Background: an optimization exercise with open tools, aiming at small area, a short achievable clock period and few clock cycles per item. Do not read the settings as production practice. RTL that was checked went through simulation tests only; none was proved equivalent to the original. Some runs may be left out. An edit can pass the tests and still lose a function that they never use. The RTL of runs 11 to 16 was laid out without a check of its function.

Figure 1. Met4 routing (run 1).
Cells faint in the background.
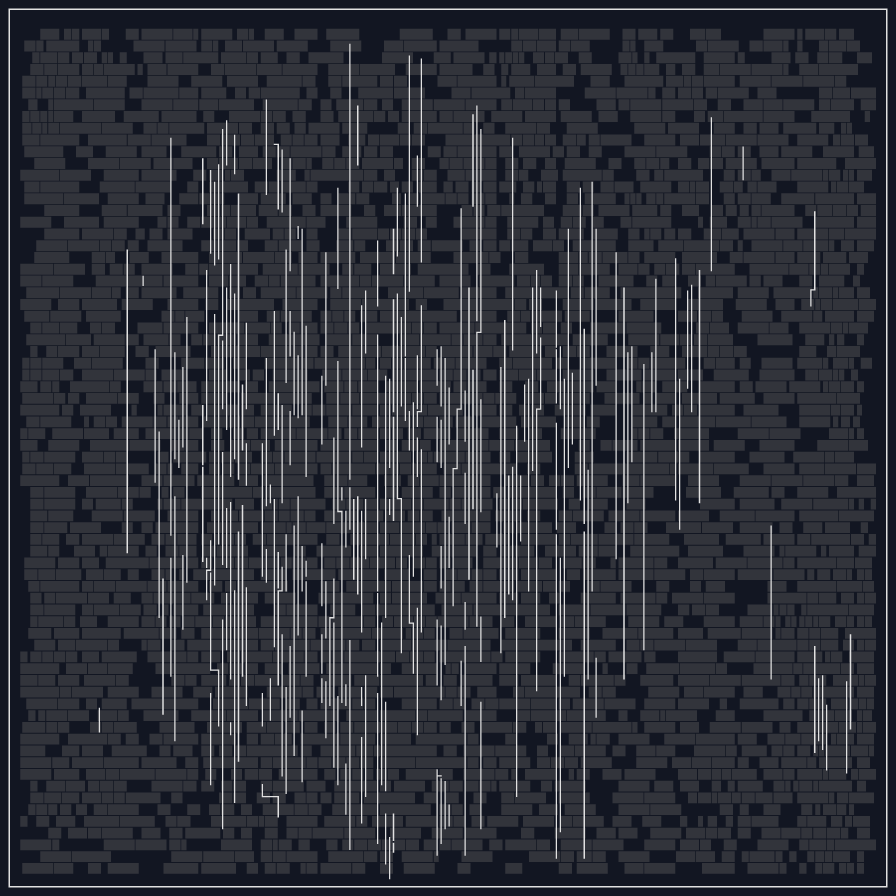
Figure 2. Cells by drive strength (run 1).
The bar under the picture is 50 um long.
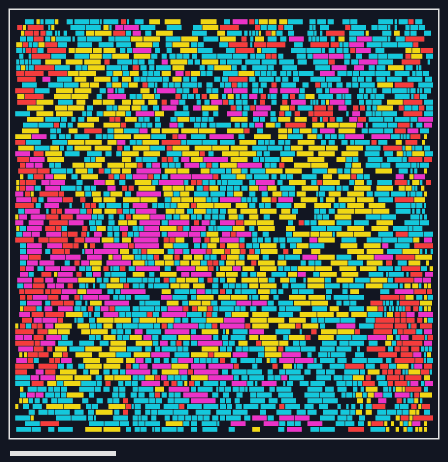
Figure 3. Clock wires, drivers and flops (run 1).
The bar under the picture is 50 um long.
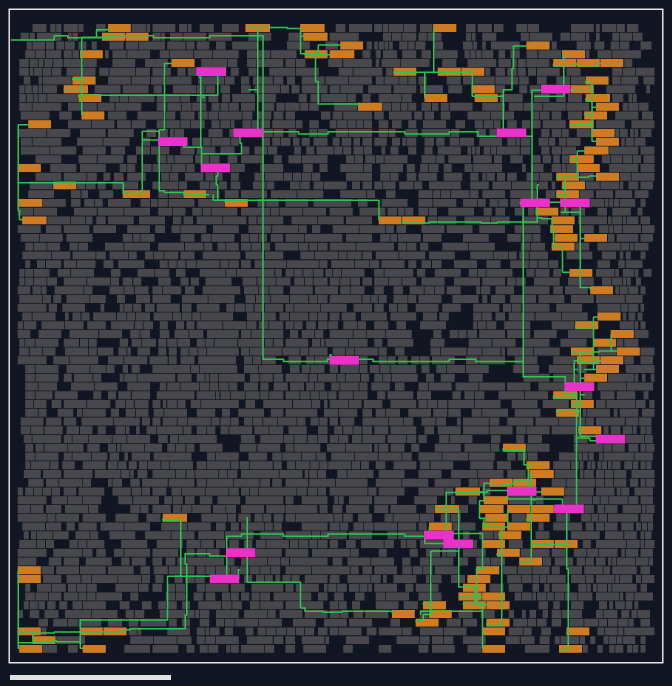
==> flow/config.mk <==
export PLATFORM = sky130hd
export DESIGN_NAME = product_gen
export DESIGN_NICKNAME = product_gen
export VERILOG_FILES = /design/flow/design.v
export SDC_FILE = /design/flow/constraint.sdc
export NUM_CORES = 4
export LEC_CHECK = 0
export CAP_MARGIN = 20
export CORE_MARGIN = 2
export CORE_UTILIZATION = 55
export SETUP_SLACK_MARGIN = 1.0
export SLEW_MARGIN = 20
export SYNTH_HIERARCHICAL = 1
export SYNTH_MINIMUM_KEEP_SIZE = 0
==> flow/constraint.sdc <==
create_clock -name core_clock -period 5.0 [get_ports {clk}]
set_input_delay 1.0000 -clock core_clock [delete_from_list [all_inputs] [get_ports {clk}]]
set_output_delay 1.0000 -clock core_clock [all_outputs]
set_load 0.01 [all_outputs]
==> flow/design.v <==
module product_gen
#(
parameter WORD_SIZE=29
)
(
  input wire clk,
  output wire[2*WORD_SIZE-1:0] sum1,
  input wire[WORD_SIZE-1:0] min,
  input wire[WORD_SIZE-1:0] q
);
  reg r1300;
  reg r1301;
  reg r1302;
  reg r1303;
  reg r1304;
  reg r1305;
  reg r1306;
  reg r1307;
  reg r1308;
  reg r1309;
  reg r1310;
  reg r1311;
  reg r1312;
  reg r1313;
  reg r1314;
  reg r1315;
  reg r1316;
  reg r1317;
  reg r1318;
  reg r1319;
  reg r1320;
  reg r1321;
  reg r1322;
  reg r1323;
  reg r1324;
  reg r1325;
  reg r1326;
  reg r1327;
  reg r1328;
  reg r1329;
  reg r1330;
  reg r1331;
  reg r1332;
  reg r1333;
  reg r1334;
  reg r1335;
  reg r1336;
  reg r1337;
  reg r1338;
  reg r1339;
  reg r1340;
  reg r1341;
  reg r1342;
  reg r1343;
  reg r1344;
  reg r1345;
  reg r1346;
  reg r1347;
  reg r1348;
  reg r1349;
  reg r1350;
  reg r1351;
  reg r1352;
  reg r1353;
  reg r1354;
  reg r1355;
  reg r1356;
  reg r1357;
  reg r1358;
  reg r1359;
  reg r1360;
  reg r1361;
  reg r1362;
  reg r1363;
  reg r1364;
  reg r1365;
  reg r1366;
  reg r1367;
  reg r1368;
  reg r1369;
  reg r1370;
  reg r1371;
  reg r1372;
  reg r1373;
  reg r1374;
  reg r1375;
  reg r1376;
  reg r1377;
  reg r1378;
  reg r1379;
  reg r1380;
  reg r1381;
  reg r1382;
  reg r1383;
  reg r1384;
  reg r1385;
  reg r1386;
  reg r1387;
  reg r1388;
  reg r1389;
  reg r1390;
  reg r1391;
  reg r1392;
  reg r1393;
  reg r1394;
  reg r1395;
  reg r1396;
  reg r1397;
  reg r1398;
  reg r1399;
  reg r1400;
  reg r1401;
  reg r1402;
  reg r1403;
  reg r1404;
  reg r1405;
  reg r1406;
  reg r1407;
  reg r1408;
  reg r1409;
  reg r1410;
  reg r1411;
  reg r1412;
  reg r1413;
  reg r1414;
  reg r1415;
  reg r1416;
  reg r1417;
  reg r1418;
  reg r1419;
  reg r1420;
  reg r1421;
  reg r1422;
  wire bo1 = q[0] ^ 1'b0;
  wire bt2 = (q[1] & ~q[0] & ~1'b0) | (~q[1] & q[0] & 1'b0);
  wire bn3 = q[1] & ~(q[0] & 1'b0);
  wire pp4 = ((bo1 & min[0]) | (bt2 & 1'b0)) ^ bn3;
  wire pp5 = ((bo1 & min[1]) | (bt2 & min[0])) ^ bn3;
  wire pp6 = ((bo1 & min[2]) | (bt2 & min[1])) ^ bn3;
  wire pp7 = ((bo1 & min[3]) | (bt2 & min[2])) ^ bn3;
  wire pp8 = ((bo1 & min[4]) | (bt2 & min[3])) ^ bn3;
  wire pp9 = ((bo1 & min[5]) | (bt2 & min[4])) ^ bn3;
  wire pp10 = ((bo1 & min[6]) | (bt2 & min[5])) ^ bn3;
  wire pp11 = ((bo1 & min[7]) | (bt2 & min[6])) ^ bn3;
  wire pp12 = ((bo1 & min[8]) | (bt2 & min[7])) ^ bn3;
  wire pp13 = ((bo1 & min[9]) | (bt2 & min[8])) ^ bn3;
  wire pp14 = ((bo1 & min[10]) | (bt2 & min[9])) ^ bn3;
  wire pp15 = ((bo1 & min[11]) | (bt2 & min[10])) ^ bn3;
  wire pp16 = ((bo1 & min[12]) | (bt2 & min[11])) ^ bn3;
  wire pp17 = ((bo1 & min[13]) | (bt2 & min[12])) ^ bn3;
  wire pp18 = ((bo1 & min[14]) | (bt2 & min[13])) ^ bn3;
  wire pp19 = ((bo1 & min[15]) | (bt2 & min[14])) ^ bn3;
  wire pp20 = ((bo1 & min[16]) | (bt2 & min[15])) ^ bn3;
  wire pp21 = ((bo1 & min[17]) | (bt2 & min[16])) ^ bn3;
  wire pp22 = ((bo1 & min[18]) | (bt2 & min[17])) ^ bn3;
  wire pp23 = ((bo1 & min[19]) | (bt2 & min[18])) ^ bn3;
  wire pp24 = ((bo1 & min[20]) | (bt2 & min[19])) ^ bn3;
  wire pp25 = ((bo1 & min[21]) | (bt2 & min[20])) ^ bn3;
  wire pp26 = ((bo1 & min[22]) | (bt2 & min[21])) ^ bn3;
  wire pp27 = ((bo1 & min[23]) | (bt2 & min[22])) ^ bn3;
  wire pp28 = ((bo1 & min[24]) | (bt2 & min[23])) ^ bn3;
  wire pp29 = ((bo1 & min[25]) | (bt2 & min[24])) ^ bn3;
  wire pp30 = ((bo1 & min[26]) | (bt2 & min[25])) ^ bn3;
  wire pp31 = ((bo1 & min[27]) | (bt2 & min[26])) ^ bn3;
  wire pp32 = ((bo1 & min[28]) | (bt2 & min[27])) ^ bn3;
  wire pp33 = ((bo1 & 1'b0) | (bt2 & min[28])) ^ bn3;
  wire bs34 = ~bn3;
  wire bo35 = q[2] ^ q[1];
  wire bt36 = (q[3] & ~q[2] & ~q[1]) | (~q[3] & q[2] & q[1]);
  wire bn37 = q[3] & ~(q[2] & q[1]);
  wire pp38 = ((bo35 & min[0]) | (bt36 & 1'b0)) ^ bn37;
  wire pp39 = ((bo35 & min[1]) | (bt36 & min[0])) ^ bn37;
  wire pp40 = ((bo35 & min[2]) | (bt36 & min[1])) ^ bn37;
  wire pp41 = ((bo35 & min[3]) | (bt36 & min[2])) ^ bn37;
  wire pp42 = ((bo35 & min[4]) | (bt36 & min[3])) ^ bn37;
  wire pp43 = ((bo35 & min[5]) | (bt36 & min[4])) ^ bn37;
  wire pp44 = ((bo35 & min[6]) | (bt36 & min[5])) ^ bn37;
  wire pp45 = ((bo35 & min[7]) | (bt36 & min[6])) ^ bn37;
  wire pp46 = ((bo35 & min[8]) | (bt36 & min[7])) ^ bn37;
  wire pp47 = ((bo35 & min[9]) | (bt36 & min[8])) ^ bn37;
  wire pp48 = ((bo35 & min[10]) | (bt36 & min[9])) ^ bn37;
  wire pp49 = ((bo35 & min[11]) | (bt36 & min[10])) ^ bn37;
  wire pp50 = ((bo35 & min[12]) | (bt36 & min[11])) ^ bn37;
  wire pp51 = ((bo35 & min[13]) | (bt36 & min[12])) ^ bn37;
  wire pp52 = ((bo35 & min[14]) | (bt36 & min[13])) ^ bn37;
  wire pp53 = ((bo35 & min[15]) | (bt36 & min[14])) ^ bn37;
  wire pp54 = ((bo35 & min[16]) | (bt36 & min[15])) ^ bn37;
  wire pp55 = ((bo35 & min[17]) | (bt36 & min[16])) ^ bn37;
  wire pp56 = ((bo35 & min[18]) | (bt36 & min[17])) ^ bn37;
  wire pp57 = ((bo35 & min[19]) | (bt36 & min[18])) ^ bn37;
  wire pp58 = ((bo35 & min[20]) | (bt36 & min[19])) ^ bn37;
  wire pp59 = ((bo35 & min[21]) | (bt36 & min[20])) ^ bn37;
  wire pp60 = ((bo35 & min[22]) | (bt36 & min[21])) ^ bn37;
  wire pp61 = ((bo35 & min[23]) | (bt36 & min[22])) ^ bn37;
  wire pp62 = ((bo35 & min[24]) | (bt36 & min[23])) ^ bn37;
  wire pp63 = ((bo35 & min[25]) | (bt36 & min[24])) ^ bn37;
  wire pp64 = ((bo35 & min[26]) | (bt36 & min[25])) ^ bn37;
  wire pp65 = ((bo35 & min[27]) | (bt36 & min[26])) ^ bn37;
  wire pp66 = ((bo35 & min[28]) | (bt36 & min[27])) ^ bn37;
  wire pp67 = ((bo35 & 1'b0) | (bt36 & min[28])) ^ bn37;
  wire bs68 = ~bn37;
  wire bo69 = q[4] ^ q[3];
  wire bt70 = (q[5] & ~q[4] & ~q[3]) | (~q[5] & q[4] & q[3]);
  wire bn71 = q[5] & ~(q[4] & q[3]);
  wire pp72 = ((bo69 & min[0]) | (bt70 & 1'b0)) ^ bn71;
  wire pp73 = ((bo69 & min[1]) | (bt70 & min[0])) ^ bn71;
  wire pp74 = ((bo69 & min[2]) | (bt70 & min[1])) ^ bn71;
  wire pp75 = ((bo69 & min[3]) | (bt70 & min[2])) ^ bn71;
  wire pp76 = ((bo69 & min[4]) | (bt70 & min[3])) ^ bn71;
  wire pp77 = ((bo69 & min[5]) | (bt70 & min[4])) ^ bn71;
  wire pp78 = ((bo69 & min[6]) | (bt70 & min[5])) ^ bn71;
  wire pp79 = ((bo69 & min[7]) | (bt70 & min[6])) ^ bn71;
  wire pp80 = ((bo69 & min[8]) | (bt70 & min[7])) ^ bn71;
  wire pp81 = ((bo69 & min[9]) | (bt70 & min[8])) ^ bn71;
  wire pp82 = ((bo69 & min[10]) | (bt70 & min[9])) ^ bn71;
  wire pp83 = ((bo69 & min[11]) | (bt70 & min[10])) ^ bn71;
  wire pp84 = ((bo69 & min[12]) | (bt70 & min[11])) ^ bn71;
  wire pp85 = ((bo69 & min[13]) | (bt70 & min[12])) ^ bn71;
  wire pp86 = ((bo69 & min[14]) | (bt70 & min[13])) ^ bn71;
  wire pp87 = ((bo69 & min[15]) | (bt70 & min[14])) ^ bn71;
  wire pp88 = ((bo69 & min[16]) | (bt70 & min[15])) ^ bn71;
  wire pp89 = ((bo69 & min[17]) | (bt70 & min[16])) ^ bn71;
  wire pp90 = ((bo69 & min[18]) | (bt70 & min[17])) ^ bn71;
  wire pp91 = ((bo69 & min[19]) | (bt70 & min[18])) ^ bn71;
  wire pp92 = ((bo69 & min[20]) | (bt70 & min[19])) ^ bn71;
  wire pp93 = ((bo69 & min[21]) | (bt70 & min[20])) ^ bn71;
  wire pp94 = ((bo69 & min[22]) | (bt70 & min[21])) ^ bn71;
  wire pp95 = ((bo69 & min[23]) | (bt70 & min[22])) ^ bn71;
  wire pp96 = ((bo69 & min[24]) | (bt70 & min[23])) ^ bn71;
  wire pp97 = ((bo69 & min[25]) | (bt70 & min[24])) ^ bn71;
  wire pp98 = ((bo69 & min[26]) | (bt70 & min[25])) ^ bn71;
  wire pp99 = ((bo69 & min[27]) | (bt70 & min[26])) ^ bn71;
  wire pp100 = ((bo69 & min[28]) | (bt70 & min[27])) ^ bn71;
  wire pp101 = ((bo69 & 1'b0) | (bt70 & min[28])) ^ bn71;
  wire bs102 = ~bn71;
  wire bo103 = q[6] ^ q[5];
  wire bt104 = (q[7] & ~q[6] & ~q[5]) | (~q[7] & q[6] & q[5]);
  wire bn105 = q[7] & ~(q[6] & q[5]);
  wire pp106 = ((bo103 & min[0]) | (bt104 & 1'b0)) ^ bn105;
  wire pp107 = ((bo103 & min[1]) | (bt104 & min[0])) ^ bn105;
  wire pp108 = ((bo103 & min[2]) | (bt104 & min[1])) ^ bn105;
  wire pp109 = ((bo103 & min[3]) | (bt104 & min[2])) ^ bn105;
  wire pp110 = ((bo103 & min[4]) | (bt104 & min[3])) ^ bn105;
  wire pp111 = ((bo103 & min[5]) | (bt104 & min[4])) ^ bn105;
  wire pp112 = ((bo103 & min[6]) | (bt104 & min[5])) ^ bn105;
  wire pp113 = ((bo103 & min[7]) | (bt104 & min[6])) ^ bn105;
  wire pp114 = ((bo103 & min[8]) | (bt104 & min[7])) ^ bn105;
  wire pp115 = ((bo103 & min[9]) | (bt104 & min[8])) ^ bn105;
  wire pp116 = ((bo103 & min[10]) | (bt104 & min[9])) ^ bn105;
  wire pp117 = ((bo103 & min[11]) | (bt104 & min[10])) ^ bn105;
  wire pp118 = ((bo103 & min[12]) | (bt104 & min[11])) ^ bn105;
  wire pp119 = ((bo103 & min[13]) | (bt104 & min[12])) ^ bn105;
  wire pp120 = ((bo103 & min[14]) | (bt104 & min[13])) ^ bn105;
  wire pp121 = ((bo103 & min[15]) | (bt104 & min[14])) ^ bn105;
  wire pp122 = ((bo103 & min[16]) | (bt104 & min[15])) ^ bn105;
  wire pp123 = ((bo103 & min[17]) | (bt104 & min[16])) ^ bn105;
  wire pp124 = ((bo103 & min[18]) | (bt104 & min[17])) ^ bn105;
  wire pp125 = ((bo103 & min[19]) | (bt104 & min[18])) ^ bn105;
  wire pp126 = ((bo103 & min[20]) | (bt104 & min[19])) ^ bn105;
  wire pp127 = ((bo103 & min[21]) | (bt104 & min[20])) ^ bn105;
  wire pp128 = ((bo103 & min[22]) | (bt104 & min[21])) ^ bn105;
  wire pp129 = ((bo103 & min[23]) | (bt104 & min[22])) ^ bn105;
  wire pp130 = ((bo103 & min[24]) | (bt104 & min[23])) ^ bn105;
  wire pp131 = ((bo103 & min[25]) | (bt104 & min[24])) ^ bn105;
  wire pp132 = ((bo103 & min[26]) | (bt104 & min[25])) ^ bn105;
  wire pp133 = ((bo103 & min[27]) | (bt104 & min[26])) ^ bn105;
  wire pp134 = ((bo103 & min[28]) | (bt104 & min[27])) ^ bn105;
  wire pp135 = ((bo103 & 1'b0) | (bt104 & min[28])) ^ bn105;
  wire bs136 = ~bn105;
  wire bo137 = q[8] ^ q[7];
  wire bt138 = (q[9] & ~q[8] & ~q[7]) | (~q[9] & q[8] & q[7]);
  wire bn139 = q[9] & ~(q[8] & q[7]);
  wire pp140 = ((bo137 & min[0]) | (bt138 & 1'b0)) ^ bn139;
  wire pp141 = ((bo137 & min[1]) | (bt138 & min[0])) ^ bn139;
  wire pp142 = ((bo137 & min[2]) | (bt138 & min[1])) ^ bn139;
  wire pp143 = ((bo137 & min[3]) | (bt138 & min[2])) ^ bn139;
  wire pp144 = ((bo137 & min[4]) | (bt138 & min[3])) ^ bn139;
  wire pp145 = ((bo137 & min[5]) | (bt138 & min[4])) ^ bn139;
  wire pp146 = ((bo137 & min[6]) | (bt138 & min[5])) ^ bn139;
  wire pp147 = ((bo137 & min[7]) | (bt138 & min[6])) ^ bn139;
  wire pp148 = ((bo137 & min[8]) | (bt138 & min[7])) ^ bn139;
  wire pp149 = ((bo137 & min[9]) | (bt138 & min[8])) ^ bn139;
  wire pp150 = ((bo137 & min[10]) | (bt138 & min[9])) ^ bn139;
  wire pp151 = ((bo137 & min[11]) | (bt138 & min[10])) ^ bn139;
  wire pp152 = ((bo137 & min[12]) | (bt138 & min[11])) ^ bn139;
  wire pp153 = ((bo137 & min[13]) | (bt138 & min[12])) ^ bn139;
  wire pp154 = ((bo137 & min[14]) | (bt138 & min[13])) ^ bn139;
  wire pp155 = ((bo137 & min[15]) | (bt138 & min[14])) ^ bn139;
  wire pp156 = ((bo137 & min[16]) | (bt138 & min[15])) ^ bn139;
  wire pp157 = ((bo137 & min[17]) | (bt138 & min[16])) ^ bn139;
  wire pp158 = ((bo137 & min[18]) | (bt138 & min[17])) ^ bn139;
  wire pp159 = ((bo137 & min[19]) | (bt138 & min[18])) ^ bn139;
  wire pp160 = ((bo137 & min[20]) | (bt138 & min[19])) ^ bn139;
  wire pp161 = ((bo137 & min[21]) | (bt138 & min[20])) ^ bn139;
  wire pp162 = ((bo137 & min[22]) | (bt138 & min[21])) ^ bn139;
  wire pp163 = ((bo137 & min[23]) | (bt138 & min[22])) ^ bn139;
  wire pp164 = ((bo137 & min[24]) | (bt138 & min[23])) ^ bn139;
  wire pp165 = ((bo137 & min[25]) | (bt138 & min[24])) ^ bn139;
  wire pp166 = ((bo137 & min[26]) | (bt138 & min[25])) ^ bn139;
  wire pp167 = ((bo137 & min[27]) | (bt138 & min[26])) ^ bn139;
  wire pp168 = ((bo137 & min[28]) | (bt138 & min[27])) ^ bn139;
  wire pp169 = ((bo137 & 1'b0) | (bt138 & min[28])) ^ bn139;
  wire bs170 = ~bn139;
  wire bo171 = q[10] ^ q[9];
  wire bt172 = (q[11] & ~q[10] & ~q[9]) | (~q[11] & q[10] & q[9]);
  wire bn173 = q[11] & ~(q[10] & q[9]);
  wire pp174 = ((bo171 & min[0]) | (bt172 & 1'b0)) ^ bn173;
  wire pp175 = ((bo171 & min[1]) | (bt172 & min[0])) ^ bn173;
  wire pp176 = ((bo171 & min[2]) | (bt172 & min[1])) ^ bn173;
  wire pp177 = ((bo171 & min[3]) | (bt172 & min[2])) ^ bn173;
  wire pp178 = ((bo171 & min[4]) | (bt172 & min[3])) ^ bn173;
  wire pp179 = ((bo171 & min[5]) | (bt172 & min[4])) ^ bn173;
  wire pp180 = ((bo171 & min[6]) | (bt172 & min[5])) ^ bn173;
  wire pp181 = ((bo171 & min[7]) | (bt172 & min[6])) ^ bn173;
  wire pp182 = ((bo171 & min[8]) | (bt172 & min[7])) ^ bn173;
  wire pp183 = ((bo171 & min[9]) | (bt172 & min[8])) ^ bn173;
  wire pp184 = ((bo171 & min[10]) | (bt172 & min[9])) ^ bn173;
  wire pp185 = ((bo171 & min[11]) | (bt172 & min[10])) ^ bn173;
  wire pp186 = ((bo171 & min[12]) | (bt172 & min[11])) ^ bn173;
  wire pp187 = ((bo171 & min[13]) | (bt172 & min[12])) ^ bn173;
  wire pp188 = ((bo171 & min[14]) | (bt172 & min[13])) ^ bn173;
  wire pp189 = ((bo171 & min[15]) | (bt172 & min[14])) ^ bn173;
  wire pp190 = ((bo171 & min[16]) | (bt172 & min[15])) ^ bn173;
  wire pp191 = ((bo171 & min[17]) | (bt172 & min[16])) ^ bn173;
  wire pp192 = ((bo171 & min[18]) | (bt172 & min[17])) ^ bn173;
  wire pp193 = ((bo171 & min[19]) | (bt172 & min[18])) ^ bn173;
  wire pp194 = ((bo171 & min[20]) | (bt172 & min[19])) ^ bn173;
  wire pp195 = ((bo171 & min[21]) | (bt172 & min[20])) ^ bn173;
  wire pp196 = ((bo171 & min[22]) | (bt172 & min[21])) ^ bn173;
  wire pp197 = ((bo171 & min[23]) | (bt172 & min[22])) ^ bn173;
  wire pp198 = ((bo171 & min[24]) | (bt172 & min[23])) ^ bn173;
  wire pp199 = ((bo171 & min[25]) | (bt172 & min[24])) ^ bn173;
  wire pp200 = ((bo171 & min[26]) | (bt172 & min[25])) ^ bn173;
  wire pp201 = ((bo171 & min[27]) | (bt172 & min[26])) ^ bn173;
  wire pp202 = ((bo171 & min[28]) | (bt172 & min[27])) ^ bn173;
  wire pp203 = ((bo171 & 1'b0) | (bt172 & min[28])) ^ bn173;
  wire bs204 = ~bn173;
  wire bo205 = q[12] ^ q[11];
  wire bt206 = (q[13] & ~q[12] & ~q[11]) | (~q[13] & q[12] & q[11]);
  wire bn207 = q[13] & ~(q[12] & q[11]);
  wire pp208 = ((bo205 & min[0]) | (bt206 & 1'b0)) ^ bn207;
  wire pp209 = ((bo205 & min[1]) | (bt206 & min[0])) ^ bn207;
  wire pp210 = ((bo205 & min[2]) | (bt206 & min[1])) ^ bn207;
  wire pp211 = ((bo205 & min[3]) | (bt206 & min[2])) ^ bn207;
  wire pp212 = ((bo205 & min[4]) | (bt206 & min[3])) ^ bn207;
  wire pp213 = ((bo205 & min[5]) | (bt206 & min[4])) ^ bn207;
  wire pp214 = ((bo205 & min[6]) | (bt206 & min[5])) ^ bn207;
  wire pp215 = ((bo205 & min[7]) | (bt206 & min[6])) ^ bn207;
  wire pp216 = ((bo205 & min[8]) | (bt206 & min[7])) ^ bn207;
  wire pp217 = ((bo205 & min[9]) | (bt206 & min[8])) ^ bn207;
  wire pp218 = ((bo205 & min[10]) | (bt206 & min[9])) ^ bn207;
  wire pp219 = ((bo205 & min[11]) | (bt206 & min[10])) ^ bn207;
  wire pp220 = ((bo205 & min[12]) | (bt206 & min[11])) ^ bn207;
  wire pp221 = ((bo205 & min[13]) | (bt206 & min[12])) ^ bn207;
  wire pp222 = ((bo205 & min[14]) | (bt206 & min[13])) ^ bn207;
  wire pp223 = ((bo205 & min[15]) | (bt206 & min[14])) ^ bn207;
  wire pp224 = ((bo205 & min[16]) | (bt206 & min[15])) ^ bn207;
  wire pp225 = ((bo205 & min[17]) | (bt206 & min[16])) ^ bn207;
  wire pp226 = ((bo205 & min[18]) | (bt206 & min[17])) ^ bn207;
  wire pp227 = ((bo205 & min[19]) | (bt206 & min[18])) ^ bn207;
  wire pp228 = ((bo205 & min[20]) | (bt206 & min[19])) ^ bn207;
  wire pp229 = ((bo205 & min[21]) | (bt206 & min[20])) ^ bn207;
  wire pp230 = ((bo205 & min[22]) | (bt206 & min[21])) ^ bn207;
  wire pp231 = ((bo205 & min[23]) | (bt206 & min[22])) ^ bn207;
  wire pp232 = ((bo205 & min[24]) | (bt206 & min[23])) ^ bn207;
  wire pp233 = ((bo205 & min[25]) | (bt206 & min[24])) ^ bn207;
  wire pp234 = ((bo205 & min[26]) | (bt206 & min[25])) ^ bn207;
  wire pp235 = ((bo205 & min[27]) | (bt206 & min[26])) ^ bn207;
  wire pp236 = ((bo205 & min[28]) | (bt206 & min[27])) ^ bn207;
  wire pp237 = ((bo205 & 1'b0) | (bt206 & min[28])) ^ bn207;
  wire bs238 = ~bn207;
  wire bo239 = q[14] ^ q[13];
  wire bt240 = (q[15] & ~q[14] & ~q[13]) | (~q[15] & q[14] & q[13]);
  wire bn241 = q[15] & ~(q[14] & q[13]);
  wire pp242 = ((bo239 & min[0]) | (bt240 & 1'b0)) ^ bn241;
  wire pp243 = ((bo239 & min[1]) | (bt240 & min[0])) ^ bn241;
  wire pp244 = ((bo239 & min[2]) | (bt240 & min[1])) ^ bn241;
  wire pp245 = ((bo239 & min[3]) | (bt240 & min[2])) ^ bn241;
  wire pp246 = ((bo239 & min[4]) | (bt240 & min[3])) ^ bn241;
  wire pp247 = ((bo239 & min[5]) | (bt240 & min[4])) ^ bn241;
  wire pp248 = ((bo239 & min[6]) | (bt240 & min[5])) ^ bn241;
  wire pp249 = ((bo239 & min[7]) | (bt240 & min[6])) ^ bn241;
  wire pp250 = ((bo239 & min[8]) | (bt240 & min[7])) ^ bn241;
  wire pp251 = ((bo239 & min[9]) | (bt240 & min[8])) ^ bn241;
  wire pp252 = ((bo239 & min[10]) | (bt240 & min[9])) ^ bn241;
  wire pp253 = ((bo239 & min[11]) | (bt240 & min[10])) ^ bn241;
  wire pp254 = ((bo239 & min[12]) | (bt240 & min[11])) ^ bn241;
  wire pp255 = ((bo239 & min[13]) | (bt240 & min[12])) ^ bn241;
  wire pp256 = ((bo239 & min[14]) | (bt240 & min[13])) ^ bn241;
  wire pp257 = ((bo239 & min[15]) | (bt240 & min[14])) ^ bn241;
  wire pp258 = ((bo239 & min[16]) | (bt240 & min[15])) ^ bn241;
  wire pp259 = ((bo239 & min[17]) | (bt240 & min[16])) ^ bn241;
  wire pp260 = ((bo239 & min[18]) | (bt240 & min[17])) ^ bn241;
  wire pp261 = ((bo239 & min[19]) | (bt240 & min[18])) ^ bn241;
  wire pp262 = ((bo239 & min[20]) | (bt240 & min[19])) ^ bn241;
  wire pp263 = ((bo239 & min[21]) | (bt240 & min[20])) ^ bn241;
  wire pp264 = ((bo239 & min[22]) | (bt240 & min[21])) ^ bn241;
  wire pp265 = ((bo239 & min[23]) | (bt240 & min[22])) ^ bn241;
  wire pp266 = ((bo239 & min[24]) | (bt240 & min[23])) ^ bn241;
  wire pp267 = ((bo239 & min[25]) | (bt240 & min[24])) ^ bn241;
  wire pp268 = ((bo239 & min[26]) | (bt240 & min[25])) ^ bn241;
  wire pp269 = ((bo239 & min[27]) | (bt240 & min[26])) ^ bn241;
  wire pp270 = ((bo239 & min[28]) | (bt240 & min[27])) ^ bn241;
  wire pp271 = ((bo239 & 1'b0) | (bt240 & min[28])) ^ bn241;
  wire bs272 = ~bn241;
  wire bo273 = q[16] ^ q[15];
  wire bt274 = (q[17] & ~q[16] & ~q[15]) | (~q[17] & q[16] & q[15]);
  wire bn275 = q[17] & ~(q[16] & q[15]);
  wire pp276 = ((bo273 & min[0]) | (bt274 & 1'b0)) ^ bn275;
  wire pp277 = ((bo273 & min[1]) | (bt274 & min[0])) ^ bn275;
  wire pp278 = ((bo273 & min[2]) | (bt274 & min[1])) ^ bn275;
  wire pp279 = ((bo273 & min[3]) | (bt274 & min[2])) ^ bn275;
  wire pp280 = ((bo273 & min[4]) | (bt274 & min[3])) ^ bn275;
  wire pp281 = ((bo273 & min[5]) | (bt274 & min[4])) ^ bn275;
  wire pp282 = ((bo273 & min[6]) | (bt274 & min[5])) ^ bn275;
  wire pp283 = ((bo273 & min[7]) | (bt274 & min[6])) ^ bn275;
  wire pp284 = ((bo273 & min[8]) | (bt274 & min[7])) ^ bn275;
  wire pp285 = ((bo273 & min[9]) | (bt274 & min[8])) ^ bn275;
  wire pp286 = ((bo273 & min[10]) | (bt274 & min[9])) ^ bn275;
  wire pp287 = ((bo273 & min[11]) | (bt274 & min[10])) ^ bn275;
  wire pp288 = ((bo273 & min[12]) | (bt274 & min[11])) ^ bn275;
  wire pp289 = ((bo273 & min[13]) | (bt274 & min[12])) ^ bn275;
  wire pp290 = ((bo273 & min[14]) | (bt274 & min[13])) ^ bn275;
  wire pp291 = ((bo273 & min[15]) | (bt274 & min[14])) ^ bn275;
  wire pp292 = ((bo273 & min[16]) | (bt274 & min[15])) ^ bn275;
  wire pp293 = ((bo273 & min[17]) | (bt274 & min[16])) ^ bn275;
  wire pp294 = ((bo273 & min[18]) | (bt274 & min[17])) ^ bn275;
  wire pp295 = ((bo273 & min[19]) | (bt274 & min[18])) ^ bn275;
  wire pp296 = ((bo273 & min[20]) | (bt274 & min[19])) ^ bn275;
  wire pp297 = ((bo273 & min[21]) | (bt274 & min[20])) ^ bn275;
  wire pp298 = ((bo273 & min[22]) | (bt274 & min[21])) ^ bn275;
  wire pp299 = ((bo273 & min[23]) | (bt274 & min[22])) ^ bn275;
  wire pp300 = ((bo273 & min[24]) | (bt274 & min[23])) ^ bn275;
  wire pp301 = ((bo273 & min[25]) | (bt274 & min[24])) ^ bn275;
  wire pp302 = ((bo273 & min[26]) | (bt274 & min[25])) ^ bn275;
  wire pp303 = ((bo273 & min[27]) | (bt274 & min[26])) ^ bn275;
  wire pp304 = ((bo273 & min[28]) | (bt274 & min[27])) ^ bn275;
  wire pp305 = ((bo273 & 1'b0) | (bt274 & min[28])) ^ bn275;
  wire bs306 = ~bn275;
  wire bo307 = q[18] ^ q[17];
  wire bt308 = (q[19] & ~q[18] & ~q[17]) | (~q[19] & q[18] & q[17]);
  wire bn309 = q[19] & ~(q[18] & q[17]);
  wire pp310 = ((bo307 & min[0]) | (bt308 & 1'b0)) ^ bn309;
  wire pp311 = ((bo307 & min[1]) | (bt308 & min[0])) ^ bn309;
  wire pp312 = ((bo307 & min[2]) | (bt308 & min[1])) ^ bn309;
  wire pp313 = ((bo307 & min[3]) | (bt308 & min[2])) ^ bn309;
  wire pp314 = ((bo307 & min[4]) | (bt308 & min[3])) ^ bn309;
  wire pp315 = ((bo307 & min[5]) | (bt308 & min[4])) ^ bn309;
  wire pp316 = ((bo307 & min[6]) | (bt308 & min[5])) ^ bn309;
  wire pp317 = ((bo307 & min[7]) | (bt308 & min[6])) ^ bn309;
  wire pp318 = ((bo307 & min[8]) | (bt308 & min[7])) ^ bn309;
  wire pp319 = ((bo307 & min[9]) | (bt308 & min[8])) ^ bn309;
  wire pp320 = ((bo307 & min[10]) | (bt308 & min[9])) ^ bn309;
  wire pp321 = ((bo307 & min[11]) | (bt308 & min[10])) ^ bn309;
  wire pp322 = ((bo307 & min[12]) | (bt308 & min[11])) ^ bn309;
  wire pp323 = ((bo307 & min[13]) | (bt308 & min[12])) ^ bn309;
  wire pp324 = ((bo307 & min[14]) | (bt308 & min[13])) ^ bn309;
  wire pp325 = ((bo307 & min[15]) | (bt308 & min[14])) ^ bn309;
  wire pp326 = ((bo307 & min[16]) | (bt308 & min[15])) ^ bn309;
  wire pp327 = ((bo307 & min[17]) | (bt308 & min[16])) ^ bn309;
  wire pp328 = ((bo307 & min[18]) | (bt308 & min[17])) ^ bn309;
  wire pp329 = ((bo307 & min[19]) | (bt308 & min[18])) ^ bn309;
  wire pp330 = ((bo307 & min[20]) | (bt308 & min[19])) ^ bn309;
  wire pp331 = ((bo307 & min[21]) | (bt308 & min[20])) ^ bn309;
  wire pp332 = ((bo307 & min[22]) | (bt308 & min[21])) ^ bn309;
  wire pp333 = ((bo307 & min[23]) | (bt308 & min[22])) ^ bn309;
  wire pp334 = ((bo307 & min[24]) | (bt308 & min[23])) ^ bn309;
  wire pp335 = ((bo307 & min[25]) | (bt308 & min[24])) ^ bn309;
  wire pp336 = ((bo307 & min[26]) | (bt308 & min[25])) ^ bn309;
  wire pp337 = ((bo307 & min[27]) | (bt308 & min[26])) ^ bn309;
  wire pp338 = ((bo307 & min[28]) | (bt308 & min[27])) ^ bn309;
  wire pp339 = ((bo307 & 1'b0) | (bt308 & min[28])) ^ bn309;
  wire bs340 = ~bn309;
  wire bo341 = q[20] ^ q[19];
  wire bt342 = (q[21] & ~q[20] & ~q[19]) | (~q[21] & q[20] & q[19]);
  wire bn343 = q[21] & ~(q[20] & q[19]);
  wire pp344 = ((bo341 & min[0]) | (bt342 & 1'b0)) ^ bn343;
  wire pp345 = ((bo341 & min[1]) | (bt342 & min[0])) ^ bn343;
  wire pp346 = ((bo341 & min[2]) | (bt342 & min[1])) ^ bn343;
  wire pp347 = ((bo341 & min[3]) | (bt342 & min[2])) ^ bn343;
  wire pp348 = ((bo341 & min[4]) | (bt342 & min[3])) ^ bn343;
  wire pp349 = ((bo341 & min[5]) | (bt342 & min[4])) ^ bn343;
  wire pp350 = ((bo341 & min[6]) | (bt342 & min[5])) ^ bn343;
  wire pp351 = ((bo341 & min[7]) | (bt342 & min[6])) ^ bn343;
  wire pp352 = ((bo341 & min[8]) | (bt342 & min[7])) ^ bn343;
  wire pp353 = ((bo341 & min[9]) | (bt342 & min[8])) ^ bn343;
  wire pp354 = ((bo341 & min[10]) | (bt342 & min[9])) ^ bn343;
  wire pp355 = ((bo341 & min[11]) | (bt342 & min[10])) ^ bn343;
  wire pp356 = ((bo341 & min[12]) | (bt342 & min[11])) ^ bn343;
  wire pp357 = ((bo341 & min[13]) | (bt342 & min[12])) ^ bn343;
  wire pp358 = ((bo341 & min[14]) | (bt342 & min[13])) ^ bn343;
  wire pp359 = ((bo341 & min[15]) | (bt342 & min[14])) ^ bn343;
  wire pp360 = ((bo341 & min[16]) | (bt342 & min[15])) ^ bn343;
  wire pp361 = ((bo341 & min[17]) | (bt342 & min[16])) ^ bn343;
  wire pp362 = ((bo341 & min[18]) | (bt342 & min[17])) ^ bn343;
  wire pp363 = ((bo341 & min[19]) | (bt342 & min[18])) ^ bn343;
  wire pp364 = ((bo341 & min[20]) | (bt342 & min[19])) ^ bn343;
  wire pp365 = ((bo341 & min[21]) | (bt342 & min[20])) ^ bn343;
  wire pp366 = ((bo341 & min[22]) | (bt342 & min[21])) ^ bn343;
  wire pp367 = ((bo341 & min[23]) | (bt342 & min[22])) ^ bn343;
  wire pp368 = ((bo341 & min[24]) | (bt342 & min[23])) ^ bn343;
  wire pp369 = ((bo341 & min[25]) | (bt342 & min[24])) ^ bn343;
  wire pp370 = ((bo341 & min[26]) | (bt342 & min[25])) ^ bn343;
  wire pp371 = ((bo341 & min[27]) | (bt342 & min[26])) ^ bn343;
  wire pp372 = ((bo341 & min[28]) | (bt342 & min[27])) ^ bn343;
  wire pp373 = ((bo341 & 1'b0) | (bt342 & min[28])) ^ bn343;
  wire bs374 = ~bn343;
  wire bo375 = q[22] ^ q[21];
  wire bt376 = (q[23] & ~q[22] & ~q[21]) | (~q[23] & q[22] & q[21]);
  wire bn377 = q[23] & ~(q[22] & q[21]);
  wire pp378 = ((bo375 & min[0]) | (bt376 & 1'b0)) ^ bn377;
  wire pp379 = ((bo375 & min[1]) | (bt376 & min[0])) ^ bn377;
  wire pp380 = ((bo375 & min[2]) | (bt376 & min[1])) ^ bn377;
  wire pp381 = ((bo375 & min[3]) | (bt376 & min[2])) ^ bn377;
  wire pp382 = ((bo375 & min[4]) | (bt376 & min[3])) ^ bn377;
  wire pp383 = ((bo375 & min[5]) | (bt376 & min[4])) ^ bn377;
  wire pp384 = ((bo375 & min[6]) | (bt376 & min[5])) ^ bn377;
  wire pp385 = ((bo375 & min[7]) | (bt376 & min[6])) ^ bn377;
  wire pp386 = ((bo375 & min[8]) | (bt376 & min[7])) ^ bn377;
  wire pp387 = ((bo375 & min[9]) | (bt376 & min[8])) ^ bn377;
  wire pp388 = ((bo375 & min[10]) | (bt376 & min[9])) ^ bn377;
  wire pp389 = ((bo375 & min[11]) | (bt376 & min[10])) ^ bn377;
  wire pp390 = ((bo375 & min[12]) | (bt376 & min[11])) ^ bn377;
  wire pp391 = ((bo375 & min[13]) | (bt376 & min[12])) ^ bn377;
  wire pp392 = ((bo375 & min[14]) | (bt376 & min[13])) ^ bn377;
  wire pp393 = ((bo375 & min[15]) | (bt376 & min[14])) ^ bn377;
  wire pp394 = ((bo375 & min[16]) | (bt376 & min[15])) ^ bn377;
  wire pp395 = ((bo375 & min[17]) | (bt376 & min[16])) ^ bn377;
  wire pp396 = ((bo375 & min[18]) | (bt376 & min[17])) ^ bn377;
  wire pp397 = ((bo375 & min[19]) | (bt376 & min[18])) ^ bn377;
  wire pp398 = ((bo375 & min[20]) | (bt376 & min[19])) ^ bn377;
  wire pp399 = ((bo375 & min[21]) | (bt376 & min[20])) ^ bn377;
  wire pp400 = ((bo375 & min[22]) | (bt376 & min[21])) ^ bn377;
  wire pp401 = ((bo375 & min[23]) | (bt376 & min[22])) ^ bn377;
  wire pp402 = ((bo375 & min[24]) | (bt376 & min[23])) ^ bn377;
  wire pp403 = ((bo375 & min[25]) | (bt376 & min[24])) ^ bn377;
  wire pp404 = ((bo375 & min[26]) | (bt376 & min[25])) ^ bn377;
  wire pp405 = ((bo375 & min[27]) | (bt376 & min[26])) ^ bn377;
  wire pp406 = ((bo375 & min[28]) | (bt376 & min[27])) ^ bn377;
  wire pp407 = ((bo375 & 1'b0) | (bt376 & min[28])) ^ bn377;
  wire bs408 = ~bn377;
  wire bo409 = q[24] ^ q[23];
  wire bt410 = (q[25] & ~q[24] & ~q[23]) | (~q[25] & q[24] & q[23]);
  wire bn411 = q[25] & ~(q[24] & q[23]);
  wire pp412 = ((bo409 & min[0]) | (bt410 & 1'b0)) ^ bn411;
  wire pp413 = ((bo409 & min[1]) | (bt410 & min[0])) ^ bn411;
  wire pp414 = ((bo409 & min[2]) | (bt410 & min[1])) ^ bn411;
  wire pp415 = ((bo409 & min[3]) | (bt410 & min[2])) ^ bn411;
  wire pp416 = ((bo409 & min[4]) | (bt410 & min[3])) ^ bn411;
  wire pp417 = ((bo409 & min[5]) | (bt410 & min[4])) ^ bn411;
  wire pp418 = ((bo409 & min[6]) | (bt410 & min[5])) ^ bn411;
  wire pp419 = ((bo409 & min[7]) | (bt410 & min[6])) ^ bn411;
  wire pp420 = ((bo409 & min[8]) | (bt410 & min[7])) ^ bn411;
  wire pp421 = ((bo409 & min[9]) | (bt410 & min[8])) ^ bn411;
  wire pp422 = ((bo409 & min[10]) | (bt410 & min[9])) ^ bn411;
  wire pp423 = ((bo409 & min[11]) | (bt410 & min[10])) ^ bn411;
  wire pp424 = ((bo409 & min[12]) | (bt410 & min[11])) ^ bn411;
  wire pp425 = ((bo409 & min[13]) | (bt410 & min[12])) ^ bn411;
  wire pp426 = ((bo409 & min[14]) | (bt410 & min[13])) ^ bn411;
  wire pp427 = ((bo409 & min[15]) | (bt410 & min[14])) ^ bn411;
  wire pp428 = ((bo409 & min[16]) | (bt410 & min[15])) ^ bn411;
  wire pp429 = ((bo409 & min[17]) | (bt410 & min[16])) ^ bn411;
  wire pp430 = ((bo409 & min[18]) | (bt410 & min[17])) ^ bn411;
  wire pp431 = ((bo409 & min[19]) | (bt410 & min[18])) ^ bn411;
  wire pp432 = ((bo409 & min[20]) | (bt410 & min[19])) ^ bn411;
  wire pp433 = ((bo409 & min[21]) | (bt410 & min[20])) ^ bn411;
  wire pp434 = ((bo409 & min[22]) | (bt410 & min[21])) ^ bn411;
  wire pp435 = ((bo409 & min[23]) | (bt410 & min[22])) ^ bn411;
  wire pp436 = ((bo409 & min[24]) | (bt410 & min[23])) ^ bn411;
  wire pp437 = ((bo409 & min[25]) | (bt410 & min[24])) ^ bn411;
  wire pp438 = ((bo409 & min[26]) | (bt410 & min[25])) ^ bn411;
  wire pp439 = ((bo409 & min[27]) | (bt410 & min[26])) ^ bn411;
  wire pp440 = ((bo409 & min[28]) | (bt410 & min[27])) ^ bn411;
  wire pp441 = ((bo409 & 1'b0) | (bt410 & min[28])) ^ bn411;
  wire bs442 = ~bn411;
  wire bo443 = q[26] ^ q[25];
  wire bt444 = (q[27] & ~q[26] & ~q[25]) | (~q[27] & q[26] & q[25]);
  wire bn445 = q[27] & ~(q[26] & q[25]);
  wire pp446 = ((bo443 & min[0]) | (bt444 & 1'b0)) ^ bn445;
  wire pp447 = ((bo443 & min[1]) | (bt444 & min[0])) ^ bn445;
  wire pp448 = ((bo443 & min[2]) | (bt444 & min[1])) ^ bn445;
  wire pp449 = ((bo443 & min[3]) | (bt444 & min[2])) ^ bn445;
  wire pp450 = ((bo443 & min[4]) | (bt444 & min[3])) ^ bn445;
  wire pp451 = ((bo443 & min[5]) | (bt444 & min[4])) ^ bn445;
  wire pp452 = ((bo443 & min[6]) | (bt444 & min[5])) ^ bn445;
  wire pp453 = ((bo443 & min[7]) | (bt444 & min[6])) ^ bn445;
  wire pp454 = ((bo443 & min[8]) | (bt444 & min[7])) ^ bn445;
  wire pp455 = ((bo443 & min[9]) | (bt444 & min[8])) ^ bn445;
  wire pp456 = ((bo443 & min[10]) | (bt444 & min[9])) ^ bn445;
  wire pp457 = ((bo443 & min[11]) | (bt444 & min[10])) ^ bn445;
  wire pp458 = ((bo443 & min[12]) | (bt444 & min[11])) ^ bn445;
  wire pp459 = ((bo443 & min[13]) | (bt444 & min[12])) ^ bn445;
  wire pp460 = ((bo443 & min[14]) | (bt444 & min[13])) ^ bn445;
  wire pp461 = ((bo443 & min[15]) | (bt444 & min[14])) ^ bn445;
  wire pp462 = ((bo443 & min[16]) | (bt444 & min[15])) ^ bn445;
  wire pp463 = ((bo443 & min[17]) | (bt444 & min[16])) ^ bn445;
  wire pp464 = ((bo443 & min[18]) | (bt444 & min[17])) ^ bn445;
  wire pp465 = ((bo443 & min[19]) | (bt444 & min[18])) ^ bn445;
  wire pp466 = ((bo443 & min[20]) | (bt444 & min[19])) ^ bn445;
  wire pp467 = ((bo443 & min[21]) | (bt444 & min[20])) ^ bn445;
  wire pp468 = ((bo443 & min[22]) | (bt444 & min[21])) ^ bn445;
  wire pp469 = ((bo443 & min[23]) | (bt444 & min[22])) ^ bn445;
  wire pp470 = ((bo443 & min[24]) | (bt444 & min[23])) ^ bn445;
  wire pp471 = ((bo443 & min[25]) | (bt444 & min[24])) ^ bn445;
  wire pp472 = ((bo443 & min[26]) | (bt444 & min[25])) ^ bn445;
  wire pp473 = ((bo443 & min[27]) | (bt444 & min[26])) ^ bn445;
  wire pp474 = ((bo443 & min[28]) | (bt444 & min[27])) ^ bn445;
  wire pp475 = ((bo443 & 1'b0) | (bt444 & min[28])) ^ bn445;
  wire bs476 = ~bn445;
  wire bo477 = q[28] ^ q[27];
  wire bt478 = (1'b0 & ~q[28] & ~q[27]) | (~1'b0 & q[28] & q[27]);
  wire bn479 = 1'b0 & ~(q[28] & q[27]);
  wire pp480 = ((bo477 & min[0]) | (bt478 & 1'b0));
  wire pp481 = ((bo477 & min[1]) | (bt478 & min[0]));
  wire pp482 = ((bo477 & min[2]) | (bt478 & min[1]));
  wire pp483 = ((bo477 & min[3]) | (bt478 & min[2]));
  wire pp484 = ((bo477 & min[4]) | (bt478 & min[3]));
  wire pp485 = ((bo477 & min[5]) | (bt478 & min[4]));
  wire pp486 = ((bo477 & min[6]) | (bt478 & min[5]));
  wire pp487 = ((bo477 & min[7]) | (bt478 & min[6]));
  wire pp488 = ((bo477 & min[8]) | (bt478 & min[7]));
  wire pp489 = ((bo477 & min[9]) | (bt478 & min[8]));
  wire pp490 = ((bo477 & min[10]) | (bt478 & min[9]));
  wire pp491 = ((bo477 & min[11]) | (bt478 & min[10]));
  wire pp492 = ((bo477 & min[12]) | (bt478 & min[11]));
  wire pp493 = ((bo477 & min[13]) | (bt478 & min[12]));
  wire pp494 = ((bo477 & min[14]) | (bt478 & min[13]));
  wire pp495 = ((bo477 & min[15]) | (bt478 & min[14]));
  wire pp496 = ((bo477 & min[16]) | (bt478 & min[15]));
  wire pp497 = ((bo477 & min[17]) | (bt478 & min[16]));
  wire pp498 = ((bo477 & min[18]) | (bt478 & min[17]));
  wire pp499 = ((bo477 & min[19]) | (bt478 & min[18]));
  wire pp500 = ((bo477 & min[20]) | (bt478 & min[19]));
  wire pp501 = ((bo477 & min[21]) | (bt478 & min[20]));
  wire pp502 = ((bo477 & min[22]) | (bt478 & min[21]));
  wire pp503 = ((bo477 & min[23]) | (bt478 & min[22]));
  wire pp504 = ((bo477 & min[24]) | (bt478 & min[23]));
  wire pp505 = ((bo477 & min[25]) | (bt478 & min[24]));
  wire pp506 = ((bo477 & min[26]) | (bt478 & min[25]));
  wire pp507 = ((bo477 & min[27]) | (bt478 & min[26]));
  wire pp508 = ((bo477 & min[28]) | (bt478 & min[27]));
  wire pp509 = ((bo477 & 1'b0) | (bt478 & min[28]));
  wire hs510, hc511;
  ha u_hs510 (bn37, pp38, hs510, hc511);
  wire hs512, hc513;
  ha u_hs512 (pp39, pp7, hs512, hc513);
  wire fs514, fc515;
  fa u_fs514 (bn71, pp40, pp72, fs514, fc515);
  wire hs516, hc517;
  ha u_hs516 (pp8, hc513, hs516, hc517);
  wire fs518, fc519;
  fa u_fs518 (pp41, pp73, pp9, fs518, fc519);
  wire hs520, hc521;
  ha u_hs520 (hc517, fc515, hs520, hc521);
  wire fs522, fc523;
  fa u_fs522 (bn105, pp10, pp106, fs522, fc523);
  wire fs524, fc525;
  fa u_fs524 (pp42, pp74, fc519, fs524, fc525);
  wire hs526, hc527;
  ha u_hs526 (fs522, hc521, hs526, hc527);
  wire fs528, fc529;
  fa u_fs528 (pp107, pp11, pp43, fs528, fc529);
  wire fs530, fc531;
  fa u_fs530 (pp75, fc523, fs528, fs530, fc531);
  wire hs532, hc533;
  ha u_hs532 (hc527, fc525, hs532, hc533);
  wire fs534, fc535;
  fa u_fs534 (bn139, pp108, pp12, fs534, fc535);
  wire fs536, fc537;
  fa u_fs536 (pp140, pp44, pp76, fs536, fc537);
  wire fs538, fc539;
  fa u_fs538 (fc529, fs534, fs536, fs538, fc539);
  wire hs540, hc541;
  ha u_hs540 (fc531, hc533, hs540, hc541);
  wire fs542, fc543;
  fa u_fs542 (pp109, pp13, pp141, fs542, fc543);
  wire fs544, fc545;
  fa u_fs544 (pp45, pp77, fc535, fs544, fc545);
  wire fs546, fc547;
  fa u_fs546 (fc537, fs542, fc539, fs546, fc547);
  wire hs548, hc549;
  ha u_hs548 (fs544, hc541, hs548, hc549);
  wire fs550, fc551;
  fa u_fs550 (bn173, pp110, pp14, fs550, fc551);
  wire fs552, fc553;
  fa u_fs552 (pp142, pp174, pp46, fs552, fc553);
  wire fs554, fc555;
  fa u_fs554 (pp78, fc543, fs550, fs554, fc555);
  wire fs556, fc557;
  fa u_fs556 (fs552, fc545, fs554, fs556, fc557);
  wire hs558, hc559;
  ha u_hs558 (fc547, hc549, hs558, hc559);
  wire fs560, fc561;
  fa u_fs560 (pp111, pp143, pp15, fs560, fc561);
  wire fs562, fc563;
  fa u_fs562 (pp175, pp47, pp79, fs562, fc563);
  wire fs564, fc565;
  fa u_fs564 (fc551, fc553, fs560, fs564, fc565);
  wire fs566, fc567;
  fa u_fs566 (fs562, fc555, fs564, fs566, fc567);
  wire hs568, hc569;
  ha u_hs568 (fc557, fs566, hs568, hc569);
  wire fs570, fc571;
  fa u_fs570 (bn207, pp112, pp144, fs570, fc571);
  wire fs572, fc573;
  fa u_fs572 (pp16, pp176, pp208, fs572, fc573);
  wire fs574, fc575;
  fa u_fs574 (pp48, pp80, fc561, fs574, fc575);
  wire fs576, fc577;
  fa u_fs576 (fc563, fs570, fs572, fs576, fc577);
  wire fs578, fc579;
  fa u_fs578 (fc565, fs574, fs576, fs578, fc579);
  wire hs580, hc581;
  ha u_hs580 (fc567, fs578, hs580, hc581);
  wire fs582, fc583;
  fa u_fs582 (pp113, pp145, pp17, fs582, fc583);
  wire fs584, fc585;
  fa u_fs584 (pp177, pp209, pp49, fs584, fc585);
  wire fs586, fc587;
  fa u_fs586 (pp81, fc571, fc573, fs586, fc587);
  wire fs588, fc589;
  fa u_fs588 (fs582, fs584, fc575, fs588, fc589);
  wire fs590, fc591;
  fa u_fs590 (fc577, fs586, fs588, fs590, fc591);
  wire hs592, hc593;
  ha u_hs592 (fc579, hc581, hs592, hc593);
  wire fs594, fc595;
  fa u_fs594 (bn241, pp114, pp146, fs594, fc595);
  wire fs596, fc597;
  fa u_fs596 (pp178, pp18, pp210, fs596, fc597);
  wire fs598, fc599;
  fa u_fs598 (pp242, pp50, pp82, fs598, fc599);
  wire fs600, fc601;
  fa u_fs600 (fc583, fc585, fs594, fs600, fc601);
  wire fs602, fc603;
  fa u_fs602 (fs596, fs598, fc587, fs602, fc603);
  wire fs604, fc605;
  fa u_fs604 (fs600, fc589, fs602, fs604, fc605);
  wire hs606, hc607;
  ha u_hs606 (fc591, fs604, hs606, hc607);
  wire fs608, fc609;
  fa u_fs608 (pp115, pp147, pp179, fs608, fc609);
  wire fs610, fc611;
  fa u_fs610 (pp19, pp211, pp243, fs610, fc611);
  wire fs612, fc613;
  fa u_fs612 (pp51, pp83, fc595, fs612, fc613);
  wire fs614, fc615;
  fa u_fs614 (fc597, fc599, fs608, fs614, fc615);
  wire fs616, fc617;
  fa u_fs616 (fs610, fc601, fs612, fs616, fc617);
  wire fs618, fc619;
  fa u_fs618 (fs614, fc603, fs616, fs618, fc619);
  wire hs620, hc621;
  ha u_hs620 (fc605, fs618, hs620, hc621);
  wire fs622, fc623;
  fa u_fs622 (bn275, pp116, pp148, fs622, fc623);
  wire fs624, fc625;
  fa u_fs624 (pp180, pp20, pp212, fs624, fc625);
  wire fs626, fc627;
  fa u_fs626 (pp244, pp276, pp52, fs626, fc627);
  wire fs628, fc629;
  fa u_fs628 (pp84, fc609, fc611, fs628, fc629);
  wire fs630, fc631;
  fa u_fs630 (fs622, fs624, fs626, fs630, fc631);
  wire fs632, fc633;
  fa u_fs632 (fc613, fc615, fs628, fs632, fc633);
  wire fs634, fc635;
  fa u_fs634 (fs630, fc617, fs632, fs634, fc635);
  wire hs636, hc637;
  ha u_hs636 (fc619, fs634, hs636, hc637);
  wire fs638, fc639;
  fa u_fs638 (pp117, pp149, pp181, fs638, fc639);
  wire fs640, fc641;
  fa u_fs640 (pp21, pp213, pp245, fs640, fc641);
  wire fs642, fc643;
  fa u_fs642 (pp277, pp53, pp85, fs642, fc643);
  wire fs644, fc645;
  fa u_fs644 (fc623, fc625, fc627, fs644, fc645);
  wire fs646, fc647;
  fa u_fs646 (fs638, fs640, fs642, fs646, fc647);
  wire fs648, fc649;
  fa u_fs648 (fc629, fc631, fs644, fs648, fc649);
  wire fs650, fc651;
  fa u_fs650 (fs646, fc633, fs648, fs650, fc651);
  wire hs652, hc653;
  ha u_hs652 (fc635, fs650, hs652, hc653);
  wire fs654, fc655;
  fa u_fs654 (bn309, pp118, pp150, fs654, fc655);
  wire fs656, fc657;
  fa u_fs656 (pp182, pp214, pp22, fs656, fc657);
  wire fs658, fc659;
  fa u_fs658 (pp246, pp278, pp310, fs658, fc659);
  wire fs660, fc661;
  fa u_fs660 (pp54, pp86, fc639, fs660, fc661);
  wire fs662, fc663;
  fa u_fs662 (fc641, fc643, fs654, fs662, fc663);
  wire fs664, fc665;
  fa u_fs664 (fs656, fs658, fc645, fs664, fc665);
  wire fs666, fc667;
  fa u_fs666 (fc647, fs660, fs662, fs666, fc667);
  wire fs668, fc669;
  fa u_fs668 (fs664, fc649, fs666, fs668, fc669);
  wire hs670, hc671;
  ha u_hs670 (fc651, fs668, hs670, hc671);
  wire fs672, fc673;
  fa u_fs672 (pp119, pp151, pp183, fs672, fc673);
  wire fs674, fc675;
  fa u_fs674 (pp215, pp23, pp247, fs674, fc675);
  wire fs676, fc677;
  fa u_fs676 (pp279, pp311, pp55, fs676, fc677);
  wire fs678, fc679;
  fa u_fs678 (pp87, fc655, fc657, fs678, fc679);
  wire fs680, fc681;
  fa u_fs680 (fc659, fs672, fs674, fs680, fc681);
  wire fs682, fc683;
  fa u_fs682 (fs676, fc661, fc663, fs682, fc683);
  wire fs684, fc685;
  fa u_fs684 (fs678, fs680, fc665, fs684, fc685);
  wire fs686, fc687;
  fa u_fs686 (fs682, fc667, fs684, fs686, fc687);
  wire fs688, fc689;
  fa u_fs688 (bn343, pp120, pp152, fs688, fc689);
  wire fs690, fc691;
  fa u_fs690 (pp184, pp216, pp24, fs690, fc691);
  wire fs692, fc693;
  fa u_fs692 (pp248, pp280, pp312, fs692, fc693);
  wire fs694, fc695;
  fa u_fs694 (pp344, pp56, pp88, fs694, fc695);
  wire fs696, fc697;
  fa u_fs696 (fc673, fc675, fc677, fs696, fc697);
  wire fs698, fc699;
  fa u_fs698 (fs688, fs690, fs692, fs698, fc699);
  wire fs700, fc701;
  fa u_fs700 (fs694, fc679, fc681, fs700, fc701);
  wire fs702, fc703;
  fa u_fs702 (fs696, fs698, fc683, fs702, fc703);
  wire fs704, fc705;
  fa u_fs704 (fs700, fc685, fs702, fs704, fc705);
  wire fs706, fc707;
  fa u_fs706 (pp121, pp153, pp185, fs706, fc707);
  wire fs708, fc709;
  fa u_fs708 (pp217, pp249, pp25, fs708, fc709);
  wire fs710, fc711;
  fa u_fs710 (pp281, pp313, pp345, fs710, fc711);
  wire fs712, fc713;
  fa u_fs712 (pp57, pp89, fc689, fs712, fc713);
  wire fs714, fc715;
  fa u_fs714 (fc691, fc693, fc695, fs714, fc715);
  wire fs716, fc717;
  fa u_fs716 (fs706, fs708, fs710, fs716, fc717);
  wire fs718, fc719;
  fa u_fs718 (fc697, fc699, fs712, fs718, fc719);
  wire fs720, fc721;
  fa u_fs720 (fs714, fs716, fc701, fs720, fc721);
  wire fs722, fc723;
  fa u_fs722 (fs718, fc703, fs720, fs722, fc723);
  wire fs724, fc725;
  fa u_fs724 (bn377, pp122, pp154, fs724, fc725);
  wire fs726, fc727;
  fa u_fs726 (pp186, pp218, pp250, fs726, fc727);
  wire fs728, fc729;
  fa u_fs728 (pp26, pp282, pp314, fs728, fc729);
  wire fs730, fc731;
  fa u_fs730 (pp346, pp378, pp58, fs730, fc731);
  wire fs732, fc733;
  fa u_fs732 (pp90, fc707, fc709, fs732, fc733);
  wire fs734, fc735;
  fa u_fs734 (fc711, fs724, fs726, fs734, fc735);
  wire fs736, fc737;
  fa u_fs736 (fs728, fs730, fc713, fs736, fc737);
  wire fs738, fc739;
  fa u_fs738 (fc715, fc717, fs732, fs738, fc739);
  wire fs740, fc741;
  fa u_fs740 (fs734, fs736, fc719, fs740, fc741);
  wire fs742, fc743;
  fa u_fs742 (fs738, fc721, fs740, fs742, fc743);
  wire fs744, fc745;
  fa u_fs744 (pp123, pp155, pp187, fs744, fc745);
  wire fs746, fc747;
  fa u_fs746 (pp219, pp251, pp27, fs746, fc747);
  wire fs748, fc749;
  fa u_fs748 (pp283, pp315, pp347, fs748, fc749);
  wire fs750, fc751;
  fa u_fs750 (pp379, pp59, pp91, fs750, fc751);
  wire fs752, fc753;
  fa u_fs752 (fc725, fc727, fc729, fs752, fc753);
  wire fs754, fc755;
  fa u_fs754 (fc731, fs744, fs746, fs754, fc755);
  wire fs756, fc757;
  fa u_fs756 (fs748, fs750, fc733, fs756, fc757);
  wire fs758, fc759;
  fa u_fs758 (fc735, fs752, fs754, fs758, fc759);
  wire fs760, fc761;
  fa u_fs760 (fc737, fs756, fc739, fs760, fc761);
  wire fs762, fc763;
  fa u_fs762 (fs758, fc741, fs760, fs762, fc763);
  wire fs764, fc765;
  fa u_fs764 (bn411, pp124, pp156, fs764, fc765);
  wire fs766, fc767;
  fa u_fs766 (pp188, pp220, pp252, fs766, fc767);
  wire fs768, fc769;
  fa u_fs768 (pp28, pp284, pp316, fs768, fc769);
  wire fs770, fc771;
  fa u_fs770 (pp348, pp380, pp412, fs770, fc771);
  wire fs772, fc773;
  fa u_fs772 (pp60, pp92, fc745, fs772, fc773);
  wire fs774, fc775;
  fa u_fs774 (fc747, fc749, fc751, fs774, fc775);
  wire fs776, fc777;
  fa u_fs776 (fs764, fs766, fs768, fs776, fc777);
  wire fs778, fc779;
  fa u_fs778 (fs770, fc753, fc755, fs778, fc779);
  wire fs780, fc781;
  fa u_fs780 (fs772, fs774, fs776, fs780, fc781);
  wire fs782, fc783;
  fa u_fs782 (fc757, fs778, fc759, fs782, fc783);
  wire fs784, fc785;
  fa u_fs784 (fs780, fc761, fs782, fs784, fc785);
  wire fs786, fc787;
  fa u_fs786 (pp125, pp157, pp189, fs786, fc787);
  wire fs788, fc789;
  fa u_fs788 (pp221, pp253, pp285, fs788, fc789);
  wire fs790, fc791;
  fa u_fs790 (pp29, pp317, pp349, fs790, fc791);
  wire fs792, fc793;
  fa u_fs792 (pp381, pp413, pp61, fs792, fc793);
  wire fs794, fc795;
  fa u_fs794 (pp93, fc765, fc767, fs794, fc795);
  wire fs796, fc797;
  fa u_fs796 (fc769, fc771, fs786, fs796, fc797);
  wire fs798, fc799;
  fa u_fs798 (fs788, fs790, fs792, fs798, fc799);
  wire fs800, fc801;
  fa u_fs800 (fc773, fc775, fc777, fs800, fc801);
  wire fs802, fc803;
  fa u_fs802 (fs794, fs796, fs798, fs802, fc803);
  wire fs804, fc805;
  fa u_fs804 (fc779, fs800, fc781, fs804, fc805);
  wire fs806, fc807;
  fa u_fs806 (fs802, fc783, fs804, fs806, fc807);
  wire fs808, fc809;
  fa u_fs808 (bn445, pp126, pp158, fs808, fc809);
  wire fs810, fc811;
  fa u_fs810 (pp190, pp222, pp254, fs810, fc811);
  wire fs812, fc813;
  fa u_fs812 (pp286, pp30, pp318, fs812, fc813);
  wire fs814, fc815;
  fa u_fs814 (pp350, pp382, pp414, fs814, fc815);
  wire fs816, fc817;
  fa u_fs816 (pp446, pp62, pp94, fs816, fc817);
  wire fs818, fc819;
  fa u_fs818 (fc787, fc789, fc791, fs818, fc819);
  wire fs820, fc821;
  fa u_fs820 (fc793, fs808, fs810, fs820, fc821);
  wire fs822, fc823;
  fa u_fs822 (fs812, fs814, fs816, fs822, fc823);
  wire fs824, fc825;
  fa u_fs824 (fc795, fc797, fc799, fs824, fc825);
  wire fs826, fc827;
  fa u_fs826 (fs818, fs820, fs822, fs826, fc827);
  wire fs828, fc829;
  fa u_fs828 (fc801, fs824, fc803, fs828, fc829);
  wire fs830, fc831;
  fa u_fs830 (fs826, fc805, fs828, fs830, fc831);
  wire fs832, fc833;
  fa u_fs832 (pp127, pp159, pp191, fs832, fc833);
  wire fs834, fc835;
  fa u_fs834 (pp223, pp255, pp287, fs834, fc835);
  wire fs836, fc837;
  fa u_fs836 (pp31, pp319, pp351, fs836, fc837);
  wire fs838, fc839;
  fa u_fs838 (pp383, pp415, pp447, fs838, fc839);
  wire fs840, fc841;
  fa u_fs840 (pp63, pp95, fc809, fs840, fc841);
  wire fs842, fc843;
  fa u_fs842 (fc811, fc813, fc815, fs842, fc843);
  wire fs844, fc845;
  fa u_fs844 (fc817, fs832, fs834, fs844, fc845);
  wire fs846, fc847;
  fa u_fs846 (fs836, fs838, fc819, fs846, fc847);
  wire fs848, fc849;
  fa u_fs848 (fc821, fc823, fs840, fs848, fc849);
  wire fs850, fc851;
  fa u_fs850 (fs842, fs844, fs846, fs850, fc851);
  wire fs852, fc853;
  fa u_fs852 (fc825, fs848, fc827, fs852, fc853);
  wire fs854, fc855;
  fa u_fs854 (fs850, fc829, fs852, fs854, fc855);
  wire fs856, fc857;
  fa u_fs856 (pp128, pp160, pp192, fs856, fc857);
  wire fs858, fc859;
  fa u_fs858 (pp224, pp256, pp288, fs858, fc859);
  wire fs860, fc861;
  fa u_fs860 (pp32, pp320, pp352, fs860, fc861);
  wire fs862, fc863;
  fa u_fs862 (pp384, pp416, pp448, fs862, fc863);
  wire fs864, fc865;
  fa u_fs864 (pp480, pp64, pp96, fs864, fc865);
  wire fs866, fc867;
  fa u_fs866 (fc833, fc835, fc837, fs866, fc867);
  wire fs868, fc869;
  fa u_fs868 (fc839, fs856, fs858, fs868, fc869);
  wire fs870, fc871;
  fa u_fs870 (fs860, fs862, fs864, fs870, fc871);
  wire fs872, fc873;
  fa u_fs872 (fc841, fc843, fc845, fs872, fc873);
  wire fs874, fc875;
  fa u_fs874 (fs866, fs868, fs870, fs874, fc875);
  wire fs876, fc877;
  fa u_fs876 (fc847, fc849, fs872, fs876, fc877);
  wire fs878, fc879;
  fa u_fs878 (fs874, fc851, fc853, fs878, fc879);
  wire fs880, fc881;
  fa u_fs880 (pp129, pp161, pp193, fs880, fc881);
  wire fs882, fc883;
  fa u_fs882 (pp225, pp257, pp289, fs882, fc883);
  wire fs884, fc885;
  fa u_fs884 (pp321, pp33, pp353, fs884, fc885);
  wire fs886, fc887;
  fa u_fs886 (pp385, pp417, pp449, fs886, fc887);
  wire fs888, fc889;
  fa u_fs888 (pp481, pp65, pp97, fs888, fc889);
  wire fs890, fc891;
  fa u_fs890 (fc857, fc859, fc861, fs890, fc891);
  wire fs892, fc893;
  fa u_fs892 (fc863, fc865, fs880, fs892, fc893);
  wire fs894, fc895;
  fa u_fs894 (fs882, fs884, fs886, fs894, fc895);
  wire fs896, fc897;
  fa u_fs896 (fs888, fc867, fc869, fs896, fc897);
  wire fs898, fc899;
  fa u_fs898 (fc871, fs890, fs892, fs898, fc899);
  wire fs900, fc901;
  fa u_fs900 (fs894, fc873, fs896, fs900, fc901);
  wire fs902, fc903;
  fa u_fs902 (fc875, fs898, fc877, fs902, fc903);
  wire fs904, fc905;
  fa u_fs904 (1'b1, bs34, pp130, fs904, fc905);
  wire fs906, fc907;
  fa u_fs906 (pp162, pp194, pp226, fs906, fc907);
  wire fs908, fc909;
  fa u_fs908 (pp258, pp290, pp322, fs908, fc909);
  wire fs910, fc911;
  fa u_fs910 (pp354, pp386, pp418, fs910, fc911);
  wire fs912, fc913;
  fa u_fs912 (pp450, pp482, pp66, fs912, fc913);
  wire fs914, fc915;
  fa u_fs914 (pp98, fc881, fc883, fs914, fc915);
  wire fs916, fc917;
  fa u_fs916 (fc885, fc887, fc889, fs916, fc917);
  wire fs918, fc919;
  fa u_fs918 (fs904, fs906, fs908, fs918, fc919);
  wire fs920, fc921;
  fa u_fs920 (fs910, fs912, fc891, fs920, fc921);
  wire fs922, fc923;
  fa u_fs922 (fc893, fc895, fs914, fs922, fc923);
  wire fs924, fc925;
  fa u_fs924 (fs916, fs918, fs920, fs924, fc925);
  wire fs926, fc927;
  fa u_fs926 (fc897, fs922, fc899, fs926, fc927);
  wire fs928, fc929;
  fa u_fs928 (fs924, fc901, fs926, fs928, fc929);
  wire fs930, fc931;
  fa u_fs930 (1'b1, pp131, pp163, fs930, fc931);
  wire fs932, fc933;
  fa u_fs932 (pp195, pp227, pp259, fs932, fc933);
  wire fs934, fc935;
  fa u_fs934 (pp291, pp323, pp355, fs934, fc935);
  wire fs936, fc937;
  fa u_fs936 (pp387, pp419, pp451, fs936, fc937);
  wire fs938, fc939;
  fa u_fs938 (pp483, pp67, pp99, fs938, fc939);
  wire fs940, fc941;
  fa u_fs940 (fc905, fc907, fc909, fs940, fc941);
  wire fs942, fc943;
  fa u_fs942 (fc911, fc913, fs930, fs942, fc943);
  wire fs944, fc945;
  fa u_fs944 (fs932, fs934, fs936, fs944, fc945);
  wire fs946, fc947;
  fa u_fs946 (fs938, fc915, fc917, fs946, fc947);
  wire fs948, fc949;
  fa u_fs948 (fc919, fs940, fs942, fs948, fc949);
  wire fs950, fc951;
  fa u_fs950 (fs944, fc921, fs946, fs950, fc951);
  wire fs952, fc953;
  fa u_fs952 (fc923, fs948, fc925, fs952, fc953);
  wire fs954, fc955;
  fa u_fs954 (fs950, fc927, fs952, fs954, fc955);
  wire fs956, fc957;
  fa u_fs956 (bs68, pp100, pp132, fs956, fc957);
  wire fs958, fc959;
  fa u_fs958 (pp164, pp196, pp228, fs958, fc959);
  wire fs960, fc961;
  fa u_fs960 (pp260, pp292, pp324, fs960, fc961);
  wire fs962, fc963;
  fa u_fs962 (pp356, pp388, pp420, fs962, fc963);
  wire fs964, fc965;
  fa u_fs964 (pp452, pp484, fc931, fs964, fc965);
  wire fs966, fc967;
  fa u_fs966 (fc933, fc935, fc937, fs966, fc967);
  wire fs968, fc969;
  fa u_fs968 (fc939, fs956, fs958, fs968, fc969);
  wire fs970, fc971;
  fa u_fs970 (fs960, fs962, fc941, fs970, fc971);
  wire fs972, fc973;
  fa u_fs972 (fc943, fc945, fs964, fs972, fc973);
  wire fs974, fc975;
  fa u_fs974 (fs966, fs968, fc947, fs974, fc975);
  wire fs976, fc977;
  fa u_fs976 (fs970, fs972, fc949, fs976, fc977);
  wire fs978, fc979;
  fa u_fs978 (fc951, fs974, fs976, fs978, fc979);
  wire fs980, fc981;
  fa u_fs980 (1'b1, pp101, pp133, fs980, fc981);
  wire fs982, fc983;
  fa u_fs982 (pp165, pp197, pp229, fs982, fc983);
  wire fs984, fc985;
  fa u_fs984 (pp261, pp293, pp325, fs984, fc985);
  wire fs986, fc987;
  fa u_fs986 (pp357, pp389, pp421, fs986, fc987);
  wire fs988, fc989;
  fa u_fs988 (pp453, pp485, fc957, fs988, fc989);
  wire fs990, fc991;
  fa u_fs990 (fc959, fc961, fc963, fs990, fc991);
  wire fs992, fc993;
  fa u_fs992 (fs980, fs982, fs984, fs992, fc993);
  wire fs994, fc995;
  fa u_fs994 (fs986, fc965, fc967, fs994, fc995);
  wire fs996, fc997;
  fa u_fs996 (fc969, fs988, fs990, fs996, fc997);
  wire fs998, fc999;
  fa u_fs998 (fs992, fc971, fs994, fs998, fc999);
  wire fs1000, fc1001;
  fa u_fs1000 (fc973, fs996, fc975, fs1000, fc1001);
  wire fs1002, fc1003;
  fa u_fs1002 (fs998, fc977, fs1000, fs1002, fc1003);
  wire fs1004, fc1005;
  fa u_fs1004 (bs102, pp134, pp166, fs1004, fc1005);
  wire fs1006, fc1007;
  fa u_fs1006 (pp198, pp230, pp262, fs1006, fc1007);
  wire fs1008, fc1009;
  fa u_fs1008 (pp294, pp326, pp358, fs1008, fc1009);
  wire fs1010, fc1011;
  fa u_fs1010 (pp390, pp422, pp454, fs1010, fc1011);
  wire fs1012, fc1013;
  fa u_fs1012 (pp486, fc981, fc983, fs1012, fc1013);
  wire fs1014, fc1015;
  fa u_fs1014 (fc985, fc987, fs1004, fs1014, fc1015);
  wire fs1016, fc1017;
  fa u_fs1016 (fs1006, fs1008, fs1010, fs1016, fc1017);
  wire fs1018, fc1019;
  fa u_fs1018 (fc989, fc991, fc993, fs1018, fc1019);
  wire fs1020, fc1021;
  fa u_fs1020 (fs1012, fs1014, fs1016, fs1020, fc1021);
  wire fs1022, fc1023;
  fa u_fs1022 (fc995, fc997, fs1018, fs1022, fc1023);
  wire fs1024, fc1025;
  fa u_fs1024 (fs1020, fc999, fs1022, fs1024, fc1025);
  wire fs1026, fc1027;
  fa u_fs1026 (1'b1, pp135, pp167, fs1026, fc1027);
  wire fs1028, fc1029;
  fa u_fs1028 (pp199, pp231, pp263, fs1028, fc1029);
  wire fs1030, fc1031;
  fa u_fs1030 (pp295, pp327, pp359, fs1030, fc1031);
  wire fs1032, fc1033;
  fa u_fs1032 (pp391, pp423, pp455, fs1032, fc1033);
  wire fs1034, fc1035;
  fa u_fs1034 (pp487, fc1005, fc1007, fs1034, fc1035);
  wire fs1036, fc1037;
  fa u_fs1036 (fc1009, fc1011, fs1026, fs1036, fc1037);
  wire fs1038, fc1039;
  fa u_fs1038 (fs1028, fs1030, fs1032, fs1038, fc1039);
  wire fs1040, fc1041;
  fa u_fs1040 (fc1013, fc1015, fc1017, fs1040, fc1041);
  wire fs1042, fc1043;
  fa u_fs1042 (fs1034, fs1036, fs1038, fs1042, fc1043);
  wire fs1044, fc1045;
  fa u_fs1044 (fc1019, fs1040, fc1021, fs1044, fc1045);
  wire fs1046, fc1047;
  fa u_fs1046 (fs1042, fc1023, fs1044, fs1046, fc1047);
  wire fs1048, fc1049;
  fa u_fs1048 (bs136, pp168, pp200, fs1048, fc1049);
  wire fs1050, fc1051;
  fa u_fs1050 (pp232, pp264, pp296, fs1050, fc1051);
  wire fs1052, fc1053;
  fa u_fs1052 (pp328, pp360, pp392, fs1052, fc1053);
  wire fs1054, fc1055;
  fa u_fs1054 (pp424, pp456, pp488, fs1054, fc1055);
  wire fs1056, fc1057;
  fa u_fs1056 (fc1027, fc1029, fc1031, fs1056, fc1057);
  wire fs1058, fc1059;
  fa u_fs1058 (fc1033, fs1048, fs1050, fs1058, fc1059);
  wire fs1060, fc1061;
  fa u_fs1060 (fs1052, fs1054, fc1035, fs1060, fc1061);
  wire fs1062, fc1063;
  fa u_fs1062 (fc1037, fc1039, fs1056, fs1062, fc1063);
  wire fs1064, fc1065;
  fa u_fs1064 (fs1058, fs1060, fc1041, fs1064, fc1065);
  wire fs1066, fc1067;
  fa u_fs1066 (fs1062, fc1043, fc1045, fs1066, fc1067);
  wire fs1068, fc1069;
  fa u_fs1068 (1'b1, pp169, pp201, fs1068, fc1069);
  wire fs1070, fc1071;
  fa u_fs1070 (pp233, pp265, pp297, fs1070, fc1071);
  wire fs1072, fc1073;
  fa u_fs1072 (pp329, pp361, pp393, fs1072, fc1073);
  wire fs1074, fc1075;
  fa u_fs1074 (pp425, pp457, pp489, fs1074, fc1075);
  wire fs1076, fc1077;
  fa u_fs1076 (fc1049, fc1051, fc1053, fs1076, fc1077);
  wire fs1078, fc1079;
  fa u_fs1078 (fc1055, fs1068, fs1070, fs1078, fc1079);
  wire fs1080, fc1081;
  fa u_fs1080 (fs1072, fs1074, fc1057, fs1080, fc1081);
  wire fs1082, fc1083;
  fa u_fs1082 (fc1059, fs1076, fs1078, fs1082, fc1083);
  wire fs1084, fc1085;
  fa u_fs1084 (fc1061, fs1080, fc1063, fs1084, fc1085);
  wire fs1086, fc1087;
  fa u_fs1086 (fs1082, fc1065, fs1084, fs1086, fc1087);
  wire fs1088, fc1089;
  fa u_fs1088 (bs170, pp202, pp234, fs1088, fc1089);
  wire fs1090, fc1091;
  fa u_fs1090 (pp266, pp298, pp330, fs1090, fc1091);
  wire fs1092, fc1093;
  fa u_fs1092 (pp362, pp394, pp426, fs1092, fc1093);
  wire fs1094, fc1095;
  fa u_fs1094 (pp458, pp490, fc1069, fs1094, fc1095);
  wire fs1096, fc1097;
  fa u_fs1096 (fc1071, fc1073, fc1075, fs1096, fc1097);
  wire fs1098, fc1099;
  fa u_fs1098 (fs1088, fs1090, fs1092, fs1098, fc1099);
  wire fs1100, fc1101;
  fa u_fs1100 (fc1077, fc1079, fs1094, fs1100, fc1101);
  wire fs1102, fc1103;
  fa u_fs1102 (fs1096, fs1098, fc1081, fs1102, fc1103);
  wire fs1104, fc1105;
  fa u_fs1104 (fs1100, fc1083, fc1085, fs1104, fc1105);
  wire fs1106, fc1107;
  fa u_fs1106 (1'b1, pp203, pp235, fs1106, fc1107);
  wire fs1108, fc1109;
  fa u_fs1108 (pp267, pp299, pp331, fs1108, fc1109);
  wire fs1110, fc1111;
  fa u_fs1110 (pp363, pp395, pp427, fs1110, fc1111);
  wire fs1112, fc1113;
  fa u_fs1112 (pp459, pp491, fc1089, fs1112, fc1113);
  wire fs1114, fc1115;
  fa u_fs1114 (fc1091, fc1093, fs1106, fs1114, fc1115);
  wire fs1116, fc1117;
  fa u_fs1116 (fs1108, fs1110, fc1095, fs1116, fc1117);
  wire fs1118, fc1119;
  fa u_fs1118 (fc1097, fc1099, fs1112, fs1118, fc1119);
  wire fs1120, fc1121;
  fa u_fs1120 (fs1114, fs1116, fc1101, fs1120, fc1121);
  wire fs1122, fc1123;
  fa u_fs1122 (fs1118, fc1103, fs1120, fs1122, fc1123);
  wire fs1124, fc1125;
  fa u_fs1124 (bs204, pp236, pp268, fs1124, fc1125);
  wire fs1126, fc1127;
  fa u_fs1126 (pp300, pp332, pp364, fs1126, fc1127);
  wire fs1128, fc1129;
  fa u_fs1128 (pp396, pp428, pp460, fs1128, fc1129);
  wire fs1130, fc1131;
  fa u_fs1130 (pp492, fc1107, fc1109, fs1130, fc1131);
  wire fs1132, fc1133;
  fa u_fs1132 (fc1111, fs1124, fs1126, fs1132, fc1133);
  wire fs1134, fc1135;
  fa u_fs1134 (fs1128, fc1113, fc1115, fs1134, fc1135);
  wire fs1136, fc1137;
  fa u_fs1136 (fs1130, fs1132, fc1117, fs1136, fc1137);
  wire fs1138, fc1139;
  fa u_fs1138 (fc1119, fs1134, fc1121, fs1138, fc1139);
  wire fs1140, fc1141;
  fa u_fs1140 (1'b1, pp237, pp269, fs1140, fc1141);
  wire fs1142, fc1143;
  fa u_fs1142 (pp301, pp333, pp365, fs1142, fc1143);
  wire fs1144, fc1145;
  fa u_fs1144 (pp397, pp429, pp461, fs1144, fc1145);
  wire fs1146, fc1147;
  fa u_fs1146 (pp493, fc1125, fc1127, fs1146, fc1147);
  wire fs1148, fc1149;
  fa u_fs1148 (fc1129, fs1140, fs1142, fs1148, fc1149);
  wire fs1150, fc1151;
  fa u_fs1150 (fs1144, fc1131, fc1133, fs1150, fc1151);
  wire fs1152, fc1153;
  fa u_fs1152 (fs1146, fs1148, fc1135, fs1152, fc1153);
  wire fs1154, fc1155;
  fa u_fs1154 (fs1150, fc1137, fs1152, fs1154, fc1155);
  wire fs1156, fc1157;
  fa u_fs1156 (bs238, pp270, pp302, fs1156, fc1157);
  wire fs1158, fc1159;
  fa u_fs1158 (pp334, pp366, pp398, fs1158, fc1159);
  wire fs1160, fc1161;
  fa u_fs1160 (pp430, pp462, pp494, fs1160, fc1161);
  wire fs1162, fc1163;
  fa u_fs1162 (fc1141, fc1143, fc1145, fs1162, fc1163);
  wire fs1164, fc1165;
  fa u_fs1164 (fs1156, fs1158, fs1160, fs1164, fc1165);
  wire fs1166, fc1167;
  fa u_fs1166 (fc1147, fc1149, fs1162, fs1166, fc1167);
  wire fs1168, fc1169;
  fa u_fs1168 (fs1164, fc1151, fs1166, fs1168, fc1169);
  wire hs1170, hc1171;
  ha u_hs1170 (fc1153, fs1168, hs1170, hc1171);
  wire fs1172, fc1173;
  fa u_fs1172 (1'b1, pp271, pp303, fs1172, fc1173);
  wire fs1174, fc1175;
  fa u_fs1174 (pp335, pp367, pp399, fs1174, fc1175);
  wire fs1176, fc1177;
  fa u_fs1176 (pp431, pp463, pp495, fs1176, fc1177);
  wire fs1178, fc1179;
  fa u_fs1178 (fc1157, fc1159, fc1161, fs1178, fc1179);
  wire fs1180, fc1181;
  fa u_fs1180 (fs1172, fs1174, fs1176, fs1180, fc1181);
  wire fs1182, fc1183;
  fa u_fs1182 (fc1163, fc1165, fs1178, fs1182, fc1183);
  wire fs1184, fc1185;
  fa u_fs1184 (fs1180, fc1167, fs1182, fs1184, fc1185);
  wire hs1186, hc1187;
  ha u_hs1186 (fc1169, fs1184, hs1186, hc1187);
  wire fs1188, fc1189;
  fa u_fs1188 (bs272, pp304, pp336, fs1188, fc1189);
  wire fs1190, fc1191;
  fa u_fs1190 (pp368, pp400, pp432, fs1190, fc1191);
  wire fs1192, fc1193;
  fa u_fs1192 (pp464, pp496, fc1173, fs1192, fc1193);
  wire fs1194, fc1195;
  fa u_fs1194 (fc1175, fc1177, fs1188, fs1194, fc1195);
  wire fs1196, fc1197;
  fa u_fs1196 (fs1190, fc1179, fc1181, fs1196, fc1197);
  wire fs1198, fc1199;
  fa u_fs1198 (fs1192, fs1194, fc1183, fs1198, fc1199);
  wire fs1200, fc1201;
  fa u_fs1200 (fs1196, fc1185, fs1198, fs1200, fc1201);
  wire fs1202, fc1203;
  fa u_fs1202 (1'b1, pp305, pp337, fs1202, fc1203);
  wire fs1204, fc1205;
  fa u_fs1204 (pp369, pp401, pp433, fs1204, fc1205);
  wire fs1206, fc1207;
  fa u_fs1206 (pp465, pp497, fc1189, fs1206, fc1207);
  wire fs1208, fc1209;
  fa u_fs1208 (fc1191, fs1202, fs1204, fs1208, fc1209);
  wire fs1210, fc1211;
  fa u_fs1210 (fc1193, fc1195, fs1206, fs1210, fc1211);
  wire fs1212, fc1213;
  fa u_fs1212 (fs1208, fc1197, fs1210, fs1212, fc1213);
  wire hs1214, hc1215;
  ha u_hs1214 (fc1199, fs1212, hs1214, hc1215);
  wire fs1216, fc1217;
  fa u_fs1216 (bs306, pp338, pp370, fs1216, fc1217);
  wire fs1218, fc1219;
  fa u_fs1218 (pp402, pp434, pp466, fs1218, fc1219);
  wire fs1220, fc1221;
  fa u_fs1220 (pp498, fc1203, fc1205, fs1220, fc1221);
  wire fs1222, fc1223;
  fa u_fs1222 (fs1216, fs1218, fc1207, fs1222, fc1223);
  wire fs1224, fc1225;
  fa u_fs1224 (fc1209, fs1220, fs1222, fs1224, fc1225);
  wire fs1226, fc1227;
  fa u_fs1226 (fc1211, fs1224, fc1213, fs1226, fc1227);
  wire fs1228, fc1229;
  fa u_fs1228 (1'b1, pp339, pp371, fs1228, fc1229);
  wire fs1230, fc1231;
  fa u_fs1230 (pp403, pp435, pp467, fs1230, fc1231);
  wire fs1232, fc1233;
  fa u_fs1232 (pp499, fc1217, fc1219, fs1232, fc1233);
  wire fs1234, fc1235;
  fa u_fs1234 (fs1228, fs1230, fc1221, fs1234, fc1235);
  wire fs1236, fc1237;
  fa u_fs1236 (fs1232, fc1223, fs1234, fs1236, fc1237);
  wire hs1238, hc1239;
  ha u_hs1238 (fc1225, fs1236, hs1238, hc1239);
  wire fs1240, fc1241;
  fa u_fs1240 (bs340, pp372, pp404, fs1240, fc1241);
  wire fs1242, fc1243;
  fa u_fs1242 (pp436, pp468, pp500, fs1242, fc1243);
  wire fs1244, fc1245;
  fa u_fs1244 (fc1229, fc1231, fs1240, fs1244, fc1245);
  wire fs1246, fc1247;
  fa u_fs1246 (fs1242, fc1233, fs1244, fs1246, fc1247);
  wire fs1248, fc1249;
  fa u_fs1248 (fc1235, fs1246, fc1237, fs1248, fc1249);
  wire fs1250, fc1251;
  fa u_fs1250 (1'b1, pp373, pp405, fs1250, fc1251);
  wire fs1252, fc1253;
  fa u_fs1252 (pp437, pp469, pp501, fs1252, fc1253);
  wire fs1254, fc1255;
  fa u_fs1254 (fc1241, fc1243, fs1250, fs1254, fc1255);
  wire fs1256, fc1257;
  fa u_fs1256 (fs1252, fc1245, fs1254, fs1256, fc1257);
  wire hs1258, hc1259;
  ha u_hs1258 (fc1247, fs1256, hs1258, hc1259);
  wire fs1260, fc1261;
  fa u_fs1260 (bs374, pp406, pp438, fs1260, fc1261);
  wire fs1262, fc1263;
  fa u_fs1262 (pp470, pp502, fc1251, fs1262, fc1263);
  wire fs1264, fc1265;
  fa u_fs1264 (fc1253, fs1260, fc1255, fs1264, fc1265);
  wire fs1266, fc1267;
  fa u_fs1266 (fs1262, fs1264, fc1257, fs1266, fc1267);
  wire fs1268, fc1269;
  fa u_fs1268 (1'b1, pp407, pp439, fs1268, fc1269);
  wire fs1270, fc1271;
  fa u_fs1270 (pp471, pp503, fc1261, fs1270, fc1271);
  wire fs1272, fc1273;
  fa u_fs1272 (fs1268, fc1263, fs1270, fs1272, fc1273);
  wire hs1274, hc1275;
  ha u_hs1274 (fc1265, fs1272, hs1274, hc1275);
  wire fs1276, fc1277;
  fa u_fs1276 (bs408, pp440, pp472, fs1276, fc1277);
  wire fs1278, fc1279;
  fa u_fs1278 (pp504, fc1269, fs1276, fs1278, fc1279);
  wire fs1280, fc1281;
  fa u_fs1280 (fc1271, fs1278, fc1273, fs1280, fc1281);
  wire fs1282, fc1283;
  fa u_fs1282 (1'b1, pp441, pp473, fs1282, fc1283);
  wire fs1284, fc1285;
  fa u_fs1284 (pp505, fc1277, fs1282, fs1284, fc1285);
  wire hs1286, hc1287;
  ha u_hs1286 (fc1279, fs1284, hs1286, hc1287);
  wire fs1288, fc1289;
  fa u_fs1288 (bs442, pp474, pp506, fs1288, fc1289);
  wire fs1290, fc1291;
  fa u_fs1290 (fc1283, fs1288, fc1285, fs1290, fc1291);
  wire fs1292, fc1293;
  fa u_fs1292 (1'b1, pp475, pp507, fs1292, fc1293);
  wire hs1294, hc1295;
  ha u_hs1294 (fc1289, fs1292, hs1294, hc1295);
  wire fs1296, fc1297;
  fa u_fs1296 (bs476, pp508, fc1293, fs1296, fc1297);
  wire hs1298, hc1299;
  ha u_hs1298 (1'b1, pp509, hs1298, hc1299);
  wire hs1423, hc1424;
  ha u_hs1423 (r1337, r1338, hs1423, hc1424);
  wire hs1425, hc1426;
  ha u_hs1425 (r1340, r1341, hs1425, hc1426);
  wire hs1427, hc1428;
  ha u_hs1427 (r1342, r1343, hs1427, hc1428);
  wire hs1429, hc1430;
  ha u_hs1429 (r1344, r1345, hs1429, hc1430);
  wire hs1431, hc1432;
  ha u_hs1431 (r1346, r1347, hs1431, hc1432);
  wire hs1433, hc1434;
  ha u_hs1433 (r1348, r1349, hs1433, hc1434);
  wire hs1435, hc1436;
  ha u_hs1435 (r1350, r1351, hs1435, hc1436);
  wire hs1437, hc1438;
  ha u_hs1437 (r1352, r1353, hs1437, hc1438);
  wire hs1439, hc1440;
  ha u_hs1439 (r1354, r1355, hs1439, hc1440);
  wire fs1441, fc1442;
  fa u_fs1441 (r1356, r1357, r1358, fs1441, fc1442);
  wire fs1443, fc1444;
  fa u_fs1443 (r1359, r1360, r1361, fs1443, fc1444);
  wire hs1445, hc1446;
  ha u_hs1445 (r1362, r1363, hs1445, hc1446);
  wire hs1447, hc1448;
  ha u_hs1447 (r1364, r1365, hs1447, hc1448);
  wire fs1449, fc1450;
  fa u_fs1449 (r1366, r1367, r1368, fs1449, fc1450);
  wire hs1451, hc1452;
  ha u_hs1451 (r1369, r1370, hs1451, hc1452);
  wire fs1453, fc1454;
  fa u_fs1453 (r1371, r1372, r1373, fs1453, fc1454);
  wire hs1455, hc1456;
  ha u_hs1455 (r1374, r1375, hs1455, hc1456);
  wire fs1457, fc1458;
  fa u_fs1457 (r1376, r1377, r1378, fs1457, fc1458);
  wire hs1459, hc1460;
  ha u_hs1459 (r1379, r1380, hs1459, hc1460);
  wire fs1461, fc1462;
  fa u_fs1461 (r1381, r1382, r1383, fs1461, fc1462);
  wire hs1463, hc1464;
  ha u_hs1463 (r1384, r1385, hs1463, hc1464);
  wire fs1465, fc1466;
  fa u_fs1465 (r1386, r1387, r1388, fs1465, fc1466);
  wire hs1467, hc1468;
  ha u_hs1467 (r1389, r1390, hs1467, hc1468);
  wire hs1469, hc1470;
  ha u_hs1469 (r1391, r1392, hs1469, hc1470);
  wire hs1471, hc1472;
  ha u_hs1471 (r1393, r1394, hs1471, hc1472);
  wire hs1473, hc1474;
  ha u_hs1473 (r1395, r1396, hs1473, hc1474);
  wire hs1475, hc1476;
  ha u_hs1475 (r1397, r1398, hs1475, hc1476);
  wire hs1477, hc1478;
  ha u_hs1477 (r1399, r1400, hs1477, hc1478);
  wire hs1479, hc1480;
  ha u_hs1479 (r1401, r1402, hs1479, hc1480);
  wire hs1481, hc1482;
  ha u_hs1481 (r1403, r1404, hs1481, hc1482);
  wire hs1483, hc1484;
  ha u_hs1483 (r1405, r1406, hs1483, hc1484);
  wire hs1485, hc1486;
  ha u_hs1485 (r1407, r1408, hs1485, hc1486);
  wire hs1487, hc1488;
  ha u_hs1487 (r1409, r1410, hs1487, hc1488);
  wire hs1489, hc1490;
  ha u_hs1489 (r1411, r1412, hs1489, hc1490);
  wire hs1491, hc1492;
  ha u_hs1491 (r1413, r1414, hs1491, hc1492);
  wire hs1493, hc1494;
  ha u_hs1493 (r1415, r1416, hs1493, hc1494);
  wire hs1495, hc1496;
  ha u_hs1495 (r1417, r1418, hs1495, hc1496);
  wire hs1497, hc1498;
  ha u_hs1497 (r1419, r1420, hs1497, hc1498);
  wire hs1499, hc1500;
  ha u_hs1499 (r1421, r1422, hs1499, hc1500);
  wire [57:0] fa_x = {hc1498, hc1496, hc1494, hc1492, hc1490, hc1488, hc1486, hc1484, hc1482, hc1480, hc1478, hc1476, hc1474, hc1472, hc1470, hc1468, hs1467, hc1464, hs1463, hc1460, hs1459, hc1456, hs1455, hc1452, hs1451, hc1448, hc1446, hs1445, fc1442, hc1440, hc1438, hc1436, hc1434, hc1432, hc1430, hc1428, hc1426, hc1424, r1339, r1335, r1333, r1331, r1329, r1327, r1325, r1323, r1321, r1319, r1317, r1315, r1313, r1311, r1309, r1307, r1305, r1303, r1302, r1300};
  wire [57:0] fa_y = {hs1499, hs1497, hs1495, hs1493, hs1491, hs1489, hs1487, hs1485, hs1483, hs1481, hs1479, hs1477, hs1475, hs1473, hs1471, hs1469, fc1466, fs1465, fc1462, fs1461, fc1458, fs1457, fc1454, fs1453, fc1450, fs1449, hs1447, fc1444, fs1443, fs1441, hs1439, hs1437, hs1435, hs1433, hs1431, hs1429, hs1427, hs1425, hs1423, r1336, r1334, r1332, r1330, r1328, r1326, r1324, r1322, r1320, r1318, r1316, r1314, r1312, r1310, r1308, r1306, r1304, 1'b0, r1301};
  wire [57:0] ag = fa_x & fa_y;
  wire [57:0] ap = fa_x ^ fa_y;
  wire pg1501 = ag[1] | (ap[1] & ag[0]);
  wire pg1502 = ag[3] | (ap[3] & ag[2]);
  wire pp_1503 = ap[3] & ap[2];
  wire pg1504 = ag[5] | (ap[5] & ag[4]);
  wire pp_1505 = ap[5] & ap[4];
  wire pg1506 = ag[7] | (ap[7] & ag[6]);
  wire pp_1507 = ap[7] & ap[6];
  wire pg1508 = ag[9] | (ap[9] & ag[8]);
  wire pp_1509 = ap[9] & ap[8];
  wire pg1510 = ag[11] | (ap[11] & ag[10]);
  wire pp_1511 = ap[11] & ap[10];
  wire pg1512 = ag[13] | (ap[13] & ag[12]);
  wire pp_1513 = ap[13] & ap[12];
  wire pg1514 = ag[15] | (ap[15] & ag[14]);
  wire pp_1515 = ap[15] & ap[14];
  wire pg1516 = ag[17] | (ap[17] & ag[16]);
  wire pp_1517 = ap[17] & ap[16];
  wire pg1518 = ag[19] | (ap[19] & ag[18]);
  wire pp_1519 = ap[19] & ap[18];
  wire pg1520 = ag[21] | (ap[21] & ag[20]);
  wire pp_1521 = ap[21] & ap[20];
  wire pg1522 = ag[23] | (ap[23] & ag[22]);
  wire pp_1523 = ap[23] & ap[22];
  wire pg1524 = ag[25] | (ap[25] & ag[24]);
  wire pp_1525 = ap[25] & ap[24];
  wire pg1526 = ag[27] | (ap[27] & ag[26]);
  wire pp_1527 = ap[27] & ap[26];
  wire pg1528 = ag[29] | (ap[29] & ag[28]);
  wire pp_1529 = ap[29] & ap[28];
  wire pg1530 = ag[31] | (ap[31] & ag[30]);
  wire pp_1531 = ap[31] & ap[30];
  wire pg1532 = ag[33] | (ap[33] & ag[32]);
  wire pp_1533 = ap[33] & ap[32];
  wire pg1534 = ag[35] | (ap[35] & ag[34]);
  wire pp_1535 = ap[35] & ap[34];
  wire pg1536 = ag[37] | (ap[37] & ag[36]);
  wire pp_1537 = ap[37] & ap[36];
  wire pg1538 = ag[39] | (ap[39] & ag[38]);
  wire pp_1539 = ap[39] & ap[38];
  wire pg1540 = ag[41] | (ap[41] & ag[40]);
  wire pp_1541 = ap[41] & ap[40];
  wire pg1542 = ag[43] | (ap[43] & ag[42]);
  wire pp_1543 = ap[43] & ap[42];
  wire pg1544 = ag[45] | (ap[45] & ag[44]);
  wire pp_1545 = ap[45] & ap[44];
  wire pg1546 = ag[47] | (ap[47] & ag[46]);
  wire pp_1547 = ap[47] & ap[46];
  wire pg1548 = ag[49] | (ap[49] & ag[48]);
  wire pp_1549 = ap[49] & ap[48];
  wire pg1550 = ag[51] | (ap[51] & ag[50]);
  wire pp_1551 = ap[51] & ap[50];
  wire pg1552 = ag[53] | (ap[53] & ag[52]);
  wire pp_1553 = ap[53] & ap[52];
  wire pg1554 = ag[55] | (ap[55] & ag[54]);
  wire pp_1555 = ap[55] & ap[54];
  wire pg1556 = ag[57] | (ap[57] & ag[56]);
  wire pp_1557 = ap[57] & ap[56];
  wire pg1558 = ag[2] | (ap[2] & pg1501);
  wire pg1559 = pg1502 | (pp_1503 & pg1501);
  wire pg1560 = ag[6] | (ap[6] & pg1504);
  wire pp_1561 = ap[6] & pp_1505;
  wire pg1562 = pg1506 | (pp_1507 & pg1504);
  wire pp_1563 = pp_1507 & pp_1505;
  wire pg1564 = ag[10] | (ap[10] & pg1508);
  wire pp_1565 = ap[10] & pp_1509;
  wire pg1566 = pg1510 | (pp_1511 & pg1508);
  wire pp_1567 = pp_1511 & pp_1509;
  wire pg1568 = ag[14] | (ap[14] & pg1512);
  wire pp_1569 = ap[14] & pp_1513;
  wire pg1570 = pg1514 | (pp_1515 & pg1512);
  wire pp_1571 = pp_1515 & pp_1513;
  wire pg1572 = ag[18] | (ap[18] & pg1516);
  wire pp_1573 = ap[18] & pp_1517;
  wire pg1574 = pg1518 | (pp_1519 & pg1516);
  wire pp_1575 = pp_1519 & pp_1517;
  wire pg1576 = ag[22] | (ap[22] & pg1520);
  wire pp_1577 = ap[22] & pp_1521;
  wire pg1578 = pg1522 | (pp_1523 & pg1520);
  wire pp_1579 = pp_1523 & pp_1521;
  wire pg1580 = ag[26] | (ap[26] & pg1524);
  wire pp_1581 = ap[26] & pp_1525;
  wire pg1582 = pg1526 | (pp_1527 & pg1524);
  wire pp_1583 = pp_1527 & pp_1525;
  wire pg1584 = ag[30] | (ap[30] & pg1528);
  wire pp_1585 = ap[30] & pp_1529;
  wire pg1586 = pg1530 | (pp_1531 & pg1528);
  wire pp_1587 = pp_1531 & pp_1529;
  wire pg1588 = ag[34] | (ap[34] & pg1532);
  wire pp_1589 = ap[34] & pp_1533;
  wire pg1590 = pg1534 | (pp_1535 & pg1532);
  wire pp_1591 = pp_1535 & pp_1533;
  wire pg1592 = ag[38] | (ap[38] & pg1536);
  wire pp_1593 = ap[38] & pp_1537;
  wire pg1594 = pg1538 | (pp_1539 & pg1536);
  wire pp_1595 = pp_1539 & pp_1537;
  wire pg1596 = ag[42] | (ap[42] & pg1540);
  wire pp_1597 = ap[42] & pp_1541;
  wire pg1598 = pg1542 | (pp_1543 & pg1540);
  wire pp_1599 = pp_1543 & pp_1541;
  wire pg1600 = ag[46] | (ap[46] & pg1544);
  wire pp_1601 = ap[46] & pp_1545;
  wire pg1602 = pg1546 | (pp_1547 & pg1544);
  wire pp_1603 = pp_1547 & pp_1545;
  wire pg1604 = ag[50] | (ap[50] & pg1548);
  wire pp_1605 = ap[50] & pp_1549;
  wire pg1606 = pg1550 | (pp_1551 & pg1548);
  wire pp_1607 = pp_1551 & pp_1549;
  wire pg1608 = ag[54] | (ap[54] & pg1552);
  wire pp_1609 = ap[54] & pp_1553;
  wire pg1610 = pg1554 | (pp_1555 & pg1552);
  wire pp_1611 = pp_1555 & pp_1553;
  wire pg1612 = ag[4] | (ap[4] & pg1559);
  wire pg1613 = pg1504 | (pp_1505 & pg1559);
  wire pg1614 = pg1560 | (pp_1561 & pg1559);
  wire pg1615 = pg1562 | (pp_1563 & pg1559);
  wire pg1616 = ag[12] | (ap[12] & pg1566);
  wire pp_1617 = ap[12] & pp_1567;
  wire pg1618 = pg1512 | (pp_1513 & pg1566);
  wire pp_1619 = pp_1513 & pp_1567;
  wire pg1620 = pg1568 | (pp_1569 & pg1566);
  wire pp_1621 = pp_1569 & pp_1567;
  wire pg1622 = pg1570 | (pp_1571 & pg1566);
  wire pp_1623 = pp_1571 & pp_1567;
  wire pg1624 = ag[20] | (ap[20] & pg1574);
  wire pp_1625 = ap[20] & pp_1575;
  wire pg1626 = pg1520 | (pp_1521 & pg1574);
  wire pp_1627 = pp_1521 & pp_1575;
  wire pg1628 = pg1576 | (pp_1577 & pg1574);
  wire pp_1629 = pp_1577 & pp_1575;
  wire pg1630 = pg1578 | (pp_1579 & pg1574);
  wire pp_1631 = pp_1579 & pp_1575;
  wire pg1632 = ag[28] | (ap[28] & pg1582);
  wire pp_1633 = ap[28] & pp_1583;
  wire pg1634 = pg1528 | (pp_1529 & pg1582);
  wire pp_1635 = pp_1529 & pp_1583;
  wire pg1636 = pg1584 | (pp_1585 & pg1582);
  wire pp_1637 = pp_1585 & pp_1583;
  wire pg1638 = pg1586 | (pp_1587 & pg1582);
  wire pp_1639 = pp_1587 & pp_1583;
  wire pg1640 = ag[36] | (ap[36] & pg1590);
  wire pp_1641 = ap[36] & pp_1591;
  wire pg1642 = pg1536 | (pp_1537 & pg1590);
  wire pp_1643 = pp_1537 & pp_1591;
  wire pg1644 = pg1592 | (pp_1593 & pg1590);
  wire pp_1645 = pp_1593 & pp_1591;
  wire pg1646 = pg1594 | (pp_1595 & pg1590);
  wire pp_1647 = pp_1595 & pp_1591;
  wire pg1648 = ag[44] | (ap[44] & pg1598);
  wire pp_1649 = ap[44] & pp_1599;
  wire pg1650 = pg1544 | (pp_1545 & pg1598);
  wire pp_1651 = pp_1545 & pp_1599;
  wire pg1652 = pg1600 | (pp_1601 & pg1598);
  wire pp_1653 = pp_1601 & pp_1599;
  wire pg1654 = pg1602 | (pp_1603 & pg1598);
  wire pp_1655 = pp_1603 & pp_1599;
  wire pg1656 = ag[52] | (ap[52] & pg1606);
  wire pp_1657 = ap[52] & pp_1607;
  wire pg1658 = pg1552 | (pp_1553 & pg1606);
  wire pp_1659 = pp_1553 & pp_1607;
  wire pg1660 = pg1608 | (pp_1609 & pg1606);
  wire pp_1661 = pp_1609 & pp_1607;
  wire pg1662 = pg1610 | (pp_1611 & pg1606);
  wire pp_1663 = pp_1611 & pp_1607;
  wire pg1664 = ag[8] | (ap[8] & pg1615);
  wire pg1665 = pg1508 | (pp_1509 & pg1615);
  wire pg1666 = pg1564 | (pp_1565 & pg1615);
  wire pg1667 = pg1566 | (pp_1567 & pg1615);
  wire pg1668 = pg1616 | (pp_1617 & pg1615);
  wire pg1669 = pg1618 | (pp_1619 & pg1615);
  wire pg1670 = pg1620 | (pp_1621 & pg1615);
  wire pg1671 = pg1622 | (pp_1623 & pg1615);
  wire pg1672 = ag[24] | (ap[24] & pg1630);
  wire pp_1673 = ap[24] & pp_1631;
  wire pg1674 = pg1524 | (pp_1525 & pg1630);
  wire pp_1675 = pp_1525 & pp_1631;
  wire pg1676 = pg1580 | (pp_1581 & pg1630);
  wire pp_1677 = pp_1581 & pp_1631;
  wire pg1678 = pg1582 | (pp_1583 & pg1630);
  wire pp_1679 = pp_1583 & pp_1631;
  wire pg1680 = pg1632 | (pp_1633 & pg1630);
  wire pp_1681 = pp_1633 & pp_1631;
  wire pg1682 = pg1634 | (pp_1635 & pg1630);
  wire pp_1683 = pp_1635 & pp_1631;
  wire pg1684 = pg1636 | (pp_1637 & pg1630);
  wire pp_1685 = pp_1637 & pp_1631;
  wire pg1686 = pg1638 | (pp_1639 & pg1630);
  wire pp_1687 = pp_1639 & pp_1631;
  wire pg1688 = ag[40] | (ap[40] & pg1646);
  wire pp_1689 = ap[40] & pp_1647;
  wire pg1690 = pg1540 | (pp_1541 & pg1646);
  wire pp_1691 = pp_1541 & pp_1647;
  wire pg1692 = pg1596 | (pp_1597 & pg1646);
  wire pp_1693 = pp_1597 & pp_1647;
  wire pg1694 = pg1598 | (pp_1599 & pg1646);
  wire pp_1695 = pp_1599 & pp_1647;
  wire pg1696 = pg1648 | (pp_1649 & pg1646);
  wire pp_1697 = pp_1649 & pp_1647;
  wire pg1698 = pg1650 | (pp_1651 & pg1646);
  wire pp_1699 = pp_1651 & pp_1647;
  wire pg1700 = pg1652 | (pp_1653 & pg1646);
  wire pp_1701 = pp_1653 & pp_1647;
  wire pg1702 = pg1654 | (pp_1655 & pg1646);
  wire pp_1703 = pp_1655 & pp_1647;
  wire pg1704 = ag[56] | (ap[56] & pg1662);
  wire pp_1705 = ap[56] & pp_1663;
  wire pg1706 = pg1556 | (pp_1557 & pg1662);
  wire pp_1707 = pp_1557 & pp_1663;
  wire pg1708 = ag[16] | (ap[16] & pg1671);
  wire pg1709 = pg1516 | (pp_1517 & pg1671);
  wire pg1710 = pg1572 | (pp_1573 & pg1671);
  wire pg1711 = pg1574 | (pp_1575 & pg1671);
  wire pg1712 = pg1624 | (pp_1625 & pg1671);
  wire pg1713 = pg1626 | (pp_1627 & pg1671);
  wire pg1714 = pg1628 | (pp_1629 & pg1671);
  wire pg1715 = pg1630 | (pp_1631 & pg1671);
  wire pg1716 = pg1672 | (pp_1673 & pg1671);
  wire pg1717 = pg1674 | (pp_1675 & pg1671);
  wire pg1718 = pg1676 | (pp_1677 & pg1671);
  wire pg1719 = pg1678 | (pp_1679 & pg1671);
  wire pg1720 = pg1680 | (pp_1681 & pg1671);
  wire pg1721 = pg1682 | (pp_1683 & pg1671);
  wire pg1722 = pg1684 | (pp_1685 & pg1671);
  wire pg1723 = pg1686 | (pp_1687 & pg1671);
  wire pg1724 = ag[48] | (ap[48] & pg1702);
  wire pp_1725 = ap[48] & pp_1703;
  wire pg1726 = pg1548 | (pp_1549 & pg1702);
  wire pp_1727 = pp_1549 & pp_1703;
  wire pg1728 = pg1604 | (pp_1605 & pg1702);
  wire pp_1729 = pp_1605 & pp_1703;
  wire pg1730 = pg1606 | (pp_1607 & pg1702);
  wire pp_1731 = pp_1607 & pp_1703;
  wire pg1732 = pg1656 | (pp_1657 & pg1702);
  wire pp_1733 = pp_1657 & pp_1703;
  wire pg1734 = pg1658 | (pp_1659 & pg1702);
  wire pp_1735 = pp_1659 & pp_1703;
  wire pg1736 = pg1660 | (pp_1661 & pg1702);
  wire pp_1737 = pp_1661 & pp_1703;
  wire pg1738 = pg1662 | (pp_1663 & pg1702);
  wire pp_1739 = pp_1663 & pp_1703;
  wire pg1740 = pg1704 | (pp_1705 & pg1702);
  wire pp_1741 = pp_1705 & pp_1703;
  wire pg1742 = pg1706 | (pp_1707 & pg1702);
  wire pp_1743 = pp_1707 & pp_1703;
  wire pg1744 = ag[32] | (ap[32] & pg1723);
  wire pg1745 = pg1532 | (pp_1533 & pg1723);
  wire pg1746 = pg1588 | (pp_1589 & pg1723);
  wire pg1747 = pg1590 | (pp_1591 & pg1723);
  wire pg1748 = pg1640 | (pp_1641 & pg1723);
  wire pg1749 = pg1642 | (pp_1643 & pg1723);
  wire pg1750 = pg1644 | (pp_1645 & pg1723);
  wire pg1751 = pg1646 | (pp_1647 & pg1723);
  wire pg1752 = pg1688 | (pp_1689 & pg1723);
  wire pg1753 = pg1690 | (pp_1691 & pg1723);
  wire pg1754 = pg1692 | (pp_1693 & pg1723);
  wire pg1755 = pg1694 | (pp_1695 & pg1723);
  wire pg1756 = pg1696 | (pp_1697 & pg1723);
  wire pg1757 = pg1698 | (pp_1699 & pg1723);
  wire pg1758 = pg1700 | (pp_1701 & pg1723);
  wire pg1759 = pg1702 | (pp_1703 & pg1723);
  wire pg1760 = pg1724 | (pp_1725 & pg1723);
  wire pg1761 = pg1726 | (pp_1727 & pg1723);
  wire pg1762 = pg1728 | (pp_1729 & pg1723);
  wire pg1763 = pg1730 | (pp_1731 & pg1723);
  wire pg1764 = pg1732 | (pp_1733 & pg1723);
  wire pg1765 = pg1734 | (pp_1735 & pg1723);
  wire pg1766 = pg1736 | (pp_1737 & pg1723);
  wire pg1767 = pg1738 | (pp_1739 & pg1723);
  wire pg1768 = pg1740 | (pp_1741 & pg1723);
  wire pg1769 = pg1742 | (pp_1743 & pg1723);
  assign sum1[0] = ap[0];
  assign sum1[1] = ap[1] ^ ag[0];
  assign sum1[2] = ap[2] ^ pg1501;
  assign sum1[3] = ap[3] ^ pg1558;
  assign sum1[4] = ap[4] ^ pg1559;
  assign sum1[5] = ap[5] ^ pg1612;
  assign sum1[6] = ap[6] ^ pg1613;
  assign sum1[7] = ap[7] ^ pg1614;
  assign sum1[8] = ap[8] ^ pg1615;
  assign sum1[9] = ap[9] ^ pg1664;
  assign sum1[10] = ap[10] ^ pg1665;
  assign sum1[11] = ap[11] ^ pg1666;
  assign sum1[12] = ap[12] ^ pg1667;
  assign sum1[13] = ap[13] ^ pg1668;
  assign sum1[14] = ap[14] ^ pg1669;
  assign sum1[15] = ap[15] ^ pg1670;
  assign sum1[16] = ap[16] ^ pg1671;
  assign sum1[17] = ap[17] ^ pg1708;
  assign sum1[18] = ap[18] ^ pg1709;
  assign sum1[19] = ap[19] ^ pg1710;
  assign sum1[20] = ap[20] ^ pg1711;
  assign sum1[21] = ap[21] ^ pg1712;
  assign sum1[22] = ap[22] ^ pg1713;
  assign sum1[23] = ap[23] ^ pg1714;
  assign sum1[24] = ap[24] ^ pg1715;
  assign sum1[25] = ap[25] ^ pg1716;
  assign sum1[26] = ap[26] ^ pg1717;
  assign sum1[27] = ap[27] ^ pg1718;
  assign sum1[28] = ap[28] ^ pg1719;
  assign sum1[29] = ap[29] ^ pg1720;
  assign sum1[30] = ap[30] ^ pg1721;
  assign sum1[31] = ap[31] ^ pg1722;
  assign sum1[32] = ap[32] ^ pg1723;
  assign sum1[33] = ap[33] ^ pg1744;
  assign sum1[34] = ap[34] ^ pg1745;
  assign sum1[35] = ap[35] ^ pg1746;
  assign sum1[36] = ap[36] ^ pg1747;
  assign sum1[37] = ap[37] ^ pg1748;
  assign sum1[38] = ap[38] ^ pg1749;
  assign sum1[39] = ap[39] ^ pg1750;
  assign sum1[40] = ap[40] ^ pg1751;
  assign sum1[41] = ap[41] ^ pg1752;
  assign sum1[42] = ap[42] ^ pg1753;
  assign sum1[43] = ap[43] ^ pg1754;
  assign sum1[44] = ap[44] ^ pg1755;
  assign sum1[45] = ap[45] ^ pg1756;
  assign sum1[46] = ap[46] ^ pg1757;
  assign sum1[47] = ap[47] ^ pg1758;
  assign sum1[48] = ap[48] ^ pg1759;
  assign sum1[49] = ap[49] ^ pg1760;
  assign sum1[50] = ap[50] ^ pg1761;
  assign sum1[51] = ap[51] ^ pg1762;
  assign sum1[52] = ap[52] ^ pg1763;
  assign sum1[53] = ap[53] ^ pg1764;
  assign sum1[54] = ap[54] ^ pg1765;
  assign sum1[55] = ap[55] ^ pg1766;
  assign sum1[56] = ap[56] ^ pg1767;
  assign sum1[57] = ap[57] ^ pg1768;
  always @(posedge clk) begin
    r1300 <= bn3;
    r1301 <= pp4;
    r1302 <= pp5;
    r1303 <= pp6;
    r1304 <= hs510;
    r1305 <= hc511;
    r1306 <= hs512;
    r1307 <= hs516;
    r1308 <= fs514;
    r1309 <= fs518;
    r1310 <= hs520;
    r1311 <= hs526;
    r1312 <= fs524;
    r1313 <= fs530;
    r1314 <= hs532;
    r1315 <= fs538;
    r1316 <= hs540;
    r1317 <= fs546;
    r1318 <= hs548;
    r1319 <= fs556;
    r1320 <= hs558;
    r1321 <= hc559;
    r1322 <= hs568;
    r1323 <= hc569;
    r1324 <= hs580;
    r1325 <= fs590;
    r1326 <= hs592;
    r1327 <= hc593;
    r1328 <= hs606;
    r1329 <= hc607;
    r1330 <= hs620;
    r1331 <= hc621;
    r1332 <= hs636;
    r1333 <= hc637;
    r1334 <= hs652;
    r1335 <= hc653;
    r1336 <= hs670;
    r1337 <= fc669;
    r1338 <= fs686;
    r1339 <= hc671;
    r1340 <= fc687;
    r1341 <= fs704;
    r1342 <= fc705;
    r1343 <= fs722;
    r1344 <= fc723;
    r1345 <= fs742;
    r1346 <= fc743;
    r1347 <= fs762;
    r1348 <= fc763;
    r1349 <= fs784;
    r1350 <= fc785;
    r1351 <= fs806;
    r1352 <= fc807;
    r1353 <= fs830;
    r1354 <= fc831;
    r1355 <= fs854;
    r1356 <= fs876;
    r1357 <= fs878;
    r1358 <= fc855;
    r1359 <= fs900;
    r1360 <= fc879;
    r1361 <= fs902;
    r1362 <= fc903;
    r1363 <= fs928;
    r1364 <= fc929;
    r1365 <= fs954;
    r1366 <= fc953;
    r1367 <= fs978;
    r1368 <= fc955;
    r1369 <= fc979;
    r1370 <= fs1002;
    r1371 <= fc1001;
    r1372 <= fs1024;
    r1373 <= fc1003;
    r1374 <= fc1025;
    r1375 <= fs1046;
    r1376 <= fs1064;
    r1377 <= fs1066;
    r1378 <= fc1047;
    r1379 <= fc1067;
    r1380 <= fs1086;
    r1381 <= fs1102;
    r1382 <= fs1104;
    r1383 <= fc1087;
    r1384 <= fc1105;
    r1385 <= fs1122;
    r1386 <= fs1136;
    r1387 <= fs1138;
    r1388 <= fc1123;
    r1389 <= fc1139;
    r1390 <= fs1154;
    r1391 <= hs1170;
    r1392 <= fc1155;
    r1393 <= hc1171;
    r1394 <= hs1186;
    r1395 <= hc1187;
    r1396 <= fs1200;
    r1397 <= hs1214;
    r1398 <= fc1201;
    r1399 <= hc1215;
    r1400 <= fs1226;
    r1401 <= hs1238;
    r1402 <= fc1227;
    r1403 <= hc1239;
    r1404 <= fs1248;
    r1405 <= hs1258;
    r1406 <= fc1249;
    r1407 <= hc1259;
    r1408 <= fs1266;
    r1409 <= hs1274;
    r1410 <= fc1267;
    r1411 <= hc1275;
    r1412 <= fs1280;
    r1413 <= hs1286;
    r1414 <= fc1281;
    r1415 <= hc1287;
    r1416 <= fs1290;
    r1417 <= hs1294;
    r1418 <= fc1291;
    r1419 <= hc1295;
    r1420 <= fs1296;
    r1421 <= hs1298;
    r1422 <= fc1297;
  end
endmodule
module fa(input wire a, input wire b, input wire c, output wire s, output wire co);
  assign s = a ^ b ^ c;
  assign co = (a & b) | (a & c) | (b & c);
endmodule
module ha(input wire a, input wire b, output wire s, output wire co);
  assign s = a ^ b;
  assign co = a & b;
endmodule
==> flow/run.sh <==
#!/bin/bash
# synth_recipe.tcl (not shown) runs the flow's synth.tcl, then flattens the netlist and writes it again
# the make line also repeats each setting of config.mk as NAME=value (left out here)
make -C /OpenROAD-flow-scripts/flow DESIGN_CONFIG=/design/flow/config.mk WORK_HOME=/design/flow/orfs CLKGATE_MAP_FILE= SYNTH_SCRIPT=/design/flow/synth_recipe.tcl finish
==> notes.md, run 1 <==
Asr flop ratio synth = 0
DRT Pass-1 Iters = 8
Crit start category = flop
Total GRT Usage = 0.444
Crit path time final = 4.40 ns
Post-route ant nets = 0
Detailed Place HPWL = 55.1 mm
Slew Limit Fails = 0
Max-slew headroom = 0.651
Slowest stage cell, crit path = fa_1
# IOs = 117
Worst Setup SP = r1359
Setup violators final = 0
FP Rows = 72
Initial antenna violation count = 3
Pre-CTS WS = -0.132 ns
H-tree Lvls = 4
Cell Area, Synth = 0.0217 sq mm
Die area = 0.0411 sq mm
WS Path Type = reg2out
Ys Warns = 7
Core ar. = 0.0388 sq mm
Family with the most delay on the worst path = compound AO/OA/AOI/OAI gates
WHS = 1.05 ns
Initial Utilization = 0.560
DRC viols = 0
M3 GR Usage = 0.183
Cells after synthesis = 2095
Yosys reg bits = 123
Post-DR vias/cell = 6.89
Final #Nets = 3006
FMAX = 0.227 GHz
Post-route setup slack = 0.604 ns
Tcrit/Tclk final = 0.879
IO buf count = 116
Slew at the pin with the worst max-slew slack = 0.521 ns
Grt ovf = 0
Instance count on the critical path = 15
Crit-path max FO = 5
Hold Path Origin = q[1]
Routability Congestion = 0.944
Grt met1 use = 0.581
Crit path DAT = 3.40 ns
Worst Path Buf+Inv = 5
Status = no timing/DRC/antenna violations
Post-CTS Hold Fix Bufs = 0
Mean Syn Cell Area = 10.4 sq um
CTS root buf = clkbuf_16
CP cell instances = fa_1 > ha_4 > a21oi_2 > o21ai_2 > nor2_2 > nand2_4 > buf_8 > o21ai_4 > buf_6 > a21boi_2 > buf_4 > buf_6 > o21ai_4 > o311ai_4 > buf_2
RSZ-0062 raised after global routing = true
Die extent in x = 203 um
Die Span Y = 203 um
Testbench counts for the RTL of run 1, summed over its fixed seeds: cycles 512, items 512.
About Figure 1:
share of all routed wire: 6.8%
longest straight run: 101 um
nets with wire on the layer: 176
via count: 20500
drt total wl: 95.0 mm

About Figure 2:
[magenta] _6 and larger | cells: 253 | share: 10%
[yellow] _2 cells | cells: 540 | share: 22%
[cyan] _0 and _1 cells | cells: 1313 | share: 54%
[red] _3 and _4 cells | cells: 344 | share: 14%
fin area: 0.0320 sq mm
Syn-to-layout area delta: 47.0%

About Figure 3:
[orange] flip-flops | count: 123
[green] clock wires | length: 2410 um
[magenta] clock drivers | count: 17
routed clock nets: 18

==> run 1: stage by stage <==
step / instances / cell area [sq um] / utilization
after floorplan: 2109 / 23600 / -
after global placement: 2713 / 26000 / 0.669
after detailed placement: 2713 / 26000 / 0.669
after CTS: 2913 / 30200 / 0.777
after global routing: 2968 / 32000 / 0.823
final: 2969 / 32000 / 0.823
==> run 1: Yosys cell counts, types with 3 or more instances <==
master     count  share of area
o21ai_1        3        0.00069
inv_1         33         0.0057
buf_1          8         0.0014
a21o_1         8         0.0028
nor2b_1        6         0.0017
o21ai_2        3         0.0012
a22o_1        29          0.012
o311ai_2       3         0.0022
ha_1         129          0.074
a21oi_1       36         0.0083
fa_1         381           0.35
o21a_1         5         0.0017
a31oi_1        4         0.0012
o22ai_1       29         0.0083
clkinv_1      13         0.0022
nand3_1        6         0.0014
nand4_1        9         0.0026
and2_1         5         0.0014
nor3_1        11         0.0025
and3_1         4         0.0012
a22oi_1      364           0.13
o31ai_1        3         0.0010
o21bai_1       3         0.0010
a21oi_2        4         0.0016
clkbuf_1     212          0.037
nand2_1       56         0.0097
xor2_1        24         0.0097
dfxtp_1      123           0.11
nor2_1        34         0.0059
xnor2_1      432           0.17
nand2b_1      27         0.0078
nand3b_1      16         0.0055
o21ai_0       29         0.0067
o2111ai_1      3         0.0012
==> run 1: cell type report <==
cell class / instances / area (sq um)
Timing Repair Buffer: 531 / 6490
Inverter: 46 / 190
Fill cell: 2151 / 6870
Clock inverter: 14 / 124
Tap cell: 518 / 648
Multi-Input combinational cell: 1718 / 21600
Antenna cell: 1 / 2.50
Clock buffer: 18 / 439
Sequential cell: 123 / 2490
==> run 1: per-module statistics from Yosys, one instance, submodules excluded <==
module	times used	cell area [sq um]	cells
product_gen	1	13500	1661
fa	376	20.0	1
ha	58	12.5	1
==> run 1: cells by family (layout without fill, tap and decap cells) <==
| family | count (synthesis) | count (layout) | share of synthesized area |
|---|---|---|---|
| xor+xnor | 456 | 456 | 0.184 |
| mux | 1 | 1 | 0.000461 |
| fa+ha+maj | 510 | 510 | 0.425 |
| buf+inv | 268 | 609 | 0.0465 |
| compound gates | 548 | 548 | 0.186 |
| other cells | 1 | 16 | 0.000173 |
| simple gates | 188 | 188 | 0.0447 |
| flops | 123 | 123 | 0.113 |
==> run 1: worst min-delay path by stage <==
stage               cells past startpoint     to  slack [ns]
CTS                                     2  r1300        1.10
global route                            2  r1300        1.05
global placement                        2  r1300        1.56
detailed placement                      2  r1300        1.57
floorplan                               0  r1300        1.03
finish                                  2  r1300        1.05
==> run 1: what timing repair did <==
item	4_1_cts	5_1_grt
buffers inserted	130	51
setup endpoints to repair	135	118
resized for setup	563	312
gates cloned	38	4
pin swaps	187	213
==> run 1: metal layers <==
layer  routed length [um]  vias up
li1                     -     7989
met1                33800    10100
met2                39500     1885
met3                15300      495
met4                 6470        2
met5                   13        -
==> run 1: cells in the final DEF, fill, tap and decap left out, drive strengths merged, types with 25 or more instances in the layout <==
master,netlist,routed
a21oi,41,41
a22o,29,29
a22oi,364,364
buf,9,444
bufbuf,0,25
dfxtp,123,123
fa,381,381
ha,129,129
inv,33,41
nand2,56,56
nand2b,27,27
nor2,35,35
o21ai,35,35
o22ai,29,29
xnor2,432,432
Figure 4. Selected gate families (run 1).
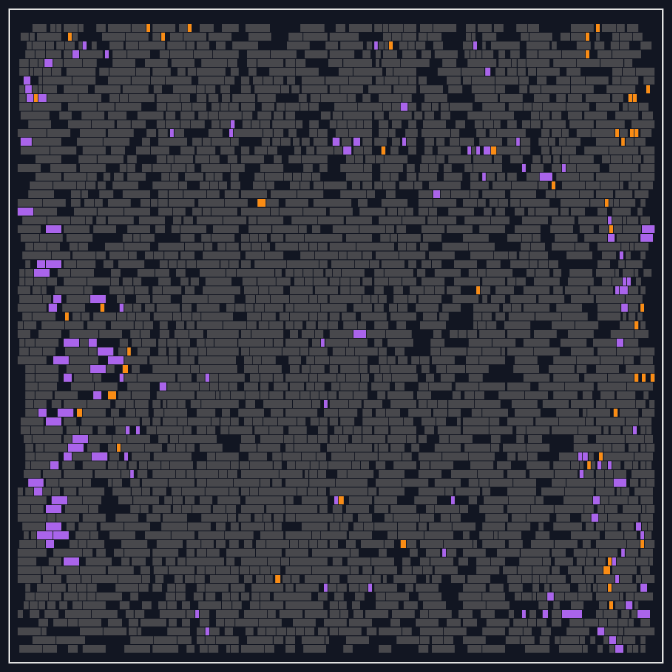

==> run 1 -> run 2 <==
--- a/flow/config.mk
+++ b/flow/config.mk
@@ -8,6 +8,6 @@
 export CAP_MARGIN = 20
 export CORE_MARGIN = 2
-export CORE_UTILIZATION = 55
-export SETUP_SLACK_MARGIN = 1.0
+export CORE_UTILIZATION = 60
+export SETUP_SLACK_MARGIN = 0.5
 export SLEW_MARGIN = 20
 export SYNTH_HIERARCHICAL = 1
Figure 5. Selected gate families (run 2).
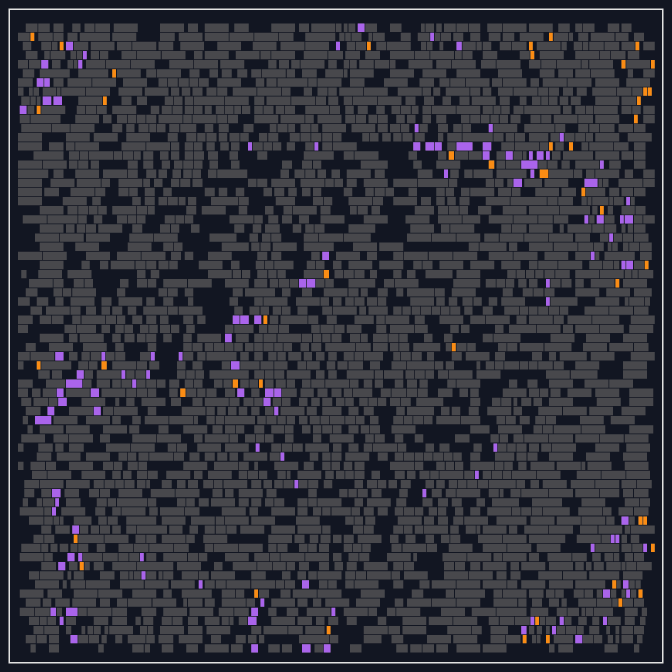
[purple] NAND gates | cells: 115 | where: all over the die
[orange] inverters | cells: 46 | where: all over the die
Post-Layout Cell Count: 2789
commonest non-fill, non-tap cell in the layout: xnor2_1
fraction of area in multi-input gates: 0.714

Figure 6. Congestion heat map (run 2).
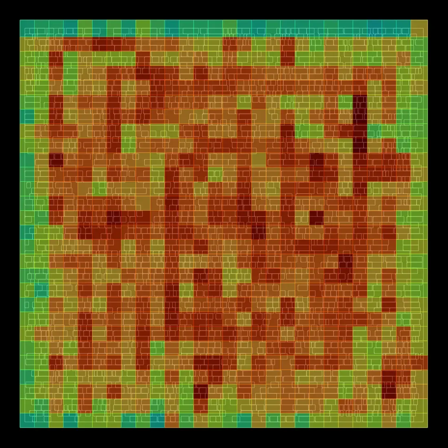
grt met1 use: 0.545
GR met2 Demand/Resource: 0.606
GR peak layer: met2

==> run 2 against run 1 <==
Net effect:
- critical endpoint is now r1375
- global-route usage shrank 4.2 points
- worst setup slack lost 0.074 ns
- via count decreased by 9.4%
==> notes.md, run 2 <==
Area fraction of the dominant cell type after synthesis = 0.351
Family with the most delay on the worst path = adder cells
Drt total wl = 75.4 mm
DRT Pass-1 Iters = 24
Routability Congestion = 0.974
Mean Syn Cell Area = 10.4 sq um
Inst Count DP = 2724
Final #Nets = 2883
Cell Area, Synth = 0.0217 sq mm
Die extent in x = 194 um
Slew Limit Fails = 0
Crit-path max FO = 25
Via count = 18500
Status = no timing/DRC/antenna violations
Crit path time final = 4.47 ns
Detailed Place HPWL = 57.1 mm
Adder-cell area share of the yosys netlist = 0.425
Synth Area in Compound Gates = 0.186
Slowest stage cell, crit path = clkdlybuf4s50_1
IO buf count = 116
H-tree Lvls = 4
WS Path Type = in2reg
Crit path DAT = 4.80 ns
Figure 7. Clock wires, drivers and flops (run 2).
The bar under the picture is 50 um long.
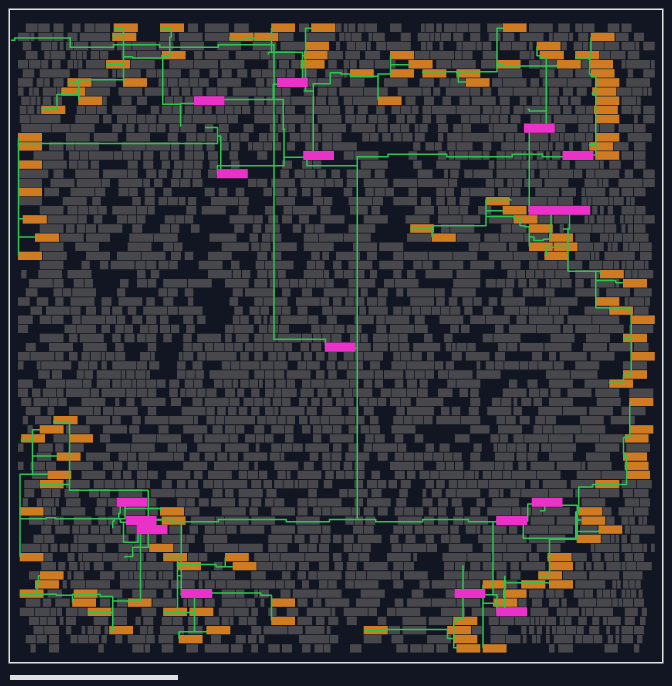

Figure 8. Cell outlines without signal wires (run 2).
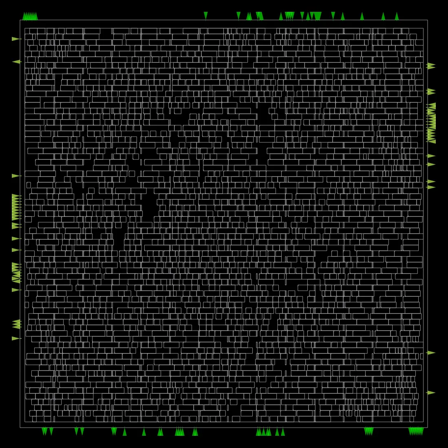
FP Rows: 69
number of sequential cells: 123
tap cells: 461
Post-Route Utilization: 0.753
Core ar.: 0.0357 sq mm

run 2: cell counts after synthesis:
Identical to the previous run, type by type.
run 2: cell type report:
| class | instances | area [sq um] | share of cell area |
|---|---|---|---|
| Antenna cell | 1 | 2.50 | 0.0000932 |
| Clock buffer | 20 | 457 | 0.0170 |
| Clock inverter | 12 | 186 | 0.00694 |
| Inverter | 46 | 184 | 0.00685 |
| Multi-Input combinational cell | 1719 | 19200 | 0.714 |
| Sequential cell | 123 | 2460 | 0.0917 |
| Tap cell | 461 | 577 | 0.0215 |
| Timing Repair Buffer | 407 | 3820 | 0.142 |
run 2: per-module statistics from Yosys (local to each module, per instance):
module       cells inside  flip-flops and latches
ha                      1                       0
fa                      1                       0
product_gen          1661                     123
run 2: what timing repair did:
item,in CTS,in global routing
gates cloned,2,1
setup endpoints to repair,98,84
gates resized for setup,150,138
buffers inserted,12,17
pin swaps,29,42
run 2: per-stage QoR:
stage / cell area [sq um] / hold slack [ns] / setup WS [ns]
2_1_floorplan: 21900 / 1.03 / 0.452
3_5_place_dp: 25100 / 1.54 / -0.261
4_1_cts: 26300 / 1.06 / 0.412
3_3_place_gp: 25100 / 1.54 / -0.231
5_1_grt: 26800 / 1.09 / 0.403
6_report: 26800 / 1.09 / 0.530
run 2: final timing paths:
| check | start | endpoint | slack [ns] |
|---|---|---|---|
| worst min-delay path | q[1] | r1300 | 1.09 |
| worst max-delay path | min[19] | r1375 | 0.53 |
run 2: metal layers:
layer | track usage | vias to the layer above | wire (um)
met5 | 0.0102 | - | 49
met4 | 0.151 | 2 | 2750
met3 | 0.130 | 178 | 10300
met2 | 0.606 | 1361 | 33300
met1 | 0.545 | 9279 | 28900
li1 | - | 7706 | -
run 2: cell families after synthesis:
family | Yosys count
adder cells (fa/ha/maj) | 510
AO/OA/AOI/OAI | 548
XOR/XNOR | 456
buffers and inverters | 268
multiplexers | 1
flip-flops | 123
AND/OR/NAND/NOR | 188
other | 1
Figure 9. Met4 routing (run 2).
Cells faint in the background.
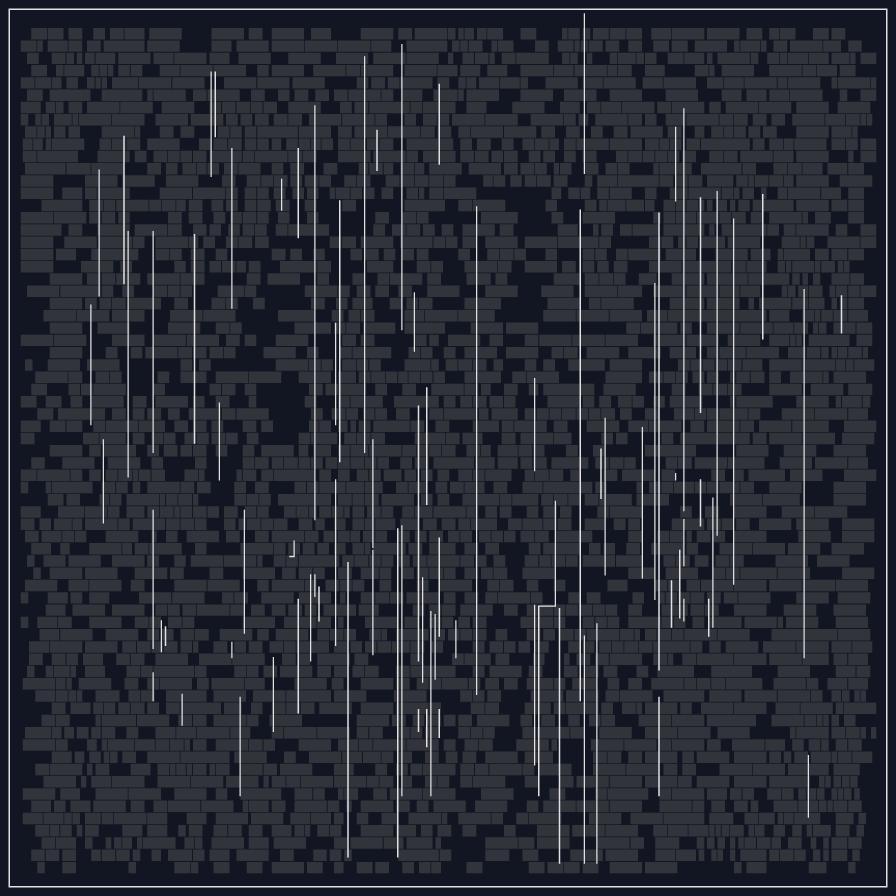

==> run 2 -> run 3 <==
==> flow/flow/run.sh (new file) <==
#!/bin/bash
set -uo pipefail
export BUFFER_PORTS_ARGS="-buffer_cell sky130_fd_sc_hd__buf_4"
export RECOVER_POWER=100
bash standard.sh > standard.log 2>&1
==> flow/standard.sh (new file) <==
#!/bin/bash
# synth_recipe.tcl (not shown) runs the flow's synth.tcl, then flattens the netlist and writes it again
# the make line also repeats each setting of config.mk as NAME=value (left out here)
make -C /OpenROAD-flow-scripts/flow DESIGN_CONFIG=/design/flow/config.mk WORK_HOME=/design/flow/orfs CLKGATE_MAP_FILE= SYNTH_SCRIPT=/design/flow/synth_recipe.tcl "${@:-finish}"
removed: flow/run.sh
Figure 10. Met4 routing (run 3).
Cells faint in the background.
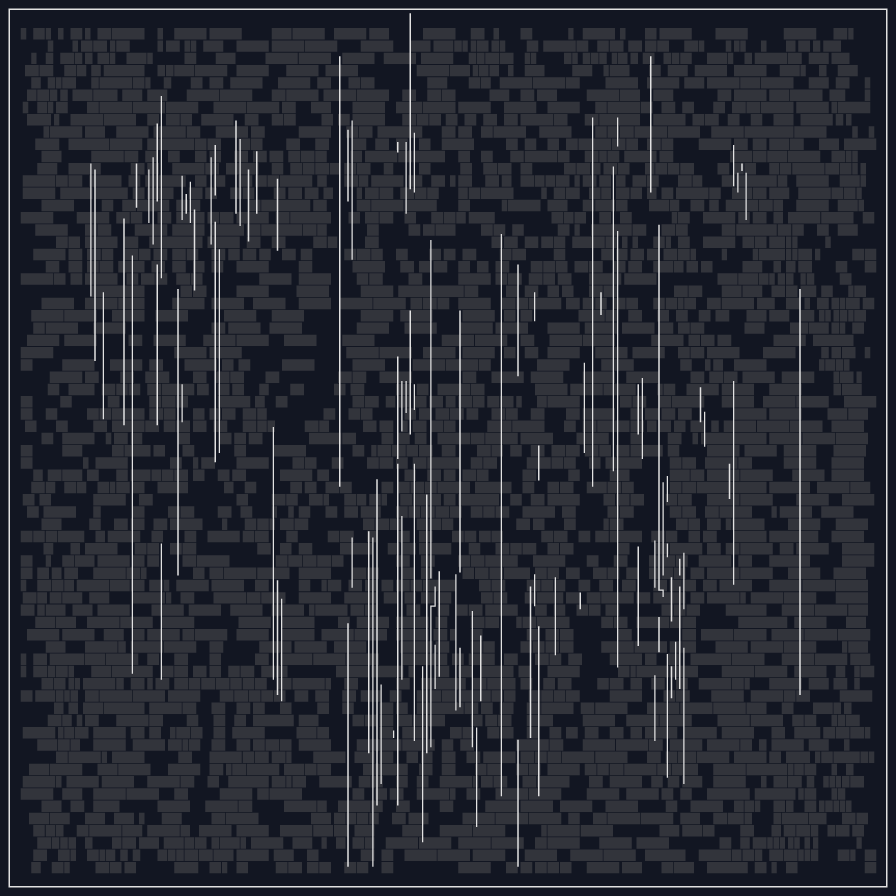
wire length on this layer: 3060 um
nets with wire on the layer: 86
longest straight run: 124 um
main direction: vertical
drt total wl: 72.8 mm
via count: 17900

Figure 11. Congestion heat map (run 3).
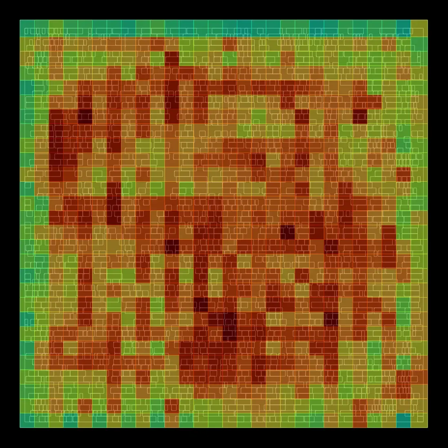
GR met2 Demand/Resource: 0.581
M3 GR Usage: 0.135
grt met1 use: 0.536
Total GRT Usage: 0.395

Figure 12. Selected gate families (run 3).
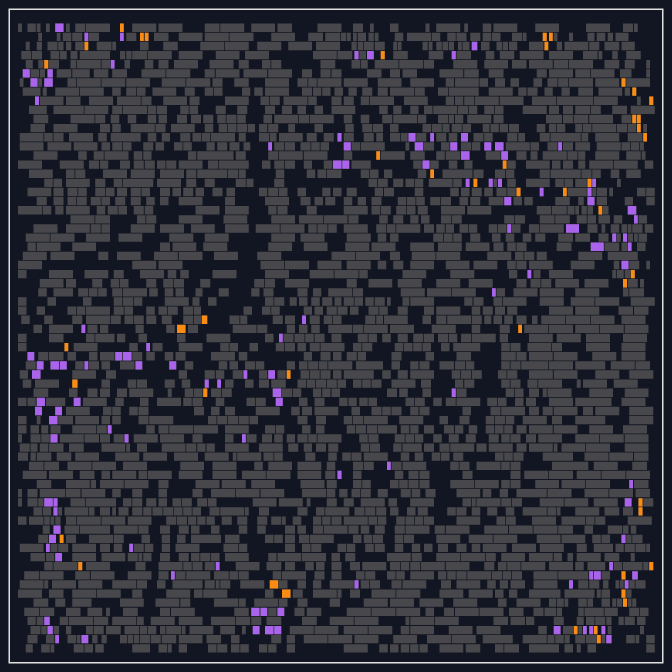
[purple] NAND gates | cells: 115 | where: all over the die
[orange] inverters | cells: 46 | where: all over the die
fraction of area in multi-input gates: 0.759
Post-Layout Cell Count: 2646

Figure 13. Clock wires, drivers and flops (run 3).
The bar under the picture is 50 um long.
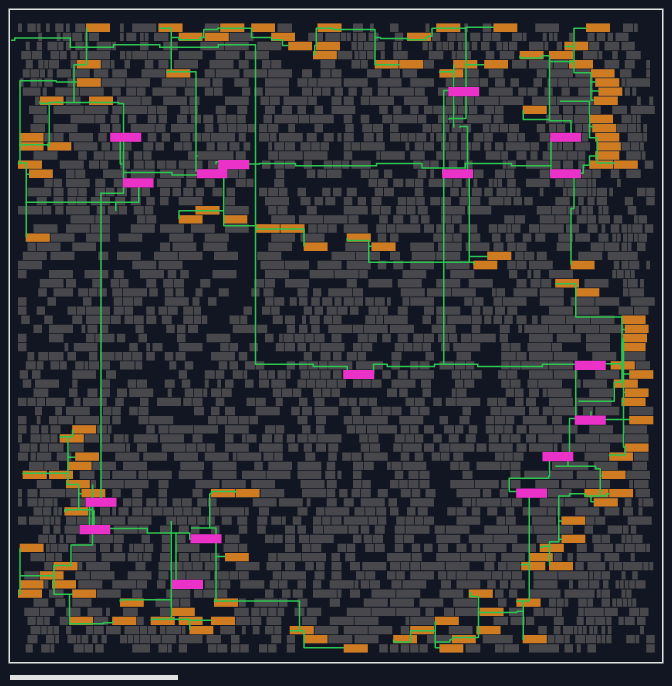
[magenta] clock drivers | count: 17
[orange] flip-flops | count: 123
[green] clock wires | length: 2230 um
routed clock nets: 18

==> run 3 against run 2 <==
Net effect:
- area after synthesis is the same
- sequential share of layout area increased by 0.89 points
- final area fell by 8.8%
- count of clock-buffer cells in the layout down 2
- critical endpoint is now r1365
==> notes.md, run 3 <==
Synth area leader = fa_1
FP Rows = 69
Crit path time final = 4.66 ns
# IOs = 117
Fin area = 0.0245 sq mm
Post-DR vias/cell = 6.75
Initial Utilization = 0.610
Crit-path max FO = 12
Mean Syn Cell Area = 10.4 sq um
ANT cells = 0
WS Path Type = in2reg
WHS = 0.839 ns
FMAX = 0.215 GHz
Detailed Place HPWL = 53.5 mm
Crit start category = input pin
Ys Warns = 7
Worst hold path depth = 3
Asr flop ratio synth = 0
Grt ovf = 0
Cells after synthesis = 2095
Final #Nets = 2741
Post-route setup slack = 0.340 ns
Slew at the pin with the worst max-slew slack = 0.889 ns
Hold Path Origin = q[0]
RSZ-0062 raised after global routing = true
Slew Limit Fails = 0
Post-route ant nets = 0
Cell Area, Synth = 0.0217 sq mm
Largest cells by area after synthesis = fa_1, xnor2_1, a22oi_1
Status = no timing/DRC/antenna violations
Top-count cell post-synth = xnor2_1
Commonest non-fill, non-tap cell in the layout = xnor2_1
Top post-synthesis cells by count = xnor2_1, fa_1, a22oi_1, clkbuf_1, ha_1
Core ar. = 0.0357 sq mm
Die Span Y = 194 um
H-tree Lvls = 4
[run 3: per-layer routing]
layer / part of all wire / track usage
met1: 0.39 / 0.536
met2: 0.43 / 0.581
met3: 0.14 / 0.135
met4: 0.042 / 0.162
met5: 0 / 0
[run 3: layout make-up]
| class | count | area, sq um |
|---|---|---|
| Multi-Input combinational cell | 1718 | 18600 |
| Fill cell | 2851 | 11200 |
| Sequential cell | 123 | 2460 |
| Timing Repair Buffer | 266 | 2030 |
| Tap cell | 461 | 577 |
| Clock buffer | 18 | 439 |
| Clock inverter | 14 | 195 |
| Inverter | 46 | 186 |
[run 3: kinds of logic (layout without fill, tap and decap cells)]
group	Yosys count	after routing	synth area share
and+or+nand+nor	188	188	0.0447
DFF	123	123	0.113
other	1	15	0.000173
adders and majority gates	510	510	0.425
xor gates and xnor gates	456	456	0.184
AOI/OAI and AO/OA	548	548	0.186
buffers and inverters	268	344	0.0465
muxes	1	1	0.000461
[run 3: repair_timing]
action,4_1_cts,5_1_grt
setup buffers,6,10
setup endpoints to repair,33,33
pin swaps,3,7
resized for setup,12,40
hold buffers,0,0
[run 3: critical path: stages]
cell and delay (ns):
buf_4 0.17, ha_1 0.15, nand2b_1 0.18, clkinvlp_2 0.40, buf_4 0.37, xnor2_1 0.24, fa_1 0.52, fa_1 0.46
fa_1 0.53, fa_1 0.54, fa_1 0.41
[run 3: stage by stage]
stage / utilization / std cells
after floorplan: - / 2109
after global placement: 0.662 / 2598
after detailed placement: 0.662 / 2598
after CTS: 0.684 / 2636
after global routing: 0.687 / 2646
final: 0.687 / 2646
[run 3: per-module statistics from Yosys, one instance, submodules excluded]
module	area [sq um]	cells inside	flip-flops and latches
product_gen	13500	1661	123
fa	20.0	1	0
ha	12.5	1	0
[run 3: path summary, 6_finish.rpt]
kind  endpoint  slack [ns]
max      r1365        0.34
min      r1301        0.84
Figure 14. Cell outlines without signal wires (run 3).
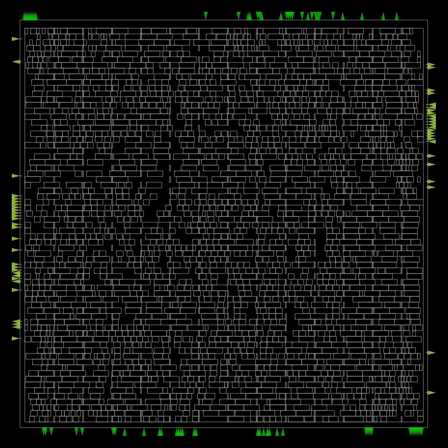

==> run 3 -> run 4 <==
==> flow/flow/run.sh (replaced) <==
#!/bin/bash
set -uo pipefail
export BUFFER_PORTS_ARGS="-buffer_cell sky130_fd_sc_hd__buf_4"
bash standard.sh > standard.log 2>&1
Figure 15. Cell outlines without signal wires (run 4).
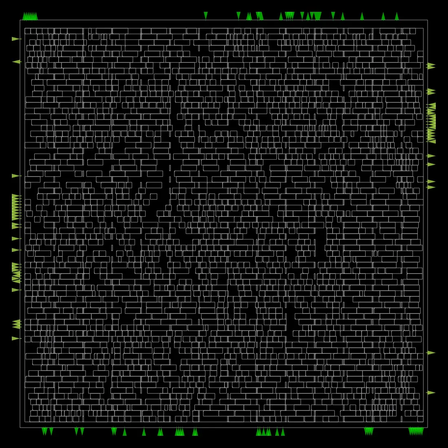
Fill cells: 2804
Post-Route Utilization: 0.692
Seq/total area: 0.0998

Figure 16. Clock wires, drivers and flops (run 4).
The bar under the picture is 50 um long.
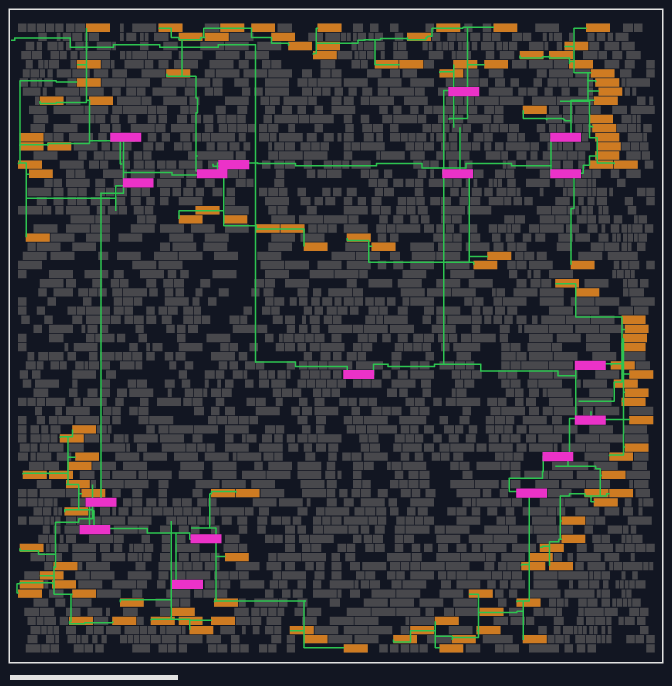
[orange] flip-flops | count: 123
[magenta] clock drivers | count: 17
[green] clock wires | length: 2220 um
flops lie: all over the die
routed clock nets: 18

==> run 4 against run 3 <==
Net effect:
- cell count unchanged
- global-route usage unchanged
- worst hold slack got worse by 0.11 ns
- non-clock buffer count unchanged
- sequential share of layout area decreased by 0.080 points
- die area unchanged
- synthesized cell count unchanged
- critical path depth unchanged
- largest cell class unchanged
- highest routed layer unchanged
==> notes.md, run 4 <==
Largest family of logic cells by synthesized area = adder cells
Slowest stage cell, crit path = fa_1
Mean Syn Cell Area = 10.4 sq um
1st-iter DRT viols = 2453
Routability Congestion = 0.939
Hold Path Origin = q[1]
Die extent in x = 194 um
Commonest cells after routing, fill and taps aside = xnor2_1, fa_1, a22oi_1
Crit path DAT = 4.82 ns
Worst Path Buf+Inv = 3
Detailed Place HPWL = 53.5 mm
Slew at the pin with the worst max-slew slack = 0.598 ns
Top post-synthesis cells by count = xnor2_1, fa_1, a22oi_1, clkbuf_1, ha_1
Max-slew headroom = 0.601
Cells after synthesis = 2095
Slew Limit Fails = 0
Post-synthesis simple-gate area fraction = 0.0447
Commonest non-fill, non-tap cell in the layout = xnor2_1
Largest cells by area after synthesis = fa_1, xnor2_1, a22oi_1
WHS = 0.733 ns
Ys Warns = 7
CP cell instances = buf_4 > ha_1 > nand2b_1 > clkinvlp_4 > buf_4 > xnor2_1 > fa_1 > fa_1 > fa_1 > fa_1 > fa_1
FMAX = 0.223 GHz
Yosys reg bits = 123
Crit start category = input pin
Family with the most delay on the worst path = adder cells
Post-CTS Hold Fix Bufs = 0
WS Path Type = in2reg
Area fraction of the dominant cell type after synthesis = 0.351
Post-route ant nets = 0
Asr flop ratio synth = 0
CP most frequent cell = fa_1
Crit path time final = 4.49 ns
# IOs = 117
Initial Utilization = 0.610
Max stage delay on crit path = 0.54 ns
Grt ovf = 0
Worst Setup SP = q[11]
FP Rows = 69
Synth area leader = fa_1
ANT cells = 0
Status = no timing/DRC/antenna violations
Tcrit/Tclk final = 0.898
Initial antenna violation count = 1
Total GRT Usage = 0.395
Synth Area in Compound Gates = 0.186
Top-count cell post-synth = xnor2_1
XOR/XNOR share of the synthesized area = 0.184
Setup violators final = 0
Largest net degree at the start of global routing = 31
DRT Pass-1 Iters = 23
Cell Area, Synth = 0.0217 sq mm
Figure 17. Met4 routing (run 4).
Cells faint in the background.
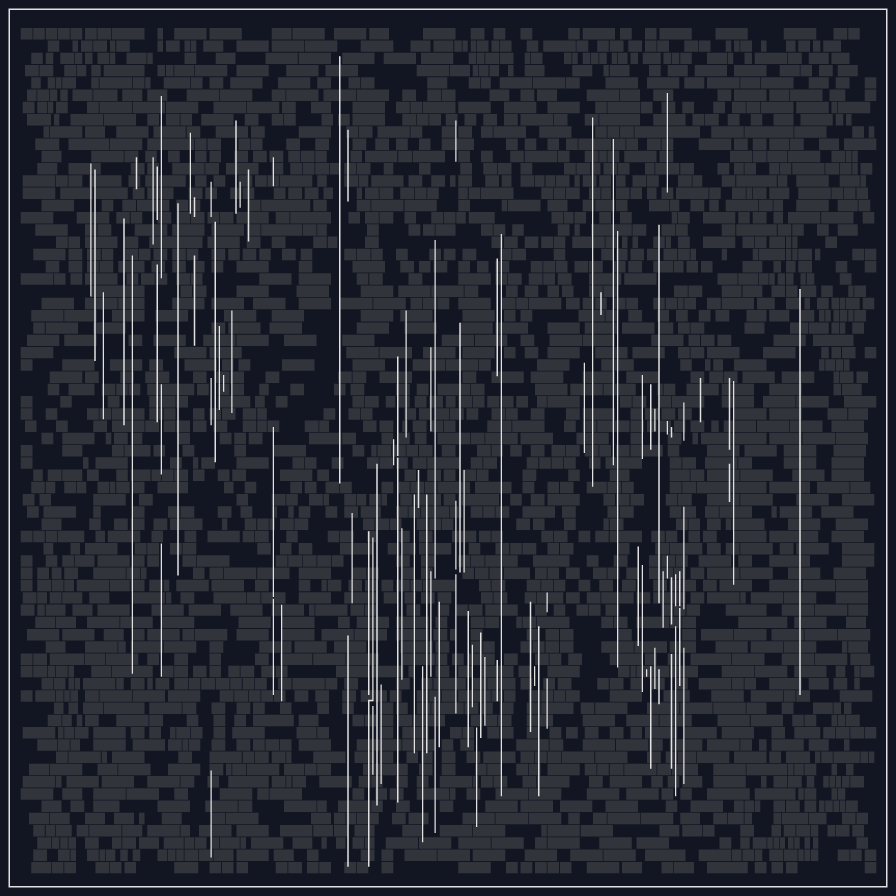
nets with wire on the layer: 81
share of all routed wire: 4.2%
via count: 17900
drt total wl: 72.8 mm

Figure 18. Cells by drive strength (run 4).
The bar under the picture is 50 um long.
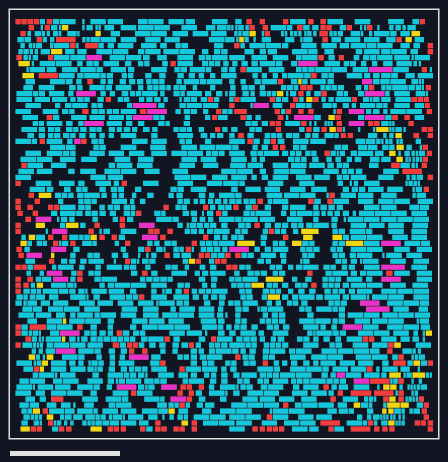
[cyan] _0 and _1 cells | cells: 1807 | share: 83%
[yellow] _2 cells | cells: 63 | share: 2.9%
[magenta] _6 and larger | cells: 39 | share: 1.8%
[red] _3 and _4 cells | cells: 276 | share: 13%
fin area: 0.0247 sq mm
Plain + repair buffers: 266
Syn-to-layout area delta: 13.5%
post-route setup slack: 0.510 ns

[run 4: cell counts after synthesis]
Identical to the previous run, type by type.
[run 4: modules after synthesis (local to each module, per instance)]
module / copies in the design / flops+latches / cells inside
product_gen: 1 / 123 / 1661
fa: 376 / 0 / 1
ha: 58 / 0 / 1
[run 4: timing repair]
action                                  in CTS  in global routing
setup buffers                                6                 10
endpoints found under the setup margin      33                 33
pin swaps                                    3                  7
gates resized for setup                     12                 40
[run 4: final timing paths]
kind	endpoint	slack, ns	depth (start not counted)
max	r1365	0.51	11
min	r1300	0.73	1
[run 4: layout make-up]
| cell class | count | area (sq um) | share of cell area |
|---|---|---|---|
| Inverter | 46 | 189 | 0.00766 |
| Multi-Input combinational cell | 1718 | 18600 | 0.755 |
| Tap cell | 461 | 577 | 0.0234 |
| Clock inverter | 14 | 195 | 0.00791 |
| Sequential cell | 123 | 2460 | 0.0998 |
| Timing Repair Buffer | 266 | 2190 | 0.0887 |
| Clock buffer | 18 | 439 | 0.0178 |
[run 4: cells by family after synthesis]
group	count (synthesis)
AOI/OAI and AO/OA	548
xor gates and xnor gates	456
adders and majority gates	510
buffers and inverters	268
DFF	123
muxes	1
other	1
and+or+nand+nor	188
[run 4: stage by stage]
stage          utilization  setup TNS, ns  setup slack (ns)  instances
2_1_floorplan            -              0             0.452       2109
3_3_place_gp         0.662         -0.648            -0.157       2598
3_5_place_dp         0.662          -1.43            -0.228       2598
4_1_cts              0.684              0             0.469       2636
5_1_grt              0.692              0             0.411       2646
6_report             0.692              0             0.510       2646
[run 4: per-layer routing]
layer	global-route usage	part of all wire	vias up
li1	-	-	7410
met2	0.581	0.43	1311
met1	0.536	0.39	8912
met5	0	0	-
met3	0.135	0.14	230
met4	0.162	0.042	0
Figure 19. Selected gate families (run 4).
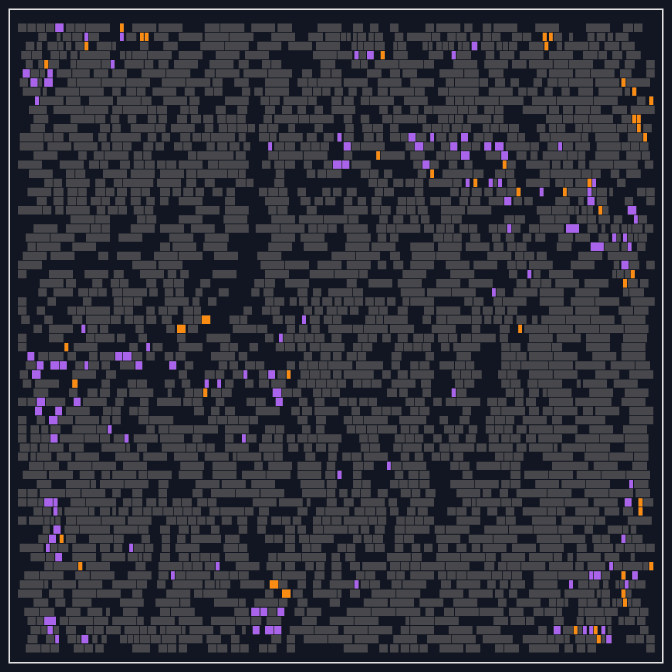

==> run 4 -> run 5 <==
--- a/flow/config.mk
+++ b/flow/config.mk
@@ -9,5 +9,4 @@
 export CORE_MARGIN = 2
 export CORE_UTILIZATION = 60
-export SETUP_SLACK_MARGIN = 0.5
 export SLEW_MARGIN = 20
 export SYNTH_HIERARCHICAL = 1
Figure 20. Selected gate families (run 5).
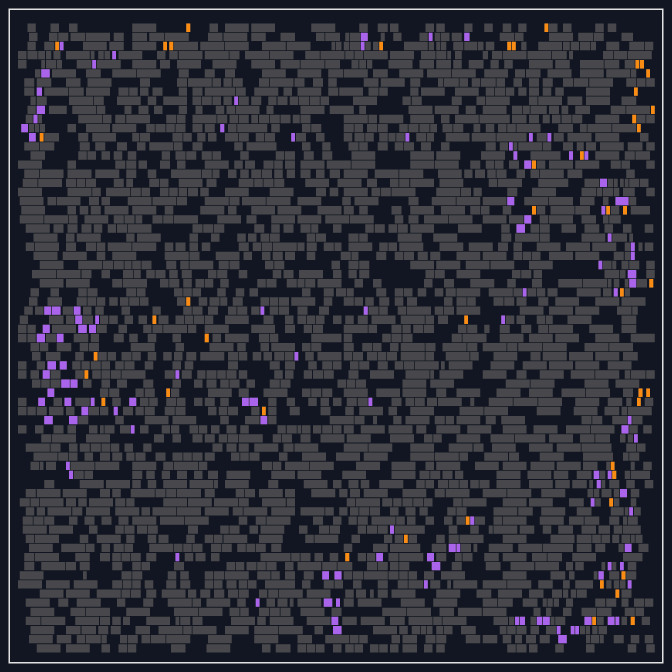
fraction of area in multi-input gates: 0.762
Post-Layout Cell Count: 2626

Figure 21. Cells by drive strength (run 5).
The bar under the picture is 50 um long.
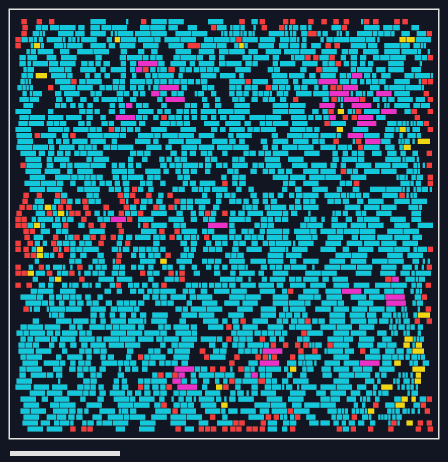
[yellow] _2 cells | cells: 37 | share: 1.7%
[cyan] _0 and _1 cells | cells: 1848 | share: 85%
[magenta] _6 and larger | cells: 35 | share: 1.6%
[red] _3 and _4 cells | cells: 245 | share: 11%
Plain + repair buffers: 246
Syn-to-layout area delta: 10.9%

==> run 5 against run 4 <==
Net effect:
- still clean on timing, DRC and antenna
- count of clock-buffer cells in the layout unchanged
- sequential share of layout area grew 0.24 points
- via count up 0.22%
- first-iteration DRC count decreased by 2.3%
- flip-flop and latch count is the same
- routed wire length down 1.3%
- die area is the same
- area after synthesis stayed put
- critical path depth is 1 higher
- critical path type is now reg2out
- critical endpoint is now sum1[41]
- largest cell class unchanged
==> notes.md, run 5 <==
Crit-path max FO = 5
Cells after synthesis = 2095
Ys Warns = 7
Routability Congestion = 0.995
Grt ovf = 0
RSZ-0062 raised after global routing = false
Via count = 17900
Commonest non-fill, non-tap cell in the layout = xnor2_1
FP Rows = 69
Status = no timing/DRC/antenna violations
Area fraction of the dominant cell type after synthesis = 0.351
Cell Area, Synth = 0.0217 sq mm
Post-route ant nets = 0
# IOs = 117
Fill cells = 2873
Post-CTS sizing = 0
Largest cells by area after synthesis = fa_1, xnor2_1, a22oi_1
FMAX = 0.218 GHz
Largest net degree at the start of global routing = 31
Die extent in x = 194 um
CTS root buf = clkbuf_16
WS Path Type = reg2out
Mean Syn Cell Area = 10.4 sq um
Core ar. = 0.0357 sq mm
WHS = 0.787 ns
Die Span Y = 194 um
Top post-synthesis cells by count = xnor2_1, fa_1, a22oi_1, clkbuf_1, ha_1
DRC viols = 0
Crit start category = flop
Slew Limit Fails = 0
Synth area leader = fa_1
Yosys reg bits = 123
Storage cell area = 0.00246 sq mm
ANT cells = 0
Post-CTS Hold Fix Bufs = 0
H-tree Lvls = 4
Die area = 0.0378 sq mm
Crit path DAT = 3.59 ns
Figure 22. Congestion heat map (run 5).
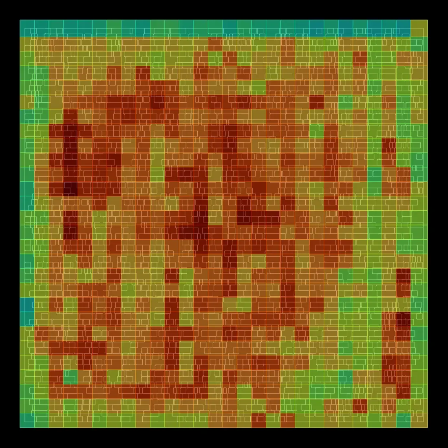
Post-Route Utilization: 0.676
routed len/inst: 27.4 um
grt met1 use: 0.559
GR peak layer: met1
GR met2 Demand/Resource: 0.556

Figure 23. Clock wires, drivers and flops (run 5).
The bar under the picture is 50 um long.
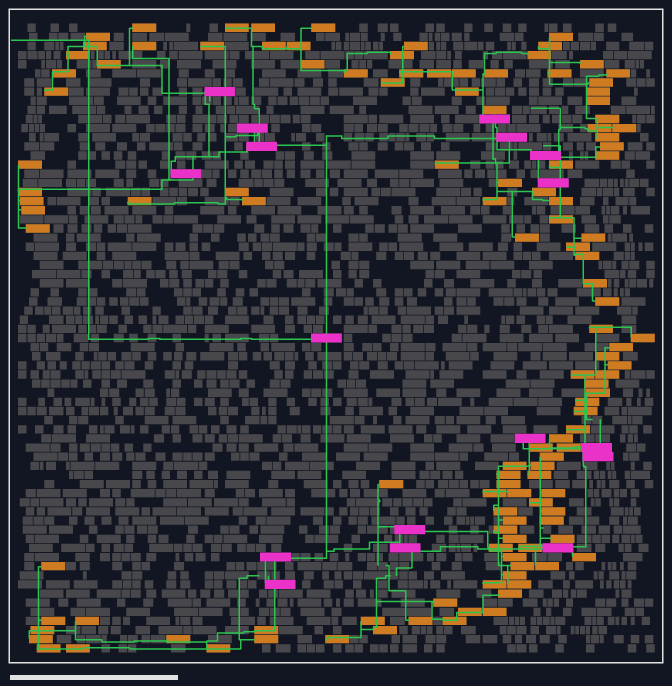
[green] clock wires | length: 2210 um
[orange] flip-flops | count: 123
[magenta] clock drivers | count: 17
routed clock nets: 18
flops lie: all over the die

==> run 5: changes by cell type in the layout (fill, tap and decap cells not counted), moves of 5 or more <==
| cell | change |
|---|---|
| a21oi_2 | -6 |
| ha_4 | -7 |
| inv_6 | +5 |
| clkinv_1 | +5 |
| ha_1 | +10 |
| a21oi_1 | +7 |
| buf_4 | -13 |
| buf_12 | -6 |
==> run 5: cell families after synthesis <==
group	after synthesis	synth area share
AOI/OAI and AO/OA	548	0.186
adders and majority gates	510	0.425
xor gates and xnor gates	456	0.184
buffers and inverters	268	0.0465
and+or+nand+nor	188	0.0447
DFF	123	0.113
other	1	0.000173
muxes	1	0.000461
==> run 5: critical path, stage by stage, from the launching register on <==
cell and delay [ns]:
dfxtp_1 0.30, ha_1 0.35, ha_1 0.36, and4_1 0.26, a221oi_2 0.24, buf_4 0.21, nand2_1 0.07, buf_4 0.17
o21ai_2 0.22, a21oi_2 0.12, or4_2 0.54, o311ai_1 0.12, buf_4 0.18
==> run 5: path summary, 6_finish.rpt <==
check             slack [ns]  endpoint  start  depth (start not counted)
setup / recovery        0.41  sum1[41]  r1346                         12
hold / removal          0.79     r1300   q[1]                          1
==> run 5: stage by stage <==
step / cells / instance area (sq um) / setup WS [ns]
global route: 2626 / 24100 / 0.191
detailed placement: 2594 / 23500 / 0.153
CTS: 2626 / 24100 / 0.386
finish: 2626 / 24100 / 0.412
floorplan: 2109 / 21800 / 0.194
global placement: 2594 / 23500 / 0.244
==> run 5: modules after synthesis (local to each module, per instance) <==
| module | flops+latches | copies in the design | cell area, sq um |
|---|---|---|---|
| ha | 0 | 58 | 12.5 |
| fa | 0 | 376 | 20.0 |
| product_gen | 123 | 1 | 13500 |
==> run 5: routing by layer <==
metal  part of all wire  vias to the layer above
li1                   -                     7384
met1               0.41                     9028
met2               0.42                     1296
met3               0.14                      193
met4              0.033                        2
met5            0.00019                        -
==> run 5: layout make-up <==
class	count	share of cell area
sequential	123	0.102
clock buffer	18	0.0182
tap	461	0.0239
clock inverter	14	0.00514
inverter	46	0.00717
multi-input combinational	1718	0.762
timing repair buffer	246	0.0813
Figure 24. Cell outlines without signal wires (run 5).
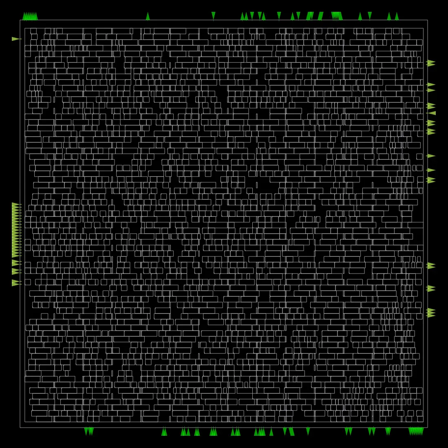

==> run 5 -> run 6 <==
--- a/flow/config.mk
+++ b/flow/config.mk
@@ -9,4 +9,5 @@
 export CORE_MARGIN = 2
 export CORE_UTILIZATION = 60
+export SETUP_SLACK_MARGIN = 0.7
 export SLEW_MARGIN = 20
 export SYNTH_HIERARCHICAL = 1
Figure 25. Cell outlines without signal wires (run 6).
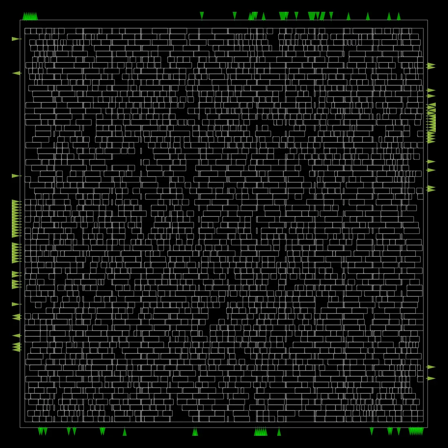
Post-Layout Cell Count: 2667
Post-Route Utilization: 0.727

Figure 26. Selected gate families (run 6).
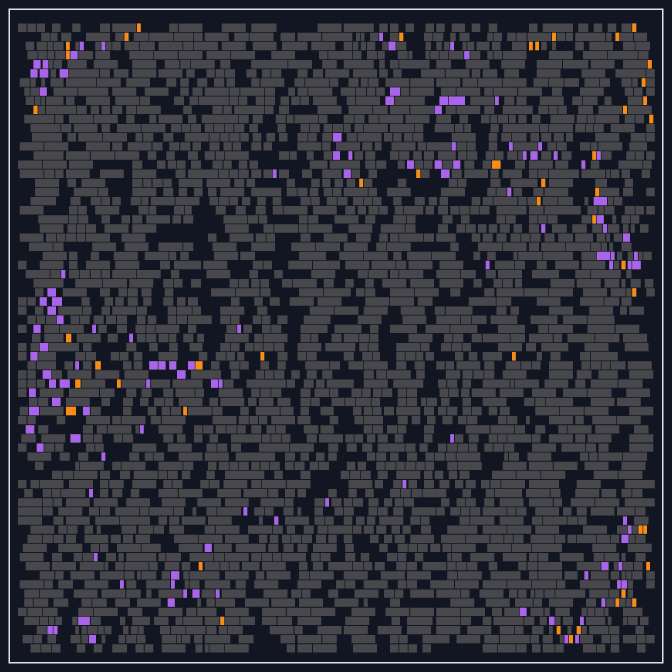
fraction of area in multi-input gates: 0.745

Figure 27. Congestion heat map (run 6).
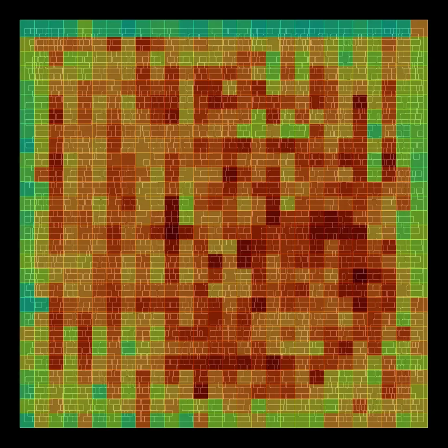
routed len/inst: 27.8 um
GR met2 Demand/Resource: 0.599
grt met1 use: 0.544
GR peak layer: met2
Total GRT Usage: 0.393

Figure 28. Cells by drive strength (run 6).
The bar under the picture is 50 um long.
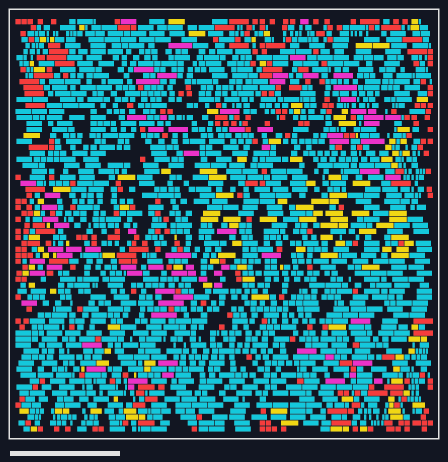
[cyan] _0 and _1 cells | cells: 1696 | share: 77%
[red] _3 and _4 cells | cells: 300 | share: 14%
[magenta] _6 and larger | cells: 76 | share: 3.4%
[yellow] _2 cells | cells: 134 | share: 6.1%
Syn-to-layout area delta: 19.2%
post-route setup slack: 0.643 ns

==> run 6 against run 5 <==
Net effect:
- synthesized cell count did not move
- first-iteration DRC count fell by 6.3%
- cell count rose by 1.6%
- critical endpoint is now sum1[50]
- fmax rose by 5.3%
- largest cell class unchanged
- global-route usage rose by 0.39 points
- area after synthesis did not move
- final area rose by 7.5%
==> notes.md, run 6 <==
Status = no timing/DRC/antenna violations
Crit start category = flop
Slowest stage cell, crit path = fa_1
FMAX = 0.230 GHz
Cell Area, Synth = 0.0217 sq mm
Adder-cell area share of the yosys netlist = 0.425
Die extent in x = 194 um
Crit-path max FO = 3
Fill cells = 2653
Routability Congestion = 0.973
Storage cell area = 0.00247 sq mm
Initial antenna violation count = 0
Crit path time final = 4.36 ns
Mux share of post-synthesis cell area = 0.000461
Die area = 0.0378 sq mm
Area fraction of the dominant cell type after synthesis = 0.351
Post-CTS Hold Fix Bufs = 0
Die Span Y = 194 um
Mean Syn Cell Area = 10.4 sq um
Crit path DAT = 3.36 ns
H-tree Lvls = 4
DRT Pass-1 Iters = 26
Largest net degree at the start of global routing = 31
DRC viols = 0
Largest cells by area after synthesis = fa_1, xnor2_1, a22oi_1
XOR/XNOR share of the synthesized area = 0.184
Top post-synthesis cells by count = xnor2_1, fa_1, a22oi_1, clkbuf_1, ha_1
Multi-input logic area = 0.0193 sq mm
Synth Area in Compound Gates = 0.186
Slew at the pin with the worst max-slew slack = 0.639 ns
Asr flop ratio synth = 0
CTS root buf = clkbuf_16
CP cell instances = fa_1 > ha_1 > nand4_1 > nor3_2 > buf_4 > and3_4 > o2111ai_2 > nand3b_1 > a21oi_2 > xnor2_2 > buf_4
Commonest cells after routing, fill and taps aside = xnor2_1, fa_1, a22oi_1
Post-route ant nets = 0
Detailed Place HPWL = 51.2 mm
ANT cells = 0
Grt ovf = 0
Post-DR vias/cell = 6.77
Ys Warns = 7
Post-synthesis simple-gate area fraction = 0.0447
Hold Path Origin = q[1]
RSZ-0062 raised after global routing = true
[run 6: cell count changes in the layout (fill, tap and decap cells not counted), sizes merged, moves of 3 or more]
cell / delta
buf: +33
bufinv: +4
bufbuf: +3
clkbuf: +3
[run 6: cell families after synthesis]
group / after synthesis
other: 1
buffers and inverters: 268
flip-flops: 123
multiplexers: 1
AO/OA/AOI/OAI: 548
adder cells (fa/ha/maj): 510
XOR/XNOR: 456
AND/OR/NAND/NOR: 188
[run 6: cell type report]
type	instances	area share
clock buffer	17	0.0164
clock inverter	15	0.00826
inverter	46	0.00724
multi-input combinational	1719	0.745
sequential	123	0.0953
tap	461	0.0223
timing repair buffer	286	0.106
[run 6: worst max-delay path: cells and delay by family, from the launching register on]
family	cells	cell delay, ns
xor gates and xnor gates	1	0.22
DFF	1	0.32
adders and majority gates	2	0.85
and+or+nand+nor	4	0.89
buffers and inverters	2	0.36
AOI/OAI and AO/OA	2	0.25
[run 6: how the worst max path moves through the flow]
stage,cells past startpoint,slack (ns),endpoint
global route,11,0.56,sum1[50]
CTS,12,0.62,sum1[57]
detailed placement,11,-0.15,r1370
global placement,11,-0.09,r1365
floorplan,11,0.62,r1365
finish,11,0.64,sum1[50]
[run 6: Yosys stat by module, one instance, submodules excluded]
| module | copies in the design | cells inside | cell area (sq um) |
|---|---|---|---|
| fa | 376 | 1 | 20.0 |
| ha | 58 | 1 | 12.5 |
| product_gen | 1 | 1661 | 13500 |
[run 6: stage by stage]
stage / hold slack, ns / setup TNS (ns) / cell area [sq um] / setup slack [ns]
6_report: 0.710 / 0 / 25900 / 0.643
5_1_grt: 0.700 / 0 / 25900 / 0.563
4_1_cts: 0.693 / 0 / 25000 / 0.617
3_5_place_dp: 1.17 / -1.52 / 23800 / -0.149
3_3_place_gp: 1.17 / -0.703 / 23800 / -0.0944
2_1_floorplan: 1.03 / 0 / 22300 / 0.616
[run 6: metal layers]
| metal | global-route usage | vias up | routed length, um |
|---|---|---|---|
| met3 | 0.0937 | 219 | 9250 |
| met2 | 0.599 | 1335 | 33300 |
| met4 | 0.160 | 0 | 2910 |
| li1 | - | 7460 | - |
| met5 | 0 | - | 0 |
| met1 | 0.544 | 9029 | 28700 |
[run 6: repair_timing]
item | 4_1_cts | 5_1_grt
buffers inserted | 19 | 31
resized for setup | 59 | 108
pin swaps | 26 | 51
cloned | 4 | 5
endpoints found under the setup margin | 97 | 52
Figure 29. Clock wires, drivers and flops (run 6).
The bar under the picture is 50 um long.
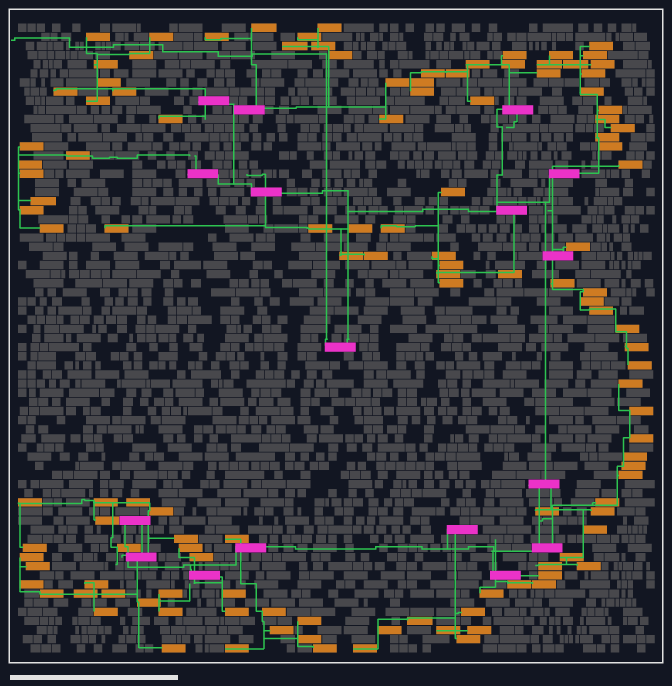

==> run 6 -> run 7 <==
--- a/flow/config.mk
+++ b/flow/config.mk
@@ -9,5 +9,5 @@
 export CORE_MARGIN = 2
 export CORE_UTILIZATION = 60
-export SETUP_SLACK_MARGIN = 0.7
+export SETUP_SLACK_MARGIN = 0.3
 export SLEW_MARGIN = 20
 export SYNTH_HIERARCHICAL = 1
Figure 30. Clock wires, drivers and flops (run 7).
The bar under the picture is 50 um long.
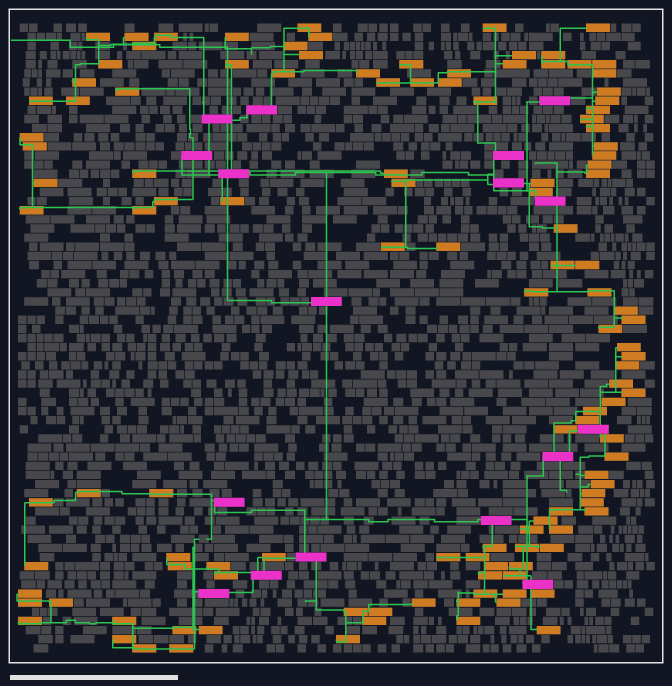
[orange] flip-flops | count: 123
[magenta] clock drivers | count: 17
[green] clock wires | length: 2230 um
flops lie: all over the die
routed clock nets: 18

Figure 31. Congestion heat map (run 7).
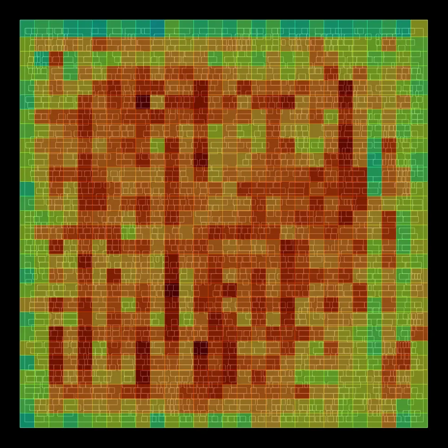
Total GRT Usage: 0.396
GR met2 Demand/Resource: 0.575
Post-Route Utilization: 0.679

==> run 7 against run 6 <==
Net effect:
- non-clock buffer count is 23 lower
- count of clock-buffer cells in the layout did not move
- worst hold slack improved by 0.034 ns
- die area did not move
- first-iteration DRC count increased by 3.6%
- worst setup slack got worse by 0.18 ns
- via count decreased by 2.2%
- synthesized cell count unchanged
- critical endpoint is now sum1[41]
- largest cell class unchanged
- highest routed layer unchanged
==> notes.md, run 7 <==
Detailed Place HPWL = 54.9 mm
DRT Pass-1 Iters = 25
Max-slew headroom = 0.463
Crit-path max FO = 5
Routability Congestion = 0.977
Cell Area, Synth = 0.0217 sq mm
Max stage delay on crit path = 0.53 ns
CP cell instances = ha_1 > ha_1 > and4_1 > a221oi_2 > buf_4 > nand2_1 > buf_4 > o21ai_4 > a21oi_2 > or4_2 > o311ai_1 > buf_4
Post-CTS Hold Fix Bufs = 0
Drt total wl = 72.8 mm
Crit path time final = 4.54 ns
Crit start category = flop
Commonest non-fill, non-tap cell in the layout = xnor2_1
RSZ-0062 raised after global routing = true
Top-count cell post-synth = xnor2_1
Via count = 17700
Die extent in x = 194 um
Largest cells by area after synthesis = fa_1, xnor2_1, a22oi_1
Family with the most delay on the worst path = simple AND/OR/NAND/NOR gates
Initial Utilization = 0.610
Routed len/inst = 27.5 um
Crit path DAT = 3.54 ns
Slew at the pin with the worst max-slew slack = 0.799 ns
Post-route ant nets = 0
Sum Neg Setup Slack = 0 ns
Status = no timing/DRC/antenna violations
H-tree Lvls = 4
Worst Path Buf+Inv = 3
Grt ovf = 0
ANT cells = 0
Ys Warns = 7
Area fraction of the dominant cell type after synthesis = 0.351
CTS root buf = clkbuf_16
Asr flop ratio synth = 0
Slew Limit Fails = 0
Post-DR vias/cell = 6.68
Synth area leader = fa_1
CP most frequent cell = buf_4
IO buf count = 116
Slowest stage cell, crit path = or4_2
Figure 32. Cell outlines without signal wires (run 7).
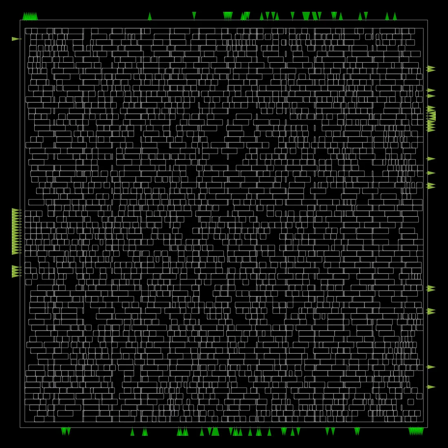
Fill cells: 2874
Seq/total area: 0.102
Post-Layout Cell Count: 2643

Figure 33. Cells by drive strength (run 7).
The bar under the picture is 50 um long.
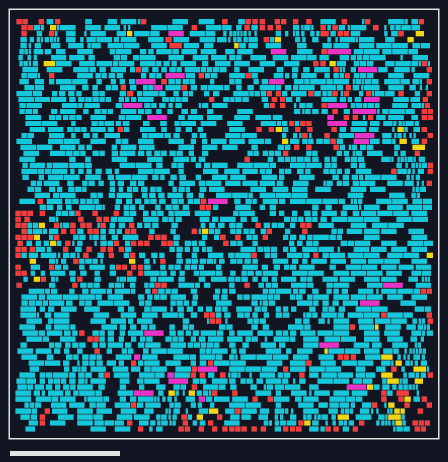
[cyan] _0 and _1 cells | cells: 1843 | share: 84%
[magenta] _6 and larger | cells: 29 | share: 1.3%
[yellow] _2 cells | cells: 42 | share: 1.9%
[red] _3 and _4 cells | cells: 268 | share: 12%
Syn-to-layout area delta: 11.5%
Plain + repair buffers: 263
post-route setup slack: 0.459 ns

[run 7: changes by cell type in the layout (fill, tap and decap cells not counted), sizes merged, moves of 2 or more]
cell | previous run | this run
clkbuf | 21 | 17
bufbuf | 3 | 0
clkinvlp | 2 | 5
inv | 40 | 38
bufinv | 4 | 2
buf | 279 | 263
[run 7: layer usage]
metal,vias to the layer above,part of all wire,routed length [um],GRT usage
li1,7401,-,-,-
met1,8830,0.40,29300,0.559
met2,1245,0.43,31300,0.575
met3,174,0.13,9820,0.127
met4,0,0.032,2360,0.138
met5,-,0,0,0
[run 7: kinds of logic after synthesis]
kind of cell / after synthesis / share of synthesized area
buffers and inverters: 268 / 0.0465
AND/OR/NAND/NOR: 188 / 0.0447
XOR/XNOR: 456 / 0.184
multiplexers: 1 / 0.000461
AO/OA/AOI/OAI: 548 / 0.186
other: 1 / 0.000173
adder cells (fa/ha/maj): 510 / 0.425
flip-flops: 123 / 0.113
[run 7: final cells by class]
cell class | count | area, sq um
multi-input combinational | 1718 | 18400
fill | 2874 | 11400
sequential | 123 | 2460
timing repair buffer | 263 | 2040
tap | 461 | 577
clock buffer | 17 | 425
inverter | 46 | 176
clock inverter | 15 | 164
[run 7: worst paths after layout]
| path | from | end | slack [ns] | cells after the start |
|---|---|---|---|---|
| max | r1346 | sum1[41] | 0.46 | 12 |
| min | q[1] | r1300 | 0.74 | 1 |
[run 7: modules after synthesis, one instance, submodules excluded]
| module | flops+latches | cells inside | area [sq um] | copies in the design |
|---|---|---|---|---|
| ha | 0 | 1 | 12.5 | 58 |
| product_gen | 123 | 1661 | 13500 | 1 |
| fa | 0 | 1 | 20.0 | 376 |
[run 7: through the flow]
stage,utilization,worst slack (ns),instances
floorplan,-,0.302,2109
global placement,0.661,-0.0351,2606
detailed placement,0.661,-0.0777,2606
CTS,0.678,0.391,2639
global route,0.679,0.285,2643
finish,0.679,0.459,2643
[run 7: what timing repair did]
action	CTS	global route
endpoints found under the setup margin	2	7
endpoints found under the hold margin	0	0
buffers inserted	1	4
pin swaps	1	2
resized for setup	1	6
Figure 34. Selected gate families (run 7).
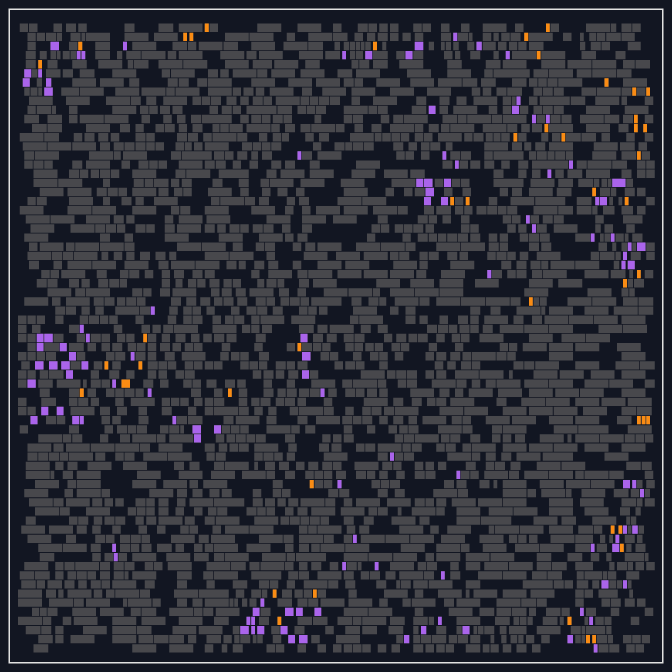

==> run 7 -> run 8 <==
--- a/flow/config.mk
+++ b/flow/config.mk
@@ -8,5 +8,5 @@
 export CAP_MARGIN = 20
 export CORE_MARGIN = 2
-export CORE_UTILIZATION = 60
+export CORE_UTILIZATION = 50
 export SETUP_SLACK_MARGIN = 0.3
 export SLEW_MARGIN = 20
Figure 35. Selected gate families (run 8).
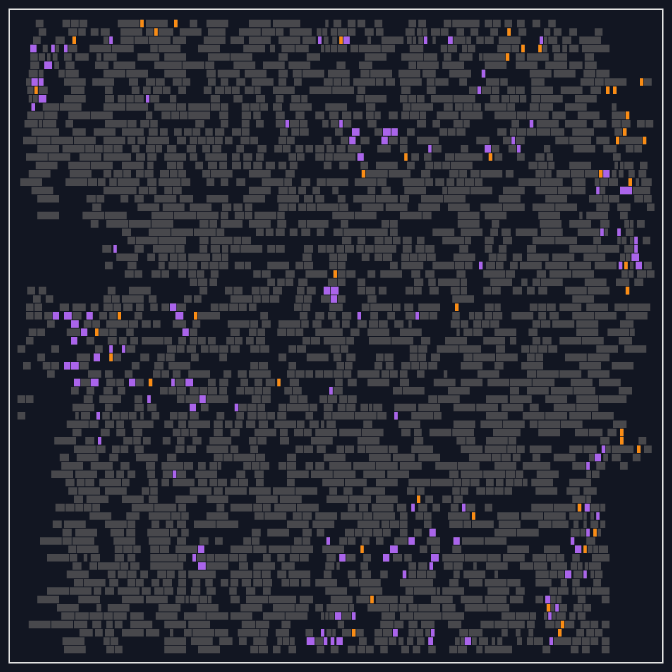
Post-Layout Cell Count: 2787
fraction of area in multi-input gates: 0.746

Figure 36. Clock wires, drivers and flops (run 8).
The bar under the picture is 50 um long.
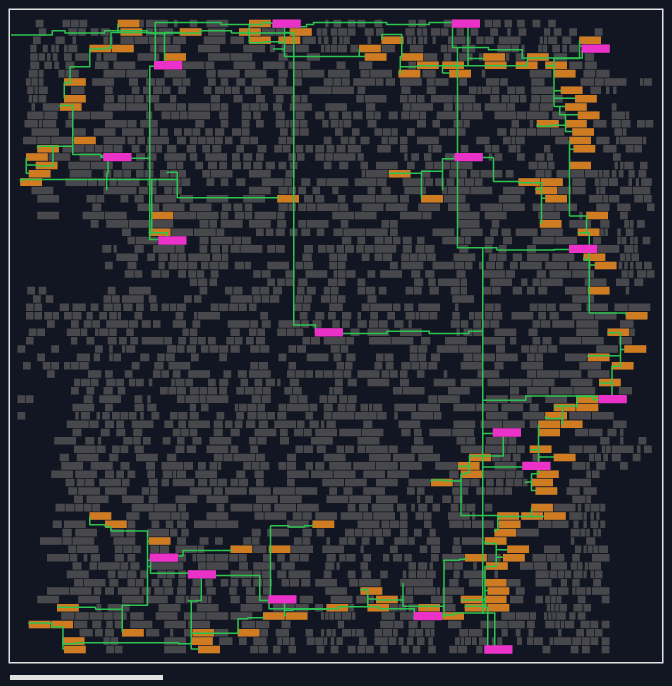
[green] clock wires | length: 2290 um
[magenta] clock drivers | count: 17
[orange] flip-flops | count: 123
routed clock nets: 18
flops lie: all over the die

==> run 8 against run 7 <==
Net effect:
- still clean
- non-clock buffer count increased by 24
- critical path depth rose by 1
- area after synthesis is the same
- routed wire length hardly changed
- global-route usage shrank 6.0 points
- worst hold slack lost 0.032 ns
- flip-flop and latch count unchanged
- sequential share of layout area down 0.18 points
- first-iteration DRC count decreased by 19%
- highest routed layer unchanged
==> notes.md, run 8 <==
Post-Route Utilization = 0.574
Largest net degree at the start of global routing = 31
DRT Pass-1 Iters = 6
Top-count cell post-synth = xnor2_1
Total GRT Usage = 0.335
Fin area = 0.0247 sq mm
Commonest non-fill, non-tap cell in the layout = xnor2_1
CP most frequent cell = buf_4
Final #Nets = 2762
Die extent in x = 213 um
Worst Path Buf+Inv = 3
Crit path time final = 4.54 ns
CP cell instances = ha_1 > ha_1 > nand3_1 > nand3b_1 > a221oi_2 > buf_4 > nand2_1 > buf_4 > o21ai_4 > a21oi_2 > or4_2 > o311ai_1 > buf_4
Routability Congestion = 0.977
Die Span Y = 213 um
DRC viols = 0
Synth area leader = fa_1
Initial antenna violation count = 0
Ys Warns = 7
Crit path DAT = 3.54 ns
Post-route ant nets = 0
Status = no timing/DRC/antenna violations
Syn-to-layout area delta = 13.5%
Figure 37. Cell outlines without signal wires (run 8).
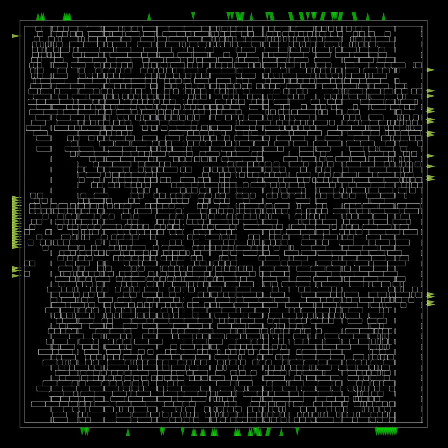
Fill cells: 3757
FP Rows: 76
Seq/total area: 0.0998
Core ar.: 0.0430 sq mm

Figure 38. Met4 routing (run 8).
Cells faint in the background.
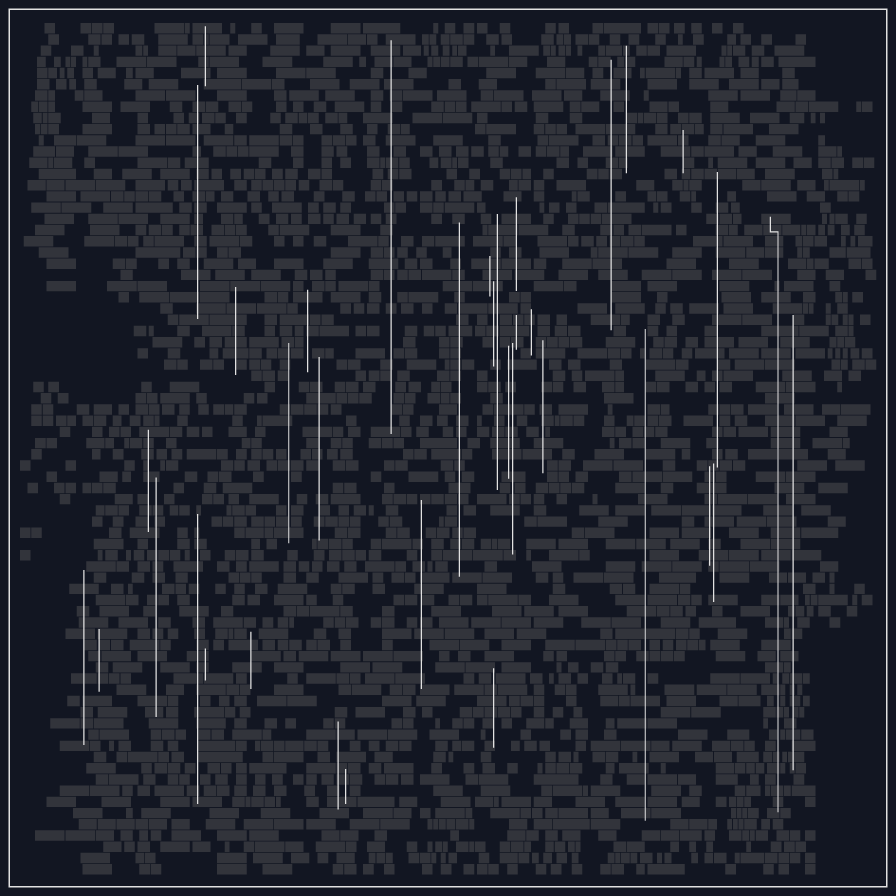
main direction: vertical
wire length on this layer: 1570 um
drt total wl: 72.8 mm
via count: 17400

run 8: cell count changes in the layout (fill, tap and decap cells not counted), sizes merged:
cell	previous run	this run
buf	263	287
clkinvlp	5	0
inv	38	33
clkbuf	17	20
clkinv	16	18
bufinv	2	3
run 8: what timing repair did:
item	4_1_cts	5_1_grt
resized for setup	1	10
pin swaps	2	3
cloned	0	0
setup endpoints to repair	3	5
buffers inserted	3	4
run 8: cells by family after synthesis:
kind of cell | synth area share
AO/OA/AOI/OAI | 0.186
adder cells (fa/ha/maj) | 0.425
XOR/XNOR | 0.184
buffers and inverters | 0.0465
AND/OR/NAND/NOR | 0.0447
flip-flops | 0.113
other | 0.000173
multiplexers | 0.000461
run 8: routing by layer:
metal	global-route usage	up-vias	part of all wire
met4	0.0928	0	0.022
met5	0	-	0
met2	0.481	1066	0.43
met3	0.0938	87	0.11
met1	0.494	8808	0.44
li1	-	7451	-
run 8: final timing paths:
path | from | cells past startpoint | slack [ns] | to
worst max-delay path | r1342 | 13 | 0.46 | sum1[41]
worst min-delay path | q[1] | 1 | 0.71 | r1300
run 8: through the flow:
step | worst slack [ns] | cells
after global placement | 0.183 | 2752
after CTS | 0.304 | 2783
after detailed placement | 0.148 | 2752
after floorplan | 0.302 | 2109
after global routing | 0.305 | 2787
final | 0.465 | 2787
run 8: area by class of cell:
class,count,share of cell area
Timing Repair Buffer,287,0.0944
Tap cell,585,0.0297
Multi-Input combinational cell,1718,0.746
Clock buffer,20,0.0181
Sequential cell,123,0.0998
Inverter,46,0.00700
Clock inverter,8,0.00497
run 8: per-module statistics from Yosys, one instance, submodules excluded:
| module | cells inside | times used | cell area, sq um | flip-flops and latches |
|---|---|---|---|---|
| ha | 1 | 58 | 12.5 | 0 |
| product_gen | 1661 | 1 | 13500 | 123 |
| fa | 1 | 376 | 20.0 | 0 |
Figure 39. Congestion heat map (run 8).
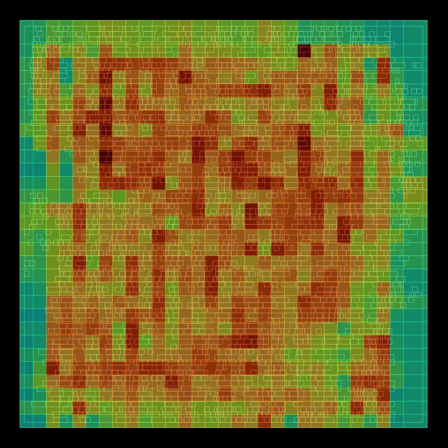

==> run 8 -> run 9 <==
--- a/flow/config.mk
+++ b/flow/config.mk
@@ -8,5 +8,7 @@
 export CAP_MARGIN = 20
 export CORE_MARGIN = 2
-export CORE_UTILIZATION = 50
+export CORE_UTILIZATION = 60
+export CTS_BUF_LIST = sky130_fd_sc_hd__clkbuf_8
+export CTS_CLUSTER_SIZE = 30
 export SETUP_SLACK_MARGIN = 0.3
 export SLEW_MARGIN = 20
Figure 40. Congestion heat map (run 9).
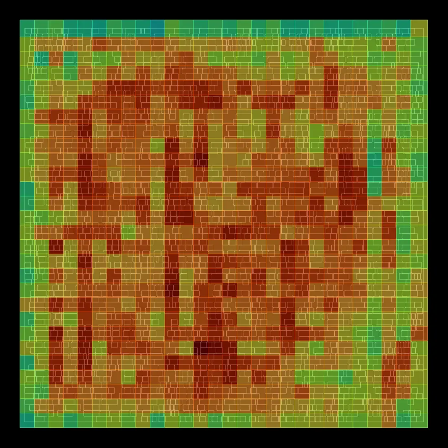
GR met2 Demand/Resource: 0.575
Total GRT Usage: 0.395

Figure 41. Clock wires, drivers and flops (run 9).
The bar under the picture is 50 um long.
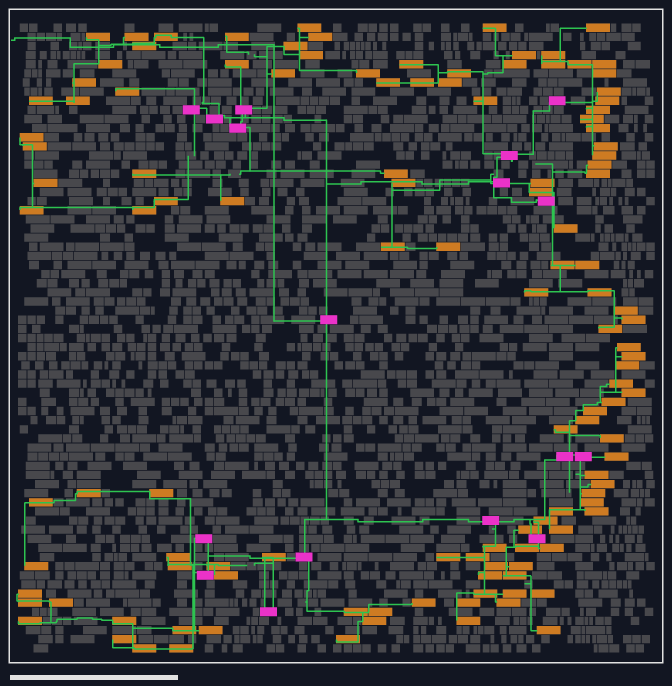

==> run 9 against run 8 <==
Net effect:
- flip-flop and latch count did not move
- die area shrank 16%
- worst setup slack worse by 0.080 ns
- critical path depth down 2
- area after synthesis unchanged
- cell count decreased by 5.1%
- utilization grew 10 points
- fmax down 1.7%
- via count increased by 2.3%
==> notes.md, run 9 <==
Post-Route Utilization = 0.676
Crit path DAT = 4.98 ns
Family with the most delay on the worst path = adder cells
Multi-input logic area = 0.0184 sq mm
Initial Utilization = 0.610
Synth area leader = fa_1
Crit-path max FO = 12
Fill cells = 2898
Core ar. = 0.0357 sq mm
Adder-cell area share of the yosys netlist = 0.425
IO buf count = 116
Slew Limit Fails = 0
DRT Pass-1 Iters = 25
Largest cells by area after synthesis = fa_1, xnor2_1, a22oi_1
Max stage delay on crit path = 0.56 ns
Mean Syn Cell Area = 10.4 sq um
Pre-CTS WS = -0.0777 ns
RSZ-0062 raised after global routing = false
Crit path time final = 4.62 ns
Mux share of post-synthesis cell area = 0.000461
ANT cells = 0
Ys Warns = 7
Final Hold Viols = 0
Top-count cell post-synth = xnor2_1
Post-Layout Cell Count = 2644
Max-slew headroom = 0.471
Tcrit/Tclk final = 0.923
WS Path Type = in2reg
DRC viols = 0
Top post-synthesis cells by count = xnor2_1, fa_1, a22oi_1, clkbuf_1, ha_1
Final #Nets = 2739
Status = no timing/DRC/antenna violations
Crit start category = input pin
Area fraction of the dominant cell type after synthesis = 0.351
Largest net degree at the start of global routing = 31
Die Span Y = 194 um
Commonest non-fill, non-tap cell in the layout = xnor2_1
CP most frequent cell = fa_1
Slowest stage cell, crit path = clkinv_1
Grt ovf = 0
Die area = 0.0378 sq mm
Worst Path Buf+Inv = 3
CTS root buf = clkbuf_8
Inst Count DP = 2606
Cell Area, Synth = 0.0217 sq mm
Largest family of logic cells by synthesized area = adder cells
Post-synthesis simple-gate area fraction = 0.0447
# IOs = 117
Synth Area in Compound Gates = 0.186
Detailed Place HPWL = 54.9 mm
Routability Congestion = 0.977
Die extent in x = 194 um
Commonest cells after routing, fill and taps aside = xnor2_1, fa_1, a22oi_1
Asr flop ratio synth = 0
Initial antenna violation count = 0
Setup violators final = 0
Placed cell area = 0.0236 sq mm
Figure 42. Met4 routing (run 9).
Cells faint in the background.
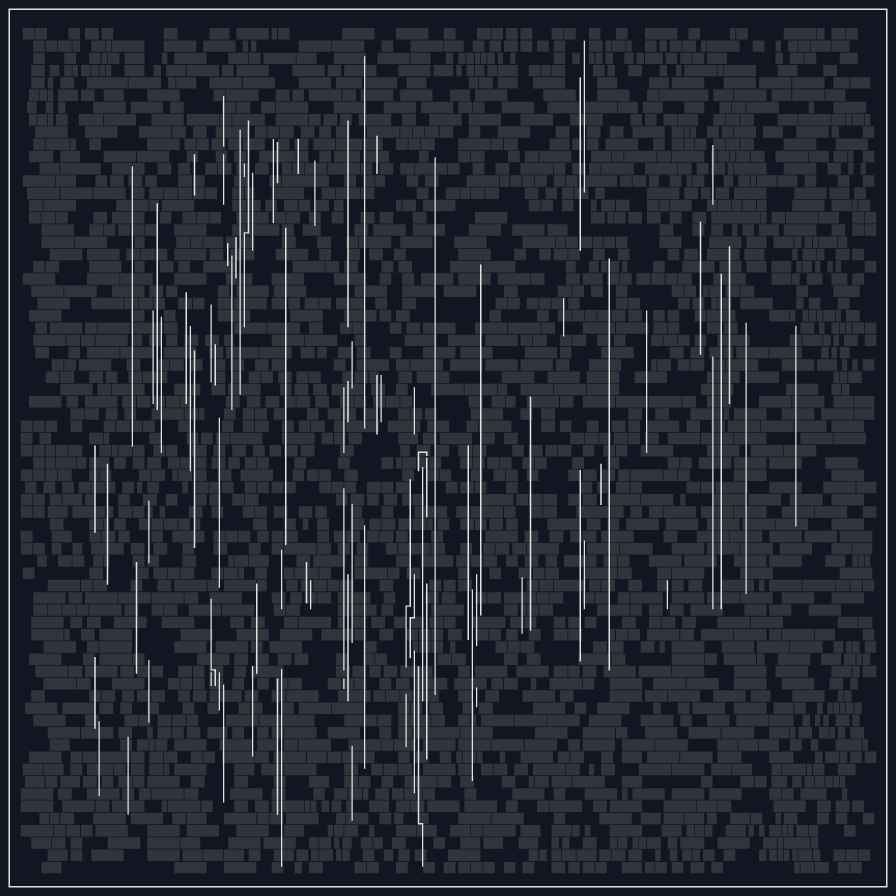
wire length on this layer: 2570 um
share of all routed wire: 3.5%
main direction: vertical
via count: 17800
drt total wl: 72.8 mm

Figure 43. Cells by drive strength (run 9).
The bar under the picture is 50 um long.
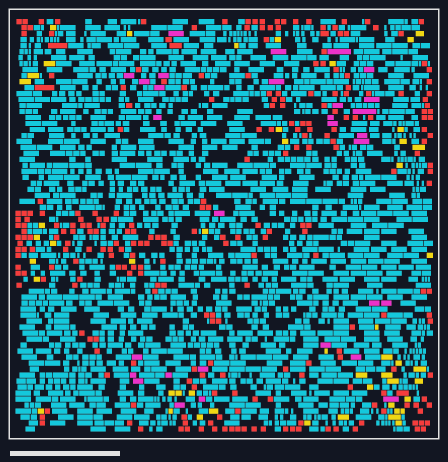
[cyan] _0 and _1 cells | cells: 1835 | share: 84%
[yellow] _2 cells | cells: 49 | share: 2.2%
[red] _3 and _4 cells | cells: 269 | share: 12%
[magenta] _6 and larger | cells: 30 | share: 1.4%
Syn-to-layout area delta: 10.9%
fin area: 0.0241 sq mm
Plain + repair buffers: 264
post-route setup slack: 0.384 ns

## run 9: per-module statistics from Yosys (local to each module, per instance)
module | times used | cell area [sq um] | cells
ha | 58 | 12.5 | 1
fa | 376 | 20.0 | 1
product_gen | 1 | 13500 | 1661
## run 9: layer usage
| layer | GRT usage | vias to the layer above | part of all wire |
|---|---|---|---|
| met5 | 0 | - | 0 |
| met4 | 0.132 | 0 | 0.035 |
| met3 | 0.122 | 195 | 0.13 |
| met2 | 0.575 | 1299 | 0.43 |
| met1 | 0.563 | 8910 | 0.40 |
| li1 | - | 7408 | - |
## run 9: worst paths after layout
check	endpoint	cells after the start	startpoint	slack, ns
worst max-delay path	r1380	11	q[19]	0.38
worst min-delay path	r1300	1	q[1]	0.70
## run 9: per-stage QoR
step / hold slack [ns]
after global routing: 0.675
after floorplan: 1.03
after CTS: 0.662
after detailed placement: 1.20
final: 0.702
after global placement: 1.20
## run 9: final cells by class
cell class              instances  share of cell area
clock buffers                  17             0.00971
clock inverters                15             0.00680
inverters                      46             0.00717
multi-input cells            1718               0.765
flip-flops and latches        123               0.102
well taps                     461              0.0239
repair buffers                264              0.0854
## run 9: cells by family (layout without fill, tap and decap cells)
family | Yosys count | count (layout)
AOI/OAI and AO/OA | 548 | 548
xor gates and xnor gates | 456 | 456
adders and majority gates | 510 | 510
buffers and inverters | 268 | 342
DFF | 123 | 123
muxes | 1 | 1
other | 1 | 15
and+or+nand+nor | 188 | 188
## run 9: what timing repair did
item	4_1_cts	5_1_grt
pin swaps	1	5
setup buffers	1	5
endpoints found under the setup margin	6	10
gates resized for setup	1	14
Figure 44. Cell outlines without signal wires (run 9).
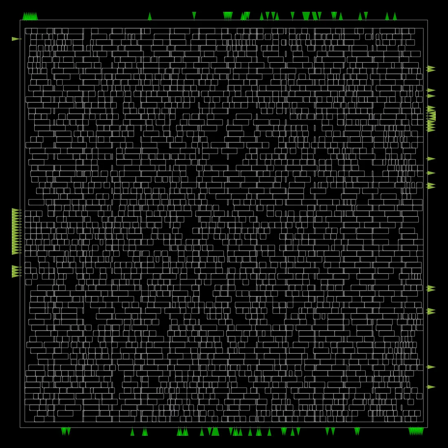

==> run 9 -> run 10 <==
==> flow/flow/run.sh (replaced) <==
#!/bin/bash
set -uo pipefail
export BUFFER_PORTS_ARGS="-buffer_cell sky130_fd_sc_hd__buf_2"
bash standard.sh > standard.log 2>&1
--- a/flow/config.mk
+++ b/flow/config.mk
@@ -9,6 +9,4 @@
 export CORE_MARGIN = 2
 export CORE_UTILIZATION = 60
-export CTS_BUF_LIST = sky130_fd_sc_hd__clkbuf_8
-export CTS_CLUSTER_SIZE = 30
 export SETUP_SLACK_MARGIN = 0.3
 export SLEW_MARGIN = 20
Figure 45. Cell outlines without signal wires (run 10).
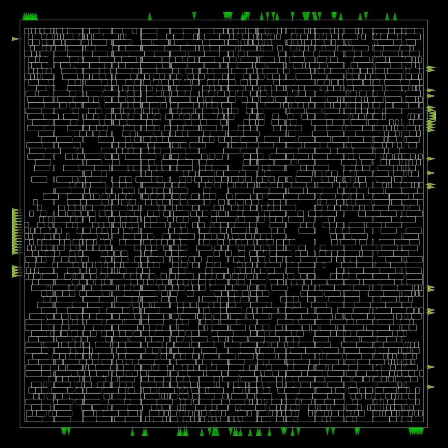
FP Rows: 69
Core ar.: 0.0357 sq mm
Post-Route Utilization: 0.678
Seq/total area: 0.102

Figure 46. Selected gate families (run 10).
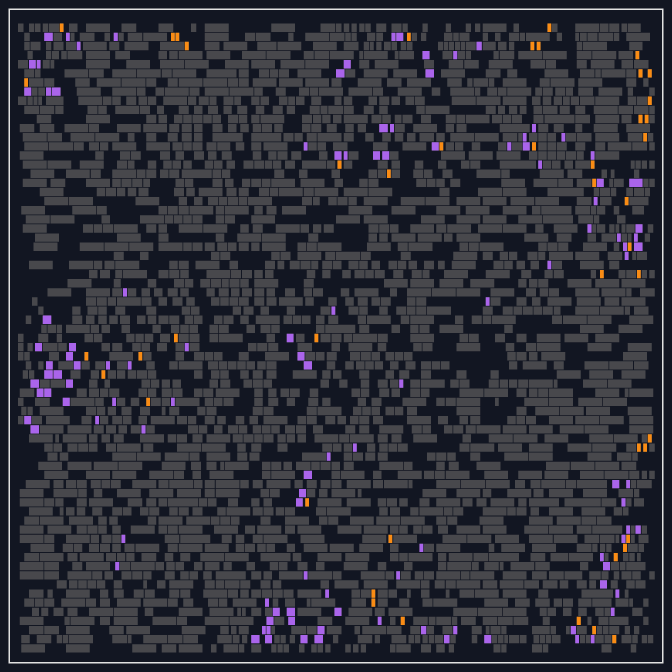
[purple] NAND gates | cells: 115 | where: all over the die
[orange] inverters | cells: 46 | where: all over the die
Post-Layout Cell Count: 2666
fraction of area in multi-input gates: 0.761

==> run 10 against run 9 <==
Net effect:
- die area did not move
- cell count up 0.83%
- worst setup slack better by 0.060 ns
- fmax increased by 1.3%
- area after synthesis did not move
- flip-flop and latch count is the same
- synthesized cell count is the same
- utilization rose by 0.23 points
- critical endpoint is now sum1[57]
- highest routed layer is now met5
==> notes.md, run 10 <==
Status = no timing/DRC/antenna violations
IO buf count = 116
# IOs = 117
Slowest stage cell, crit path = fa_1
Worst Setup SP = r1386
DRC viols = 0
Asr flop ratio synth = 0
Post-DR vias/cell = 6.66
Crit path time final = 4.56 ns
XOR/XNOR share of the synthesized area = 0.184
Final #Nets = 2760
Routed wl met3 = 9.60 mm
Met1 WL = 29.6 mm
RSZ-0062 raised after global routing = true
1st-iter DRT viols = 2088
Tcrit/Tclk final = 0.911
Crit-path max FO = 7
Worst Path Buf+Inv = 2
Area fraction of the dominant cell type after synthesis = 0.351
Synth area leader = fa_1
Fin area = 0.0242 sq mm
CP most frequent cell = a21oi_2
Crit path DAT = 3.56 ns
Routed len/inst = 27.2 um
Setup violators final = 0
Mux share of post-synthesis cell area = 0.000461
H-tree Lvls = 4
Inst Count DP = 2629
Drt total wl = 72.5 mm
Hold Path Origin = q[0]
Die extent in x = 194 um
Commonest cells after routing, fill and taps aside = xnor2_1, fa_1, a22oi_1
Final Hold Viols = 0
Top metal layer carrying routed signals = met5
Max stage delay on crit path = 0.62 ns
Detailed Place HPWL = 56.3 mm
Ys Warns = 7
Die Span Y = 194 um
CTS root buf = clkbuf_16
Figure 47. Clock wires, drivers and flops (run 10).
The bar under the picture is 50 um long.
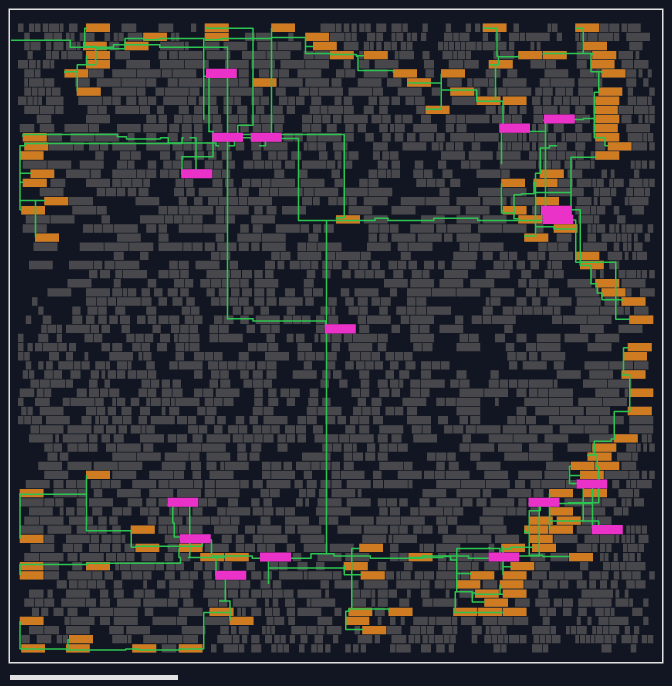
[magenta] clock drivers | count: 17
[orange] flip-flops | count: 123
[green] clock wires | length: 2220 um
routed clock nets: 18

Figure 48. Cells by drive strength (run 10).
The bar under the picture is 50 um long.
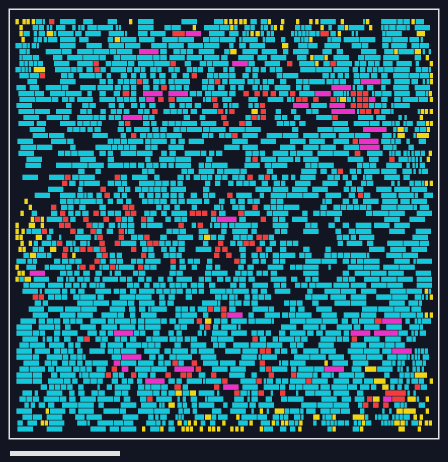
Syn-to-layout area delta: 11.2%
post-route setup slack: 0.444 ns
Plain + repair buffers: 285

==> run 10: cell counts after synthesis <==
Identical to the previous run, type by type.
==> run 10: timing repair <==
item | CTS | global route
setup buffers | 0 | 4
endpoints found under the setup margin | 2 | 9
pin swaps | 0 | 4
gates resized for setup | 2 | 7
==> run 10: how the worst min path moves through the flow <==
stage	slack, ns	cells after the start	to
2_1_floorplan	1.03	0	r1300
3_3_place_gp	1.29	3	r1301
3_5_place_dp	1.30	3	r1301
4_1_cts	0.82	3	r1301
5_1_grt	0.83	3	r1301
6_report	0.84	3	r1301
==> run 10: layer usage <==
metal / track usage / up-vias
met4: 0.130 / 2
li1: - / 7463
met5: 0 / -
met3: 0.128 / 176
met2: 0.568 / 1277
met1: 0.564 / 8839
==> run 10: modules after synthesis, one instance, submodules excluded <==
module | area [sq um] | times used
product_gen | 13500 | 1
fa | 20.0 | 376
ha | 12.5 | 58
==> run 10: metrics by stage <==
step                hold WS [ns]  setup slack (ns)   util
detailed placement          1.30            0.0200  0.659
CTS                        0.817             0.326  0.676
floorplan                   1.03             0.302      -
global route               0.831             0.277  0.678
finish                     0.840             0.444  0.678
global placement            1.29            0.0580  0.659
==> run 10: final cells by class <==
class                   instances  area [sq um]  share of cell area
diodes                          1          2.50            0.000104
clock buffers                  17           425              0.0176
clock inverters                15           190             0.00787
inverters                      46           173             0.00714
multi-input cells            1718         18400               0.761
flip-flops and latches        123          2460               0.102
well taps                     461           577              0.0239
repair buffers                285          1950              0.0808
==> run 10: cell families (layout without fill, tap and decap cells) <==
kind of cell,Yosys count,in the layout
xor gates and xnor gates,456,456
DFF,123,123
other,1,16
adders and majority gates,510,510
and+or+nand+nor,188,188
muxes,1,1
AOI/OAI and AO/OA,548,548
buffers and inverters,268,363
Figure 49. Congestion heat map (run 10).
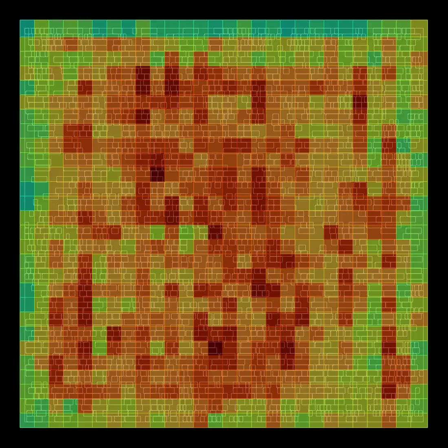

==> run 11: too many edits to list; what changed since run 10 <==
flow/design.v: 1975 -> 2219 lines; modules unchanged: 2
  product_gen: edited, 1967 -> 2211 lines
==> flow/flow/run.sh (replaced) <==
#!/bin/bash
set -uo pipefail
export BUFFER_PORTS_ARGS="-buffer_cell sky130_fd_sc_hd__buf_4"
bash standard.sh > standard.log 2>&1
Figure 50. Congestion heat map (run 11).
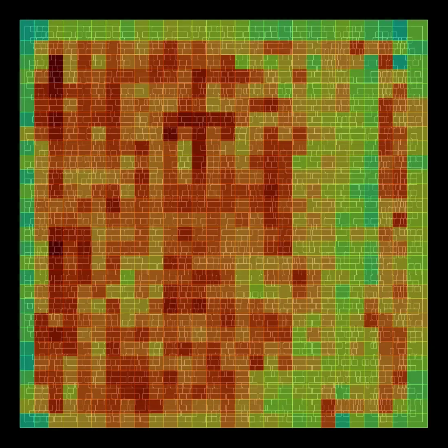
GR met2 Demand/Resource: 0.569
Total GRT Usage: 0.396

Figure 51. Cells by drive strength (run 11).
The bar under the picture is 50 um long.
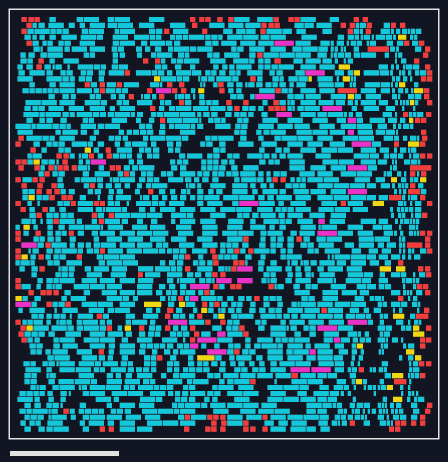
Syn-to-layout area delta: 11.5%
post-route setup slack: 0.332 ns

Figure 52. Selected gate families (run 11).
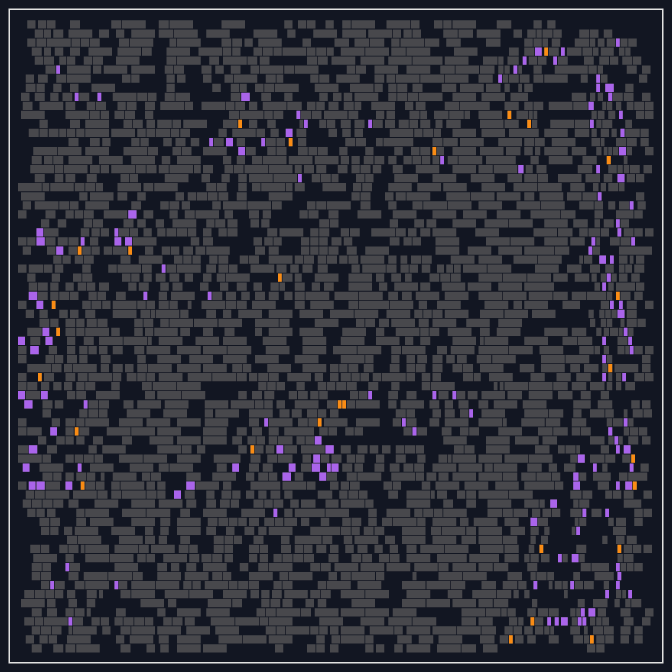
fraction of area in multi-input gates: 0.767
Post-Layout Cell Count: 2717

Figure 53. Cell outlines without signal wires (run 11).
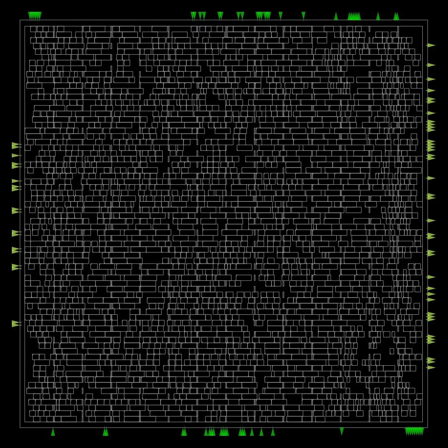
Seq/total area: 0.0998
tap cells: 468
Post-Route Utilization: 0.677
FP Rows: 70
Fill cells: 2964

==> run 11 against run 10 <==
Net effect:
- still clean
- final area rose by 2.1%
- via count rose by 3.4%
- flip-flop and latch count unchanged
- non-clock buffer count is 27 lower
==> notes.md, run 11 <==
Max stage delay on crit path = 0.54 ns
Asr flop ratio synth = 0
Core ar. = 0.0364 sq mm
Status = no timing/DRC/antenna violations
Crit start category = flop
Yosys reg bits = 123
Slew Limit Fails = 0
Storage cell area = 0.00246 sq mm
Routability Congestion = 0.975
Multi-input logic area = 0.0189 sq mm
CP most frequent cell = a21oi_2
Initial antenna violation count = 6
Ys Warns = 7
Max-slew headroom = 0.595
1st-iter DRT viols = 2260
Mean Syn Cell Area = 10.2 sq um
CP cell instances = fa_1 > ha_2 > a21oi_4 > o21ai_0 > a211oi_1 > a21oi_1 > a21oi_2 > o21ai_4 > a21oi_2 > o21ai_2 > a221oi_2 > xnor2_1 > buf_4
Tcrit/Tclk final = 0.934
Die area = 0.0385 sq mm
Largest cells by area after synthesis = fa_1, xnor2_1, a22oi_1
Placed cell area = 0.0239 sq mm
Commonest non-fill, non-tap cell in the layout = xnor2_1
Synth Area in Compound Gates = 0.201
DRC viols = 0
WS Path Type = reg2out
Via count = 18400
Crit-path max FO = 6
Commonest cells after routing, fill and taps aside = xnor2_1, fa_1, a22oi_1
Grt met1 use = 0.553
Drt total wl = 75.0 mm
Setup violators final = 0
Mux share of post-synthesis cell area = 0
# IOs = 117
Final #Nets = 2798
Final Hold Viols = 0
XOR/XNOR share of the synthesized area = 0.187
GR peak layer = met2
Area fraction of the dominant cell type after synthesis = 0.340
H-tree Lvls = 4
Crit path time final = 4.67 ns
run 11: routing by layer:
metal / vias up / wire (um)
li1: 7724 / -
met1: 9110 / 29800
met2: 1323 / 31300
met3: 197 / 11100
met4: 6 / 2710
met5: - / 37
run 11: worst max-delay path: cells and delay by family, from the launching register on:
family	cells	cell delay (ns)
AO/OA/AOI/OAI	9	1.74
XOR/XNOR	1	0.16
adder cells (fa/ha/maj)	2	0.86
buffers and inverters	1	0.15
flip-flops	1	0.31
run 11: cell families (layout without fill, tap and decap cells):
family / count (synthesis) / in the layout
compound gates: 617 / 617
xor+xnor: 474 / 474
fa+ha+maj: 505 / 505
buf+inv: 259 / 318
flops: 123 / 123
other cells: 1 / 17
simple gates: 195 / 195
run 11: modules after synthesis (local to each module, per instance):
module	cells inside	area [sq um]
ha	1	12.5
product_gen	1740	13900
fa	1	20.0
run 11: final timing paths:
kind	from	to	slack [ns]	cells past startpoint
worst max-delay path	r1356	sum1[57]	0.33	13
worst min-delay path	q[0]	r1301	0.86	3
run 11: layout make-up:
cell class	instances	share of cell area
Inverter	28	0.00426
Clock buffer	17	0.0172
Timing Repair Buffer	258	0.0825
Sequential cell	123	0.0998
Tap cell	468	0.0237
Clock inverter	15	0.00542
Antenna cell	2	0.000203
Multi-Input combinational cell	1806	0.767
run 11: metrics by stage:
step	std cells	setup slack (ns)	hold slack, ns
2_1_floorplan	2188	0.307	1.03
3_3_place_gp	2674	0.176	1.31
3_5_place_dp	2674	0.124	1.31
4_1_cts	2709	0.297	0.838
5_1_grt	2715	0.158	0.865
6_report	2717	0.332	0.861
run 11: timing repair:
item / CTS / global route
hold buffers: 0 / 0
setup endpoints to repair: 12 / 17
pin swaps: 2 / 7
resized for setup: 9 / 16
setup buffers: 3 / 6
Figure 54. Clock wires, drivers and flops (run 11).
The bar under the picture is 50 um long.
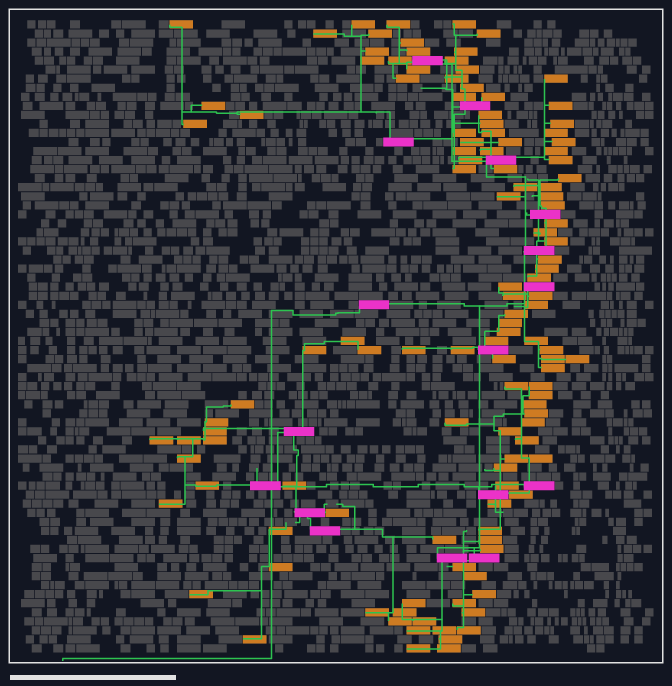

--- run 12: outline of the changes from run 11 ---
flow/design.v: 2219 -> 2235 lines; modules unchanged: 2
  product_gen: edited, 2211 -> 2227 lines
Figure 55. Clock wires, drivers and flops (run 12).
The bar under the picture is 50 um long.
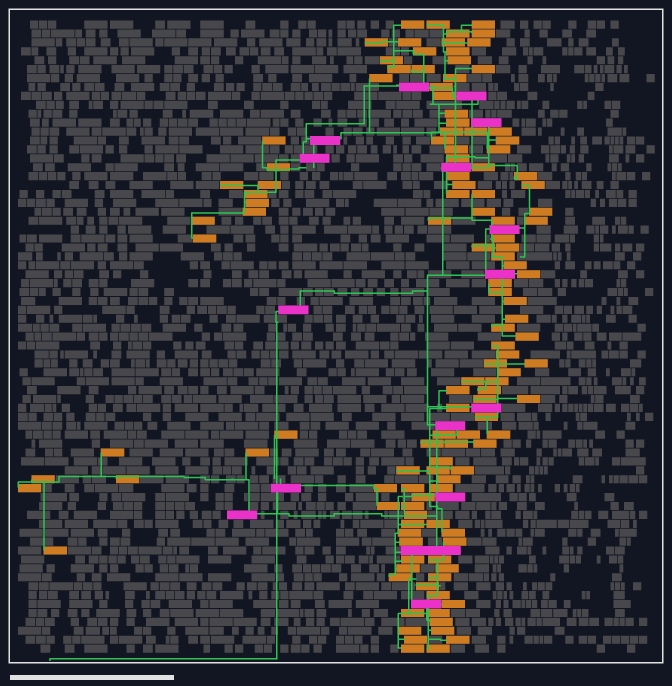
[orange] flip-flops | count: 125
[magenta] clock drivers | count: 17
[green] clock wires | length: 1700 um
routed clock nets: 18

Figure 56. Congestion heat map (run 12).
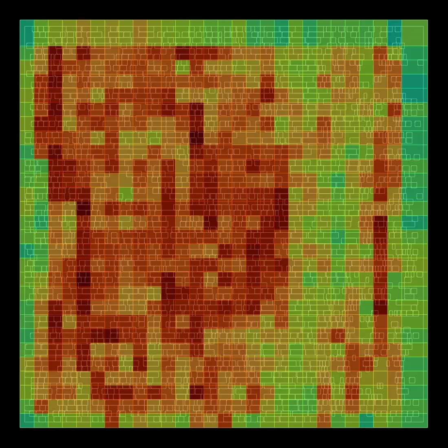
GR met2 Demand/Resource: 0.593
grt met1 use: 0.545
routed len/inst: 28.3 um
Post-Route Utilization: 0.679
M3 GR Usage: 0.166

==> run 12 against run 11 <==
Net effect:
- fmax grew 0.87%
- via count up 5.9%
- critical path type unchanged
- largest cell class unchanged
- die area is 2.9% higher
- global-route usage grew 1.5 points
- count of clock-buffer cells in the layout grew 2
- first-iteration DRC count up 15%
- critical endpoint is now sum1[55]
- routed wire length grew 6.3%
==> notes.md, run 12 <==
Status = no timing/DRC/antenna violations
Worst Path Buf+Inv = 1
Post-CTS Hold Fix Bufs = 0
# IOs = 117
Crit path time final = 4.63 ns
Slowest stage cell, crit path = fa_2
Slew at the pin with the worst max-slew slack = 0.760 ns
Commonest non-fill, non-tap cell in the layout = xnor2_1
Family with the most delay on the worst path = compound AO/OA/AOI/OAI gates
Core ar. = 0.0376 sq mm
Routability Congestion = 0.985
Multi-input logic area = 0.0196 sq mm
Initial Utilization = 0.607
Die Span Y = 199 um
DRC viols = 0
Sum Neg Setup Slack = 0 ns
Initial antenna violation count = 0
Max-slew headroom = 0.493
Grt ovf = 0
Largest cells by area after synthesis = fa_1, xnor2_1, a22oi_1
Largest net degree at the start of global routing = 31
DRT Pass-1 Iters = 9
Post-route ant nets = 0
Storage cell area = 0.00250 sq mm
Figure 57. Met4 routing (run 12).
Cells faint in the background.
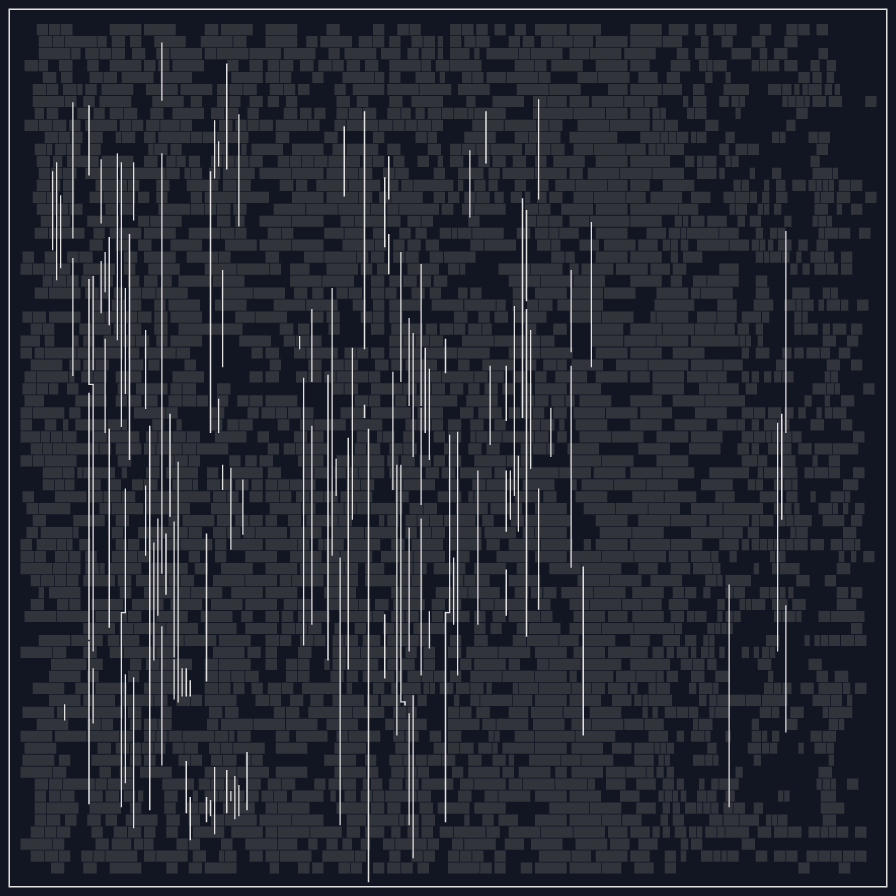
drt total wl: 79.7 mm
via count: 19400

Figure 58. Cell outlines without signal wires (run 12).
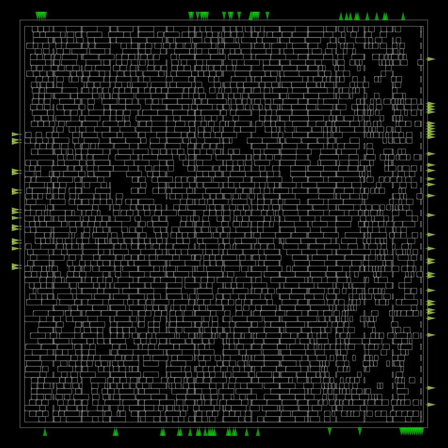
Fill cells: 2988
Post-Layout Cell Count: 2820

[run 12: cell types whose count changed in the layout (fill, tap and decap cells not counted), moves of 8 or more]
cell	delta
buf_4	-60
buf_12	+23
nor2_1	+18
o21ai_0	+15
inv_1	+12
nand4_1	+10
nand3_1	+9
nor3_1	+9
a21o_1	-8
a21oi_1	+8
[run 12: cell type report]
class,count,area share
multi-input combinational,1891,0.767
sequential,125,0.0981
timing repair buffer,221,0.0803
tap,511,0.0251
clock buffer,19,0.0174
clock inverter,13,0.00643
inverter,40,0.00589
[run 12: path summary, 6_finish.rpt]
path | from | end | slack, ns | cells after the start
max | r1407 | sum1[55] | 0.37 | 11
min | q[0] | r1315 | 0.86 | 3
[run 12: modules after synthesis, one instance, submodules excluded]
module | flops+latches | copies in the design | cells
fa | 0 | 376 | 1
ha | 0 | 64 | 1
product_gen | 125 | 1 | 1845
[run 12: cells by family after synthesis]
| kind of cell | synth area share |
|---|---|
| and+or+nand+nor | 0.0530 |
| other | 0.000164 |
| buffers and inverters | 0.0476 |
| adders and majority gates | 0.404 |
| muxes | 0.000494 |
| DFF | 0.110 |
| xor gates and xnor gates | 0.180 |
| AOI/OAI and AO/OA | 0.205 |
[run 12: worst min-delay path, cell delays in order]
cell     delay (ns)
buf_4          0.11
nand2_1        0.07
xnor2_1        0.06
[run 12: per-stage QoR]
step	hold slack, ns
final	0.857
after CTS	0.838
after global placement	1.28
after detailed placement	1.30
after floorplan	1.03
after global routing	0.847
[run 12: what timing repair did]
| item | in CTS | in global routing |
|---|---|---|
| cloned | 0 | 0 |
| pin swaps | 5 | 12 |
| endpoints found under the setup margin | 10 | 16 |
| gates resized for setup | 16 | 35 |
| buffers inserted | 3 | 5 |
[run 12: metal layers]
metal	up-vias	track usage	part of all wire
li1	8037	-	-
met5	-	0	0
met1	9604	0.545	0.38
met4	0	0.177	0.045
met3	291	0.166	0.15
met2	1513	0.593	0.42
Figure 59. Cells by drive strength (run 12).
The bar under the picture is 50 um long.
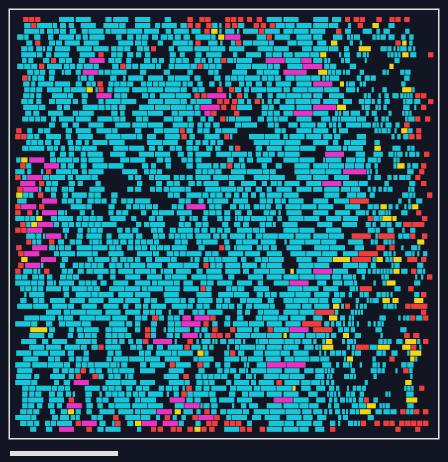

--- run 13: outline of the changes from run 12 ---
flow/design.v: 2235 -> 1991 lines; modules unchanged: 2
  product_gen: edited, 2227 -> 1983 lines
Figure 60. Cells by drive strength (run 13).
The bar under the picture is 50 um long.
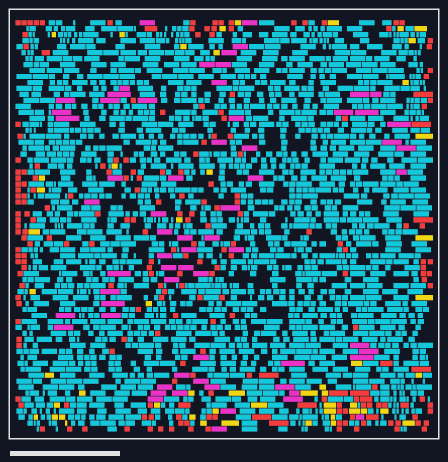
[red] _3 and _4 cells | cells: 221 | share: 10%
[cyan] _0 and _1 cells | cells: 1828 | share: 84%
[yellow] _2 cells | cells: 52 | share: 2.4%
[magenta] _6 and larger | cells: 65 | share: 3.0%
Syn-to-layout area delta: 13.9%
fin area: 0.0249 sq mm
post-route setup slack: 0.366 ns
Plain + repair buffers: 239

Figure 61. Congestion heat map (run 13).
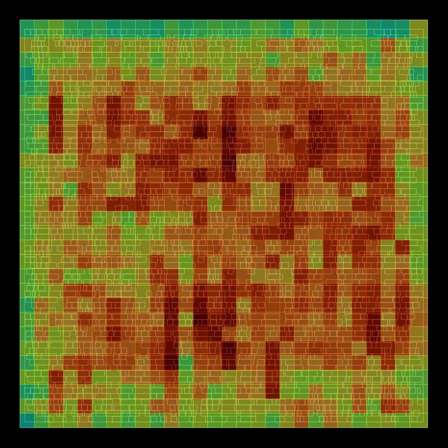
Post-Route Utilization: 0.696
M3 GR Usage: 0.0890

Figure 62. Selected gate families (run 13).
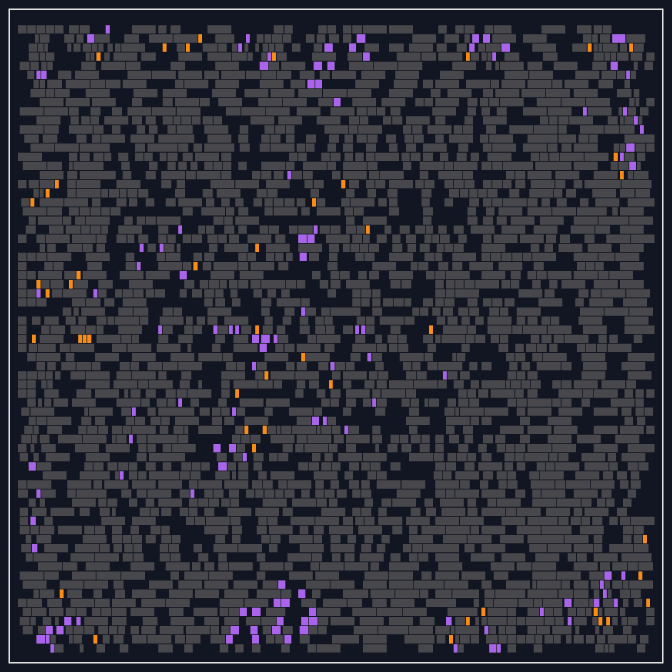
[purple] NAND gates | cells: 115 | where: all over the die
[orange] inverters | cells: 46 | where: all over the die
fraction of area in multi-input gates: 0.750
Post-Layout Cell Count: 2627

Figure 63. Cell outlines without signal wires (run 13).
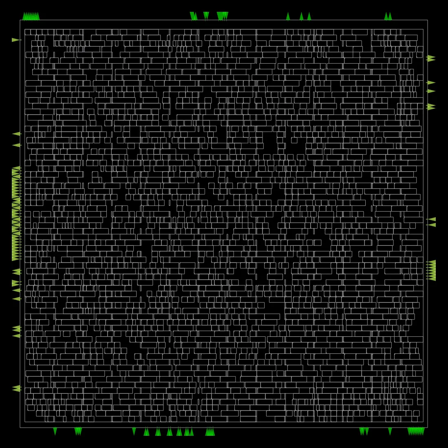
Core ar.: 0.0357 sq mm
Fill cells: 2762
number of sequential cells: 125

==> run 13 against run 12 <==
Net effect:
- still clean
- routed wire length down 7.7%
- die area down 4.1%
==> notes.md, run 13 <==
FP Rows = 69
XOR/XNOR share of the synthesized area = 0.183
DRT Pass-1 Iters = 7
Ys Warns = 7
Slew Limit Fails = 0
Die Span Y = 195 um
Asr flop ratio synth = 0
Final #Nets = 2728
IO buf count = 116
Routed len/inst = 28.0 um
Setup violators final = 0
Cell Area, Synth = 0.0219 sq mm
Top post-synthesis cells by count = xnor2_1, fa_1, a22oi_1, clkbuf_1, ha_1
Inst Count DP = 2583
Commonest cells after routing, fill and taps aside = xnor2_1, fa_1, a22oi_1
Synth area leader = fa_1
CTS root buf = clkbuf_16
Detailed Place HPWL = 52.0 mm
Routability Congestion = 0.976
Status = no timing/DRC/antenna violations
Mux share of post-synthesis cell area = 0.000458
Crit path time final = 4.63 ns
FMAX = 0.216 GHz
Drt total wl = 73.6 mm
run 13: what timing repair did:
| item | 4_1_cts | 5_1_grt |
|---|---|---|
| hold buffers | 0 | 0 |
| pin swaps | 7 | 21 |
| endpoints found under the setup margin | 21 | 22 |
| buffers inserted | 5 | 7 |
| gates resized for setup | 20 | 26 |
run 13: layout make-up:
type,count,area (sq um),share of cell area
multi-input cells,1724,18700,0.750
flip-flops and latches,125,2500,0.101
repair buffers,239,2240,0.0902
well taps,461,577,0.0232
clock buffers,22,474,0.0191
clock inverters,10,256,0.0103
inverters,46,173,0.00694
run 13: per-layer routing:
metal | track usage | vias up | part of all wire
li1 | - | 7407 | -
met1 | 0.544 | 9095 | 0.39
met2 | 0.603 | 1255 | 0.45
met3 | 0.0890 | 270 | 0.11
met4 | 0.192 | 2 | 0.051
met5 | 0 | - | 0.00016
run 13: cells by family (layout without fill, tap and decap cells):
logic type      Yosys count  count (layout)
xor+xnor                456             456
flops                   125             125
other cells               1              15
mux                       1               1
compound gates          548             548
buf+inv                 268             317
fa+ha+maj               516             516
simple gates            188             188
run 13: critical path, stage by stage (launching register included):
cell and delay, ns:
dfxtp_2 0.33, ha_4 0.16, ha_4 0.16, fa_2 0.57
ha_4 0.22, a21o_1 0.16, a31o_2 0.23, a221oi_2 0.16
buf_4 0.20, a21oi_2 0.09, nand2_2 0.12, a21oi_2 0.08
or2_1 0.26, a311oi_2 0.25, buf_4 0.17
run 13: modules after synthesis, one instance, submodules excluded:
module / flip-flops and latches / cells / area (sq um)
ha: 0 / 1 / 12.5
product_gen: 125 / 1663 / 13500
fa: 0 / 1 / 20.0
run 13: worst paths after layout:
path	startpoint	endpoint	cells after the start
max	r1404	sum1[57]	14
min	q[0]	r1315	3
run 13: metrics by stage:
step	hold slack (ns)	setup TNS, ns	cell area [sq um]	setup slack (ns)
6_report	0.835	0	24900	0.366
4_1_cts	0.825	0	24700	0.234
5_1_grt	0.827	0	24900	0.239
3_5_place_dp	1.30	-0.337	23800	-0.117
2_1_floorplan	1.03	0	21900	0.295
3_3_place_gp	1.29	-0.110	23800	-0.0650
Figure 64. Clock wires, drivers and flops (run 13).
The bar under the picture is 50 um long.
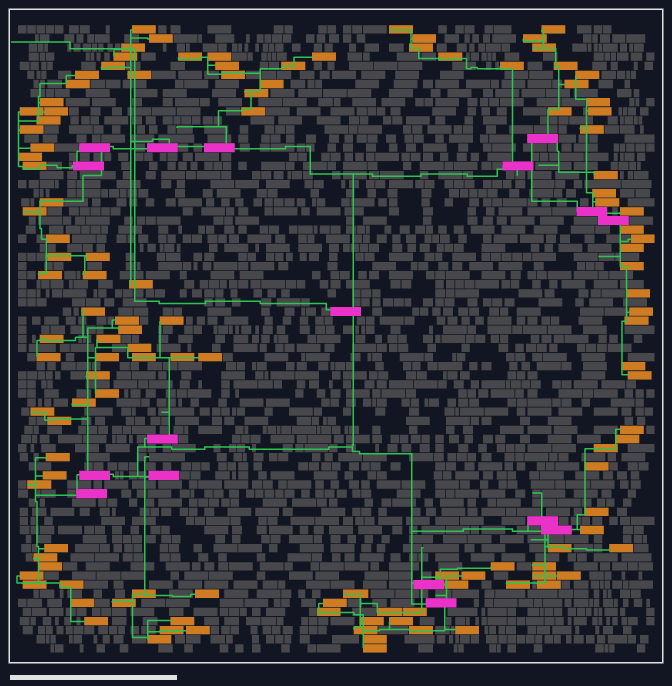

## Run 14: large edit since run 13, in outline
flow/design.v: 1991 -> 1983 lines; modules unchanged: 2
  product_gen: edited, 1983 -> 1975 lines
Figure 65. Clock wires, drivers and flops (run 14).
The bar under the picture is 50 um long.
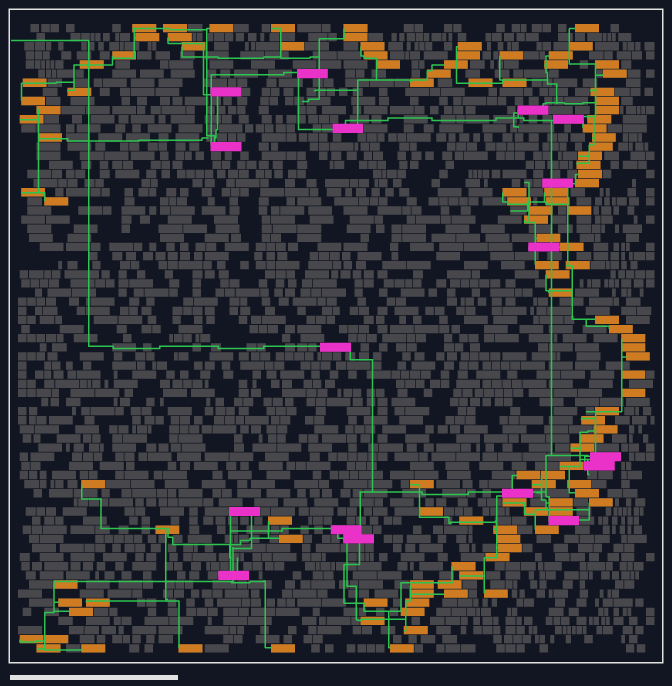
[green] clock wires | length: 2170 um
[magenta] clock drivers | count: 17
[orange] flip-flops | count: 119
flops lie: all over the die
routed clock nets: 18

Figure 66. Selected gate families (run 14).
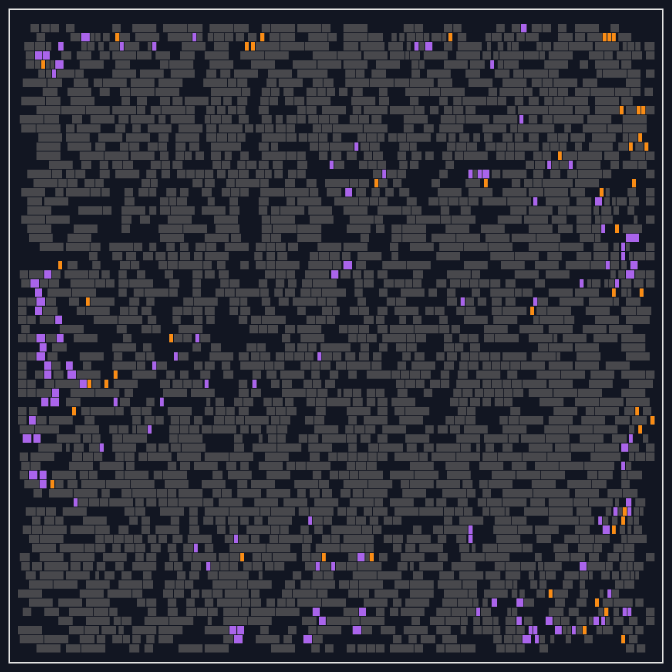
[orange] inverters | cells: 46 | where: all over the die
[purple] NAND gates | cells: 115 | where: all over the die
fraction of area in multi-input gates: 0.754
Post-Layout Cell Count: 2628

Figure 67. Congestion heat map (run 14).
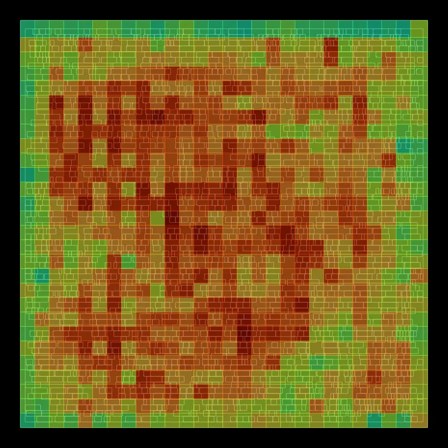
routed len/inst: 26.9 um
M3 GR Usage: 0.118
grt met1 use: 0.540

Figure 68. Cells by drive strength (run 14).
The bar under the picture is 50 um long.
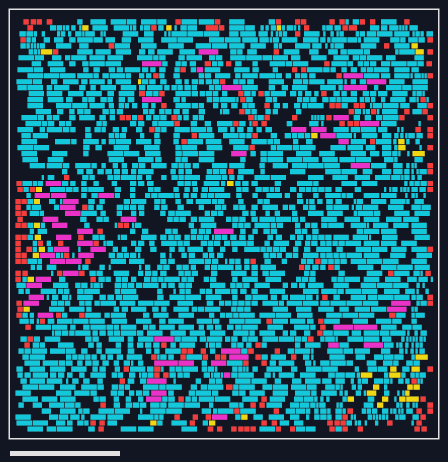
Plain + repair buffers: 244
fin area: 0.0245 sq mm

==> run 14 against run 13 <==
Net effect:
- fmax increased by 1.0%
- area after synthesis decreased by 0.44%
- flip-flop and latch count shrank 6
- via count down 2.3%
==> notes.md, run 14 <==
Via count = 17600
Syn-to-layout area delta = 12.6%
Sum Neg Setup Slack = 0 ns
Detailed Place HPWL = 51.9 mm
Mux share of post-synthesis cell area = 0.000460
RSZ-0062 raised after global routing = false
Die area = 0.0378 sq mm
H-tree Lvls = 4
FP Rows = 69
Post-route ant nets = 0
Cells after synthesis = 2099
Tcrit/Tclk final = 0.918
XOR/XNOR share of the synthesized area = 0.184
Cell Area, Synth = 0.0218 sq mm
IO buf count = 116
Post-DR vias/cell = 6.70
Max-slew headroom = 0.623
Crit start category = input pin
DRC viols = 0
Top-count cell post-synth = xnor2_1
Storage cell area = 0.00238 sq mm
DRT Pass-1 Iters = 24
ANT cells = 0
Initial antenna violation count = 0
Initial Utilization = 0.610
Die extent in x = 194 um
Synth area leader = fa_1
Area fraction of the dominant cell type after synthesis = 0.351
Final #Nets = 2731
1st-iter DRT viols = 2465
Adder-cell area share of the yosys netlist = 0.429
Drt total wl = 70.8 mm
Status = no timing/DRC/antenna violations
Commonest non-fill, non-tap cell in the layout = xnor2_1
Post-CTS Hold Fix Bufs = 0
# IOs = 117
==> run 14: final cells by class <==
type,instances,area share
clock buffer,19,0.0185
multi-input combinational,1726,0.754
inverter,46,0.00705
clock inverter,13,0.00700
tap,461,0.0236
timing repair buffer,244,0.0927
sequential,119,0.0973
==> run 14: Yosys stat by module (local to each module, per instance) <==
| module | copies in the design | cell area, sq um | cells inside | flip-flops and latches |
|---|---|---|---|---|
| ha | 66 | 12.5 | 1 | 0 |
| product_gen | 1 | 13400 | 1657 | 119 |
| fa | 376 | 20.0 | 1 | 0 |
==> run 14: kinds of logic (layout without fill, tap and decap cells) <==
family / count (synthesis) / in the layout
multiplexers: 1 / 1
AO/OA/AOI/OAI: 548 / 548
adder cells (fa/ha/maj): 518 / 518
XOR/XNOR: 456 / 456
flip-flops: 119 / 119
buffers and inverters: 268 / 322
other: 1 / 15
AND/OR/NAND/NOR: 188 / 188
==> run 14: path summary, 6_finish.rpt <==
| check | start | cells after the start | endpoint |
|---|---|---|---|
| worst max-delay path | q[24] | 10 | r1385 |
| worst min-delay path | q[1] | 1 | r1326 |
==> run 14: metal layers <==
layer	up-vias	global-route usage	wire length (um)
met4	0	0.115	2070
met2	1259	0.569	30500
met5	-	0	0
met3	169	0.118	9410
li1	7390	-	-
met1	8789	0.540	28800
==> run 14: metrics by stage <==
stage	setup WS [ns]	std cells	instance area [sq um]	hold slack, ns
CTS	0.433	2628	24500	0.768
floorplan	0.248	2113	21900	1.03
finish	0.411	2628	24500	0.785
detailed placement	0.00706	2596	23900	1.24
global route	0.303	2628	24500	0.781
global placement	0.0462	2596	23900	1.23
==> run 14: what timing repair did <==
action                     CTS  global route
setup buffers                0             0
gates resized for setup      0             1
setup endpoints to repair    0             1
==> run 14: critical path, stage by stage <==
cell,delay (ns)
buf_4,0.12
ha_1,0.53
a22oi_1,0.18
xnor2_1,0.34
fa_1,0.51
fa_1,0.41
fa_1,0.47
fa_1,0.49
fa_1,0.41
fa_1,0.45
Figure 69. Met4 routing (run 14).
Cells faint in the background.
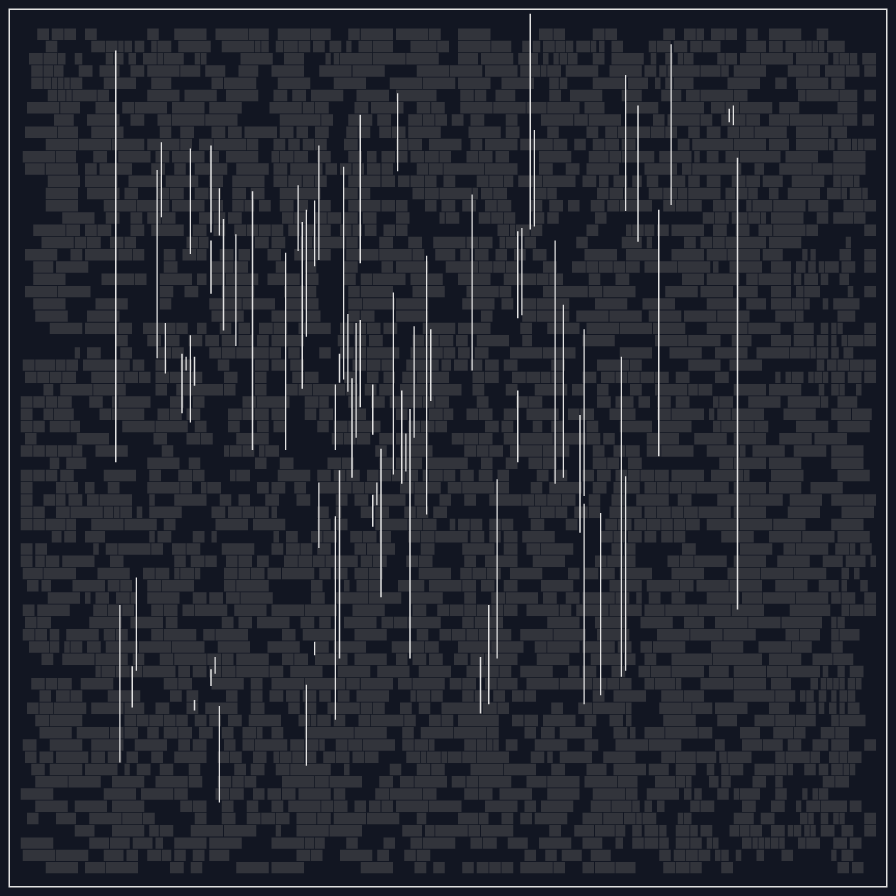

==> run 15: too many edits to list; what changed since run 14 <==
flow/design.v: 1983 -> 2065 lines; modules unchanged: 2
  product_gen: edited, 1975 -> 2052 lines
  benc: new, 5 lines
==> module benc as of run 15 <==
module benc(input wire x2, input wire x1, input wire x0, output wire one, output wire two, output wire neg);
  assign one = x1 ^ x0;
  assign two = (x2 & ~x1 & ~x0) | (~x2 & x1 & x0);
  assign neg = x2 & ~(x1 & x0);
endmodule
==> flow/run.sh (new file) <==
#!/bin/bash
# synth_recipe.tcl (not shown) runs the flow's synth.tcl, then flattens the netlist and writes it again
# the make line also repeats each setting of config.mk as NAME=value (left out here)
make -C /OpenROAD-flow-scripts/flow DESIGN_CONFIG=/design/flow/config.mk WORK_HOME=/design/flow/orfs CLKGATE_MAP_FILE= SYNTH_SCRIPT=/design/flow/synth_recipe.tcl finish
--- a/flow/config.mk
+++ b/flow/config.mk
@@ -9,5 +9,4 @@
 export CORE_MARGIN = 2
 export CORE_UTILIZATION = 60
-export SETUP_SLACK_MARGIN = 0.3
 export SLEW_MARGIN = 20
 export SYNTH_HIERARCHICAL = 1
removed: flow/flow/run.sh
removed: flow/standard.sh
Figure 70. Met4 routing (run 15).
Cells faint in the background.
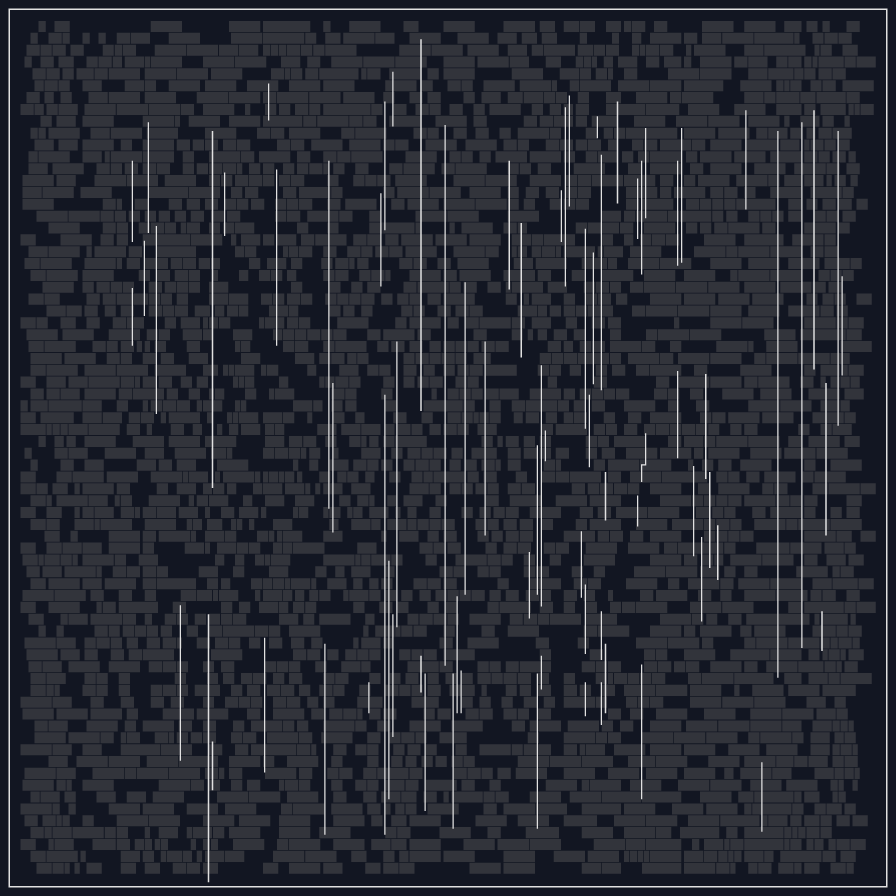
wire length on this layer: 2610 um
share of all routed wire: 3.6%
main direction: vertical
drt total wl: 73.2 mm
via count: 18400

Figure 71. Cells by drive strength (run 15).
The bar under the picture is 50 um long.
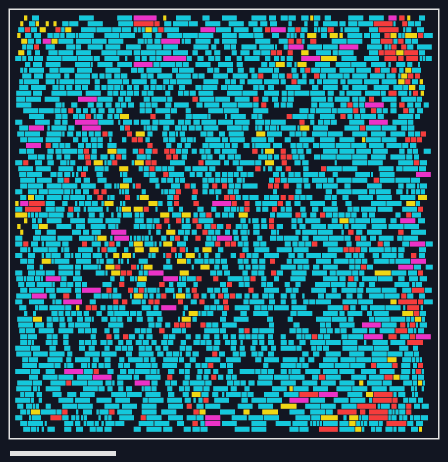
Plain + repair buffers: 363
post-route setup slack: 0.0252 ns
Syn-to-layout area delta: 17.7%

Figure 72. Congestion heat map (run 15).
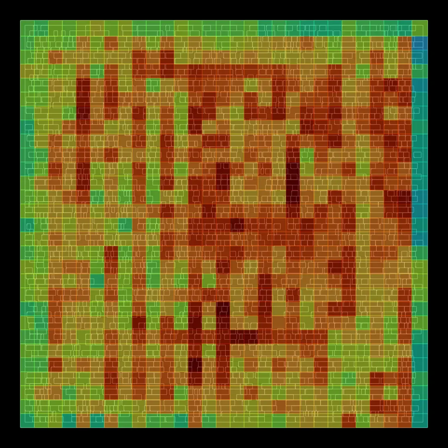
routed len/inst: 24.9 um
GR met2 Demand/Resource: 0.559

Figure 73. Selected gate families (run 15).
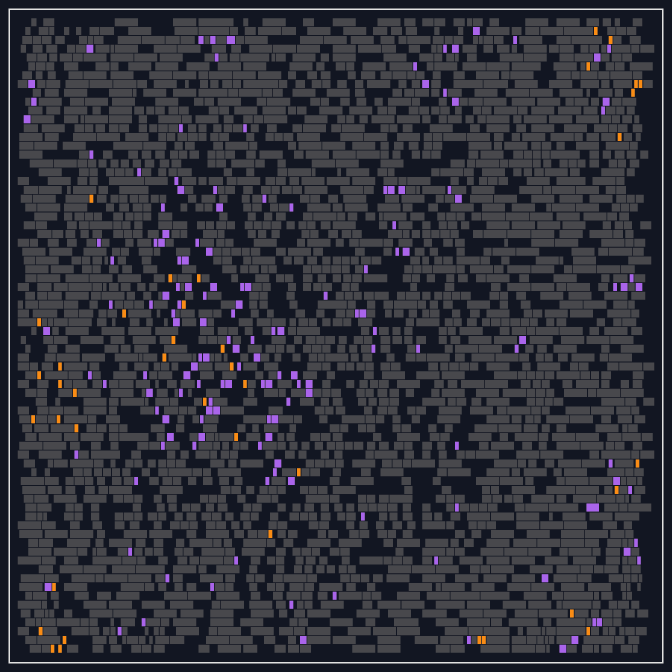
Post-Layout Cell Count: 2938
fraction of area in multi-input gates: 0.723

==> run 15 against run 14 <==
Net effect:
- non-clock buffer count increased by 119
- cell count increased by 12%
- final area increased by 12%
- via count increased by 4.7%
- sequential share of layout area increased by 1.2 points
==> notes.md, run 15 <==
Die extent in x = 201 um
Max-slew headroom = 0.228
Detailed Place HPWL = 58.5 mm
Worst setup EP type = primary output
Placed cell area = 0.0265 sq mm
Crit start category = flop
Final Hold Viols = 0
FP Rows = 72
# IOs = 117
Commonest non-fill, non-tap cell in the layout = xnor2_1
Setup violators final = 0
Die area = 0.0404 sq mm
Pre-CTS WS = -0.206 ns
Sum Neg Setup Slack = 0 ns
FMAX = 0.201 GHz
Slew Limit Fails = 0
Status = no timing/DRC/antenna violations
Initial Utilization = 0.605
Max stage delay on crit path = 0.56 ns
Hold Path Class = in2reg
IO buf count = 116
RSZ-0062 raised after global routing = true
Die Span Y = 201 um
Tcrit/Tclk final = 0.995
Commonest cells after routing, fill and taps aside = xnor2_1, a22oi_1, fa_1
Cells after synthesis = 2215
Largest net degree at the start of global routing = 31
Core ar. = 0.0385 sq mm
Post-CTS Hold Fix Bufs = 0
Crit path DAT = 3.97 ns
Crit path time final = 4.97 ns
DRT Pass-1 Iters = 6
Initial antenna violation count = 1
Ys Warns = 7
CP cell instances = fa_1 > fa_1 > ha_4 > a21oi_4 > o21ai_4 > a211oi_2 > nand2_4 > buf_6 > o21a_4 > o21a_1 > a31o_1 > a21oi_2 > xnor2_1 > buf_2
Inst Count DP = 2900
DRC viols = 0
Mean Syn Cell Area = 10.5 sq um
WS Path Type = reg2out
CP most frequent cell = fa_1
Final #Nets = 3000
Crit-path max FO = 3
1st-iter DRT viols = 1865
Post-DR vias/cell = 6.28
WHS = 1.35 ns
Fin area = 0.0274 sq mm
Routability Congestion = 0.995
Total GRT Usage = 0.368
Cell Area, Synth = 0.0233 sq mm
Grt ovf = 0
Post-Route Utilization = 0.713
Post-route ant nets = 0
CTS tree = done
Slew at the pin with the worst max-slew slack = 1.16 ns
run 15: what timing repair did:
action                                 4_1_cts  5_1_grt
pin swaps                                   12       43
setup endpoints to repair                   31       33
resized for setup                           83       67
endpoints found under the hold margin        0        0
buffers inserted                             4        1
run 15: worst paths after layout:
check	end	start	cells after the start	slack, ns
worst max-delay path	sum1[52]	r1397	14	0.03
worst min-delay path	r1325	min[0]	4	1.35
run 15: critical path: cells and delay by family (launching register included):
family / cells / cell delay [ns]
flip-flops: 1 / 0.32
adder cells (fa/ha/maj): 3 / 1.27
buffers and inverters: 2 / 0.31
AND/OR/NAND/NOR: 1 / 0.13
XOR/XNOR: 1 / 0.14
AO/OA/AOI/OAI: 7 / 1.32
run 15: final cells by class:
class | count | area [sq um]
Clock buffer | 19 | 433
Fill cell | 2977 | 11100
Timing Repair Buffer | 363 | 3220
Inverter | 40 | 150
Antenna cell | 1 | 2.50
Clock inverter | 13 | 159
Tap cell | 518 | 648
Sequential cell | 149 | 2990
Multi-Input combinational cell | 1835 | 19800
run 15: per-layer routing:
metal / vias up / track usage / wire length (um)
li1: 8011 / - / -
met3: 166 / 0.122 / 7920
met4: 0 / 0.134 / 2610
met2: 985 / 0.559 / 32800
met5: - / 0 / 0
met1: 9278 / 0.492 / 29900
Figure 74. Cell outlines without signal wires (run 15).
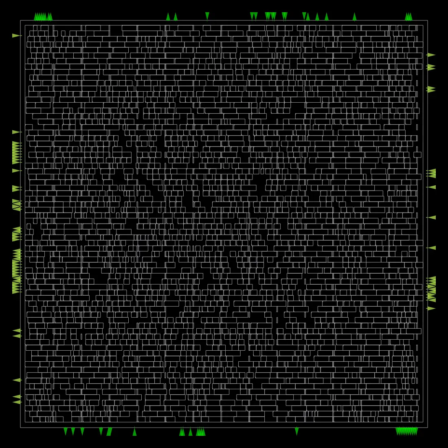

==> run 15 -> run 16 <==
--- a/flow/config.mk
+++ b/flow/config.mk
@@ -9,4 +9,5 @@
 export CORE_MARGIN = 2
 export CORE_UTILIZATION = 60
+export SETUP_SLACK_MARGIN = 0.5
 export SLEW_MARGIN = 20
 export SYNTH_HIERARCHICAL = 1
Figure 75. Cell outlines without signal wires (run 16).
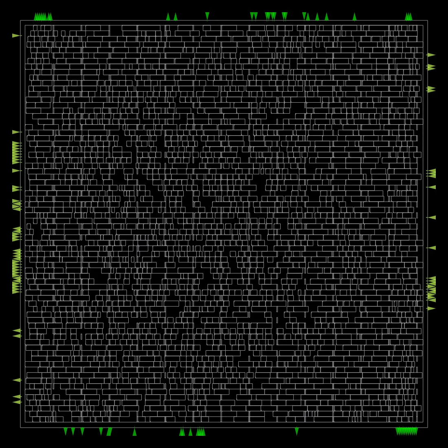
tap cells: 518
Post-Layout Cell Count: 2962
Core ar.: 0.0385 sq mm
Fill cells: 2895
Post-Route Utilization: 0.724

Figure 76. Congestion heat map (run 16).
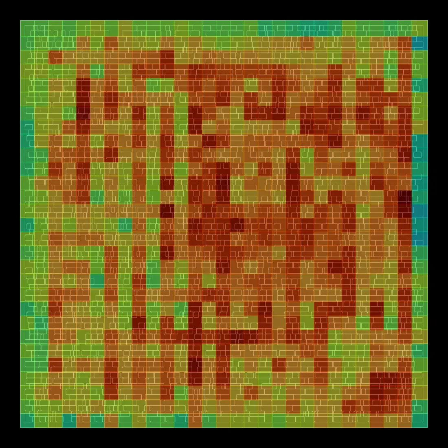
Total GRT Usage: 0.373
GR met2 Demand/Resource: 0.573
M3 GR Usage: 0.112

==> run 16 against run 15 <==
Net effect:
- routed wire length grew 2.2%
- via count grew 1.3%
- cell count grew 0.82%
- count of clock-buffer cells in the layout is the same
- sequential share of layout area shrank 0.17 points
- fmax grew 1.3%
- flip-flop and latch count is the same
- worst setup slack gained 0.063 ns
==> notes.md, run 16 <==
Largest net degree at the start of global routing = 31
Routed wl met3 = 7.35 mm
Mean Syn Cell Area = 10.5 sq um
FMAX = 0.204 GHz
WS Path Type = reg2out
Top metal layer carrying routed signals = met4
Placed cell area = 0.0265 sq mm
Die extent in x = 201 um
Final Hold Viols = 0
Post-route ant nets = 0
DRC viols = 0
Crit-path max FO = 3
Initial antenna violation count = 1
Worst hold path depth = 4
Family with the most delay on the worst path = compound AO/OA/AOI/OAI gates
Slowest stage cell, crit path = fa_1
Grt ovf = 0
Slew at the pin with the worst max-slew slack = 0.824 ns
Commonest non-fill, non-tap cell in the layout = xnor2_1
Hold Path Origin = min[0]
# IOs = 117
WHS = 1.36 ns
Worst setup EP type = primary output
Final #Nets = 3024
Initial Utilization = 0.605
Drt total wl = 74.9 mm
Hold Path Class = in2reg
Max-slew headroom = 0.448
1st-iter DRT viols = 1939
Ys Warns = 7
FP Rows = 72
IO buf count = 116
Tcrit/Tclk final = 0.982
RSZ-0062 raised after global routing = true
Setup violators final = 0
Die area = 0.0404 sq mm
Post-route setup slack = 0.0885 ns
Crit path DAT = 3.91 ns
CTS root buf = clkbuf_16
Max stage delay on crit path = 0.60 ns
Sum Neg Setup Slack = 0 ns
Slew Limit Fails = 0
Post-DR vias/cell = 6.31
Hold endpoint = r1325
H-tree Lvls = 4
Crit start category = flop
Pre-CTS WS = -0.206 ns
DRT Pass-1 Iters = 6
Commonest cells after routing, fill and taps aside = xnor2_1, a22oi_1, fa_1
Routability Congestion = 0.995
Detailed Place HPWL = 58.5 mm
Crit path time final = 4.91 ns
Via count = 18700
Met1 WL = 31.1 mm
Cell Area, Synth = 0.0233 sq mm
Status = no timing/DRC/antenna violations
Die Span Y = 201 um
Worst Path Buf+Inv = 3
Figure 77. Cells by drive strength (run 16).
The bar under the picture is 50 um long.
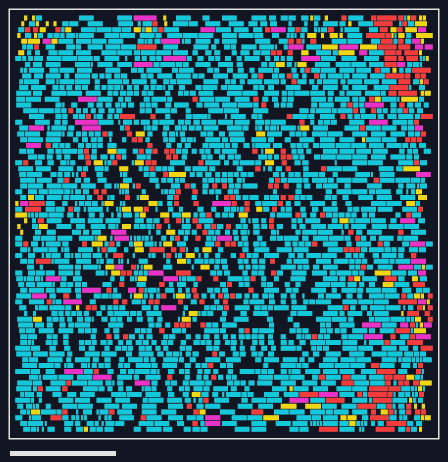
[yellow] _2 cells | cells: 138 | share: 5.6%
[red] _3 and _4 cells | cells: 297 | share: 12%
[magenta] _6 and larger | cells: 57 | share: 2.3%
[cyan] _0 and _1 cells | cells: 1951 | share: 80%
fin area: 0.0279 sq mm
Syn-to-layout area delta: 19.7%

Figure 78. Selected gate families (run 16).
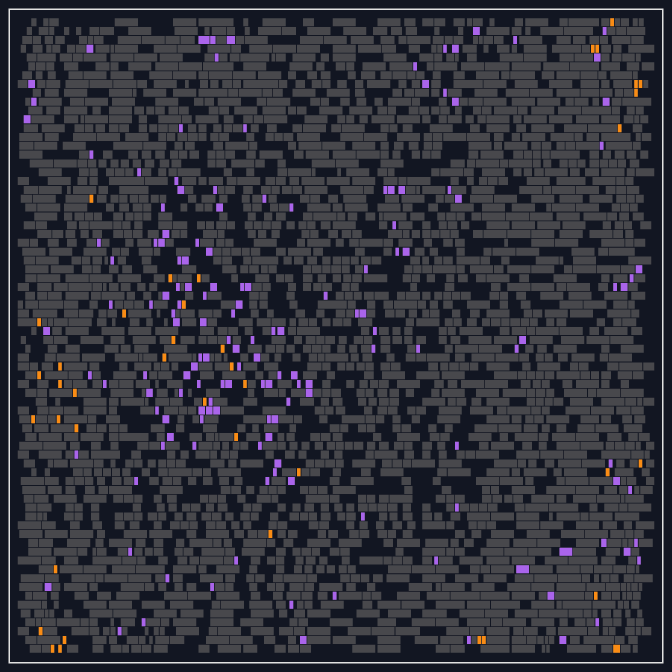
fraction of area in multi-input gates: 0.722

[run 16: cell types whose count changed in the layout (fill, tap and decap cells not counted), moves of 8 or more]
cell             before  now
buf_2                11   31
buf_4               222  234
buf_6                 3   15
clkdlybuf4s50_1      85   76
ha_1                143  134
ha_4                 10   18
[run 16: layout make-up]
type | instances | area, sq um | share of cell area
flip-flops and latches | 149 | 2990 | 0.107
clock buffers | 19 | 433 | 0.0155
clock inverters | 13 | 159 | 0.00570
repair buffers | 387 | 3350 | 0.120
diodes | 1 | 2.50 | 0.0000898
multi-input cells | 1835 | 20100 | 0.722
inverters | 40 | 153 | 0.00548
well taps | 518 | 648 | 0.0233
[run 16: worst max path at each step]
| stage | to | cells past startpoint | startpoint |
|---|---|---|---|
| 3_5_place_dp | r1404 | 10 | q[11] |
| 3_3_place_gp | r1404 | 9 | q[4] |
| 6_report | sum1[52] | 15 | r1367 |
| 5_1_grt | sum1[52] | 15 | r1367 |
| 4_1_cts | sum1[52] | 13 | r1428 |
| 2_1_floorplan | r1434 | 9 | q[5] |
[run 16: layer usage]
layer | track usage | vias to the layer above
met1 | 0.502 | 9449
met3 | 0.112 | 177
met2 | 0.573 | 989
li1 | - | 8065
met4 | 0.134 | 0
met5 | 0 | -
[run 16: repair_timing]
| action | in CTS | in global routing |
|---|---|---|
| gates resized for setup | 197 | 91 |
| hold buffers | 0 | 0 |
| endpoints found under the setup margin | 47 | 61 |
| pin swaps | 56 | 58 |
| setup buffers | 11 | 18 |
[run 16: per-stage QoR]
| step | utilization | std cells |
|---|---|---|
| finish | 0.724 | 2962 |
| global route | 0.724 | 2962 |
| CTS | 0.713 | 2943 |
| detailed placement | 0.688 | 2900 |
| global placement | 0.688 | 2900 |
| floorplan | - | 2243 |

-- afterwards: timing with drivers on the ports --
No port has a modelled driver above. Below, the same layouts with a new extraction and two added sets of constraints. Step 1 assumes that a clkbuf_16 drives the clock port and a buf_2 every other input. Step 2 times the ports against the registers' clock, not the clock port: input delays grow and output delays shrink by t, the midpoint of the rising clock arrivals with the driver on. Slacks: ideal / step 1 / step 2; pairs: ideal / step 1.
| run | shift t [ns] | setup slack, ns | worst setup path at the end | latest minus earliest clock arrival (ns) | cell pins on the clock port's net |
|---|---|---|---|---|---|
| run 1 | 0.530 | 0.604 / 0.542 / 0.238 | input to register | 0.025 / 0.025 | 1 |
| run 2 | 0.510 | 0.530 / 0.499 / 0.056 | input to register | 0.015 / 0.014 | 1 |
| run 3 | 0.514 | 0.340 / 0.345 / -0.139 | input to register | 0.017 / 0.017 | 1 |
| run 4 | 0.514 | 0.510 / 0.491 / 0.033 | input to register | 0.018 / 0.019 | 1 |
| run 5 | 0.504 | 0.412 / 0.355 / 0.087 | input to register | 0.013 / 0.013 | 1 |
| run 6 | 0.514 | 0.643 / 0.586 / 0.239 | input to register | 0.009 / 0.009 | 1 |
| run 7 | 0.507 | 0.459 / 0.404 / 0.000 | input to register | 0.015 / 0.016 | 1 |
| run 8 | 0.544 | 0.465 / 0.405 / 0.065 | input to register | 0.023 / 0.023 | 1 |
| run 9 | 0.545 | 0.384 / 0.411 / -0.134 | input to register | 0.026 / 0.026 | 1 |
| run 10 | 0.512 | 0.444 / 0.387 / -0.026 | input to register | 0.021 / 0.021 | 1 |
| run 11 | 0.493 | 0.332 / 0.273 / -0.002 | input to register | 0.021 / 0.020 | 1 |
| run 12 | 0.485 | 0.372 / 0.320 / 0.016 | input to register | 0.013 / 0.014 | 1 |
| run 13 | 0.508 | 0.366 / 0.308 / 0.025 | input to register | 0.012 / 0.013 | 1 |
| run 14 | 0.507 | 0.411 / 0.408 / -0.065 | input to register | 0.020 / 0.020 | 1 |
| run 15 | 0.528 | 0.025 / -0.031 / -0.248 | input to register | 0.015 / 0.015 | 1 |
| run 16 | 0.528 | 0.089 / 0.033 / 0.050 | input to register | 0.014 / 0.015 | 1 |
With both steps, setup timing fails in 6 of these runs, where it was met with ideal ports. For run 9, which loses most, drivers alone change the setup slack by +0.027 ns; drivers and shift together by -0.518 ns.
